This design comes from an exercise in tuning for small area and a short achievable clock period on the open sky130 flow, not from production work.
In this exercise RTL edits were held to simulation tests only and were not proved equivalent to the original.
The series may have gaps, and a smaller design here may also do less where the tests do not look.
Power is estimated from default activity; no workload was simulated.

==> flow/design.v <==
`timescale 1ns/1ns
module FA( sum, cout, cin, bin, a, b );
	input cin, bin, a, b ;
	output sum, cout ;
	wire b1, w1, w2, w3, temp ;
	xor( b1, b, bin ) ;
	xor( w1, a, b1 ) ;
	xor( sum, w1, cin ) ;
	and( w2, a, b1 ) ;
	and( w3, w1, cin ) ;
	or ( temp, w2, w3 ) ;
	assign cout = temp ;
endmodule
`timescale 1ns/1ns
module ALU_slice( cout, sum, cin, sel, bin, a, b, less ) ;
	output cout, sum ;
	input cin, bin, a, b, less ;
	input[2:0] sel ;
	wire tempAdd, tempSub, tempOr, tempAnd, tempSlt ;
	parameter ADD = 3'b010;
	parameter SUB = 3'b110;
	parameter AND = 3'b000;
	parameter OR  = 3'b001;
	parameter SLT = 3'b111;
	and( tempAnd, a, b ) ;
	or( tempOr, a, b ) ;
	FA faAdd( .sum( tempAdd ), .cout( cout ), .cin( cin ), .bin( bin ), .a( a ), .b( b ) ) ;
	assign tempSub = tempAdd ;
	assign tempSlt = less ;
	assign sum = ( sel == AND ) ? tempAnd : 
				 ( sel == OR ) ? tempOr : 
				 ( sel == ADD ) ? tempAdd : 
				 ( sel == SUB ) ? tempSub : tempSlt ;
endmodule
`timescale 1ns/1ns
module ALU_slice31( set, cout, sum, cin, sel, bin, a, b, less ) ;
	output set, cout, sum ;
	input cin, bin, a, b, less ;
	input[2:0] sel ;
	wire tempAdd, tempSub, tempOr, tempAnd, tempSlt ;
	parameter ADD = 3'b010;
	parameter SUB = 3'b110;
	parameter AND = 3'b000;
	parameter OR  = 3'b001;
	parameter SLT = 3'b111;
	and( tempAnd, a, b ) ;
	or( tempOr, a, b ) ;
	FA faAdd( .sum( tempAdd ), .cout( cout ), .cin( cin ), .bin( bin ), .a( a ), .b( b ) ) ;
	assign tempSub = tempAdd ;
	assign tempSlt = less ;
	assign set = tempSub ;
	assign sum = ( sel == AND ) ? tempAnd : 
				 ( sel == OR ) ? tempOr : 
				 ( sel == ADD ) ? tempAdd : 
				 ( sel == SUB ) ? tempSub : tempSlt ;
endmodule
`timescale 1ns/1ns
module ALU( Signal, dataA, dataB, dataOut, reset, isZero );
	input reset ;
	input [31:0] dataA ;
	input [31:0] dataB ;
	input [2:0] Signal ;
	output isZero ;
	output [31:0] dataOut ;
	wire set, bin ;
	wire[31:0] c ;
	wire [31:0] temp ;
	parameter ADD = 3'b010;
	parameter SUB = 3'b110;
	parameter AND = 3'b000;
	parameter OR  = 3'b001;
	parameter SLT = 3'b111;
	assign bin = ( Signal == ADD ) ? 1'b0 : 1'b1 ;
	ALU_slice slice0( c[0], temp[0], bin, Signal, bin, dataA[0], dataB[0], set ) ;
	ALU_slice slice1( c[1], temp[1], c[0], Signal, bin, dataA[1], dataB[1], 1'b0 ) ;
	ALU_slice slice2( c[2], temp[2], c[1], Signal, bin, dataA[2], dataB[2], 1'b0 ) ;
	ALU_slice slice3( c[3], temp[3], c[2], Signal, bin, dataA[3], dataB[3], 1'b0 ) ;
	ALU_slice slice4( c[4], temp[4], c[3], Signal, bin, dataA[4], dataB[4], 1'b0 ) ;
	ALU_slice slice5( c[5], temp[5], c[4], Signal, bin, dataA[5], dataB[5], 1'b0 ) ;
	ALU_slice slice6( c[6], temp[6], c[5], Signal, bin, dataA[6], dataB[6], 1'b0 ) ;
	ALU_slice slice7( c[7], temp[7], c[6], Signal, bin, dataA[7], dataB[7], 1'b0 ) ;
	ALU_slice slice8( c[8], temp[8], c[7], Signal, bin, dataA[8], dataB[8], 1'b0 ) ;
	ALU_slice slice9( c[9], temp[9], c[8], Signal, bin, dataA[9], dataB[9], 1'b0 ) ;
	ALU_slice slice10( c[10], temp[10], c[9], Signal, bin, dataA[10], dataB[10], 1'b0 ) ;
	ALU_slice slice11( c[11], temp[11], c[10], Signal, bin, dataA[11], dataB[11], 1'b0 ) ;
	ALU_slice slice12( c[12], temp[12], c[11], Signal, bin, dataA[12], dataB[12], 1'b0 ) ;
	ALU_slice slice13( c[13], temp[13], c[12], Signal, bin, dataA[13], dataB[13], 1'b0 ) ;
	ALU_slice slice14( c[14], temp[14], c[13], Signal, bin, dataA[14], dataB[14], 1'b0 ) ;
	ALU_slice slice15( c[15], temp[15], c[14], Signal, bin, dataA[15], dataB[15], 1'b0 ) ;
	ALU_slice slice16( c[16], temp[16], c[15], Signal, bin, dataA[16], dataB[16], 1'b0 ) ;
	ALU_slice slice17( c[17], temp[17], c[16], Signal, bin, dataA[17], dataB[17], 1'b0 ) ;
	ALU_slice slice18( c[18], temp[18], c[17], Signal, bin, dataA[18], dataB[18], 1'b0 ) ;
	ALU_slice slice19( c[19], temp[19], c[18], Signal, bin, dataA[19], dataB[19], 1'b0 ) ;
	ALU_slice slice20( c[20], temp[20], c[19], Signal, bin, dataA[20], dataB[20], 1'b0 ) ;
	ALU_slice slice21( c[21], temp[21], c[20], Signal, bin, dataA[21], dataB[21], 1'b0 ) ;
	ALU_slice slice22( c[22], temp[22], c[21], Signal, bin, dataA[22], dataB[22], 1'b0 ) ;
	ALU_slice slice23( c[23], temp[23], c[22], Signal, bin, dataA[23], dataB[23], 1'b0 ) ;
	ALU_slice slice24( c[24], temp[24], c[23], Signal, bin, dataA[24], dataB[24], 1'b0 ) ;
	ALU_slice slice25( c[25], temp[25], c[24], Signal, bin, dataA[25], dataB[25], 1'b0 ) ;
	ALU_slice slice26( c[26], temp[26], c[25], Signal, bin, dataA[26], dataB[26], 1'b0 ) ;
	ALU_slice slice27( c[27], temp[27], c[26], Signal, bin, dataA[27], dataB[27], 1'b0 ) ;
	ALU_slice slice28( c[28], temp[28], c[27], Signal, bin, dataA[28], dataB[28], 1'b0 ) ;
	ALU_slice slice29( c[29], temp[29], c[28], Signal, bin, dataA[29], dataB[29], 1'b0 ) ;
	ALU_slice slice30( c[30], temp[30], c[29], Signal, bin, dataA[30], dataB[30], 1'b0 ) ;
	ALU_slice31 slice31( set, c[31], temp[31], c[30], Signal, bin, dataA[31], dataB[31], 1'b0 ) ;
	assign dataOut = ( reset ) ? 32'b0 : 
					 ( Signal == AND ) ? temp : 
					 ( Signal == OR ) ? temp : 
					 ( Signal == ADD ) ? temp : 
					 ( Signal == SUB ) ? temp : 
					 ( Signal == SLT ) ? temp : 32'b0 ;
	assign isZero = ( reset ) ? 1'b0 : ( temp == 32'b0 ) ? 1'b1 : 32'b0 ;
endmodule
`timescale 1ns/1ns
module alu_ctl(ALUOp, Funct, ALUOperation);
	input [1:0] ALUOp;
	input [5:0] Funct;
	output [2:0] ALUOperation;
	reg    [2:0] ALUOperation;
	parameter F_add = 6'd32;
	parameter F_sub = 6'd34;
	parameter F_and = 6'd36;
	parameter F_or  = 6'd37;
	parameter F_slt = 6'd42;
	parameter ALU_add = 3'b010 ;
	parameter ALU_sub = 3'b110 ;
	parameter ALU_and = 3'b000 ;
	parameter ALU_or  = 3'b001 ;
	parameter ALU_slt = 3'b111 ;
	always @( ALUOp or Funct ) begin
		if ( ALUOp == 2'b00 )
			ALUOperation = ALU_add ;
		else if ( ALUOp == 2'b01 )
			ALUOperation = ALU_sub ;
		else if ( ALUOp == 2'b10 ) begin
			if ( Funct == F_add )
				ALUOperation = ALU_add ;
			else if ( Funct == F_sub )
				ALUOperation = ALU_sub ;
			else if ( Funct == F_and )
				ALUOperation = ALU_and ;
			else if ( Funct == F_or )
				ALUOperation = ALU_or ;
			else if ( Funct == F_slt )
				ALUOperation = ALU_slt ;
			else
				ALUOperation = 3'b000 ;
		end
		else if ( ALUOp == 2'b11 )
			ALUOperation = ALU_or ;
		else
			ALUOperation = 3'b000 ;
	end
endmodule
`timescale 1ns/1ns
module Shifter( dataA, dataB, dataOut, reset );
	input reset ;
	input [31:0] dataA ;
	input [4:0] dataB ;
	output [31:0] dataOut ;
	wire [31:0] temp ;
	wire [31:0] floor1, floor2, floor3, floor4 ;
	wire [4:0] s ;
	assign s = dataB[4:0] ;
	ShifterMux mux0_0( floor1[0], dataA[0], dataA[1], s[0] ) ;
	ShifterMux mux1_0( floor1[1], dataA[1], dataA[2], s[0] ) ;
	ShifterMux mux2_0( floor1[2], dataA[2], dataA[3], s[0] ) ;
	ShifterMux mux3_0( floor1[3], dataA[3], dataA[4], s[0] ) ;
	ShifterMux mux4_0( floor1[4], dataA[4], dataA[5], s[0] ) ;
	ShifterMux mux5_0( floor1[5], dataA[5], dataA[6], s[0] ) ;
	ShifterMux mux6_0( floor1[6], dataA[6], dataA[7], s[0] ) ;
	ShifterMux mux7_0( floor1[7], dataA[7], dataA[8], s[0] ) ;
	ShifterMux mux8_0( floor1[8], dataA[8], dataA[9], s[0] ) ;
	ShifterMux mux9_0( floor1[9], dataA[9], dataA[10], s[0] ) ;
	ShifterMux mux10_0( floor1[10], dataA[10], dataA[11], s[0] ) ;
	ShifterMux mux11_0( floor1[11], dataA[11], dataA[12], s[0] ) ;
	ShifterMux mux12_0( floor1[12], dataA[12], dataA[13], s[0] ) ;
	ShifterMux mux13_0( floor1[13], dataA[13], dataA[14], s[0] ) ;
	ShifterMux mux14_0( floor1[14], dataA[14], dataA[15], s[0] ) ;
	ShifterMux mux15_0( floor1[15], dataA[15], dataA[16], s[0] ) ;
	ShifterMux mux16_0( floor1[16], dataA[16], dataA[17], s[0] ) ;
	ShifterMux mux17_0( floor1[17], dataA[17], dataA[18], s[0] ) ;
	ShifterMux mux18_0( floor1[18], dataA[18], dataA[19], s[0] ) ;
	ShifterMux mux19_0( floor1[19], dataA[19], dataA[20], s[0] ) ;
	ShifterMux mux20_0( floor1[20], dataA[20], dataA[21], s[0] ) ;
	ShifterMux mux21_0( floor1[21], dataA[21], dataA[22], s[0] ) ;
	ShifterMux mux22_0( floor1[22], dataA[22], dataA[23], s[0] ) ;
	ShifterMux mux23_0( floor1[23], dataA[23], dataA[24], s[0] ) ;
	ShifterMux mux24_0( floor1[24], dataA[24], dataA[25], s[0] ) ;
	ShifterMux mux25_0( floor1[25], dataA[25], dataA[26], s[0] ) ;
	ShifterMux mux26_0( floor1[26], dataA[26], dataA[27], s[0] ) ;
	ShifterMux mux27_0( floor1[27], dataA[27], dataA[28], s[0] ) ;
	ShifterMux mux28_0( floor1[28], dataA[28], dataA[29], s[0] ) ;
	ShifterMux mux29_0( floor1[29], dataA[29], dataA[30], s[0] ) ;
	ShifterMux mux30_0( floor1[30], dataA[30], dataA[31], s[0] ) ;
	ShifterMux mux31_0( floor1[31], dataA[31], 1'b0, s[0] ) ;
	ShifterMux mux0_1( floor2[0], floor1[0], floor1[2], s[1] ) ;
	ShifterMux mux1_1( floor2[1], floor1[1], floor1[3], s[1] ) ;
	ShifterMux mux2_1( floor2[2], floor1[2], floor1[4], s[1] ) ;
	ShifterMux mux3_1( floor2[3], floor1[3], floor1[5], s[1] ) ;
	ShifterMux mux4_1( floor2[4], floor1[4], floor1[6], s[1] ) ;
	ShifterMux mux5_1( floor2[5], floor1[5], floor1[7], s[1] ) ;
	ShifterMux mux6_1( floor2[6], floor1[6], floor1[8], s[1] ) ;
	ShifterMux mux7_1( floor2[7], floor1[7], floor1[9], s[1] ) ;
	ShifterMux mux8_1( floor2[8], floor1[8], floor1[10], s[1] ) ;
	ShifterMux mux9_1( floor2[9], floor1[9], floor1[11], s[1] ) ;
	ShifterMux mux10_1( floor2[10], floor1[10], floor1[12], s[1] ) ;
	ShifterMux mux11_1( floor2[11], floor1[11], floor1[13], s[1] ) ;
	ShifterMux mux12_1( floor2[12], floor1[12], floor1[14], s[1] ) ;
	ShifterMux mux13_1( floor2[13], floor1[13], floor1[15], s[1] ) ;
	ShifterMux mux14_1( floor2[14], floor1[14], floor1[16], s[1] ) ;
	ShifterMux mux15_1( floor2[15], floor1[15], floor1[17], s[1] ) ;
	ShifterMux mux16_1( floor2[16], floor1[16], floor1[18], s[1] ) ;
	ShifterMux mux17_1( floor2[17], floor1[17], floor1[19], s[1] ) ;
	ShifterMux mux18_1( floor2[18], floor1[18], floor1[20], s[1] ) ;
	ShifterMux mux19_1( floor2[19], floor1[19], floor1[21], s[1] ) ;
	ShifterMux mux20_1( floor2[20], floor1[20], floor1[22], s[1] ) ;
	ShifterMux mux21_1( floor2[21], floor1[21], floor1[23], s[1] ) ;
	ShifterMux mux22_1( floor2[22], floor1[22], floor1[24], s[1] ) ;
	ShifterMux mux23_1( floor2[23], floor1[23], floor1[25], s[1] ) ;
	ShifterMux mux24_1( floor2[24], floor1[24], floor1[26], s[1] ) ;
	ShifterMux mux25_1( floor2[25], floor1[25], floor1[27], s[1] ) ;
	ShifterMux mux26_1( floor2[26], floor1[26], floor1[28], s[1] ) ;
	ShifterMux mux27_1( floor2[27], floor1[27], floor1[29], s[1] ) ;
	ShifterMux mux28_1( floor2[28], floor1[28], floor1[30], s[1] ) ;
	ShifterMux mux29_1( floor2[29], floor1[29], floor1[31], s[1] ) ;
	ShifterMux mux30_1( floor2[30], floor1[30], 1'b0, s[1] ) ;
	ShifterMux mux31_1( floor2[31], floor1[31], 1'b0, s[1] ) ;
	ShifterMux mux0_2( floor3[0], floor2[0], floor2[4], s[2] ) ;
	ShifterMux mux1_2( floor3[1], floor2[1], floor2[5], s[2] ) ;
	ShifterMux mux2_2( floor3[2], floor2[2], floor2[6], s[2] ) ;
	ShifterMux mux3_2( floor3[3], floor2[3], floor2[7], s[2] ) ;
	ShifterMux mux4_2( floor3[4], floor2[4], floor2[8], s[2] ) ;
	ShifterMux mux5_2( floor3[5], floor2[5], floor2[9], s[2] ) ;
	ShifterMux mux6_2( floor3[6], floor2[6], floor2[10], s[2] ) ;
	ShifterMux mux7_2( floor3[7], floor2[7], floor2[11], s[2] ) ;
	ShifterMux mux8_2( floor3[8], floor2[8], floor2[12], s[2] ) ;
	ShifterMux mux9_2( floor3[9], floor2[9], floor2[13], s[2] ) ;
	ShifterMux mux10_2( floor3[10], floor2[10], floor2[14], s[2] ) ;
	ShifterMux mux11_2( floor3[11], floor2[11], floor2[15], s[2] ) ;
	ShifterMux mux12_2( floor3[12], floor2[12], floor2[16], s[2] ) ;
	ShifterMux mux13_2( floor3[13], floor2[13], floor2[17], s[2] ) ;
	ShifterMux mux14_2( floor3[14], floor2[14], floor2[18], s[2] ) ;
	ShifterMux mux15_2( floor3[15], floor2[15], floor2[19], s[2] ) ;
	ShifterMux mux16_2( floor3[16], floor2[16], floor2[20], s[2] ) ;
	ShifterMux mux17_2( floor3[17], floor2[17], floor2[21], s[2] ) ;
	ShifterMux mux18_2( floor3[18], floor2[18], floor2[22], s[2] ) ;
	ShifterMux mux19_2( floor3[19], floor2[19], floor2[23], s[2] ) ;
	ShifterMux mux20_2( floor3[20], floor2[20], floor2[24], s[2] ) ;
	ShifterMux mux21_2( floor3[21], floor2[21], floor2[25], s[2] ) ;
	ShifterMux mux22_2( floor3[22], floor2[22], floor2[26], s[2] ) ;
	ShifterMux mux23_2( floor3[23], floor2[23], floor2[27], s[2] ) ;
	ShifterMux mux24_2( floor3[24], floor2[24], floor2[28], s[2] ) ;
	ShifterMux mux25_2( floor3[25], floor2[25], floor2[29], s[2] ) ;
	ShifterMux mux26_2( floor3[26], floor2[26], floor2[30], s[2] ) ;
	ShifterMux mux27_2( floor3[27], floor2[27], floor2[31], s[2] ) ;
	ShifterMux mux28_2( floor3[28], floor2[28], 1'b0, s[2] ) ;
	ShifterMux mux29_2( floor3[29], floor2[29], 1'b0, s[2] ) ;
	ShifterMux mux30_2( floor3[30], floor2[30], 1'b0, s[2] ) ;
	ShifterMux mux31_2( floor3[31], floor2[31], 1'b0, s[2] ) ;
	ShifterMux mux0_3( floor4[0], floor3[0], floor3[8], s[3] ) ;
	ShifterMux mux1_3( floor4[1], floor3[1], floor3[9], s[3] ) ;
	ShifterMux mux2_3( floor4[2], floor3[2], floor3[10], s[3] ) ;
	ShifterMux mux3_3( floor4[3], floor3[3], floor3[11], s[3] ) ;
	ShifterMux mux4_3( floor4[4], floor3[4], floor3[12], s[3] ) ;
	ShifterMux mux5_3( floor4[5], floor3[5], floor3[13], s[3] ) ;
	ShifterMux mux6_3( floor4[6], floor3[6], floor3[14], s[3] ) ;
	ShifterMux mux7_3( floor4[7], floor3[7], floor3[15], s[3] ) ;
	ShifterMux mux8_3( floor4[8], floor3[8], floor3[16], s[3] ) ;
	ShifterMux mux9_3( floor4[9], floor3[9], floor3[17], s[3] ) ;
	ShifterMux mux10_3( floor4[10], floor3[10], floor3[18], s[3] ) ;
	ShifterMux mux11_3( floor4[11], floor3[11], floor3[19], s[3] ) ;
	ShifterMux mux12_3( floor4[12], floor3[12], floor3[20], s[3] ) ;
	ShifterMux mux13_3( floor4[13], floor3[13], floor3[21], s[3] ) ;
	ShifterMux mux14_3( floor4[14], floor3[14], floor3[22], s[3] ) ;
	ShifterMux mux15_3( floor4[15], floor3[15], floor3[23], s[3] ) ;
	ShifterMux mux16_3( floor4[16], floor3[16], floor3[24], s[3] ) ;
	ShifterMux mux17_3( floor4[17], floor3[17], floor3[25], s[3] ) ;
	ShifterMux mux18_3( floor4[18], floor3[18], floor3[26], s[3] ) ;
	ShifterMux mux19_3( floor4[19], floor3[19], floor3[27], s[3] ) ;
	ShifterMux mux20_3( floor4[20], floor3[20], floor3[28], s[3] ) ;
	ShifterMux mux21_3( floor4[21], floor3[21], floor3[29], s[3] ) ;
	ShifterMux mux22_3( floor4[22], floor3[22], floor3[30], s[3] ) ;
	ShifterMux mux23_3( floor4[23], floor3[23], floor3[31], s[3] ) ;
	ShifterMux mux24_3( floor4[24], floor3[24], 1'b0, s[3] ) ;
	ShifterMux mux25_3( floor4[25], floor3[25], 1'b0, s[3] ) ;
	ShifterMux mux26_3( floor4[26], floor3[26], 1'b0, s[3] ) ;
	ShifterMux mux27_3( floor4[27], floor3[27], 1'b0, s[3] ) ;
	ShifterMux mux28_3( floor4[28], floor3[28], 1'b0, s[3] ) ;
	ShifterMux mux29_3( floor4[29], floor3[29], 1'b0, s[3] ) ;
	ShifterMux mux30_3( floor4[30], floor3[30], 1'b0, s[3] ) ;
	ShifterMux mux31_3( floor4[31], floor3[31], 1'b0, s[3] ) ;
	ShifterMux mux0_4( temp[0], floor4[0], floor4[16], s[4] ) ;
	ShifterMux mux1_4( temp[1], floor4[1], floor4[17], s[4] ) ;
	ShifterMux mux2_4( temp[2], floor4[2], floor4[18], s[4] ) ;
	ShifterMux mux3_4( temp[3], floor4[3], floor4[19], s[4] ) ;
	ShifterMux mux4_4( temp[4], floor4[4], floor4[20], s[4] ) ;
	ShifterMux mux5_4( temp[5], floor4[5], floor4[21], s[4] ) ;
	ShifterMux mux6_4( temp[6], floor4[6], floor4[22], s[4] ) ;
	ShifterMux mux7_4( temp[7], floor4[7], floor4[23], s[4] ) ;
	ShifterMux mux8_4( temp[8], floor4[8], floor4[24], s[4] ) ;
	ShifterMux mux9_4( temp[9], floor4[9], floor4[25], s[4] ) ;
	ShifterMux mux10_4( temp[10], floor4[10], floor4[26], s[4] ) ;
	ShifterMux mux11_4( temp[11], floor4[11], floor4[27], s[4] ) ;
	ShifterMux mux12_4( temp[12], floor4[12], floor4[28], s[4] ) ;
	ShifterMux mux13_4( temp[13], floor4[13], floor4[29], s[4] ) ;
	ShifterMux mux14_4( temp[14], floor4[14], floor4[30], s[4] ) ;
	ShifterMux mux15_4( temp[15], floor4[15], floor4[31], s[4] ) ;
	ShifterMux mux16_4( temp[16], floor4[16], 1'b0, s[4] ) ;
	ShifterMux mux17_4( temp[17], floor4[17], 1'b0, s[4] ) ;
	ShifterMux mux18_4( temp[18], floor4[18], 1'b0, s[4] ) ;
	ShifterMux mux19_4( temp[19], floor4[19], 1'b0, s[4] ) ;
	ShifterMux mux20_4( temp[20], floor4[20], 1'b0, s[4] ) ;
	ShifterMux mux21_4( temp[21], floor4[21], 1'b0, s[4] ) ;
	ShifterMux mux22_4( temp[22], floor4[22], 1'b0, s[4] ) ;
	ShifterMux mux23_4( temp[23], floor4[23], 1'b0, s[4] ) ;
	ShifterMux mux24_4( temp[24], floor4[24], 1'b0, s[4] ) ;
	ShifterMux mux25_4( temp[25], floor4[25], 1'b0, s[4] ) ;
	ShifterMux mux26_4( temp[26], floor4[26], 1'b0, s[4] ) ;
	ShifterMux mux27_4( temp[27], floor4[27], 1'b0, s[4] ) ;
	ShifterMux mux28_4( temp[28], floor4[28], 1'b0, s[4] ) ;
	ShifterMux mux29_4( temp[29], floor4[29], 1'b0, s[4] ) ;
	ShifterMux mux30_4( temp[30], floor4[30], 1'b0, s[4] ) ;
	ShifterMux mux31_4( temp[31], floor4[31], 1'b0, s[4] ) ;
	assign dataOut = ( reset ) ? 32'b0 : temp ;
endmodule
`timescale 1ns/1ns
module ShifterMux( out, a, b, sel );
	output out ;
	input a, b, sel ;
	assign out = ( sel ) ? b : a ;
endmodule
`timescale 1ns/1ns
module add32(a, b, result);
  input [31:0] a, b;
  output [31:0] result;
  assign result = a + b;
endmodule
`timescale 1ns/1ns
module mux2( sel, a, b, y );
    input sel;
    input  [31:0] a, b;
    output [31:0] y;
    assign y = sel ? a : b ;
endmodule
`timescale 1ns/1ns
module mux2S5( sel, a, b, y );
    input sel;
    input  [4:0] a, b;
    output [4:0] y;
    assign y = sel ? a : b ;
endmodule
`timescale 1ns/1ns
module reg32 ( clk, rst, en_reg, d_in, d_out );
	input clk, rst, en_reg;
	input[31:0]	d_in;
	output[31:0] d_out;
	reg [31:0] d_out;
	always @( posedge clk ) begin
		if ( rst )
			d_out <= 32'b0;
		else if ( en_reg )
			d_out <= d_in;
	end
endmodule
`timescale 1ns/1ns
module sign_extend( immed_in, ext_immed_out );
	input[15:0] immed_in;
	output[31:0] ext_immed_out;
	assign ext_immed_out = { {16{immed_in[15]}}, immed_in };
endmodule
`timescale 1ns/1ns
module control_single( rst, allInstr, opcode, W, M, E, j, jr );
	input rst ;
	input[5:0] opcode;
	input [31:0] allInstr ;
	output j, jr ;
	output [4:0] W ;
	output [2:0] M ;
	output [4:0] E ;
	reg j, jr ;
	reg [4:0] W ;
	reg [2:0] M ;
	reg [4:0] E ;
	parameter R_FORMAT = 6'd0;
	parameter LW = 6'd35;
	parameter SW = 6'd43;
	parameter ORI = 6'd13 ;
	parameter BEQ = 6'd4;
	parameter J = 6'd2;
	always @( * ) begin
		if ( rst ) begin
			W = 5'b0 ;
			M = 3'b0 ;
			E = 5'b0 ;
			j = 1'b0 ;
			jr = 1'b0 ;
		end 
		if ( allInstr == 32'd0 ) begin
			W = 5'b0 ;
			M = 3'b0 ;
			E[3:0] = 4'b0 ;
			E[4] = 1'b0 ;
			j = 1'b0 ;
			jr = 1'b0 ;
		end
		else if ( opcode == R_FORMAT && allInstr[5:0] == 6'd2 ) begin
			W[0] = 1'b1 ;  
			W[1] = 1'b0 ;  
			W[2] = 1'b1 ;  
			W[3] = 1'b0 ;  
			W[4] = 1'b0 ;  
			M[0] = 1'b0 ;  
			M[1] = 1'b0 ;  
			M[2] = 1'b0 ;  
			E[0] = 1'b0 ;  
			E[1] = 1'b1 ;  
			E[3:2] = 2'b10 ;  
			E[4] = 1'b0 ;  
			j = 1'b0 ;
			jr = 1'b0 ;
		end
		else if ( opcode == R_FORMAT && allInstr[5:0] == 6'd27 ) begin
			W[0] = 1'b1 ;  
			W[1] = 1'b0 ;  
			W[2] = 1'b0 ;  
			W[3] = 1'b0 ;  
			W[4] = 1'b0 ;  
			M[0] = 1'b0 ;  
			M[1] = 1'b0 ;  
			M[2] = 1'b0 ;  
			E[0] = 1'b0 ;  
			E[1] = 1'b1 ;  
			E[3:2] = 2'b10 ;  
			E[4] = 1'b1 ;  
			j = 1'b0 ;
			jr = 1'b0 ;
		end
		else if ( opcode == R_FORMAT && allInstr[5:0] == 6'd16 ) begin
			W[0] = 1'b1 ;  
			W[1] = 1'b0 ;  
			W[2] = 1'b0 ;  
			W[3] = 1'b1 ;  
			W[4] = 1'b0 ;  
			M[0] = 1'b0 ;  
			M[1] = 1'b0 ;  
			M[2] = 1'b0 ;  
			E[0] = 1'b0 ;  
			E[1] = 1'b1 ;  
			E[3:2] = 2'b10 ;  
			E[4] = 1'b0 ;  
			j = 1'b0 ;
			jr = 1'b0 ;
		end
		else if ( opcode == R_FORMAT && allInstr[5:0] == 6'd18 ) begin
			W[0] = 1'b1 ;  
			W[1] = 1'b0 ;  
			W[2] = 1'b0 ;  
			W[3] = 1'b0 ;  
			W[4] = 1'b1 ;  
			M[0] = 1'b0 ;  
			M[1] = 1'b0 ;  
			M[2] = 1'b0 ;  
			E[0] = 1'b0 ;  
			E[1] = 1'b1 ;  
			E[3:2] = 2'b10 ;  
			E[4] = 1'b0 ;  
			j = 1'b0 ;
			jr = 1'b0 ;
		end
		else if ( opcode == R_FORMAT && allInstr[5:0] == 6'd8 ) begin
			W[0] = 1'b0 ;  
			W[1] = 1'b0 ;  
			W[2] = 1'b0 ;  
			W[3] = 1'b0 ;  
			W[4] = 1'b0 ;  
			M[0] = 1'b0 ;  
			M[1] = 1'b0 ;  
			M[2] = 1'b0 ;  
			E[0] = 1'b0 ;  
			E[1] = 1'b0 ;  
			E[3:2] = 2'b00 ;  
			E[4] = 1'b0 ;  
			j = 1'b0 ;
			jr = 1'b1 ;
		end
		else if ( opcode == R_FORMAT ) begin
			W[0] = 1'b1 ;  
			W[1] = 1'b0 ;  
			W[2] = 1'b0 ;  
			W[3] = 1'b0 ;  
			W[4] = 1'b0 ;  
			M[0] = 1'b0 ;  
			M[1] = 1'b0 ;  
			M[2] = 1'b0 ;  
			E[0] = 1'b0 ;  
			E[1] = 1'b1 ;  
			E[3:2] = 2'b10 ;  
			E[4] = 1'b0 ;  
			j = 1'b0 ;
			jr = 1'b0 ;
		end
		else if ( opcode == LW ) begin
			W[0] = 1'b1 ;  
			W[1] = 1'b1 ;  
			W[2] = 1'b0 ;  
			W[3] = 1'b0 ;  
			W[4] = 1'b0 ;  
			M[0] = 1'b0 ;  
			M[1] = 1'b0 ;  
			M[2] = 1'b1 ;  
			E[0] = 1'b1 ;  
			E[1] = 1'b0 ;  
			E[3:2] = 2'b00 ;  
			E[4] = 1'b0 ;  
			j = 1'b0 ;
			jr = 1'b0 ;
		end
		else if ( opcode == SW ) begin
			W[0] = 1'b0 ;  
			W[1] = 1'b0 ;  
			W[2] = 1'b0 ;  
			W[3] = 1'b0 ;  
			W[4] = 1'b0 ;  
			M[0] = 1'b0 ;  
			M[1] = 1'b1 ;  
			M[2] = 1'b0 ;  
			E[0] = 1'b1 ;  
			E[1] = 1'b0 ;  
			E[3:2] = 2'b00 ;  
			E[4] = 1'b0 ;  
			j = 1'b0 ;
			jr = 1'b0 ;
		end
		else if ( opcode == BEQ ) begin
			W[0] = 1'b0 ;  
			W[1] = 1'b0 ;  
			W[2] = 1'b0 ;  
			W[3] = 1'b0 ;  
			W[4] = 1'b0 ;  
			M[0] = 1'b1 ;  
			M[1] = 1'b0 ;  
			M[2] = 1'b0 ;  
			E[0] = 1'b0 ;  
			E[1] = 1'b0 ;  
			E[3:2] = 2'b01 ;  
			E[4] = 1'b0 ;  
			j = 1'b0 ;
			jr = 1'b0 ;
		end
		else if ( opcode == ORI ) begin
			W[0] = 1'b1 ;  
			W[1] = 1'b0 ;  
			W[2] = 1'b0 ;  
			W[3] = 1'b0 ;  
			W[4] = 1'b0 ;  
			M[0] = 1'b0 ;  
			M[1] = 1'b0 ;  
			M[2] = 1'b0 ;  
			E[0] = 1'b1 ;  
			E[1] = 1'b0 ;  
			E[3:2] = 2'b11 ;  
			E[4] = 1'b0 ;  
			j = 1'b0 ;
			jr = 1'b0 ;
		end
		else if ( opcode == J ) begin
			W[0] = 1'b0 ;  
			W[1] = 1'b0 ;  
			W[2] = 1'b0 ;  
			W[3] = 1'b0 ;  
			W[4] = 1'b0 ;  
			M[0] = 1'b0 ;  
			M[1] = 1'b0 ;  
			M[2] = 1'b0 ;  
			E[0] = 1'b0 ;  
			E[1] = 1'b0 ;  
			E[3:2] = 2'b00 ;  
			E[4] = 1'b0 ;  
			j = 1'b1 ;
			jr = 1'b0 ;
		end
		else begin
			W = 5'b0 ;
			M = 3'b0 ;
			E = 5'b0 ;
			j = 1'b0 ;
			jr = 1'b0 ;
		end
	end
endmodule
`timescale 1ns/1ns
module reg_file( clk, RegWrite, RN1, RN2, WN, WD, RD1, RD2 );
	input clk;
	input RegWrite;
	input[4:0] RN1, RN2, WN;
	input[31:0] WD;
	output[31:0] RD1, RD2;
	reg[31:0] RD1, RD2;
	reg[31:0] file_array[31:1];
	always @( * ) begin
		if ( RN1 == 0 )
			RD1 = 32'd0;
		else
			RD1 = file_array[RN1];
	end
	always @( * ) begin
		if ( RN2 == 0 )
			RD2 = 32'd0;
		else
			RD2 = file_array[RN2];
	end
	always @( posedge clk ) begin
		if ( RegWrite && (WN != 0) ) begin
			file_array[WN] <= WD;
		end
	end
endmodule
`timescale 1ns/1ns
module IF_ID_Reg ( clk, rst, enable, instructionIn, instructionOut, PC_4In, PC_4Out ) ;
	input clk, rst, enable ;
	input[31:0] instructionIn, PC_4In ;
	output[31:0] instructionOut, PC_4Out ;
	reg[31:0] T_instructionOut, T_PC_4Out ;
	always @( posedge clk ) begin
		if( rst ) begin
			T_PC_4Out <= 32'b0 ;
			T_instructionOut <= 32'b0 ;
		end
		else if ( enable ) begin
			T_PC_4Out <= PC_4In ;
			T_instructionOut <= instructionIn ;
		end
	end
	assign PC_4Out = T_PC_4Out ;
	assign instructionOut = T_instructionOut ;
endmodule
`timescale 1ns/1ns
module ID_EX_Reg ( clk, rst, enable, Win, Wout, Min, Mout, Ein,
				   ALUSrc, RegDst, divd, ALUOp, PC4In, PC4Out, 
				   RF_RD1In, RF_RD1Out, RF_RD2In, RF_RD2Out, 
				   extendIn, extendOut, rtIn, rtOut, rdIn, rdOut,
				   shamtIn, shamtOut, funcIn, funcOut ) ;
	input clk, rst, enable ;
	input [4:0] Win ;
	input [2:0] Min ;
	input [4:0] Ein ;
	input [31:0] PC4In, RF_RD1In, RF_RD2In ;
	input [31:0] extendIn ;
	input [4:0] rtIn, rdIn, shamtIn ;
	input [5:0] funcIn ;
	output ALUSrc, RegDst, divd ;
	output [1:0] ALUOp ;
	output [4:0] Wout ;
	output [2:0] Mout ;
	output [31:0] PC4Out, RF_RD1Out, RF_RD2Out ;
	output [31:0] extendOut ;
	output [4:0] rtOut, rdOut, shamtOut ;
	output [5:0] funcOut ;
	reg T_ALUSrc, T_RegDst, T_divdTemp ;
	reg [1:0] T_ALUOp ;
	reg [4:0] T_Wout ;
	reg [2:0] T_Mout ;
	reg [31:0] T_PC4Out, T_RF_RD1Out, T_RF_RD2Out ;
	reg [31:0] T_extendOut ;
	reg [4:0] T_rtOut, T_rdOut, T_shamtOut ;
	reg [5:0] T_funcOut ;
	always @( posedge clk ) begin
		if ( rst ) begin
			T_ALUSrc <= 1'b0 ;
			T_RegDst <= 1'b0 ;
			T_divdTemp <= 1'b0 ;
			T_Wout <= 5'b0 ;
			T_ALUOp <= 2'b0 ;
			T_Mout <= 3'b0 ;
			T_PC4Out <= 1'b0 ;
			T_RF_RD1Out <= 32'b0 ;
			T_RF_RD2Out <= 32'b0 ;
			T_extendOut <= 32'b0 ;
			T_rtOut <= 5'b0 ;
			T_rdOut <= 5'b0 ;
			T_shamtOut <= 5'b0 ;
			T_funcOut <= 6'b0 ;
		end
		else if ( enable ) begin
			T_ALUSrc <= Ein[0] ;
			T_RegDst <= Ein[1] ;
			T_ALUOp <= Ein[3:2] ;
			T_divdTemp <= Ein[4] ;
			T_Wout <= Win ;
			T_Mout <= Min ;
			T_PC4Out <= PC4In ;
			T_RF_RD1Out <= RF_RD1In ;
			T_RF_RD2Out <= RF_RD2In ;
			T_extendOut <= extendIn ;
			T_rtOut <= rtIn ;
			T_rdOut <= rdIn ;
			T_shamtOut <= shamtIn ;
			T_funcOut <= funcIn ;
		end
	end
	assign ALUSrc = T_ALUSrc ;
	assign RegDst = T_RegDst ;
	assign ALUOp = T_ALUOp ;
	assign divdTemp = T_divdTemp ;
	assign Wout = T_Wout ;
	assign Mout = T_Mout ;
	assign PC4Out = T_PC4Out ;
	assign RF_RD1Out = T_RF_RD1Out ;
	assign RF_RD2Out = T_RF_RD2Out ;
	assign extendOut = T_extendOut ;
	assign rtOut = T_rtOut ;
	assign rdOut = T_rdOut ;
	assign shamtOut = T_shamtOut ;
	assign funcOut = T_funcOut ;
	assign divd = divdTemp ;
endmodule
`timescale 1ns/1ns
module EX_MEM_Reg ( clk, rst, enable, Win, Min, Wout, isBranch,
					shiftIn, shiftOut, branchPCIn, branchPCOut,
					divdIn, divdOut, ALUIn, ALUOut, openHiLoIn, openHiLoOut,
					RD2In, RD2Out, zeroIn, zeroOut, 
					rtOrRdIn, rtOrRdOut, memWrite, memRead ) ;
	input clk, rst, enable, openHiLoIn ;
	input [4:0] Win ;
	input [2:0] Min ;
	input [31:0] branchPCIn, ALUIn, RD2In, shiftIn ;
	input [63:0] divdIn ;
	input zeroIn ;
	input [4:0] rtOrRdIn ;
	output isBranch, memWrite, memRead, openHiLoOut ;
	output [4:0] Wout ;
	output [31:0] branchPCOut, ALUOut, RD2Out, shiftOut ;
	output [63:0] divdOut ;
	output zeroOut ;
	output [4:0] rtOrRdOut ;
	reg T_isBranch, T_memWrite, T_memRead, T_openHiLoOut ;
	reg [4:0] T_Wout ;
	reg [31:0] T_branchPCOut, T_ALUOut, T_RD2Out, T_shiftOut ;
	reg [63:0] T_divdOut ;
	reg T_zeroOut ;
	reg [4:0] T_rtOrRdOut ;
	always @( posedge clk ) begin
		if ( rst ) begin
			T_isBranch <= 1'b0 ;
			T_memWrite <= 1'b0 ;
			T_memRead <= 1'b0 ;
			T_openHiLoOut <= 1'b0 ;
			T_Wout <= 5'b0 ;
			T_branchPCOut <= 32'b0 ;
			T_divdOut <= 64'b0 ;
			T_shiftOut <= 32'b0 ;
			T_ALUOut <= 32'b0 ;
			T_RD2Out <= 32'b0 ;
			T_zeroOut <= 1'b0 ;
			T_rtOrRdOut <= 5'b0 ;
		end
		else if ( enable ) begin
			T_isBranch <= Min[0] ;
			T_memWrite <= Min[1] ;
			T_memRead <= Min[2] ;
			T_openHiLoOut <= openHiLoIn ;
			T_Wout <= Win ;
			T_branchPCOut <= branchPCIn ;
			T_divdOut <= divdIn ;
			T_shiftOut <= shiftIn ;
			T_ALUOut <= ALUIn ;
			T_RD2Out <= RD2In ;
			T_zeroOut <= zeroIn ;
			T_rtOrRdOut <= rtOrRdIn ;
		end
	end
	assign isBranch = T_isBranch ;
	assign memWrite = T_memWrite ;
	assign memRead = T_memRead ;
	assign openHiLoOut = T_openHiLoOut ;
	assign Wout = T_Wout ;
	assign branchPCOut = T_branchPCOut ;
	assign divdOut = T_divdOut ;
	assign shiftOut = T_shiftOut ;
	assign ALUOut = T_ALUOut ;
	assign RD2Out = T_RD2Out ;
	assign zeroOut = T_zeroOut ;
	assign rtOrRdOut = T_rtOrRdOut ;
endmodule
`timescale 1ns/1ns
module MEM_WB_Reg ( clk, rst, enable, Win, RegWrite, MemToReg, ALUIn, 
				   shiftIn, shiftOut, shift, mfhi, mflo, openHiLoIn, openHiLoOut, 
				   divdIn, divdOut, ALUOut, memDataIn, memDataOut, rtOrRdIn, rtOrRdOut ) ;
	input clk, rst, enable, openHiLoIn ;
	input [4:0] Win ;
	input [31:0] ALUIn, memDataIn, shiftIn ;
	input [63:0] divdIn ;
	input [4:0] rtOrRdIn ;
	output RegWrite, MemToReg, shift, mfhi, mflo, openHiLoOut ;
	output [31:0] ALUOut, memDataOut, shiftOut ;
	output [63:0] divdOut ;
	output [4:0] rtOrRdOut ;
	reg T_RegWrite, T_MemToReg, T_shift, T_mfhi, T_mflo, T_openHiLoOut ;
	reg [31:0] T_ALUOut, T_memDataOut, T_shiftOut ;
	reg [63:0] T_divdOut ;
	reg [4:0] T_rtOrRdOut ;
	always @( posedge clk ) begin
		if ( rst ) begin
			T_RegWrite <= 1'b0 ;
			T_MemToReg <= 1'b0 ;
			T_shift <= 1'b0 ;
			T_mfhi <= 1'b0 ;
			T_mflo <= 1'b0 ;
			T_openHiLoOut <= 1'b0 ;
			T_divdOut <= 64'b0 ;
			T_ALUOut <= 32'b0 ;
			T_memDataOut <= 32'b0 ;
			T_shiftOut <= 32'b0 ;
			T_rtOrRdOut <= 5'b0 ;
		end
		else if ( enable ) begin
			T_RegWrite <= Win[0] ;
			T_MemToReg <= Win[1] ;
			T_shift <= Win[2] ;
			T_mfhi <= Win[3] ;
			T_mflo <= Win[4] ;
			T_openHiLoOut <= openHiLoIn ;
			T_divdOut <= divdIn ;
			T_ALUOut <= ALUIn ;
			T_shiftOut <= shiftIn ;
			T_memDataOut <= memDataIn ;
			T_rtOrRdOut <= rtOrRdIn ;
		end
	end
	assign RegWrite = T_RegWrite ;
	assign MemToReg = T_MemToReg ;
	assign shift = T_shift ;
	assign mfhi = T_mfhi ;
	assign mflo = T_mflo ;
	assign openHiLoOut = T_openHiLoOut ;
	assign divdOut = T_divdOut ;
	assign ALUOut = T_ALUOut ;
	assign shiftOut = T_shiftOut ;
	assign memDataOut = T_memDataOut ;
	assign rtOrRdOut = T_rtOrRdOut ;
endmodule
`timescale 1ns/1ns
module DivControl( clk, reset, Signal, SignaltoDIV, openHiLo, give );
	input clk, reset ;
	input Signal ;
	output [5:0] SignaltoDIV ;
	output openHiLo, give ;
	reg [5:0] counter ;
	reg active ;
	parameter DIVU= 6'b011011;
	parameter OUT= 6'b111111;
	always@( posedge clk ) begin
		if ( reset ) begin
			active <= 1'b0 ;
			counter <= 6'd0 ;
		end
		else if ( Signal ) begin
			active <= 1'b1 ;
			counter <= 6'd0 ;
		end
		else if ( active ) begin
			counter <= counter + 6'd1 ;
			if ( counter == 6'd34 )
				active <= 1'b0 ;
		end
	end
	assign give = Signal ;
	assign SignaltoDIV = ( !active ) ? 6'd0 :
						 ( counter < 6'd33 ) ? DIVU :
						 ( counter == 6'd33 ) ? OUT : 6'd0 ;
	assign openHiLo = active && ( counter == 6'd34 ) ;
endmodule
`timescale 1ns/1ns
module Divider( clk, dataA, dataB, Signal, dataOut, reset, enable );
	input clk, enable ;
	input reset ;
	input [31:0] dataA ;
	input [31:0] dataB ;
	input [5:0] Signal ;
	output [63:0] dataOut ;
	reg [63:0] temp ;
	reg [63:0] divisor ;
	reg [63:0] rem ;
	reg [31:0] quo ;
	parameter DIVU = 6'b011011;
	parameter OUT = 6'b111111;
	always@( posedge clk ) begin
		if ( reset ) begin
			temp = 64'b0 ;
			divisor = 64'b0 ;
			rem = 64'b0 ;
			quo = 32'b0 ;
		end
		else if ( enable ) begin
			divisor[31:0] = 32'b0 ;
			rem[63:32] = 32'b0 ;
			quo = 32'b0 ;
			rem[31:0] = dataA ;
			divisor[63:32] = dataB ;
		end
		else if ( Signal == DIVU && !enable ) begin
			if ( rem < divisor ) begin
				quo = quo << 1'b1 ;
				quo[0] = 1'b0 ;
			end
			else begin
				rem = rem - divisor ;
				quo = quo << 1'b1 ;
				quo[0] = 1'b1 ;
			end
			divisor = divisor >> 1'b1 ;
		end
		else if ( Signal == OUT ) begin
			temp[63:32] = quo ;
			temp[31:0] = rem ;
		end
	end
	assign dataOut = temp ;
endmodule
`timescale 1ns/1ns
module HiLo( clk, DivAns, HiOut, LoOut, reset, enable );
	input clk ;
	input reset, enable ;
	input [63:0] DivAns ;
	output [31:0] HiOut ;
	output [31:0] LoOut ;
	reg [63:0] HiLo ;
	always@( posedge clk ) begin
		if ( reset )
			HiLo <= 64'b0 ;
		else if ( enable )
			HiLo <= DivAns ;
	end
	assign LoOut = HiLo[63:32] ;
	assign HiOut = HiLo[31:0] ;
endmodule
`timescale 1ns/1ns
module mips_pipeline( clk, rst, pc_enable, imem_addr, imem_rdata,
					  dmem_addr, dmem_wdata, dmem_we, dmem_rdata );
	input clk, rst, pc_enable ;
	output [31:0] imem_addr ;
	input [31:0] imem_rdata ;
	output [31:0] dmem_addr, dmem_wdata ;
	output dmem_we ;
	input [31:0] dmem_rdata ;
	wire [31:0] instrctionReg, instructionOut;
	wire EX_openHiLoIn, MEM_openHiLoIn, MEM_openHiLoOut, startDivd ;
	wire [4:0] ID_WIn, EX_WIn, MEM_WIn ;
	wire [2:0] ID_MIn, EX_MIn ;
	wire [4:0] ID_EIn ;
	wire [5:0] opcode, ID_functIn, ID_funcOut, sigToDivd ;
	wire [4:0] rs, ID_rtIn, ID_rdIn, ID_shamtIn, ID_shamtOut ;
	wire [15:0] immed;
	wire [31:0] ID_extend_immedIn, ID_extend_immedOut, b_offset;
	wire [25:0] jumpoffset;
	wire [4:0]  ID_rtOut, ID_rdOut, EX_rtOrRdIn, EX_rtOrRdOut, MEM_rtOrRdOut ;
	wire [31:0] EX_shiftIn, MEM_shiftIn, MEM_shiftOut ;
	wire [31:0] ID_rfile_rd1In, ID_rfile_rd1Out, ID_rfile_rd2In,
				ID_rfile_rd2Out, EX_rfile_rd2Out, mToR, sToR, hiToLo, rfile_wd, alu_b, alu_a, EX_aluIn,
				EX_aluOut, MEM_aluOut, EX_b_tgtIn, EX_b_tgtOut, pc_next, bOut, jOut,
				pc, pc_incrReg, pc_incrOut, MEM_dmem_rdataIn, MEM_dmem_rdataOut,
				jump_addr, branch_addr, ID_PCOut, hiOut, loOut ;
	wire [63:0] EX_divdIn, MEM_divdIn, MEM_divdOut ;
	wire RegWrite, EX_BranchOut, PCSrc, RegDst, memtoReg, divd, mfhi, mflo,
		 MemRead, MemWrite, ALUSrc, EX_ZeroIn, EX_ZeroOut, Jump, JumpR, ifShift ;
	wire [1:0] ALUOp;
	wire [2:0] Operation;
	reg32 PC( .clk(clk), .rst(rst), .en_reg(pc_enable), .d_in(pc_next), .d_out(pc) );
	add32 PCADD( .a(pc), .b(32'd4), .result(pc_incrReg) );
	assign imem_addr = pc ;
	assign instrctionReg = imem_rdata ;
	IF_ID_Reg IF_ID( .clk(clk), .rst(rst), .enable(1'b1), .instructionIn(instrctionReg),
					 .instructionOut(instructionOut), .PC_4In(pc_incrReg), .PC_4Out(pc_incrOut) ) ;
	assign opcode = instructionOut[31:26];
	assign rs = instructionOut[25:21];
	assign ID_rtIn = instructionOut[20:16];
	assign ID_rdIn = instructionOut[15:11];
	assign ID_shamtIn = instructionOut[10:6];
	assign ID_functIn = instructionOut[5:0];
	assign immed = instructionOut[15:0];
	assign jumpoffset = instructionOut[25:0];
	assign jump_addr = { pc_incrOut[31:28], jumpoffset, 2'b00 };
	control_single ctrl( .rst(rst), .allInstr(instructionOut), .opcode(opcode), 
						 .W(ID_WIn), .M(ID_MIn), .E(ID_EIn), .j(Jump), .jr(JumpR) ) ;
	reg_file RegFile( .clk(clk), .RegWrite(RegWrite), .RN1(rs), .RN2(ID_rtIn), .WN(MEM_rtOrRdOut),
					  .WD(rfile_wd), .RD1(ID_rfile_rd1In), .RD2(ID_rfile_rd2In) );
	sign_extend SignExt( immed, ID_extend_immedIn );
	ID_EX_Reg ID_EX( .clk(clk), .rst(rst), .enable(1'b1), .Win(ID_WIn),
					 .Wout(EX_WIn), .Min(ID_MIn), .Mout(EX_MIn), .Ein(ID_EIn),
					 .ALUSrc(ALUSrc), .RegDst(RegDst), .divd(divd), .ALUOp(ALUOp),
					 .PC4In(pc_incrOut), .PC4Out(ID_PCOut), .RF_RD1In(ID_rfile_rd1In),
					 .RF_RD1Out(ID_rfile_rd1Out), .RF_RD2In(ID_rfile_rd2In),
					 .RF_RD2Out(ID_rfile_rd2Out), .extendIn(ID_extend_immedIn),
					 .extendOut(ID_extend_immedOut), .rtIn(ID_rtIn), .rtOut(ID_rtOut), .rdIn(ID_rdIn),
					 .rdOut(ID_rdOut), .shamtIn(ID_shamtIn), .shamtOut(ID_shamtOut),
					 .funcIn(ID_functIn), .funcOut(ID_funcOut) ) ;
	DivControl divControl( .clk(clk), .reset(rst), .Signal(divd), .SignaltoDIV(sigToDivd), .openHiLo(EX_openHiLoIn), .give(startDivd) ) ;
	Divider divder( .clk(clk), .dataA(ID_rfile_rd1Out), 
					.dataB(ID_rfile_rd2Out), .Signal(sigToDivd), .dataOut(EX_divdIn), .reset(rst), .enable(startDivd) ) ;
	assign b_offset = ID_extend_immedOut << 2 ;
	Shifter shift( .dataA(ID_rfile_rd2Out), .dataB(ID_shamtOut), .dataOut(EX_shiftIn), .reset(rst) ) ;
	add32 BRADD( .a(ID_PCOut), .b(b_offset), .result(EX_b_tgtIn) );
	mux2 ALUBMux( .sel(ALUSrc), .a(ID_extend_immedOut), .b(ID_rfile_rd2Out), .y(alu_b) ) ;
	alu_ctl ALUContol( .ALUOp(ALUOp), .Funct(ID_funcOut), .ALUOperation(Operation) ) ;
	ALU alu( .Signal(Operation), .dataA(ID_rfile_rd1Out), .dataB(alu_b),
			 .dataOut(EX_aluIn), .reset(rst), .isZero(EX_ZeroIn) );
	mux2S5 regDest( .sel(RegDst), .a(ID_rdOut), .b(ID_rtOut), .y(EX_rtOrRdIn) ) ;
	EX_MEM_Reg EX_MEM( .clk(clk), .rst(rst), .enable(1'b1), .Win(EX_WIn),
					   .Min(EX_MIn), .Wout(MEM_WIn), .isBranch(EX_BranchOut),
					   .shiftIn(EX_shiftIn), .shiftOut(MEM_shiftIn),
					   .branchPCIn(EX_b_tgtIn), .branchPCOut(EX_b_tgtOut), .divdIn(EX_divdIn), 
					   .divdOut(MEM_divdIn), .ALUIn(EX_aluIn), .ALUOut(EX_aluOut), 
					   .openHiLoIn(EX_openHiLoIn), .openHiLoOut(MEM_openHiLoIn), .RD2In(ID_rfile_rd2Out),
					   .RD2Out(EX_rfile_rd2Out), .zeroIn(EX_ZeroIn), .zeroOut(EX_ZeroOut),
					   .rtOrRdIn(EX_rtOrRdIn), .rtOrRdOut(EX_rtOrRdOut),
					   .memWrite(MemWrite), .memRead(MemRead) ) ;
	and BR_AND( PCSrc, EX_BranchOut, EX_ZeroOut );
	mux2 PCMux( .sel(PCSrc), .a(EX_b_tgtOut), .b(pc_incrReg), .y(bOut) ) ;  
	mux2 J( .sel(Jump), .a(jump_addr), .b(bOut), .y(jOut) ) ;  
	mux2 JR( .sel(JumpR), .a(ID_rfile_rd1In), .b(jOut), .y(pc_next) ) ;  
	assign dmem_addr = EX_aluOut ;
	assign dmem_wdata = EX_rfile_rd2Out ;
	assign dmem_we = MemWrite ;
	assign MEM_dmem_rdataIn = ( MemRead ) ? dmem_rdata : 32'd0 ;
	MEM_WB_Reg MEM_WB( .clk(clk), .rst(rst), .enable(1'b1), .Win(MEM_WIn),
					   .RegWrite(RegWrite), .MemToReg(memtoReg), .ALUIn(EX_aluOut),
					   .shiftIn(MEM_shiftIn), .shiftOut(MEM_shiftOut), .shift(ifShift),
					   .mfhi(mfhi), .mflo(mflo), .openHiLoIn(MEM_openHiLoIn), .openHiLoOut(MEM_openHiLoOut),
					   .divdIn(MEM_divdIn), .divdOut(MEM_divdOut), .ALUOut(MEM_aluOut), .memDataIn(MEM_dmem_rdataIn),
					   .memDataOut(MEM_dmem_rdataOut), .rtOrRdIn(EX_rtOrRdOut), .rtOrRdOut(MEM_rtOrRdOut) ) ;
	HiLo HiLo_reg( .clk(clk), .DivAns(MEM_divdOut), .HiOut(hiOut), .LoOut(loOut), .reset(rst), .enable(MEM_openHiLoOut) ) ;
	mux2 memToRegMux( .sel(memtoReg), .a(MEM_dmem_rdataOut), .b(MEM_aluOut), .y(mToR) ) ;
	mux2 shiftToRegMux( .sel(ifShift), .a(MEM_shiftOut), .b(mToR), .y(sToR) ) ;
	mux2 hiMux( .sel(mfhi), .a(hiOut), .b(sToR), .y(hiToLo) ) ;
	mux2 loMux( .sel(mflo), .a(loOut), .b(hiToLo), .y(rfile_wd) ) ;
endmodule
==> flow/run.sh <==
#!/bin/bash
# synth_recipe.tcl (not shown) runs the flow's synth.tcl, then flattens the netlist and writes it again
# the make line also repeats each setting of config.mk as NAME=value (left out here)
make -C /OpenROAD-flow-scripts/flow DESIGN_CONFIG=/design/flow/config.mk WORK_HOME=/design/flow/orfs CLKGATE_MAP_FILE= SYNTH_SCRIPT=/design/flow/synth_recipe.tcl finish
==> flow/config.mk <==
export PLATFORM = sky130hd
export DESIGN_NAME = mips_pipeline
export DESIGN_NICKNAME = mips_pipeline
export VERILOG_FILES = /design/flow/design.v
export SDC_FILE = /design/flow/constraint.sdc
export NUM_CORES = 4
export LEC_CHECK = 0
export CAP_MARGIN = 20
export CORE_MARGIN = 2
export CORE_UTILIZATION = 40
export PLACE_DENSITY = 0.6
export SLEW_MARGIN = 20
==> flow/constraint.sdc <==
create_clock -name core_clock -period 14.5 [get_ports {clk}]
set_input_delay 2.9000 -clock core_clock [delete_from_list [all_inputs] [get_ports {clk}]]
set_output_delay 2.9000 -clock core_clock [all_outputs]
set_load 0.01 [all_outputs]
==> summary.txt, run 1 <==
Final layout
  – Max reg flops: 992
  – Fraction of layout cells with a size suffix above 1: 18.2%
  – Commonest non-fill, non-tap cell in the layout: edfxtp_1
  – Register Area: 47,800 µm²
  – Inverters: 119
  – Final cell count without fillers: 9,456
  – Biggest register: RegFile.file_array
  – Fraction of area in registers: 50.0%
  – ClkCell Share: 6.83%
  – Commonest cells after routing, fill and taps aside: edfxtp_1 (992), dfxtp_1 (880), mux4_2 (596), nor2_1 (591), nand2_1 (521)
  – Layout clock buffers: 274
  – Signal buffers share of area: 3.06%
  – P&R area growth vs syn: 14.3%
  – FFs & Latches: 1,889
  – Final instance area: 95,500 µm²

Power
  – Sequential power share: 48.7%
  – Psw: 2950 µW
  – Top power group: sequential cells
  – VDD IR max: 0.126 mV
  – LEAKAGE: 0.0322 µW
  – Clock power share: 42.5%
  – P_seq: 5860 µW

Synthesis
  – Top_reg_cell synth: edfxtp_1
  – Library cells used by synthesis: 77
  – Syn_nets: 6,596
  – Post-synthesis adder-cell area fraction: 2.23%
  – Post-synth EDFFs: 992
  – Count leader, synth: edfxtp_1
  – Synth area leader: edfxtp_1
  – Multiplexer share of the synthesized area: 19.4%
  – Synth Register Bits: 1,889
  – Syn avg cell area: 13.1 µm²
  – Post-synthesis xor/xnor area fraction: 1.51%

Placed design
  – Area after DPL: 88,900 µm²
  – Pre-CTS setup slack: -0.558 ns
  – Dpl hpwl: 178 mm

Setup path
  – Kind of critical path: reg -> reg
  – Critical Path Source Type: flip-flop
  – Flop2flop setup slack: 0.48 ns
  – CP Data Arrival Time: 14.82 ns
  – Crit Path Max Fanout: 3
  – Bufs and invs on worst path: 2
  – Slowest CP cell: fa_1
  – Setup crit start: ID_EX.T_funcOut[4]
  – Crit end category: flip-flop
  – Reg2reg start: ID_EX.T_funcOut[4]

Timing
  – Worst Tran Pin Value: 1.24 ns
  – RSZ-0062 raised after global routing: no
  – Final hold slack: 0.405 ns
  – Normalized max-slew margin: 14.8%
  – Final Setup Violations: 0
  – Final Skew: 0.0898 ns
  – Final slew viol count: 0

Run
  – Max_cap viols: 0

Route
  – DRC Markers: 0
  – Via density per instance: 5.85
  – DRT iter0 DRCs: 6,067
  – Metal2 WL: 128 mm

Min path
  – Worst hold path class: reg -> reg
  – Min-delay src: EX_MEM.T_divdOut[63]
  – WHS Endpoint: MEM_WB.T_divdOut[63]
  – Hold depth: 1

Outcome
  – Outcome: timing/DRC/antenna clean

GRT
  – Vias in the first global route: 54,300
  – Met2 Track Usage GR: 40.4%
  – Grt peak-use layer: met2
  – Total track usage: 25.5%
  – First-pass GRT wire length: 391 mm

Die
  – Tap Count: 2,788
  – Site Rows: 167
  – Top-level I/O count: 164
  – Core box area: 207,000 µm²

Clocking
  – Clock Tree Root: clkbuf_16
  – Worst skew pair latency: 0.87 ns
  – CTS tree: built
  – Clock Tree Buf Depth: 3
  – Clk slew on worst S/H paths: 0.06 ns
  – Hold buffers post-CTS: 0
  – Clock sink total: 1,889
**Run 1: M1 wires**

Cells faint in the background.
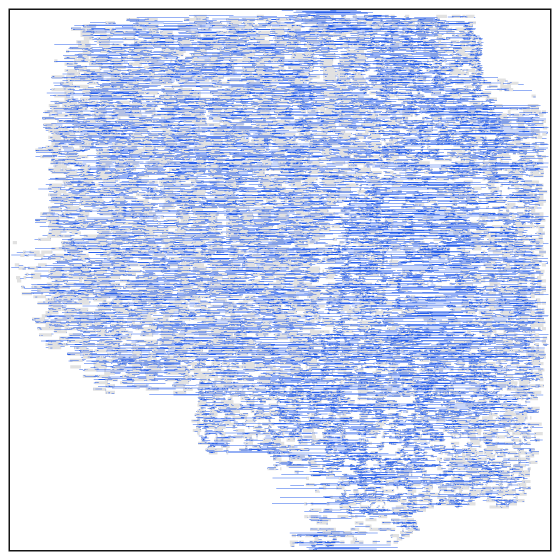
The layer carries 112 mm of wire. The longest straight run is 142 µm. The layer holds 41% of the routed length. 6,430 nets have wire on it. The wires run mostly horizontal.
via count: 55,400
met1 usage: 34.6%
final WL: 274 mm

**Run 1: placement density heat map**

Scale bar: 100 µm. The die is cut into 23 by 23 equal tiles; dark purple is low, yellow is high, 0 to 100% covered.
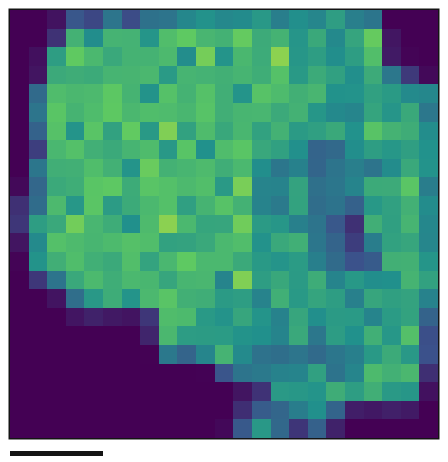
The emptiest ninth of the die: lower left. The mean over all tiles is 43%. 17% of the tiles are nearly empty. 2.5% of the tiles are over 75% full. The fullest tile reaches 82%.

**Run 1: wiring heat map**

Scale bar: 100 µm. The die is cut into 23 by 23 equal tiles; dark purple is low, yellow is high, scaled to the fullest tile. Values are wire area over tile area, all layers added.
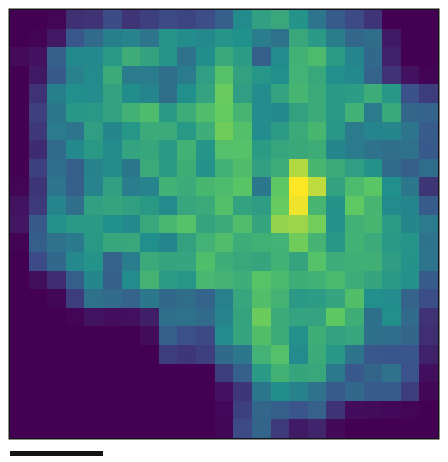
The mean over all tiles is 0.21. The fullest tile reaches 0.57. 39% of the tiles are over half the peak.

**Run 1: met2 routing**

Cells faint in the background.
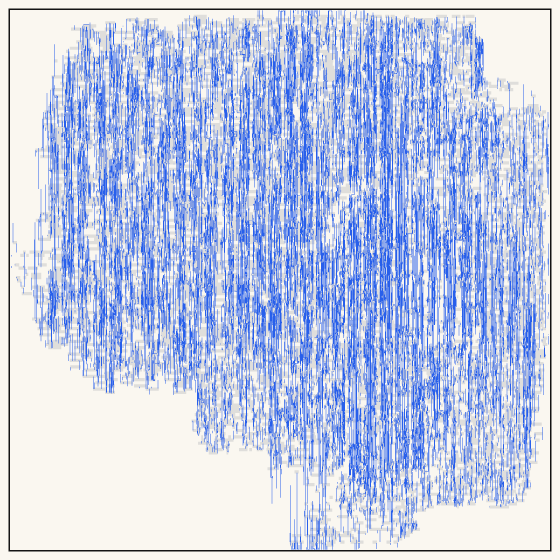

## Run 2: files that changed since run 1, shown whole
==> flow/design.v <==
`timescale 1ns/1ns
module mips_pipeline( clk, rst, pc_enable, imem_addr, imem_rdata,
					  dmem_addr, dmem_wdata, dmem_we, dmem_rdata );
	input clk, rst, pc_enable ;
	output [31:0] imem_addr ;
	input [31:0] imem_rdata ;
	output [31:0] dmem_addr, dmem_wdata ;
	output dmem_we ;
	input [31:0] dmem_rdata ;
	reg [31:0] pc ;
	wire [31:0] pc4 = { pc[31:2] + 30'd1, pc[1:0] } ;
	assign imem_addr = pc ;
	reg [31:0] id_instr, id_pc4 ;
	reg id_valid ;
	always @( posedge clk ) begin
		id_instr <= imem_rdata ;
		id_pc4 <= pc4 ;
		id_valid <= !rst ;
	end
	wire [5:0] op = id_instr[31:26] ;
	wire [5:0] funct = id_instr[5:0] ;
	wire [4:0] rs = id_instr[25:21] ;
	wire [4:0] rt = id_instr[20:16] ;
	wire [4:0] rd = id_instr[15:11] ;
	wire [4:0] shamt = id_instr[10:6] ;
	wire [31:0] sext = { {16{id_instr[15]}}, id_instr[15:0] } ;
	wire rtype = id_valid && ( op == 6'd0 ) && ( id_instr != 32'd0 ) ;
	wire i_srl  = rtype && ( funct == 6'd2 ) ;
	wire i_divu = rtype && ( funct == 6'd27 ) ;
	wire i_mfhi = rtype && ( funct == 6'd16 ) ;
	wire i_mflo = rtype && ( funct == 6'd18 ) ;
	wire i_jr   = rtype && ( funct == 6'd8 ) ;
	wire i_add  = rtype && ( funct == 6'd32 ) ;
	wire i_sub  = rtype && ( funct == 6'd34 ) ;
	wire i_or   = rtype && ( funct == 6'd37 ) ;
	wire i_slt  = rtype && ( funct == 6'd42 ) ;
	wire i_lw   = id_valid && ( op == 6'd35 ) ;
	wire i_sw   = id_valid && ( op == 6'd43 ) ;
	wire i_beq  = id_valid && ( op == 6'd4 ) ;
	wire i_ori  = id_valid && ( op == 6'd13 ) ;
	wire i_j    = id_valid && ( op == 6'd2 ) ;
	wire reg_write = ( rtype && !i_jr ) || i_lw || i_ori ;
	wire [4:0] waddr = !reg_write ? 5'd0 : rtype ? rd : rt ;
	wire s_sum = i_add || i_sub || i_lw || i_sw ;
	wire s_or  = i_or || i_ori ;
	wire s_slt = i_slt ;
	wire s_srl = i_srl ;
	wire s_and = !( s_sum || s_or || s_slt || s_srl ) ;
	wire inv_b = i_sub || i_slt ;
	wire alu_src = i_lw || i_sw || i_ori ;
	reg [31:0] rf [1:31] ;
	reg [31:0] rd1, rd2 ;
	integer k ;
	always @( * ) begin
		rd1 = 32'd0 ;
		rd2 = 32'd0 ;
		for ( k = 1 ; k < 32 ; k = k + 1 ) begin
			rd1 = rd1 | ( {32{ rs == k }} & rf[k] ) ;
			rd2 = rd2 | ( {32{ rt == k }} & rf[k] ) ;
		end
	end
	wire [31:0] btgt = { id_pc4[31:2] + sext[29:0], id_pc4[1:0] } ;
	reg [31:0] ex_a, ex_b, ex_y ;
	reg [4:0] ex_waddr ;
	reg ex_memw, ex_br, ex_divd ;
	reg ex_lw, ex_mfhi, ex_mflo ;
	reg ex_s_sum, ex_s_or, ex_s_and, ex_s_slt, ex_s_srl, ex_cin ;
	always @( posedge clk ) begin
		if ( rst ) begin
			ex_waddr <= 5'd0 ;
			ex_memw <= 1'b0 ;
			ex_br <= 1'b0 ;
			ex_divd <= 1'b0 ;
		end
		else begin
			ex_waddr <= waddr ;
			ex_memw <= i_sw ;
			ex_br <= i_beq ;
			ex_divd <= i_divu ;
		end
		ex_a <= { rd1[31:5], i_srl ? shamt : rd1[4:0] } ;
		ex_b <= alu_src ? sext : inv_b ? ~rd2 : rd2 ;
		ex_y <= i_sw ? rd2 : btgt ;
		ex_lw <= i_lw ;
		ex_mfhi <= i_mfhi ;
		ex_mflo <= i_mflo ;
		ex_s_sum <= s_sum ;
		ex_s_or <= s_or ;
		ex_s_and <= s_and ;
		ex_s_slt <= s_slt ;
		ex_s_srl <= s_srl ;
		ex_cin <= inv_b ;
	end
	wire [31:0] sum = ex_a + ex_b + { 31'd0, ex_cin } ;
	wire eq = ( ex_a == ex_b ) ;
	wire [31:0] shifted = ex_b >> ex_a[4:0] ;
	wire [31:0] res = ( {32{ex_s_sum}} & sum ) |
					  ( {32{ex_s_or}} & ( ex_a | ex_b ) ) |
					  ( {32{ex_s_and}} & ( ex_a & ex_b ) ) |
					  ( {32{ex_s_srl}} & shifted ) |
					  { 31'd0, ex_s_slt & sum[31] } ;
	reg [31:0] mem_res, mem_x ;
	reg [4:0] mem_waddr ;
	reg mem_we, mem_taken ;
	reg mem_lw, mem_mfhi, mem_mflo ;
	always @( posedge clk ) begin
		if ( rst ) begin
			mem_waddr <= 5'd0 ;
			mem_we <= 1'b0 ;
			mem_taken <= 1'b0 ;
		end
		else begin
			mem_waddr <= ex_waddr ;
			mem_we <= ex_memw ;
			mem_taken <= ex_br && eq ;
		end
		mem_res <= res ;
		mem_x <= ex_y ;
		mem_lw <= ex_lw ;
		mem_mfhi <= ex_mfhi ;
		mem_mflo <= ex_mflo ;
	end
	assign dmem_addr = mem_res ;
	assign dmem_wdata = mem_x ;
	assign dmem_we = mem_we ;
	reg [31:0] wb_data ;
	reg [4:0] wb_waddr ;
	reg wb_mfhi, wb_mflo ;
	always @( posedge clk ) begin
		if ( rst )
			wb_waddr <= 5'd0 ;
		else
			wb_waddr <= mem_waddr ;
		wb_data <= mem_lw ? dmem_rdata : mem_res ;
		wb_mfhi <= mem_mfhi ;
		wb_mflo <= mem_mflo ;
	end
	reg [31:0] hi, lo ;
	wire [31:0] wd = wb_mflo ? lo : wb_mfhi ? hi : wb_data ;
	always @( posedge clk ) begin
		for ( k = 1 ; k < 32 ; k = k + 1 )
			if ( wb_waddr == k )
				rf[k] <= wd ;
	end
	wire [31:0] jtgt = { id_pc4[31:28], id_instr[25:0], 2'b00 } ;
	wire [31:0] pc_next = i_jr ? rd1 : i_j ? jtgt : mem_taken ? mem_x : pc4 ;
	always @( posedge clk ) begin
		if ( rst )
			pc <= 32'd0 ;
		else if ( pc_enable )
			pc <= pc_next ;
	end
	reg [31:0] dv_a, dv_d, dv_q, dv_r ;
	reg [5:0] dv_c ;
	reg dv_p1, dv_p2 ;
	wire [32:0] dv_sh = { dv_r, dv_q[31] } ;
	wire [33:0] dv_diff = { 1'b0, dv_sh } - { 2'b0, dv_d } ;
	wire dv_ge = !dv_diff[33] ;
	always @( posedge clk ) begin
		if ( ex_divd ) begin
			dv_a <= ex_a ;
			dv_d <= ex_b ;
		end
		if ( rst )
			dv_c <= 6'd0 ;
		else if ( ex_divd )
			dv_c <= 6'd1 ;
		else if ( dv_c != 6'd0 )
			dv_c <= ( dv_c == 6'd35 ) ? 6'd0 : dv_c + 6'd1 ;
		if ( dv_c == 6'd3 ) begin
			dv_q <= dv_a ;
			dv_r <= 32'd0 ;
		end
		else if ( dv_c >= 6'd4 ) begin
			dv_q <= { dv_q[30:0], dv_ge } ;
			dv_r <= dv_ge ? dv_diff[31:0] : dv_sh[31:0] ;
		end
		dv_p1 <= !rst && ( dv_c == 6'd35 ) ;
		dv_p2 <= !rst && dv_p1 ;
		if ( rst ) begin
			hi <= 32'd0 ;
			lo <= 32'd0 ;
		end
		else if ( dv_p2 ) begin
			hi <= dv_r ;
			lo <= dv_q ;
		end
	end
endmodule
**Run 2: met2 routing**

Cells faint in the background.
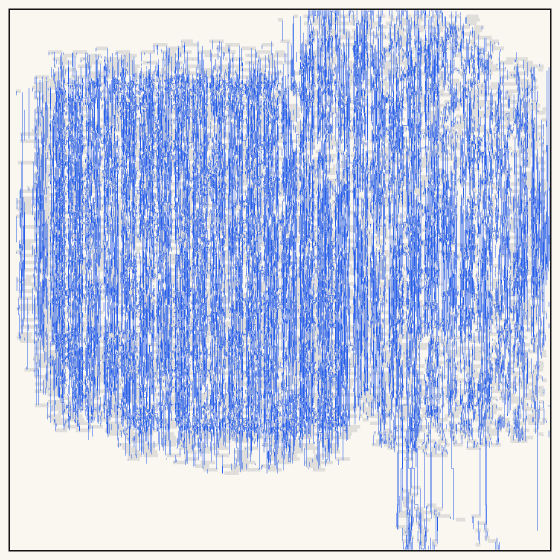
The layer holds 42% of the routed length. The longest straight run is 141 µm. The wires run mostly vertical. The layer carries 129 mm of wire.

**Run 2: placement density heat map**

Scale bar: 100 µm. The die is cut into 21 by 21 equal tiles; dark purple is low, yellow is high, 0 to 100% covered.
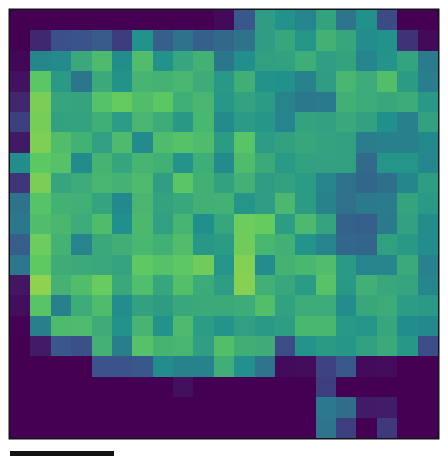
The mean over all tiles is 44%. 17% of the tiles are nearly empty. 3.4% of the tiles are over 75% full.

**Run 2: wiring heat map**

Scale bar: 100 µm. The die is cut into 21 by 21 equal tiles; dark purple is low, yellow is high, scaled to the fullest tile. Values are wire area over tile area, all layers added.
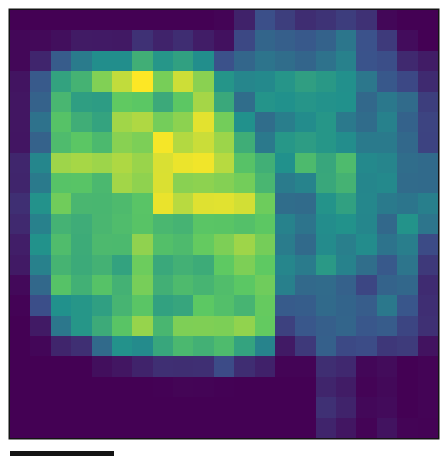
The emptiest ninth of the die: lower right. The densest ninth of the die: centre. 38% of the tiles are over half the peak. The mean over all tiles is 0.34. The fullest tile reaches 0.89. 19% of the tiles are nearly empty.

==> run 2 against run 1 <==
  * Still clean
  * Sequential power fell by 16%
  * Synthesized cell count fell by 17%
  * Combinational power rose by 13%
  * Power fell by 14%
  * Sequential share of layout area rose by 3.7 points
  * Clock power fell by 18%
  * Hold slack got worse by 0.085 ns
==> summary.txt, run 2 <==
Min path
  – Hold depth: 0
  – Min-delay src: mem_mflo
  – WHS Endpoint: wb_mflo
  – Worst hold path class: reg -> reg

Placed design
  – Area after DPL: 71,300 µm²
  – Dpl hpwl: 180 mm
  – Pre-CTS setup slack: 9.56 ns

Route
  – DRT iter0 DRCs: 11,900
  – Via density per instance: 7.04
  – DRC Markers: 0
  – Met3 Routed Length: 50.9 mm
  – Final WL: 308 mm
  – Via count: 54,800
  – Metal2 WL: 129 mm

Final layout
  – Fraction of layout cells with a size suffix above 1: 11.7%
  – Register Area: 41,200 µm²
  – Final cell count without fillers: 7,791
  – Layout clock buffers: 194
  – FFs & Latches: 1,515
  – P&R area growth vs syn: 15.6%
  – Fraction of area in registers: 53.7%
  – ClkCell Share: 6.87%
  – Biggest register: rf
  – Max reg flops: 992

Setup path
  – Setup crit start: pc[1]
  – Bufs and invs on worst path: 1
  – Critical Path Max Stage Delay: 0.73 ns
  – Kind of critical path: reg -> out
  – Crit end category: output port
  – Critical Path Source Type: flip-flop
  – Crit Path Max Fanout: 3
  – Slowest CP cell: clkdlybuf4s50_1
  – Reg2reg start: id_instr[23]
  – CP Data Arrival Time: 2.22 ns

Power
  – VDD IR max: 0.140 mV
  – Psw: 2750 µW
  – Sequential power share: 47.8%
  – P_seq: 4940 µW
  – LEAKAGE: 0.0261 µW
  – Clock power share: 40.5%

Synthesis
  – Top_reg_cell synth: edfxtp_1
  – Syn_nets: 5,518
  – Synth Register Bits: 1,515
  – Multiplexer share of the synthesized area: 4.35%
  – Syn avg cell area: 12.5 µm²
  – Count leader, synth: edfxtp_1
  – Library cells used by synthesis: 87
  – Post-synthesis adder-cell area fraction: 2.53%
  – Post-synth EDFFs: 1,088
  – Synth area leader: edfxtp_1

Clocking
  – Clk slew on worst S/H paths: 0.06 ns
  – Clock Tree Buf Depth: 3
  – Worst skew pair latency: 0.83 ns
  – CTS tree: built
  – Clock sink total: 1,515
  – Clock Tree Root: clkbuf_16

Timing
  – Normalized max-slew margin: 18.4%
  – Final Setup Violations: 0
  – Final hold vios: 0
  – Final slew viol count: 0
  – Worst Tran Pin Value: 1.22 ns
  – Final hold slack: 0.321 ns
  – Final Skew: 0.0428 ns

GRT
  – Grt peak-use layer: met2
  – Total track usage: 35.1%
  – First-pass GRT wire length: 413 mm
  – Met1 usage: 42.5%
  – Vias in the first global route: 50,800
  – Met2 Track Usage GR: 50.8%

Die
  – Tap Count: 2,189
  – Site Rows: 149
  – Core box area: 165,000 µm²
  – Top-level I/O count: 164

Run
  – Max_cap viols: 0

Outcome
  – Outcome: timing/DRC/antenna clean
**Run 2: placement view**

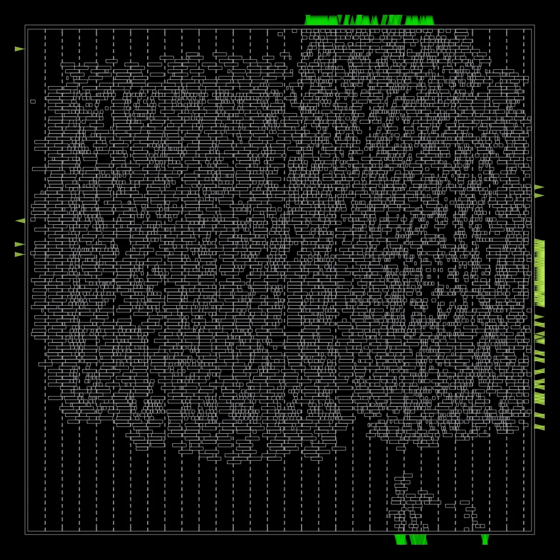

==> inputs of run 3 (changes only) <==
--- a/flow/design.v
+++ b/flow/design.v
@@ -1,3 +1,66 @@
+`timescale 1ns/1ns
+module bk_add ( a, b, cin, sum, cout, pall ) ;
+	parameter N = 32 ;
+	parameter L = 5 ;	 
+	input [N-1:0] a, b ;
+	input cin ;
+	output [N-1:0] sum ;
+	output cout, pall ;
+	reg [N-1:0] G, P ;
+	wire [N-1:0] p = a ^ b ;
+	wire [N-1:0] g = a & b ;
+	integer l, i ;
+	always @( * ) begin
+		G = g ;
+		G[0] = g[0] | ( p[0] & cin ) ;
+		P = p ;
+		for ( l = 0 ; l < L ; l = l + 1 )
+			for ( i = 0 ; i < N ; i = i + 1 )
+				if ( i % ( 2 << l ) == ( 2 << l ) - 1 ) begin
+					G[i] = G[i] | ( P[i] & G[i-(1<<l)] ) ;
+					P[i] = P[i] & P[i-(1<<l)] ;
+				end
+		for ( l = L - 2 ; l >= 0 ; l = l - 1 )
+			for ( i = 0 ; i < N ; i = i + 1 )
+				if ( i >= 3*(1<<l)-1 && ( i - ( 3*(1<<l)-1 ) ) % ( 2 << l ) == 0 ) begin
+					G[i] = G[i] | ( P[i] & G[i-(1<<l)] ) ;
+					P[i] = P[i] & P[i-(1<<l)] ;
+				end
+	end
+	assign sum = p ^ { G[N-2:0], cin } ;
+	assign cout = G[N-1] ;
+	assign pall = P[N-1] ;
+endmodule
+`timescale 1ns/1ns
+module rf_aoi222 ( a1, a2, b1, b2, c1, c2, y ) ;
+	input a1, a2, b1, b2, c1, c2 ;
+	output y ;
+	assign y = ~( ( a1 & a2 ) | ( b1 & b2 ) | ( c1 & c2 ) ) ;
+endmodule
+module rf_nand2 ( a, b, y ) ;
+	input a, b ;
+	output y ;
+	assign y = ~( a & b ) ;
+endmodule
+module rf_or11n ( n, y ) ;
+	input [10:0] n ;
+	output y ;
+	assign y = ~&n[3:0] | ~&n[7:4] | ~&n[10:8] ;
+endmodule
+module rf_rdbit ( sel, d, y ) ;
+	input [31:1] sel, d ;
+	output y ;
+	wire [10:0] n ;
+	genvar i ;
+	generate
+		for ( i = 0 ; i < 10 ; i = i + 1 ) begin : g
+			rf_aoi222 u ( .a1(sel[3*i+1]), .a2(d[3*i+1]), .b1(sel[3*i+2]), .b2(d[3*i+2]),
+						  .c1(sel[3*i+3]), .c2(d[3*i+3]), .y(n[i]) ) ;
+		end
+	endgenerate
+	rf_nand2 u31 ( .a(sel[31]), .b(d[31]), .y(n[10]) ) ;
+	rf_or11n uo ( .n(n), .y(y) ) ;
+endmodule
 `timescale 1ns/1ns
 module mips_pipeline( clk, rst, pc_enable, imem_addr, imem_rdata,
 					  dmem_addr, dmem_wdata, dmem_we, dmem_rdata );
@@ -46,20 +109,30 @@
 	wire s_slt = i_slt ;
 	wire s_srl = i_srl ;
 	wire s_and = !( s_sum || s_or || s_slt || s_srl ) ;
-	wire inv_b = i_sub || i_slt ;
+	wire inv_b = i_sub || i_slt || i_beq ;
 	wire alu_src = i_lw || i_sw || i_ori ;
 	reg [31:0] rf [1:31] ;
-	reg [31:0] rd1, rd2 ;
+	wire [31:0] rd1, rd2 ;
+	wire [31:1] sel1, sel2 ;
 	integer k ;
-	always @( * ) begin
-		rd1 = 32'd0 ;
-		rd2 = 32'd0 ;
-		for ( k = 1 ; k < 32 ; k = k + 1 ) begin
-			rd1 = rd1 | ( {32{ rs == k }} & rf[k] ) ;
-			rd2 = rd2 | ( {32{ rt == k }} & rf[k] ) ;
-		end
-	end
-	wire [31:0] btgt = { id_pc4[31:2] + sext[29:0], id_pc4[1:0] } ;
+	genvar gi, gb ;
+	generate
+		for ( gi = 1 ; gi < 32 ; gi = gi + 1 ) begin : rdsel
+			assign sel1[gi] = ( rs == gi ) ;
+			assign sel2[gi] = ( rt == gi ) ;
+		end
+		for ( gb = 0 ; gb < 32 ; gb = gb + 1 ) begin : rdbit
+			wire [31:1] col ;
+			for ( gi = 1 ; gi < 32 ; gi = gi + 1 ) begin : c
+				assign col[gi] = rf[gi][gb] ;
+			end
+			rf_rdbit r1 ( .sel(sel1), .d(col), .y(rd1[gb]) ) ;
+			rf_rdbit r2 ( .sel(sel2), .d(col), .y(rd2[gb]) ) ;
+		end
+	endgenerate
+	wire [29:0] btgt_hi ;
+	bk_add #( .N(30) ) bradd ( .a(id_pc4[31:2]), .b(sext[29:0]), .cin(1'b0), .sum(btgt_hi), .cout(), .pall() ) ;
+	wire [31:0] btgt = { btgt_hi, id_pc4[1:0] } ;
 	reg [31:0] ex_a, ex_b, ex_y ;
 	reg [4:0] ex_waddr ;
 	reg ex_memw, ex_br, ex_divd ;
@@ -91,8 +164,9 @@
 		ex_s_srl <= s_srl ;
 		ex_cin <= inv_b ;
 	end
-	wire [31:0] sum = ex_a + ex_b + { 31'd0, ex_cin } ;
-	wire eq = ( ex_a == ex_b ) ;
+	wire [31:0] sum ;
+	wire eq ;
+	bk_add #( .N(32) ) aluadd ( .a(ex_a), .b(ex_b), .cin(ex_cin), .sum(sum), .cout(), .pall(eq) ) ;
 	wire [31:0] shifted = ex_b >> ex_a[4:0] ;
 	wire [31:0] res = ( {32{ex_s_sum}} & sum ) |
 					  ( {32{ex_s_or}} & ( ex_a | ex_b ) ) |
@@ -154,8 +228,10 @@
 	reg [5:0] dv_c ;
 	reg dv_p1, dv_p2 ;
 	wire [32:0] dv_sh = { dv_r, dv_q[31] } ;
-	wire [33:0] dv_diff = { 1'b0, dv_sh } - { 2'b0, dv_d } ;
-	wire dv_ge = !dv_diff[33] ;
+	wire [31:0] dv_diff ;
+	wire dv_co ;
+	bk_add #( .N(32) ) divsub ( .a(dv_sh[31:0]), .b(~dv_d), .cin(1'b1), .sum(dv_diff), .cout(dv_co), .pall() ) ;
+	wire dv_ge = dv_sh[32] | dv_co ;
 	always @( posedge clk ) begin
 		if ( ex_divd ) begin
 			dv_a <= ex_a ;
==> flow/flow/run.sh (new file) <==
#!/bin/bash
# Layout flow: the standard ORFS flow (standard.sh, unchanged synthesis,
# floorplan, power grid, placement, CTS and routing) with two changes:
#  - every input and output port still gets a buffer, but a plain
#    sky130_fd_sc_hd__buf_2 instead of the cell buffer_ports picks by itself;
#  - setup repair aims for 10.6 ns of slack on the 14.5 ns clock, so that
#    the resizer works on the paths that set the achieved period.
# The SDC, clock period, I/O delays and loads are the standard flow's, untouched.
# make's full output goes to standard.log; each ORFS step keeps its own log
# under orfs/logs/.
set -euo pipefail
bash standard.sh \
	"BUFFER_PORTS_ARGS=-buffer_cell sky130_fd_sc_hd__buf_2" \
	SETUP_SLACK_MARGIN=10.6 \
	finish > standard.log 2>&1
==> flow/standard.sh (new file) <==
#!/bin/bash
# synth_recipe.tcl (not shown) runs the flow's synth.tcl, then flattens the netlist and writes it again
# the make line also repeats each setting of config.mk as NAME=value (left out here)
make -C /OpenROAD-flow-scripts/flow DESIGN_CONFIG=/design/flow/config.mk WORK_HOME=/design/flow/orfs CLKGATE_MAP_FILE= SYNTH_SCRIPT=/design/flow/synth_recipe.tcl "${@:-finish}"
--- a/flow/config.mk
+++ b/flow/config.mk
@@ -8,5 +8,9 @@
 export CAP_MARGIN = 20
 export CORE_MARGIN = 2
 export CORE_UTILIZATION = 40
+export CTS_CLUSTER_DIAMETER = 120
+export CTS_CLUSTER_SIZE = 25
 export PLACE_DENSITY = 0.6
 export SLEW_MARGIN = 20
+export SYNTH_HIERARCHICAL = 1
+export SYNTH_MINIMUM_KEEP_SIZE = 0
removed: flow/run.sh
**Run 3: placement view**

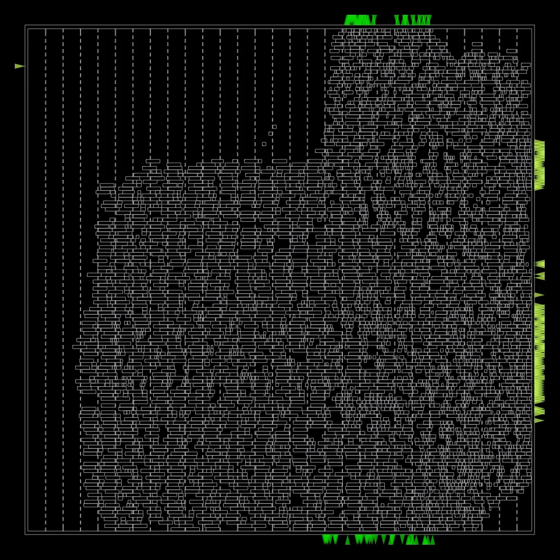
FFs & Latches: 1,515
Site Rows: 146
Fill cells: 14,100

**Run 3: M1 wires**

Cells faint in the background.
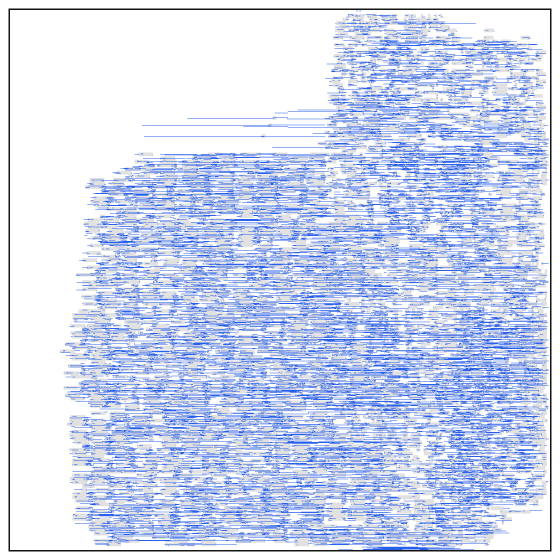
The layer carries 83.9 mm of wire. The layer holds 36% of the routed length.
final WL: 233 mm
via count: 47,000
met1 usage: 34.8%

==> run 3 against run 2 <==
  * Clock skew increased by 0.021 ns
  * First-iteration DRC count down 18%
  * Cell count shrank 11%
  * Critical path depth is the same
  * Power fell by 13%
  * Via count fell by 14%
  * Still clean on timing, DRC and antenna
  * Fmax increased by 23%
  * Flip-flop and latch count did not move
  * Clock power decreased by 45%
  * Hold slack got worse by 0.0082 ns
  * Clock-buffer cell count fell by 94
  * Die area decreased by 4.1%
==> summary.txt, run 3 <==
Timing
  – Worst Tran Pin Value: 1.02 ns
  – Final setup TNS: 0 ns
  – F_max: 241 MHz
  – Normalized max-slew margin: 32.1%
  – Final Setup Violations: 0
  – RSZ-0062 raised after global routing: yes
  – Final Skew: 0.0641 ns
  – Final hold vios: 0
  – Tcrit/Tclk final: 28.7%
  – Final slew viol count: 0
  – Final hold slack: 0.312 ns
  – Fin crit period: 4.16 ns
  – Final setup margin: 10.34 ns

Route
  – Met3 Routed Length: 28.7 mm
  – DRT iter0 DRCs: 9,780
  – Wl on met1: 83.9 mm
  – DRC Markers: 0
  – Via density per instance: 6.81
  – Metal2 WL: 107 mm
  – Avg WL per Cell: 33.8 µm
  – Max Used Layer: met5
  – Antenna Nets Post-Route: 0

Die
  – Top-level I/O count: 164
  – Tap Count: 2,072
  – Core box area: 158,000 µm²
  – Initial Util: 40.2%
  – Die width: 403 µm
  – Die Y: 403 µm

Clocking
  – Clock Tree Root: clkbuf_16
  – Clock sink total: 1,515
  – Hold buffers post-CTS: 0
  – Clk slew on worst S/H paths: 0.11 ns
  – CTS tree: built
  – Worst skew pair latency: 0.73 ns
  – Num CTS Buffers: 70
  – Post-CTS setup repair buffer count: 61
  – Clock Tree Buf Depth: 3

Final layout
  – Final cell count without fillers: 6,902
  – Fraction of layout cells with a size suffix above 1: 18.7%
  – Signal buffers share of area: 4.46%
  – Final instance area: 71,900 µm²
  – Commonest non-fill, non-tap cell in the layout: edfxtp_1
  – Multi-input logic area: 22,100 µm²
  – Biggest register: rf
  – Multi-Input Combinational: 2,683
  – ANT cells: 16
  – P&R area growth vs syn: 13.0%
  – Layout clock buffers: 100
  – Register Area: 41,500 µm²
  – Fraction of area in multi-input gates: 30.7%
  – Commonest cells after routing, fill and taps aside: edfxtp_1 (1,088), a222oi_1 (669), dfxtp_1 (324), nand2_1 (216), buf_4 (216)
  – ClkCell Share: 2.77%
  – Inverters: 125
  – Max reg flops: 992
  – Fraction of area in registers: 57.7%

Power
  – Pint: 6380 µW
  – Power Total: 8940 µW
  – Psw: 2550 µW
  – P_seq: 5080 µW
  – VDD IR max: 0.0937 mV
  – Top power group: sequential cells
  – Clock power share: 25.8%
  – Sequential power share: 56.8%
  – LEAKAGE: 0.0243 µW
  – Switching share of total power: 28.6%
  – Gate power share: 17.4%

GRT
  – Met2 Track Usage GR: 44.1%
  – Vias in the first global route: 44,100
  – Total track usage: 27.6%
  – Initial antenna violation count: 9
  – First-pass GRT wire length: 324 mm
  – Total grt overflow: 0
  – Grt peak-use layer: met2

Setup path
  – Worst EP required: 11.60 ns
  – Reg2reg start: id_instr[20]
  – Cell count along the critical path: 1
  – Slowest CP cell: dfxtp_4
  – Kind of critical path: reg -> out
  – FF-to-FF End: ex_b[5]
  – Bufs and invs on worst path: 1
  – Top delay family on crit path: flip-flops
  – CP Data Arrival Time: 1.26 ns
  – Crit end category: output port
  – Flop2flop setup slack: 10.56 ns
  – Setup crit start: pc[16]
  – Critical Path Max Stage Delay: 0.40 ns
  – Crit Path Max Fanout: 2
  – Critical Path Source Type: flip-flop

Min path
  – Min-delay src: ex_y[27]
  – WHS Endpoint: mem_x[27]
  – Worst hold path class: reg -> reg
  – Hold depth: 0

Synthesis
  – Syn_nets: 4,678
  – Synthesized area: 63,600 µm²
  – Synth Instances: 4,469
  – Syn avg cell area: 14.2 µm²

Outcome
  – Outcome: timing/DRC/antenna clean

Run
  – Max_cap viols: 0

Placed design
  – Pre-CTS setup slack: 9.07 ns
  – Area after DPL: 68,300 µm²
  – Dpl hpwl: 147 mm
  – Post-placement cell count: 6,706
  – IO buf count: 163
**Run 3: placement density heat map**

Scale bar: 100 µm. The die is cut into 20 by 20 equal tiles; dark purple is low, yellow is high, 0 to 100% covered.
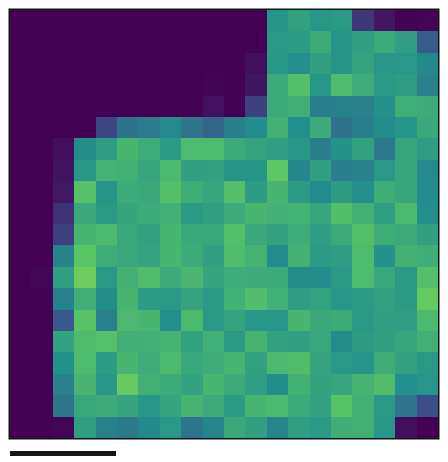
23% of the tiles are nearly empty. The mean over all tiles is 43%. The emptiest ninth of the die: upper left. 0.70% of the tiles are over 75% full. The fullest tile reaches 78%.

**Run 3: wiring heat map**

Scale bar: 100 µm. The die is cut into 20 by 20 equal tiles; dark purple is low, yellow is high, scaled to the fullest tile. Values are wire area over tile area, all layers added.
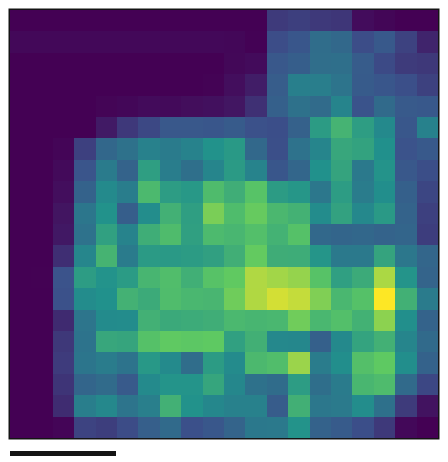

==> inputs of run 4 (changes only) <==
--- a/flow/design.v
+++ b/flow/design.v
@@ -111,6 +111,8 @@
 	wire s_and = !( s_sum || s_or || s_slt || s_srl ) ;
 	wire inv_b = i_sub || i_slt || i_beq ;
 	wire alu_src = i_lw || i_sw || i_ori ;
+	wire b_neg = !alu_src && inv_b ;
+	wire b_pos = !alu_src && !inv_b ;
 	reg [31:0] rf [1:31] ;
 	wire [31:0] rd1, rd2 ;
 	wire [31:1] sel1, sel2 ;
@@ -152,7 +154,7 @@
 			ex_divd <= i_divu ;
 		end
 		ex_a <= { rd1[31:5], i_srl ? shamt : rd1[4:0] } ;
-		ex_b <= alu_src ? sext : inv_b ? ~rd2 : rd2 ;
+		ex_b <= ( {32{alu_src}} & sext ) | ( {32{b_neg}} & ~rd2 ) | ( {32{b_pos}} & rd2 ) ;
 		ex_y <= i_sw ? rd2 : btgt ;
 		ex_lw <= i_lw ;
 		ex_mfhi <= i_mfhi ;
@@ -199,31 +201,36 @@
 	assign dmem_we = mem_we ;
 	reg [31:0] wb_data ;
 	reg [4:0] wb_waddr ;
-	reg wb_mfhi, wb_mflo ;
+	reg wb_lo, wb_hi, wb_d ;
 	always @( posedge clk ) begin
 		if ( rst )
 			wb_waddr <= 5'd0 ;
 		else
 			wb_waddr <= mem_waddr ;
 		wb_data <= mem_lw ? dmem_rdata : mem_res ;
-		wb_mfhi <= mem_mfhi ;
-		wb_mflo <= mem_mflo ;
+		wb_lo <= mem_mflo ;
+		wb_hi <= mem_mfhi && !mem_mflo ;
+		wb_d <= !( mem_mfhi || mem_mflo ) ;
 	end
 	reg [31:0] hi, lo ;
-	wire [31:0] wd = wb_mflo ? lo : wb_mfhi ? hi : wb_data ;
+	wire [31:0] wd = ( {32{wb_lo}} & lo ) | ( {32{wb_hi}} & hi ) | ( {32{wb_d}} & wb_data ) ;
 	always @( posedge clk ) begin
 		for ( k = 1 ; k < 32 ; k = k + 1 )
 			if ( wb_waddr == k )
 				rf[k] <= wd ;
 	end
 	wire [31:0] jtgt = { id_pc4[31:28], id_instr[25:0], 2'b00 } ;
-	wire [31:0] pc_next = i_jr ? rd1 : i_j ? jtgt : mem_taken ? mem_x : pc4 ;
-	always @( posedge clk ) begin
-		if ( rst )
-			pc <= 32'd0 ;
-		else if ( pc_enable )
-			pc <= pc_next ;
-	end
+	wire pc_go = !rst && pc_enable ;
+	wire pc_hd = !rst && !pc_enable ;
+	wire pc_jr = pc_go && i_jr ;
+	wire pc_j  = pc_go && !i_jr && i_j ;
+	wire pc_br = pc_go && !i_jr && !i_j && mem_taken ;
+	wire pc_in = pc_go && !i_jr && !i_j && !mem_taken ;
+	wire [31:0] pc_next = ( {32{pc_jr}} & rd1 ) | ( {32{pc_j}} & jtgt ) |
+						  ( {32{pc_br}} & mem_x ) | ( {32{pc_in}} & pc4 ) |
+						  ( {32{pc_hd}} & pc ) ;
+	always @( posedge clk )
+		pc <= pc_next ;
 	reg [31:0] dv_a, dv_d, dv_q, dv_r ;
 	reg [5:0] dv_c ;
 	reg dv_p1, dv_p2 ;
==> flow/flow/run.sh (replaced) <==
#!/bin/bash
# Layout flow: the standard ORFS flow (standard.sh, unchanged synthesis,
# floorplan, power grid, placement, CTS and routing) with two changes:
#  - every input and output port still gets a buffer, but a plain
#    sky130_fd_sc_hd__buf_2 instead of the cell buffer_ports picks by itself;
#  - setup repair aims for 10.7 ns of slack on the 14.5 ns clock, so that
#    the resizer works on the paths that set the achieved period.
# The SDC, clock period, I/O delays and loads are the standard flow's, untouched.
# make's full output goes to standard.log; each ORFS step keeps its own log
# under orfs/logs/.
set -euo pipefail
bash standard.sh \
	"BUFFER_PORTS_ARGS=-buffer_cell sky130_fd_sc_hd__buf_2" \
	SETUP_SLACK_MARGIN=10.7 \
	finish > standard.log 2>&1
--- a/flow/config.mk
+++ b/flow/config.mk
@@ -8,8 +8,8 @@
 export CAP_MARGIN = 20
 export CORE_MARGIN = 2
 export CORE_UTILIZATION = 40
-export CTS_CLUSTER_DIAMETER = 120
-export CTS_CLUSTER_SIZE = 25
+export CTS_CLUSTER_DIAMETER = 110
+export CTS_CLUSTER_SIZE = 22
 export PLACE_DENSITY = 0.6
 export SLEW_MARGIN = 20
 export SYNTH_HIERARCHICAL = 1
**Run 4: wiring heat map**

Scale bar: 100 µm. The die is cut into 20 by 20 equal tiles; dark purple is low, yellow is high, scaled to the fullest tile. Values are wire area over tile area, all layers added.
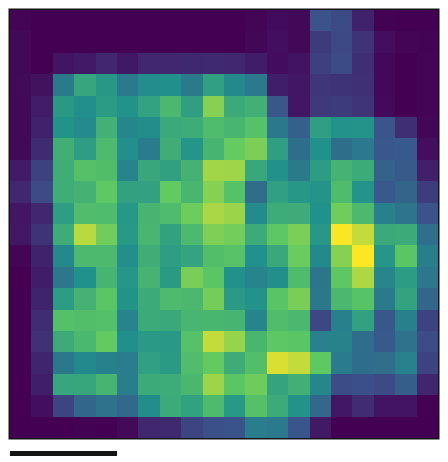
The fullest tile reaches 0.61. The emptiest ninth of the die: upper right. 14% of the tiles are nearly empty. 44% of the tiles are over half the peak. The mean over all tiles is 0.24.

**Run 4: placement view**

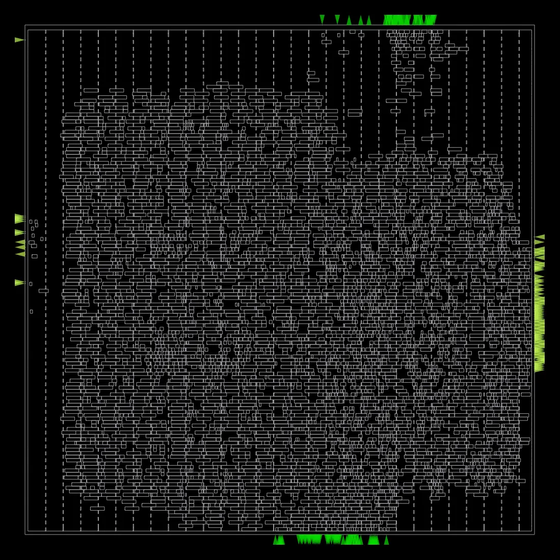
Fill cells: 13,900
Site Rows: 145
Tap Count: 2,058
Post-Route Utilization: 45.4%
core box area: 156,000 µm²

**Run 4: placement density heat map**

Scale bar: 100 µm. The die is cut into 20 by 20 equal tiles; dark purple is low, yellow is high, 0 to 100% covered.
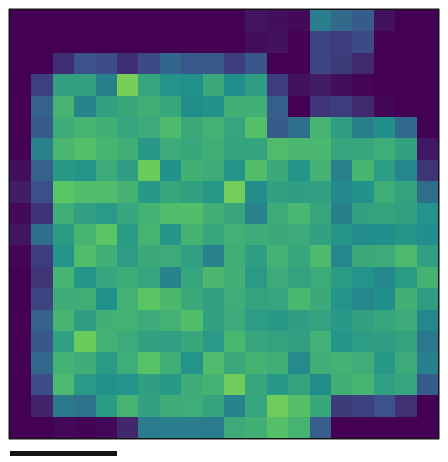
The mean over all tiles is 43%. The fullest tile reaches 79%. 1.5% of the tiles are over 75% full. The emptiest ninth of the die: upper right. 16% of the tiles are nearly empty.

==> run 4 against run 3 <==
  * Hold slack improved by 0.016 ns
  * Via count fell by 2.7%
  * Critical path type unchanged
  * Worst setup slack got worse by 0.061 ns
  * Largest cell class unchanged
  * Flip-flop and latch count is 1 higher
  * Combinational power decreased by 12%
  * Clock skew rose by 0.022 ns
  * Power up 0.14%
  * Design area down 1.2%
  * Synthesized cell count is 3.0% lower
  * Largest power group unchanged
  * Clock-buffer cell count rose by 30
==> summary.txt, run 4 <==
Power
  – Switching share of total power: 27.9%
  – Pint: 6450 µW
  – Sequential power share: 56.6%
  – Power Total: 8950 µW
  – Top power group: sequential cells
  – LEAKAGE: 0.0245 µW
  – P_seq: 5070 µW

Final layout
  – Signal buffers share of area: 3.87%
  – Register Area: 41,600 µm²
  – Multi-Input Combinational: 2,512
  – P&R area growth vs syn: 12.6%
  – Commonest non-fill, non-tap cell in the layout: edfxtp_1
  – Biggest register: rf
  – Max reg flops: 992
  – Final instance area: 71,000 µm²
  – Fraction of layout cells with a size suffix above 1: 18.0%
  – ClkCell Share: 3.34%
  – ANT cells: 7
  – Final cell count without fillers: 6,738
  – FFs & Latches: 1,516
  – Commonest cells after routing, fill and taps aside: edfxtp_1 (1,088), a222oi_1 (712), dfxtp_1 (320), buf_4 (164)
  – Fraction of area in registers: 58.5%

Synthesis
  – Synthesized area: 63,100 µm²
  – Syn avg cell area: 14.5 µm²
  – Syn_nets: 4,543
  – Synth Instances: 4,334

Setup path
  – Crit end category: output port
  – Top delay family on crit path: flip-flops
  – Kind of critical path: reg -> out
  – Critical Path Max Stage Delay: 0.45 ns
  – Worst EP required: 11.60 ns
  – FF-to-FF End: ex_b[0]
  – Cell count along the critical path: 1
  – Flop2flop setup slack: 10.77 ns

Timing
  – RSZ-0062 raised after global routing: yes
  – Tcrit/Tclk final: 29.1%
  – Worst Tran Pin Value: 1.28 ns
  – Final Skew: 0.0863 ns
  – Normalized max-slew margin: 15.0%
  – Final slew viol count: 0
  – Fin crit period: 4.22 ns
  – Final hold slack: 0.328 ns
  – F_max: 237 MHz

Route
  – Via count: 45,700
  – DRT iter0 DRCs: 11,000
  – Wl on met1: 84.0 mm
  – Max Used Layer: met5
  – Metal2 WL: 104 mm
  – Antenna Nets Post-Route: 0
  – Avg WL per Cell: 33.6 µm

Min path
  – Min-delay src: ex_y[20]
  – Worst hold path class: reg -> reg

Clocking
  – Clk slew on worst S/H paths: 0.10 ns
  – Clock Tree Root: clkbuf_16
  – Clock Tree Buf Depth: 3
  – Worst skew pair latency: 0.75 ns

GRT
  – Initial antenna violation count: 18
  – Met1 usage: 35.9%
  – Vias in the first global route: 43,400
  – Grt peak-use layer: met2

Outcome
  – Outcome: timing/DRC/antenna clean

Die
  – Initial Util: 40.3%
**Run 4: M1 wires**

Cells faint in the background.
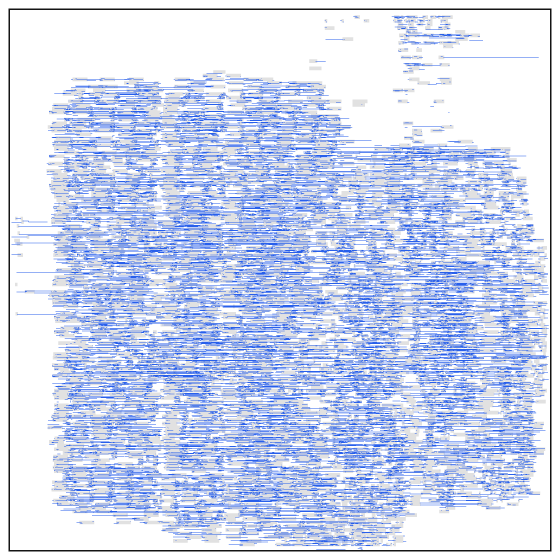

==> inputs of run 5 (changes only) <==
--- a/flow/design.v
+++ b/flow/design.v
@@ -87,7 +87,7 @@
 	wire [4:0] rd = id_instr[15:11] ;
 	wire [4:0] shamt = id_instr[10:6] ;
 	wire [31:0] sext = { {16{id_instr[15]}}, id_instr[15:0] } ;
-	wire rtype = id_valid && ( op == 6'd0 ) && ( id_instr != 32'd0 ) ;
+	wire rtype = id_valid && ( op == 6'd0 ) ;
 	wire i_srl  = rtype && ( funct == 6'd2 ) ;
 	wire i_divu = rtype && ( funct == 6'd27 ) ;
 	wire i_mfhi = rtype && ( funct == 6'd16 ) ;
@@ -213,7 +213,10 @@
 		wb_d <= !( mem_mfhi || mem_mflo ) ;
 	end
 	reg [31:0] hi, lo ;
-	wire [31:0] wd = ( {32{wb_lo}} & lo ) | ( {32{wb_hi}} & hi ) | ( {32{wb_d}} & wb_data ) ;
+	reg hl_valid ;
+	wire rd_lo = wb_lo && hl_valid ;
+	wire rd_hi = wb_hi && hl_valid ;
+	wire [31:0] wd = ( {32{rd_lo}} & lo ) | ( {32{rd_hi}} & hi ) | ( {32{wb_d}} & wb_data ) ;
 	always @( posedge clk ) begin
 		for ( k = 1 ; k < 32 ; k = k + 1 )
 			if ( wb_waddr == k )
@@ -260,11 +263,11 @@
 		end
 		dv_p1 <= !rst && ( dv_c == 6'd35 ) ;
 		dv_p2 <= !rst && dv_p1 ;
-		if ( rst ) begin
-			hi <= 32'd0 ;
-			lo <= 32'd0 ;
-		end
-		else if ( dv_p2 ) begin
+		if ( rst )
+			hl_valid <= 1'b0 ;
+		else if ( dv_p2 )
+			hl_valid <= 1'b1 ;
+		if ( dv_p2 ) begin
 			hi <= dv_r ;
 			lo <= dv_q ;
 		end
**Run 5: M1 wires**

Cells faint in the background.
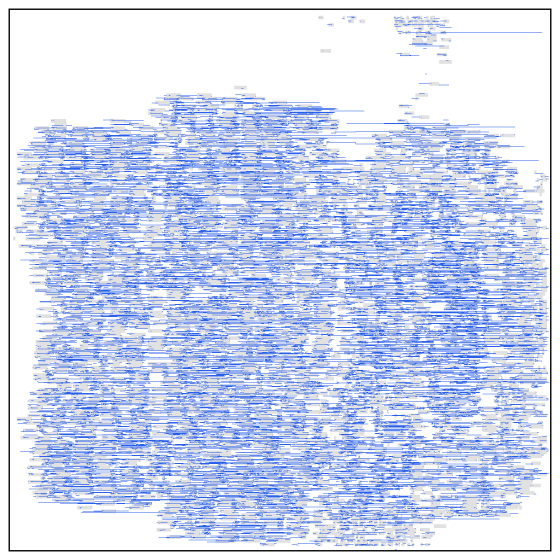
The layer holds 37% of the routed length. The longest straight run is 129 µm. The wires run mostly horizontal. The layer carries 84.0 mm of wire.

**Run 5: placement view**

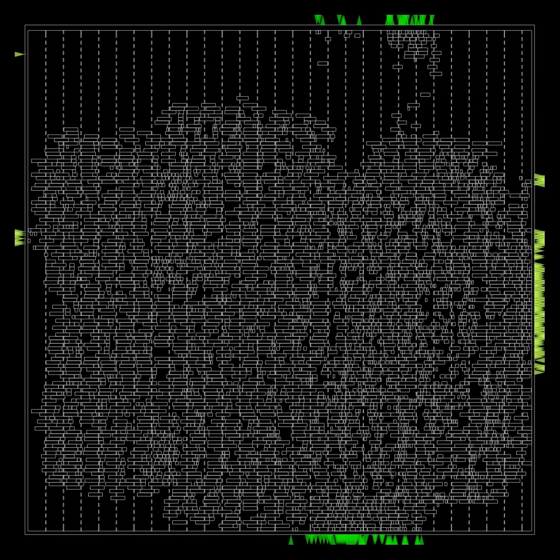
core box area: 154,000 µm²
Site Rows: 144
final cell count without fillers: 6,540
Fill cells: 13,500
Tap Count: 2,044

==> run 5 against run 4 <==
  * Power decreased by 2.4%
  * Cell count fell by 2.9%
  * Combinational power down 12%
  * First-iteration DRC count decreased by 8.8%
  * Die area fell by 1.2%
  * Sequential share of layout area grew 1.3 points
  * Critical path type unchanged
  * Design area decreased by 0.69%
  * Fmax rose by 1.0%
  * Sequential power about the same
  * Wire length is 0.38% higher
  * Hold slack worse by 0.053 ns
  * Non-clock buffer count grew 18
==> summary.txt, run 5 <==
Final layout
  – ANT cells: 3
  – Layout clock buffers: 119
  – Fraction of layout cells with a size suffix above 1: 18.7%
  – Max reg flops: 992
  – Multi-Input Combinational: 2,320
  – Post-Route Utilization: 45.7%
  – Non-clock buffers: 355
  – Commonest non-fill, non-tap cell in the layout: edfxtp_1
  – ClkCell Share: 3.30%
  – Final instance area: 70,500 µm²
  – Commonest cells after routing, fill and taps aside: edfxtp_1 (1,152), a222oi_1 (702), dfxtp_1 (252), buf_4 (186), inv_1 (168)
  – Signal buffers share of area: 4.11%
  – Fraction of area in registers: 59.8%
  – Biggest register: rf
  – Inverters: 172
  – FFs & Latches: 1,517

Clocking
  – Worst skew pair latency: 0.73 ns
  – Post-CTS setup repair buffer count: 52
  – Clk slew on worst S/H paths: 0.10 ns
  – Clock Tree Root: clkbuf_16
  – Clock Tree Buf Depth: 3
  – Hold buffers post-CTS: 0
  – Clock sink total: 1,517

Synthesis
  – Syn avg cell area: 15.1 µm²
  – Synthesized area: 62,300 µm²
  – Synth Instances: 4,132
  – Syn_nets: 4,341

Power
  – Sequential power share: 57.8%
  – Top power group: sequential cells
  – Power Total: 8730 µW
  – Clock power share: 28.4%
  – VDD IR max: 0.0887 mV
  – Switching share of total power: 26.9%
  – Pint: 6390 µW
  – Gate power share: 13.8%
  – LEAKAGE: 0.0244 µW
  – P_seq: 5050 µW

Setup path
  – CP Data Arrival Time: 1.27 ns
  – Cell count along the critical path: 1
  – Setup crit start: mem_we
  – Reg2reg start: id_instr[16]
  – Kind of critical path: reg -> out
  – Bufs and invs on worst path: 1
  – FF-to-FF End: ex_b[1]
  – Worst EP required: 11.60 ns
  – Slowest CP cell: dfxtp_4
  – Crit end category: output port
  – Crit Path Max Fanout: 1
  – Flop2flop setup slack: 10.73 ns
  – Top delay family on crit path: flip-flops

Min path
  – Min-delay src: ex_y[26]
  – Worst hold path class: reg -> reg
  – WHS Endpoint: mem_x[26]

Route
  – Via density per instance: 6.86
  – Avg WL per Cell: 34.8 µm
  – DRT iter0 DRCs: 9,991
  – Wl on met1: 84.0 mm
  – Metal2 WL: 103 mm
  – Antenna Nets Post-Route: 0
  – DRC Markers: 0

Placed design
  – Pre-CTS setup slack: 9.56 ns
  – Post-placement cell count: 6,342
  – IO buf count: 163
  – Dpl hpwl: 142 mm

Timing
  – Normalized max-slew margin: 21.5%
  – RSZ-0062 raised after global routing: yes
  – Final Skew: 0.0507 ns
  – F_max: 240 MHz
  – Tcrit/Tclk final: 28.8%
  – Final setup TNS: 0 ns
  – Final hold vios: 0
  – Fin crit period: 4.17 ns
  – Final hold slack: 0.275 ns
  – Final setup margin: 10.33 ns

Die
  – Top-level I/O count: 164
  – Die Y: 399 µm
  – Die width: 399 µm
  – Initial Util: 40.4%

GRT
  – Grt peak-use layer: met2
  – Met1 usage: 36.7%
  – Initial antenna violation count: 21
  – Total track usage: 27.5%
  – Total grt overflow: 0
  – Vias in the first global route: 41,800
  – First-pass GRT wire length: 312 mm

Outcome
  – Outcome: timing/DRC/antenna clean

Run
  – Max_cap viols: 0
**Run 5: met2 routing**

Cells faint in the background.
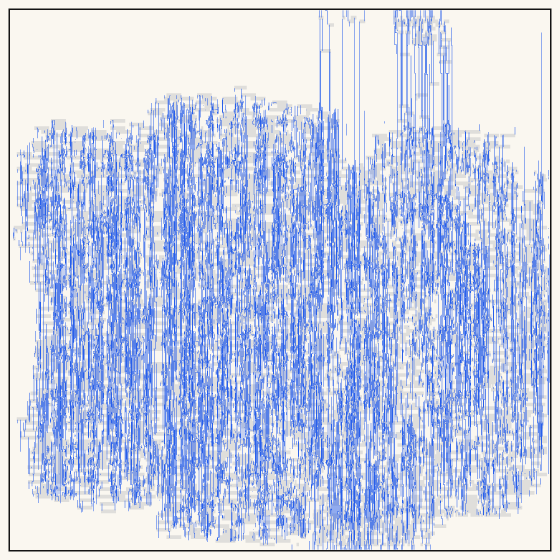
The wires run mostly vertical. The layer holds 45% of the routed length. 4,140 nets have wire on it.
met2 Track Usage GR: 43.2%
final WL: 227 mm
via count: 44,900

**Run 5: placement density heat map**

Scale bar: 100 µm. The die is cut into 40 by 40 equal tiles; dark purple is low, yellow is high, 0 to 100% covered.
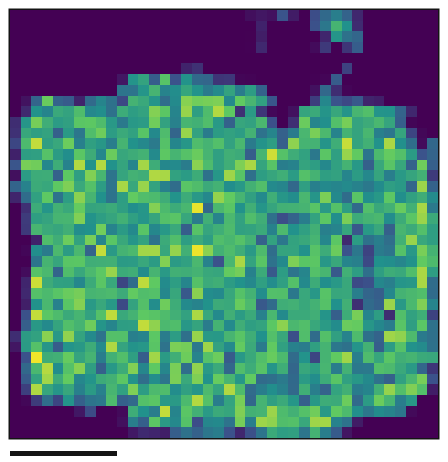

==> inputs of run 6 (changes only) <==
--- a/flow/design.v
+++ b/flow/design.v
@@ -104,15 +104,17 @@
 	wire i_j    = id_valid && ( op == 6'd2 ) ;
 	wire reg_write = ( rtype && !i_jr ) || i_lw || i_ori ;
 	wire [4:0] waddr = !reg_write ? 5'd0 : rtype ? rd : rt ;
-	wire s_sum = i_add || i_sub || i_lw || i_sw ;
+	wire s_sum = i_add || i_sub || i_lw || i_sw || i_beq ;
 	wire s_or  = i_or || i_ori ;
 	wire s_slt = i_slt ;
 	wire s_srl = i_srl ;
 	wire s_and = !( s_sum || s_or || s_slt || s_srl ) ;
-	wire inv_b = i_sub || i_slt || i_beq ;
+	wire inv_b = i_sub || i_slt ;
 	wire alu_src = i_lw || i_sw || i_ori ;
-	wire b_neg = !alu_src && inv_b ;
-	wire b_pos = !alu_src && !inv_b ;
+	wire b_neg = !alu_src && !i_beq && inv_b ;
+	wire b_pos = !alu_src && !i_beq && !inv_b ;
+	wire y_xor = !i_sw && !i_divu ;
+	wire a_reg = !i_beq ;
 	reg [31:0] rf [1:31] ;
 	wire [31:0] rd1, rd2 ;
 	wire [31:1] sel1, sel2 ;
@@ -132,9 +134,6 @@
 			rf_rdbit r2 ( .sel(sel2), .d(col), .y(rd2[gb]) ) ;
 		end
 	endgenerate
-	wire [29:0] btgt_hi ;
-	bk_add #( .N(30) ) bradd ( .a(id_pc4[31:2]), .b(sext[29:0]), .cin(1'b0), .sum(btgt_hi), .cout(), .pall() ) ;
-	wire [31:0] btgt = { btgt_hi, id_pc4[1:0] } ;
 	reg [31:0] ex_a, ex_b, ex_y ;
 	reg [4:0] ex_waddr ;
 	reg ex_memw, ex_br, ex_divd ;
@@ -153,9 +152,10 @@
 			ex_br <= i_beq ;
 			ex_divd <= i_divu ;
 		end
-		ex_a <= { rd1[31:5], i_srl ? shamt : rd1[4:0] } ;
-		ex_b <= ( {32{alu_src}} & sext ) | ( {32{b_neg}} & ~rd2 ) | ( {32{b_pos}} & rd2 ) ;
-		ex_y <= i_sw ? rd2 : btgt ;
+		ex_a <= ( {32{a_reg}} & { rd1[31:5], i_srl ? shamt : rd1[4:0] } ) | ( {32{i_beq}} & id_pc4 ) ;
+		ex_b <= ( {32{alu_src}} & sext ) | ( {32{b_neg}} & ~rd2 ) | ( {32{b_pos}} & rd2 ) |
+				( {32{i_beq}} & { sext[29:0], 2'b00 } ) ;
+		ex_y <= ( {32{i_sw}} & rd2 ) | ( {32{i_divu}} & rd1 ) | ( {32{y_xor}} & ( rd1 ^ rd2 ) ) ;
 		ex_lw <= i_lw ;
 		ex_mfhi <= i_mfhi ;
 		ex_mflo <= i_mflo ;
@@ -167,8 +167,8 @@
 		ex_cin <= inv_b ;
 	end
 	wire [31:0] sum ;
-	wire eq ;
-	bk_add #( .N(32) ) aluadd ( .a(ex_a), .b(ex_b), .cin(ex_cin), .sum(sum), .cout(), .pall(eq) ) ;
+	bk_add #( .N(32) ) aluadd ( .a(ex_a), .b(ex_b), .cin(ex_cin), .sum(sum), .cout(), .pall() ) ;
+	wire eq = ( ex_y == 32'd0 ) ;
 	wire [31:0] shifted = ex_b >> ex_a[4:0] ;
 	wire [31:0] res = ( {32{ex_s_sum}} & sum ) |
 					  ( {32{ex_s_or}} & ( ex_a | ex_b ) ) |
@@ -199,24 +199,23 @@
 	assign dmem_addr = mem_res ;
 	assign dmem_wdata = mem_x ;
 	assign dmem_we = mem_we ;
+	reg [31:0] hi, lo ;
+	reg hl_valid ;
+	wire rd_lo = mem_mflo && hl_valid ;
+	wire rd_hi = mem_mfhi && !mem_mflo && hl_valid ;
+	wire rd_m = mem_lw ;
+	wire rd_r = !( mem_lw || mem_mfhi || mem_mflo ) ;
 	reg [31:0] wb_data ;
 	reg [4:0] wb_waddr ;
-	reg wb_lo, wb_hi, wb_d ;
 	always @( posedge clk ) begin
 		if ( rst )
 			wb_waddr <= 5'd0 ;
 		else
 			wb_waddr <= mem_waddr ;
-		wb_data <= mem_lw ? dmem_rdata : mem_res ;
-		wb_lo <= mem_mflo ;
-		wb_hi <= mem_mfhi && !mem_mflo ;
-		wb_d <= !( mem_mfhi || mem_mflo ) ;
-	end
-	reg [31:0] hi, lo ;
-	reg hl_valid ;
-	wire rd_lo = wb_lo && hl_valid ;
-	wire rd_hi = wb_hi && hl_valid ;
-	wire [31:0] wd = ( {32{rd_lo}} & lo ) | ( {32{rd_hi}} & hi ) | ( {32{wb_d}} & wb_data ) ;
+		wb_data <= ( {32{rd_m}} & dmem_rdata ) | ( {32{rd_r}} & mem_res ) |
+				   ( {32{rd_lo}} & lo ) | ( {32{rd_hi}} & hi ) ;
+	end
+	wire [31:0] wd = wb_data ;
 	always @( posedge clk ) begin
 		for ( k = 1 ; k < 32 ; k = k + 1 )
 			if ( wb_waddr == k )
@@ -230,44 +229,41 @@
 	wire pc_br = pc_go && !i_jr && !i_j && mem_taken ;
 	wire pc_in = pc_go && !i_jr && !i_j && !mem_taken ;
 	wire [31:0] pc_next = ( {32{pc_jr}} & rd1 ) | ( {32{pc_j}} & jtgt ) |
-						  ( {32{pc_br}} & mem_x ) | ( {32{pc_in}} & pc4 ) |
+						  ( {32{pc_br}} & mem_res ) | ( {32{pc_in}} & pc4 ) |
 						  ( {32{pc_hd}} & pc ) ;
 	always @( posedge clk )
 		pc <= pc_next ;
-	reg [31:0] dv_a, dv_d, dv_q, dv_r ;
+	reg [31:0] dv_d, dv_q, dv_r ;
 	reg [5:0] dv_c ;
-	reg dv_p1, dv_p2 ;
+	reg dv_p1 ;
 	wire [32:0] dv_sh = { dv_r, dv_q[31] } ;
 	wire [31:0] dv_diff ;
 	wire dv_co ;
 	bk_add #( .N(32) ) divsub ( .a(dv_sh[31:0]), .b(~dv_d), .cin(1'b1), .sum(dv_diff), .cout(dv_co), .pall() ) ;
 	wire dv_ge = dv_sh[32] | dv_co ;
 	always @( posedge clk ) begin
-		if ( ex_divd ) begin
-			dv_a <= ex_a ;
+		if ( ex_divd )
 			dv_d <= ex_b ;
-		end
 		if ( rst )
 			dv_c <= 6'd0 ;
 		else if ( ex_divd )
 			dv_c <= 6'd1 ;
 		else if ( dv_c != 6'd0 )
 			dv_c <= ( dv_c == 6'd35 ) ? 6'd0 : dv_c + 6'd1 ;
-		if ( dv_c == 6'd3 ) begin
-			dv_q <= dv_a ;
+		if ( dv_c == 6'd1 ) begin
+			dv_q <= mem_x ;
 			dv_r <= 32'd0 ;
 		end
-		else if ( dv_c >= 6'd4 ) begin
+		else if ( dv_c >= 6'd2 && dv_c <= 6'd33 ) begin
 			dv_q <= { dv_q[30:0], dv_ge } ;
 			dv_r <= dv_ge ? dv_diff[31:0] : dv_sh[31:0] ;
 		end
 		dv_p1 <= !rst && ( dv_c == 6'd35 ) ;
-		dv_p2 <= !rst && dv_p1 ;
 		if ( rst )
 			hl_valid <= 1'b0 ;
-		else if ( dv_p2 )
+		else if ( dv_p1 )
 			hl_valid <= 1'b1 ;
-		if ( dv_p2 ) begin
+		if ( dv_p1 ) begin
 			hi <= dv_r ;
 			lo <= dv_q ;
 		end
--- a/flow/config.mk
+++ b/flow/config.mk
@@ -6,6 +6,8 @@
 export NUM_CORES = 4
 export LEC_CHECK = 0
 export CAP_MARGIN = 20
+export CELL_PAD_IN_SITES_DETAIL_PLACEMENT = 1
+export CELL_PAD_IN_SITES_GLOBAL_PLACEMENT = 1
 export CORE_MARGIN = 2
 export CORE_UTILIZATION = 40
 export CTS_CLUSTER_DIAMETER = 110
**Run 6: placement density heat map**

Scale bar: 100 µm. The die is cut into 39 by 39 equal tiles; dark purple is low, yellow is high, 0 to 100% covered.
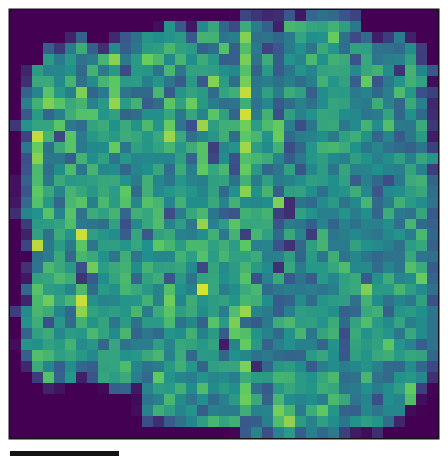
The emptiest ninth of the die: lower left. The mean over all tiles is 43%. 3.3% of the tiles are over 75% full. The fullest tile reaches 94%. 11% of the tiles are nearly empty.
Post-Route Utilization: 46.1%
core box area: 150,000 µm²
Initial Util: 40.4%

**Run 6: wiring heat map**

Scale bar: 100 µm. The die is cut into 39 by 39 equal tiles; dark purple is low, yellow is high, scaled to the fullest tile. Values are wire area over tile area, all layers added.
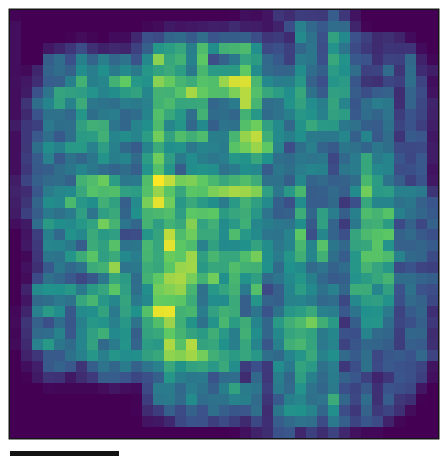
The fullest tile reaches 0.75. The mean over all tiles is 0.28. 30% of the tiles are over half the peak.

**Run 6: met2 routing**

Cells faint in the background.
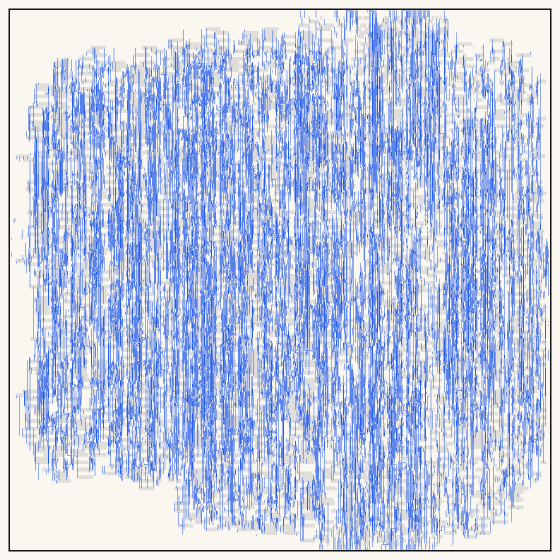
The layer carries 116 mm of wire. The longest straight run is 155 µm. The layer holds 46% of the routed length. 4,262 nets have wire on it.

==> run 6 against run 5 <==
  * Largest cell class unchanged
  * Synthesized cell count grew 2.4%
  * Still clean on timing, DRC and antenna
  * Critical path depth is the same
  * Register-to-register slack gained 0.03 ns
  * Sequential power grew 1%
  * Critical path type unchanged
==> summary.txt, run 6 <==
Setup path
  – Critical Path Source Type: flip-flop
  – Slowest CP cell: dfxtp_4
  – CP Data Arrival Time: 1.29 ns
  – Crit Path Max Fanout: 5
  – Bufs and invs on worst path: 1
  – Flop2flop setup slack: 10.76 ns
  – Cell count along the critical path: 1
  – Reg2reg start: id_instr[24]
  – Top delay family on crit path: flip-flops

Route
  – Max Used Layer: met5
  – Via density per instance: 6.94
  – Avg WL per Cell: 37.9 µm
  – Met3 Routed Length: 28.1 mm
  – Antenna Nets Post-Route: 0
  – Metal2 WL: 116 mm
  – Final WL: 252 mm

Final layout
  – Fill cells: 14,900
  – Fraction of layout cells with a size suffix above 1: 17.0%
  – ClkCell Share: 3.24%
  – Max reg flops: 992
  – Layout clock buffers: 118
  – Non-clock buffers: 406
  – Fraction of area in registers: 59.6%
  – Commonest non-fill, non-tap cell in the layout: edfxtp_1
  – P&R area growth vs syn: 14.1%
  – Multi-input logic area: 19,500 µm²

Clocking
  – Num CTS Buffers: 77
  – Post-CTS setup repair buffer count: 73
  – Clock sink total: 1,481
  – Hold buffers post-CTS: 0
  – Clk slew on worst S/H paths: 0.10 ns
  – Clock Tree Root: clkbuf_16

GRT
  – Met1 usage: 40.9%
  – First-pass GRT wire length: 348 mm
  – Grt peak-use layer: met2
  – Met2 Track Usage GR: 49.9%
  – Initial antenna violation count: 13

Power
  – Gate power share: 17.2%
  – P_seq: 5110 µW
  – LEAKAGE: 0.0239 µW

Placed design
  – Area after DPL: 65,300 µm²
  – Dpl hpwl: 155 mm

Min path
  – Hold depth: 0
  – Worst hold path class: reg -> reg

Timing
  – Fin crit period: 4.19 ns
  – Normalized max-slew margin: 24.3%
  – RSZ-0062 raised after global routing: yes
  – Final Setup Violations: 0
  – Final slew viol count: 0
  – Final Skew: 0.0419 ns
  – Final hold slack: 0.347 ns
  – Tcrit/Tclk final: 28.9%

Die
  – Die Y: 393 µm
  – Die width: 393 µm

Outcome
  – Outcome: timing/DRC/antenna clean

Synthesis
  – Syn_nets: 4,397
**Run 6: placement view**

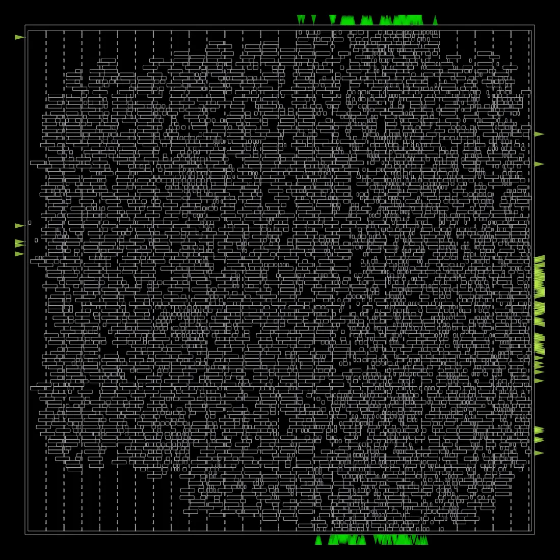

==> inputs of run 7 (changes only) <==
--- a/flow/config.mk
+++ b/flow/config.mk
@@ -9,10 +9,10 @@
 export CELL_PAD_IN_SITES_DETAIL_PLACEMENT = 1
 export CELL_PAD_IN_SITES_GLOBAL_PLACEMENT = 1
 export CORE_MARGIN = 2
-export CORE_UTILIZATION = 40
+export CORE_UTILIZATION = 52
 export CTS_CLUSTER_DIAMETER = 110
 export CTS_CLUSTER_SIZE = 22
-export PLACE_DENSITY = 0.6
+export PLACE_DENSITY = 0.66
 export SLEW_MARGIN = 20
 export SYNTH_HIERARCHICAL = 1
 export SYNTH_MINIMUM_KEEP_SIZE = 0
**Run 7: placement view**

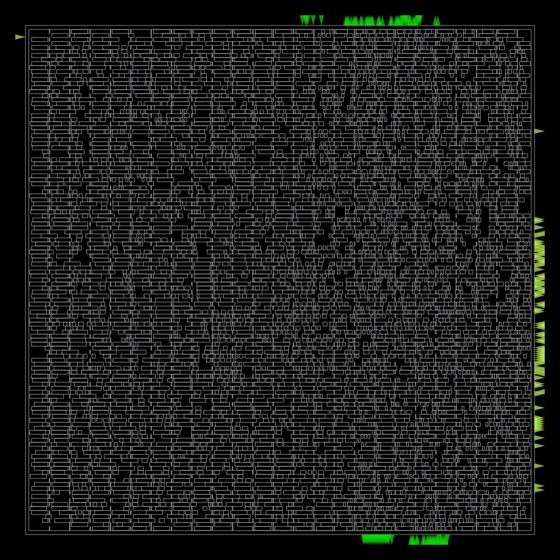
Site Rows: 125
Tap Count: 1,524
final cell count without fillers: 6,118
FFs & Latches: 1,481

**Run 7: placement density heat map**

Scale bar: 100 µm. The die is cut into 35 by 35 equal tiles; dark purple is low, yellow is high, 0 to 100% covered.
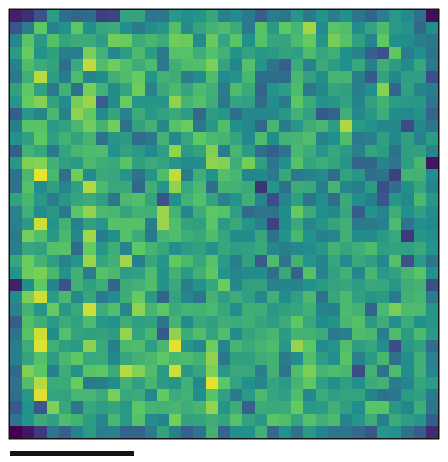
The mean over all tiles is 56%. The fullest tile reaches 97%. 7.3% of the tiles are over 75% full.

==> run 7 against run 6 <==
  * Critical endpoint is now dmem_wdata[31]
  * Clock skew is essentially flat
  * Highest routed layer unchanged
  * Clock-buffer cell count shrank 10
  * Utilization grew 13 points
  * Via count grew 1.9%
  * Die area shrank 23%
  * Clock power shrank 2%
  * Still clean
  * Flip-flop and latch count is the same
  * Sequential share of layout area grew 0.70 points
==> summary.txt, run 7 <==
Outcome
  – Outcome: timing/DRC/antenna clean

Power
  – Psw: 2730 µW
  – Pint: 6460 µW
  – Top power group: sequential cells
  – Clock power share: 26.3%
  – VDD IR max: 0.165 mV
  – Power Total: 9190 µW

Timing
  – Final hold vios: 0
  – RSZ-0062 raised after global routing: yes
  – F_max: 238 MHz
  – Fin crit period: 4.20 ns
  – Final Setup Violations: 0
  – Final Skew: 0.0416 ns
  – Worst Tran Pin Value: 1.26 ns
  – Final setup TNS: 0 ns

Route
  – DRT iter0 DRCs: 10,600
  – DRC Markers: 0
  – Max Used Layer: met5
  – Via density per instance: 7.67
  – Metal2 WL: 114 mm
  – Antenna Nets Post-Route: 0
  – Final WL: 254 mm

GRT
  – Total track usage: 41.4%
  – Initial antenna violation count: 16
  – Grt peak-use layer: met2
  – Vias in the first global route: 45,900
  – First-pass GRT wire length: 350 mm
  – Met2 Track Usage GR: 64.4%

Clocking
  – CTS tree: built
  – Clk slew on worst S/H paths: 0.09 ns
  – Num CTS Buffers: 77
  – Clock Tree Buf Depth: 3
  – Clock Tree Root: clkbuf_16

Final layout
  – Multi-input logic area: 19,600 µm²
  – ClkCell Share: 3.22%
  – Signal buffers share of area: 4.56%
  – ANT cells: 7
  – Register Area: 41,200 µm²
  – Fraction of area in registers: 60.3%
  – Post-Route Utilization: 59.0%
  – Commonest cells after routing, fill and taps aside: edfxtp_1 (1,120), a222oi_1 (702), nand2_1 (451), dfxtp_1 (246), buf_4 (213)
  – P&R area growth vs syn: 12.8%
  – Multi-Input Combinational: 2,514
  – Inverters: 95
  – Fraction of area in multi-input gates: 28.6%
  – Non-clock buffers: 381
  – Commonest non-fill, non-tap cell in the layout: edfxtp_1

Min path
  – Worst hold path class: reg -> reg
  – Min-delay src: ex_lw
  – WHS Endpoint: mem_lw

Setup path
  – Worst EP required: 11.60 ns
  – Bufs and invs on worst path: 1
  – Critical Path Source Type: flip-flop
  – Crit end category: output port
  – Cell count along the critical path: 1
  – CP Data Arrival Time: 1.30 ns
  – Setup crit start: mem_x[31]
  – Crit Path Max Fanout: 2

Placed design
  – Dpl hpwl: 157 mm
  – IO buf count: 163
  – Post-placement cell count: 5,923

Synthesis
  – Syn_nets: 4,397
  – Synthesized area: 60,600 µm²

Die
  – Die Y: 345 µm
  – Top-level I/O count: 164
**Run 7: M1 wires**

Cells faint in the background.
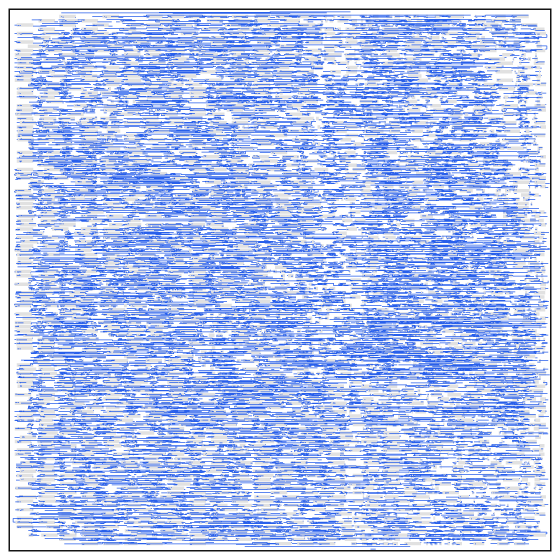
The layer carries 87.6 mm of wire. 4,509 nets have wire on it. The longest straight run is 170 µm.

**Run 7: wiring heat map**

Scale bar: 100 µm. The die is cut into 35 by 35 equal tiles; dark purple is low, yellow is high, scaled to the fullest tile. Values are wire area over tile area, all layers added.
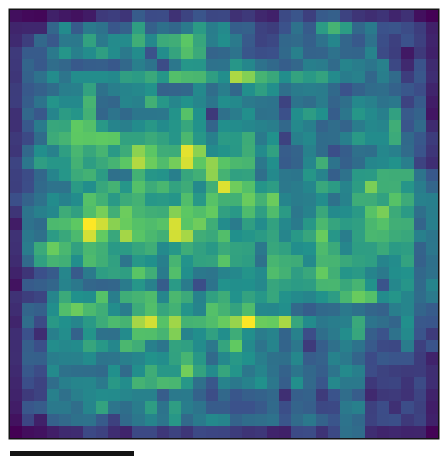

==> inputs of run 8 (changes only) <==
--- a/flow/config.mk
+++ b/flow/config.mk
@@ -9,10 +9,10 @@
 export CELL_PAD_IN_SITES_DETAIL_PLACEMENT = 1
 export CELL_PAD_IN_SITES_GLOBAL_PLACEMENT = 1
 export CORE_MARGIN = 2
-export CORE_UTILIZATION = 52
+export CORE_UTILIZATION = 46
 export CTS_CLUSTER_DIAMETER = 110
 export CTS_CLUSTER_SIZE = 22
-export PLACE_DENSITY = 0.66
+export PLACE_DENSITY = 0.63
 export SLEW_MARGIN = 20
 export SYNTH_HIERARCHICAL = 1
 export SYNTH_MINIMUM_KEEP_SIZE = 0
**Run 8: wiring heat map**

Scale bar: 100 µm. The die is cut into 37 by 37 equal tiles; dark purple is low, yellow is high, scaled to the fullest tile. Values are wire area over tile area, all layers added.
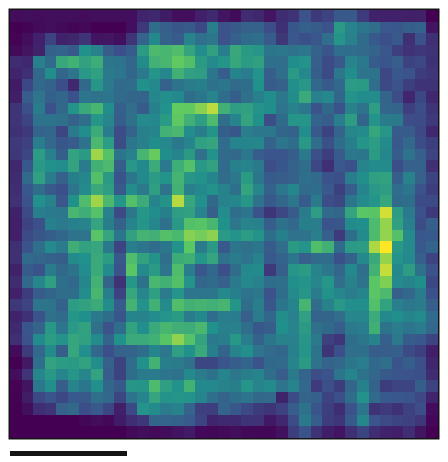
2.4% of the tiles are nearly empty. The mean over all tiles is 0.30. 22% of the tiles are over half the peak. The fullest tile reaches 0.82.
final WL: 239 mm
Avg WL per Cell: 37.5 µm
total track usage: 34.5%

**Run 8: M1 wires**

Cells faint in the background.
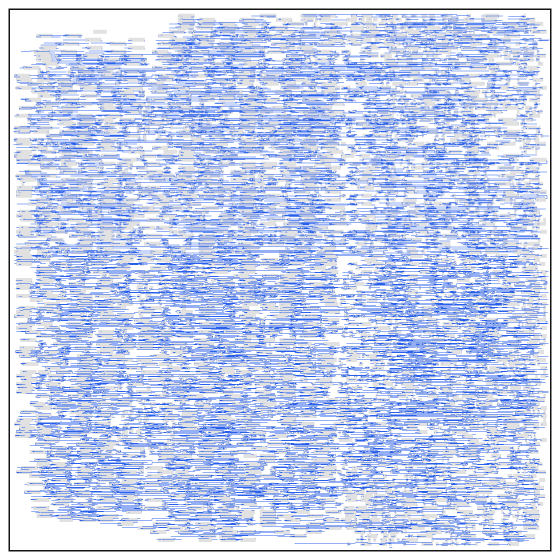
The layer holds 38% of the routed length. The layer carries 90.7 mm of wire. The wires run mostly horizontal. The longest straight run is 118 µm. 4,531 nets have wire on it.

**Run 8: placement density heat map**

Scale bar: 100 µm. The die is cut into 37 by 37 equal tiles; dark purple is low, yellow is high, 0 to 100% covered.
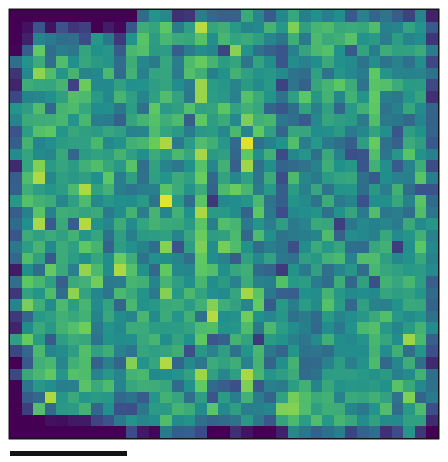
4.4% of the tiles are over 75% full. The mean over all tiles is 49%. 2.8% of the tiles are nearly empty.

==> run 8 against run 7 <==
  * Clock skew fell by 0.013 ns
  * Global-route usage fell by 6.9 points
  * Critical path depth did not move
  * Sequential share of layout area fell by 0.29 points
  * Synthesized cell count did not move
  * Hold slack improved by 0.0019 ns
  * Combinational power fell by 3%
  * Largest power group unchanged
  * Highest routed layer unchanged
==> summary.txt, run 8 <==
Setup path
  – Critical Path Max Stage Delay: 0.42 ns
  – Flop2flop setup slack: 10.76 ns
  – Crit end category: output port
  – Top delay family on crit path: flip-flops
  – Kind of critical path: reg -> out
  – Cell count along the critical path: 1
  – Worst EP required: 11.60 ns
  – Slowest CP cell: dfxtp_4

Outcome
  – Outcome: timing/DRC/antenna clean

Final layout
  – Commonest cells after routing, fill and taps aside: edfxtp_1 (1,120), a222oi_1 (702), nand2_1 (452), dfxtp_1 (244), buf_4 (236)
  – Non-clock buffers: 403
  – Register Area: 41,200 µm²
  – FFs & Latches: 1,481
  – Layout clock buffers: 113
  – ANT cells: 1
  – Fraction of area in registers: 60.0%
  – Post-Route Utilization: 52.4%
  – Biggest register: rf
  – Multi-Input Combinational: 2,513

Clocking
  – Clock sink total: 1,481
  – Worst skew pair latency: 0.72 ns
  – Clock Tree Buf Depth: 3
  – CTS tree: built

Placed design
  – Dpl hpwl: 153 mm
  – IO buf count: 163
  – Area after DPL: 64,900 µm²

GRT
  – Initial antenna violation count: 21
  – First-pass GRT wire length: 334 mm
  – Vias in the first global route: 45,400
  – Met1 usage: 45.8%

Power
  – Sequential power share: 56.5%
  – LEAKAGE: 0.0239 µW
  – Switching share of total power: 28.8%
  – Clock power share: 26.6%
  – Psw: 2620 µW

Timing
  – Final Skew: 0.0286 ns
  – Final Setup Violations: 0
  – Tcrit/Tclk final: 28.6%
  – F_max: 241 MHz
  – Worst Tran Pin Value: 1.10 ns
  – Final setup margin: 10.35 ns
  – RSZ-0062 raised after global routing: yes

Synthesis
  – Synthesized area: 60,600 µm²
  – Synth Instances: 4,232

Min path
  – Hold depth: 0
  – WHS Endpoint: mem_mflo

Route
  – DRC Markers: 0
  – Antenna Nets Post-Route: 0
  – Wl on met1: 90.7 mm

Die
  – Tap Count: 1,755
  – Core box area: 131,000 µm²

Run
  – Max_cap viols: 0
**Run 8: met2 routing**

Cells faint in the background.
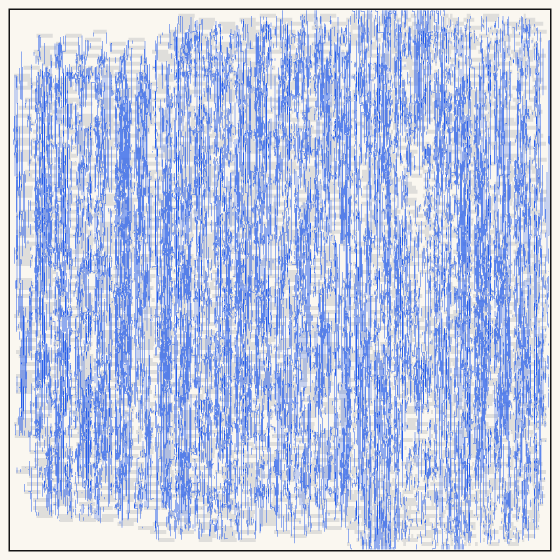

==> inputs of run 9 (changes only) <==
--- a/flow/config.mk
+++ b/flow/config.mk
@@ -9,10 +9,10 @@
 export CELL_PAD_IN_SITES_DETAIL_PLACEMENT = 1
 export CELL_PAD_IN_SITES_GLOBAL_PLACEMENT = 1
 export CORE_MARGIN = 2
-export CORE_UTILIZATION = 46
+export CORE_UTILIZATION = 43
 export CTS_CLUSTER_DIAMETER = 110
 export CTS_CLUSTER_SIZE = 22
-export PLACE_DENSITY = 0.63
+export PLACE_DENSITY = 0.62
 export SLEW_MARGIN = 20
 export SYNTH_HIERARCHICAL = 1
 export SYNTH_MINIMUM_KEEP_SIZE = 0
**Run 9: met2 routing**

Cells faint in the background.
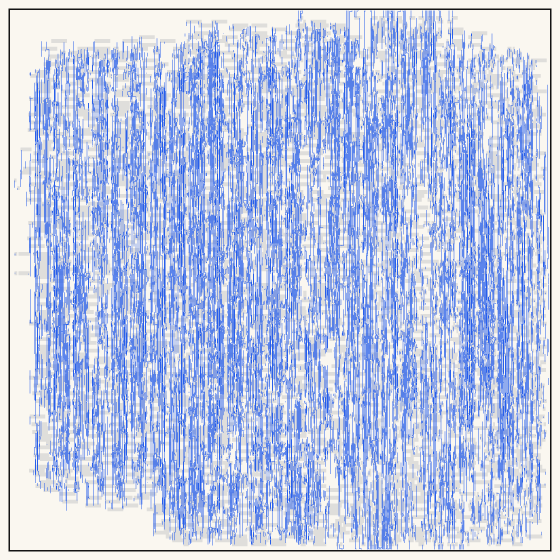
4,244 nets have wire on it. The wires run mostly vertical. The layer holds 46% of the routed length. The layer carries 114 mm of wire. The longest straight run is 116 µm.
final WL: 246 mm
met2 Track Usage GR: 53.2%
via count: 46,000

**Run 9: placement density heat map**

Scale bar: 100 µm. The die is cut into 38 by 38 equal tiles; dark purple is low, yellow is high, 0 to 100% covered.
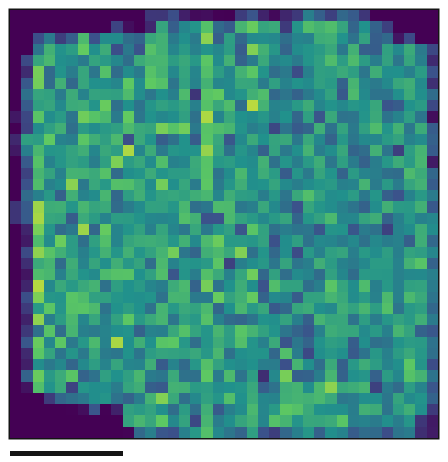
3.0% of the tiles are over 75% full. The mean over all tiles is 46%. The fullest tile reaches 89%.

==> run 9 against run 8 <==
  * Still clean on timing, DRC and antenna
  * Combinational power down 3%
  * Sequential power is essentially flat
  * Critical path depth stayed put
  * Critical endpoint is now dmem_addr[4]
  * Highest routed layer unchanged
==> summary.txt, run 9 <==
Die
  – Initial Util: 43.4%
  – Top-level I/O count: 164
  – Site Rows: 137
  – Core box area: 140,000 µm²
  – Die width: 379 µm
  – Die ar.: 144,000 µm²
  – Tap Count: 1,876

Final layout
  – Fraction of layout cells with a size suffix above 1: 17.1%
  – ANT cells: 1
  – Fraction of area in multi-input gates: 28.4%
  – Final cell count without fillers: 6,485
  – Register Area: 41,200 µm²
  – Post-Route Utilization: 49.3%
  – P&R area growth vs syn: 13.6%
  – Commonest cells after routing, fill and taps aside: edfxtp_1 (1,120), a222oi_1 (702), nand2_1 (451), dfxtp_1 (237), buf_4 (225)
  – Commonest non-fill, non-tap cell in the layout: edfxtp_1
  – Max reg flops: 992
  – Fraction of area in registers: 59.8%
  – Multi-input logic area: 19,600 µm²
  – Multi-Input Combinational: 2,513
  – ClkCell Share: 3.19%
  – Signal buffers share of area: 4.62%
  – Final instance area: 68,800 µm²
  – Non-clock buffers: 392
  – Inverters: 95
  – Layout clock buffers: 119
  – Biggest register: rf

Timing
  – RSZ-0062 raised after global routing: yes
  – Final hold slack: 0.329 ns
  – Fin crit period: 4.17 ns
  – Final setup margin: 10.33 ns
  – Final setup TNS: 0 ns
  – Tcrit/Tclk final: 28.8%
  – F_max: 240 MHz
  – Final Skew: 0.0384 ns
  – Normalized max-slew margin: 27.4%
  – Final slew viol count: 0
  – Final hold vios: 0
  – Worst Tran Pin Value: 1.09 ns

GRT
  – Grt peak-use layer: met2
  – Total grt overflow: 0
  – Total track usage: 33.6%
  – GR Util met3: 6.93%
  – First-pass GRT wire length: 342 mm
  – Initial antenna violation count: 15
  – Vias in the first global route: 45,600

Power
  – Top power group: sequential cells
  – Psw: 2640 µW
  – VDD IR max: 0.101 mV
  – Switching share of total power: 29.0%
  – Sequential power share: 56.8%
  – P_seq: 5170 µW
  – Pint: 6470 µW
  – Power Total: 9100 µW
  – LEAKAGE: 0.0238 µW
  – Clock power share: 26.8%

Setup path
  – Bufs and invs on worst path: 1
  – Flop2flop setup slack: 10.69 ns
  – FF-to-FF End: ex_y[24]
  – Critical Path Max Stage Delay: 0.41 ns
  – Critical Path Source Type: flip-flop
  – Top delay family on crit path: flip-flops
  – Kind of critical path: reg -> out
  – Crit end category: output port
  – Worst EP required: 11.60 ns
  – Slowest CP cell: dfxtp_4
  – CP Data Arrival Time: 1.27 ns
  – Crit Path Max Fanout: 2
  – Reg2reg start: id_instr[22]
  – Setup crit start: mem_res[4]
  – Cell count along the critical path: 1

Route
  – Met3 Routed Length: 27.2 mm
  – Antenna Nets Post-Route: 0
  – Via density per instance: 7.10
  – Max Used Layer: met5
  – DRC Markers: 0
  – Avg WL per Cell: 38.0 µm
  – Metal2 WL: 114 mm
  – DRT iter0 DRCs: 8,685

Clocking
  – Post-CTS resize count: 296
  – Num CTS Buffers: 77
  – Post-CTS setup repair buffer count: 75
  – Clk slew on worst S/H paths: 0.11 ns
  – Clock Tree Buf Depth: 3
  – Hold buffers post-CTS: 0
  – Worst skew pair latency: 0.74 ns
  – Clock sink total: 1,481

Run
  – Max_cap viols: 0

Synthesis
  – Syn_nets: 4,397
  – Syn avg cell area: 14.3 µm²
  – Synth Instances: 4,232
  – Synthesized area: 60,600 µm²

Placed design
  – Dpl hpwl: 152 mm
  – IO buf count: 163
  – Post-placement cell count: 6,278
  – Pre-CTS setup slack: 9.66 ns
  – Area after DPL: 65,000 µm²

Min path
  – Hold depth: 0
  – Worst hold path class: reg -> reg
  – WHS Endpoint: mem_lw

Outcome
  – Outcome: timing/DRC/antenna clean
**Run 9: M1 wires**

Cells faint in the background.
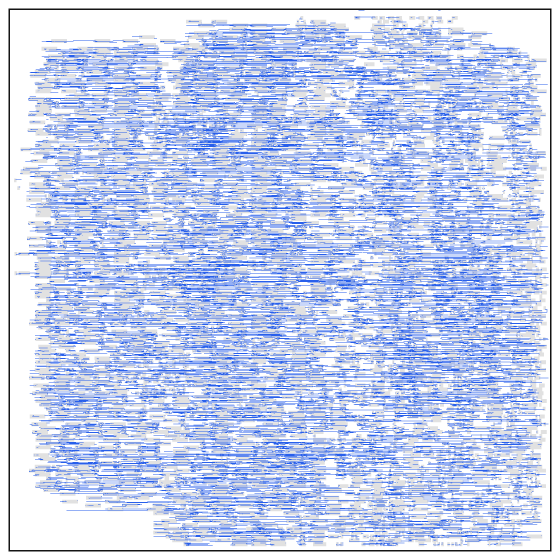
The layer holds 38% of the routed length. The longest straight run is 142 µm. The layer carries 94.3 mm of wire. The wires run mostly horizontal. 4,508 nets have wire on it.
met1 usage: 44.4%

**Run 9: wiring heat map**

Scale bar: 100 µm. The die is cut into 38 by 38 equal tiles; dark purple is low, yellow is high, scaled to the fullest tile. Values are wire area over tile area, all layers added.
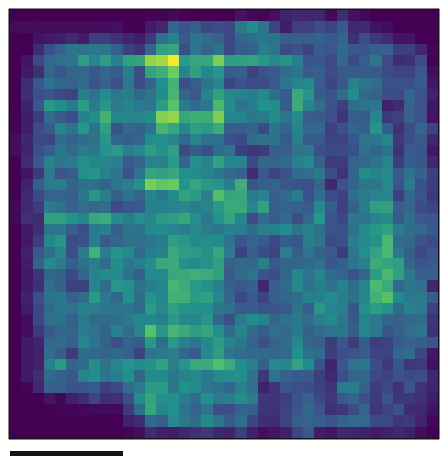

==> inputs of run 10 (changes only) <==
==> flow/flow/run.sh (replaced) <==
#!/bin/bash
# Layout flow: the standard ORFS flow (standard.sh, unchanged synthesis,
# floorplan, power grid, placement, CTS and routing) with two changes:
#  - every input and output port still gets a buffer, but a plain
#    sky130_fd_sc_hd__buf_2 instead of the cell buffer_ports picks by itself;
#  - setup repair aims for 10.5 ns of slack on the 14.5 ns clock, so that
#    the resizer works on the paths that set the achieved period.
# The SDC, clock period, I/O delays and loads are the standard flow's, untouched.
# make's full output goes to standard.log; each ORFS step keeps its own log
# under orfs/logs/.
set -euo pipefail
bash standard.sh \
	"BUFFER_PORTS_ARGS=-buffer_cell sky130_fd_sc_hd__buf_2" \
	SETUP_SLACK_MARGIN=10.5 \
	finish > standard.log 2>&1
--- a/flow/config.mk
+++ b/flow/config.mk
@@ -9,10 +9,10 @@
 export CELL_PAD_IN_SITES_DETAIL_PLACEMENT = 1
 export CELL_PAD_IN_SITES_GLOBAL_PLACEMENT = 1
 export CORE_MARGIN = 2
-export CORE_UTILIZATION = 43
+export CORE_UTILIZATION = 46
 export CTS_CLUSTER_DIAMETER = 110
 export CTS_CLUSTER_SIZE = 22
-export PLACE_DENSITY = 0.62
+export PLACE_DENSITY = 0.63
 export SLEW_MARGIN = 20
 export SYNTH_HIERARCHICAL = 1
 export SYNTH_MINIMUM_KEEP_SIZE = 0
**Run 10: wiring heat map**

Scale bar: 100 µm. The die is cut into 37 by 37 equal tiles; dark purple is low, yellow is high, scaled to the fullest tile. Values are wire area over tile area, all layers added.
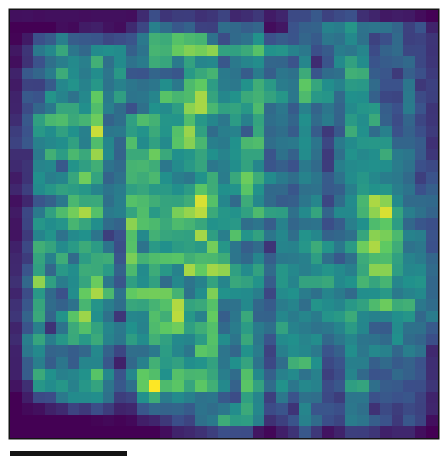
2.3% of the tiles are nearly empty. The densest ninth of the die: centre. The mean over all tiles is 0.30. The fullest tile reaches 0.73. 32% of the tiles are over half the peak.
total track usage: 34.4%
via count: 45,800
Avg WL per Cell: 37.4 µm

**Run 10: placement view**

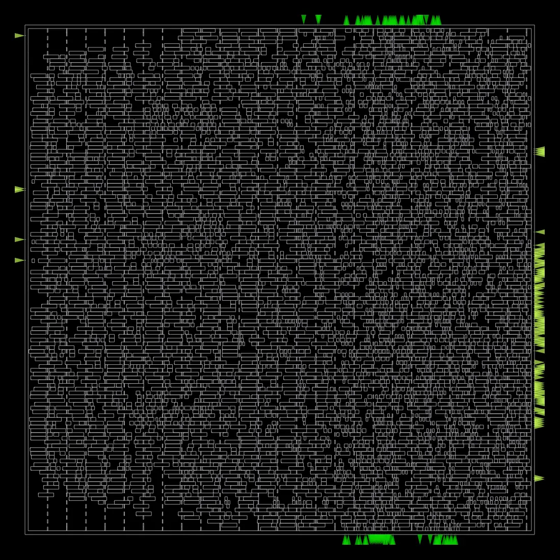
Fill cells: 12,800
fraction of area in registers: 60.0%

**Run 10: M1 wires**

Cells faint in the background.
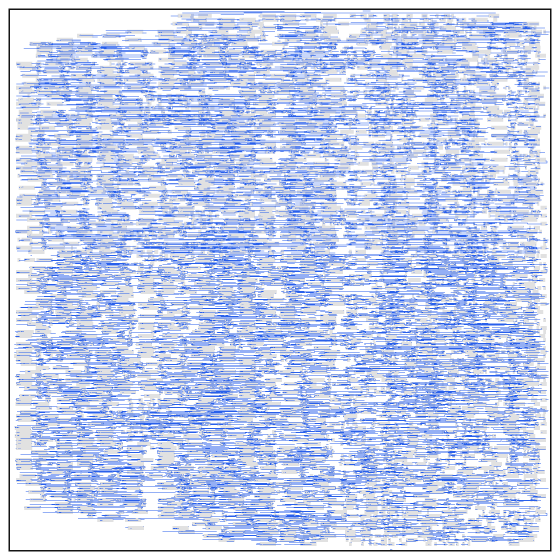
The longest straight run is 130 µm. 4,507 nets have wire on it.
final WL: 238 mm
met1 usage: 46.2%

==> run 10 against run 9 <==
  * Largest power group unchanged
  * Critical path type unchanged
  * Clock skew is 0.013 ns lower
  * Design area is 0.32% lower
  * Cell count is 1.9% lower
  * Hold slack better by 0.010 ns
  * Critical path depth stayed put
  * Area after synthesis stayed put
  * Register-to-register slack worse by 0.13 ns
  * First-iteration DRC count is 0.53% lower
  * Highest routed layer unchanged
  * Clock power hardly changed
  * Power is 0.20% lower
  * Flip-flop and latch count stayed put
==> summary.txt, run 10 <==
Outcome
  – Outcome: timing/DRC/antenna clean

Route
  – Met3 Routed Length: 26.9 mm
  – DRC Markers: 0
  – Antenna Nets Post-Route: 0
  – DRT iter0 DRCs: 8,639
  – Via density per instance: 7.20
  – Wl on met1: 91.4 mm
  – Metal2 WL: 110 mm
  – Max Used Layer: met5

Synthesis
  – Syn avg cell area: 14.3 µm²
  – Syn_nets: 4,397

Die
  – Initial Util: 46.2%
  – Core box area: 131,000 µm²
  – Top-level I/O count: 164
  – Die Y: 367 µm
  – Site Rows: 133
  – Die width: 367 µm
  – Die ar.: 135,000 µm²

Min path
  – WHS Endpoint: mem_mfhi
  – Worst hold path class: reg -> reg
  – Min-delay src: ex_mfhi

Setup path
  – Cell count along the critical path: 1
  – Worst EP required: 11.60 ns
  – FF-to-FF End: pc[4]
  – CP Data Arrival Time: 1.25 ns
  – Crit Path Max Fanout: 2
  – Reg2reg start: id_instr[25]
  – Slowest CP cell: dfxtp_4
  – Critical Path Max Stage Delay: 0.41 ns
  – Flop2flop setup slack: 10.56 ns
  – Top delay family on crit path: flip-flops
  – Critical Path Source Type: flip-flop
  – Kind of critical path: reg -> out

Power
  – P_seq: 5160 µW
  – Top power group: sequential cells
  – Sequential power share: 56.8%
  – LEAKAGE: 0.0238 µW
  – Switching share of total power: 28.6%

GRT
  – First-pass GRT wire length: 334 mm
  – Grt peak-use layer: met2
  – GR Util met3: 7.02%
  – Total grt overflow: 0

Clocking
  – Post-CTS setup repair buffer count: 78
  – Clock Tree Root: clkbuf_16
  – Post-CTS resize count: 285
  – Hold buffers post-CTS: 0
  – CTS tree: built
  – Num CTS Buffers: 77
  – Clk slew on worst S/H paths: 0.10 ns
  – Clock sink total: 1,481
  – Worst skew pair latency: 0.72 ns

Final layout
  – Final cell count without fillers: 6,362
  – Inverters: 95
  – Signal buffers share of area: 4.65%
  – Layout clock buffers: 114
  – Fraction of layout cells with a size suffix above 1: 16.8%
  – ClkCell Share: 3.23%
  – ANT cells: 1
  – Max reg flops: 992
  – Post-Route Utilization: 52.3%
  – Commonest non-fill, non-tap cell in the layout: edfxtp_1
  – Multi-Input Combinational: 2,513
  – Final instance area: 68,600 µm²
  – Non-clock buffers: 398
  – FFs & Latches: 1,481

Placed design
  – Area after DPL: 64,900 µm²
  – Dpl hpwl: 152 mm

Timing
  – Final hold vios: 0
  – F_max: 241 MHz
  – Final slew viol count: 0
  – Normalized max-slew margin: 24.2%
  – RSZ-0062 raised after global routing: yes
  – Tcrit/Tclk final: 28.6%
  – Final Setup Violations: 0
  – Final hold slack: 0.339 ns

==> what the ideal ports hide <==
In the flow no input, the clock included, has a driving cell. The finished layouts below were timed again as built, in two steps.
Step 1: set_driving_cell puts a clkbuf_16 on clk and a buf_2 on each other input, an assumption about the parent block.
Step 2 moves the port delays by t, midway between the first and last clock arrival at a register: inputs arrive t later, outputs are due t later. That takes back most of the time a late clock gives input paths.
Three values: ideal, step 1, step 2; two values: the first two.
| run | t, ns | setup WS [ns] | worst setup path at the end | latest minus earliest clock arrival (ns) | worst data-port slew with drivers (ns) |
|---|---|---|---|---|---|
| run 1 | 0.927 | 0.482 / 0.482 / 0.482 | register to register | 0.092 / 0.091 | 0.09 |
| run 2 | 0.893 | 9.381 / 9.299 / 9.561 | input to register | 0.044 / 0.045 | 0.13 |
| run 3 | 0.783 | 10.345 / 10.268 / 9.928 | input to register | 0.076 / 0.076 | 0.07 |
| run 4 | 0.788 | 10.283 / 10.202 / 10.020 | input to register | 0.087 / 0.087 | 0.05 |
| run 5 | 0.793 | 10.327 / 10.248 / 9.937 | input to register | 0.067 / 0.068 | 0.07 |
| run 6 | 0.799 | 10.314 / 10.236 / 9.990 | input to register | 0.042 / 0.043 | 0.09 |
| run 7 | 0.801 | 10.301 / 10.219 / 10.021 | input to register | 0.045 / 0.046 | 0.11 |
| run 8 | 0.786 | 10.348 / 10.268 / 9.992 | input to register | 0.029 / 0.029 | 0.10 |
| run 9 | 0.810 | 10.326 / 10.241 / 9.985 | input to register | 0.041 / 0.042 | 0.11 |
| run 10 | 0.792 | 10.354 / 10.273 / 9.854 | input to register | 0.031 / 0.031 | 0.08 |
After both steps setup and hold are still met in every run listed. For run 10, which loses most, drivers alone change the setup slack by -0.081 ns; drivers and shift together by -0.500 ns.
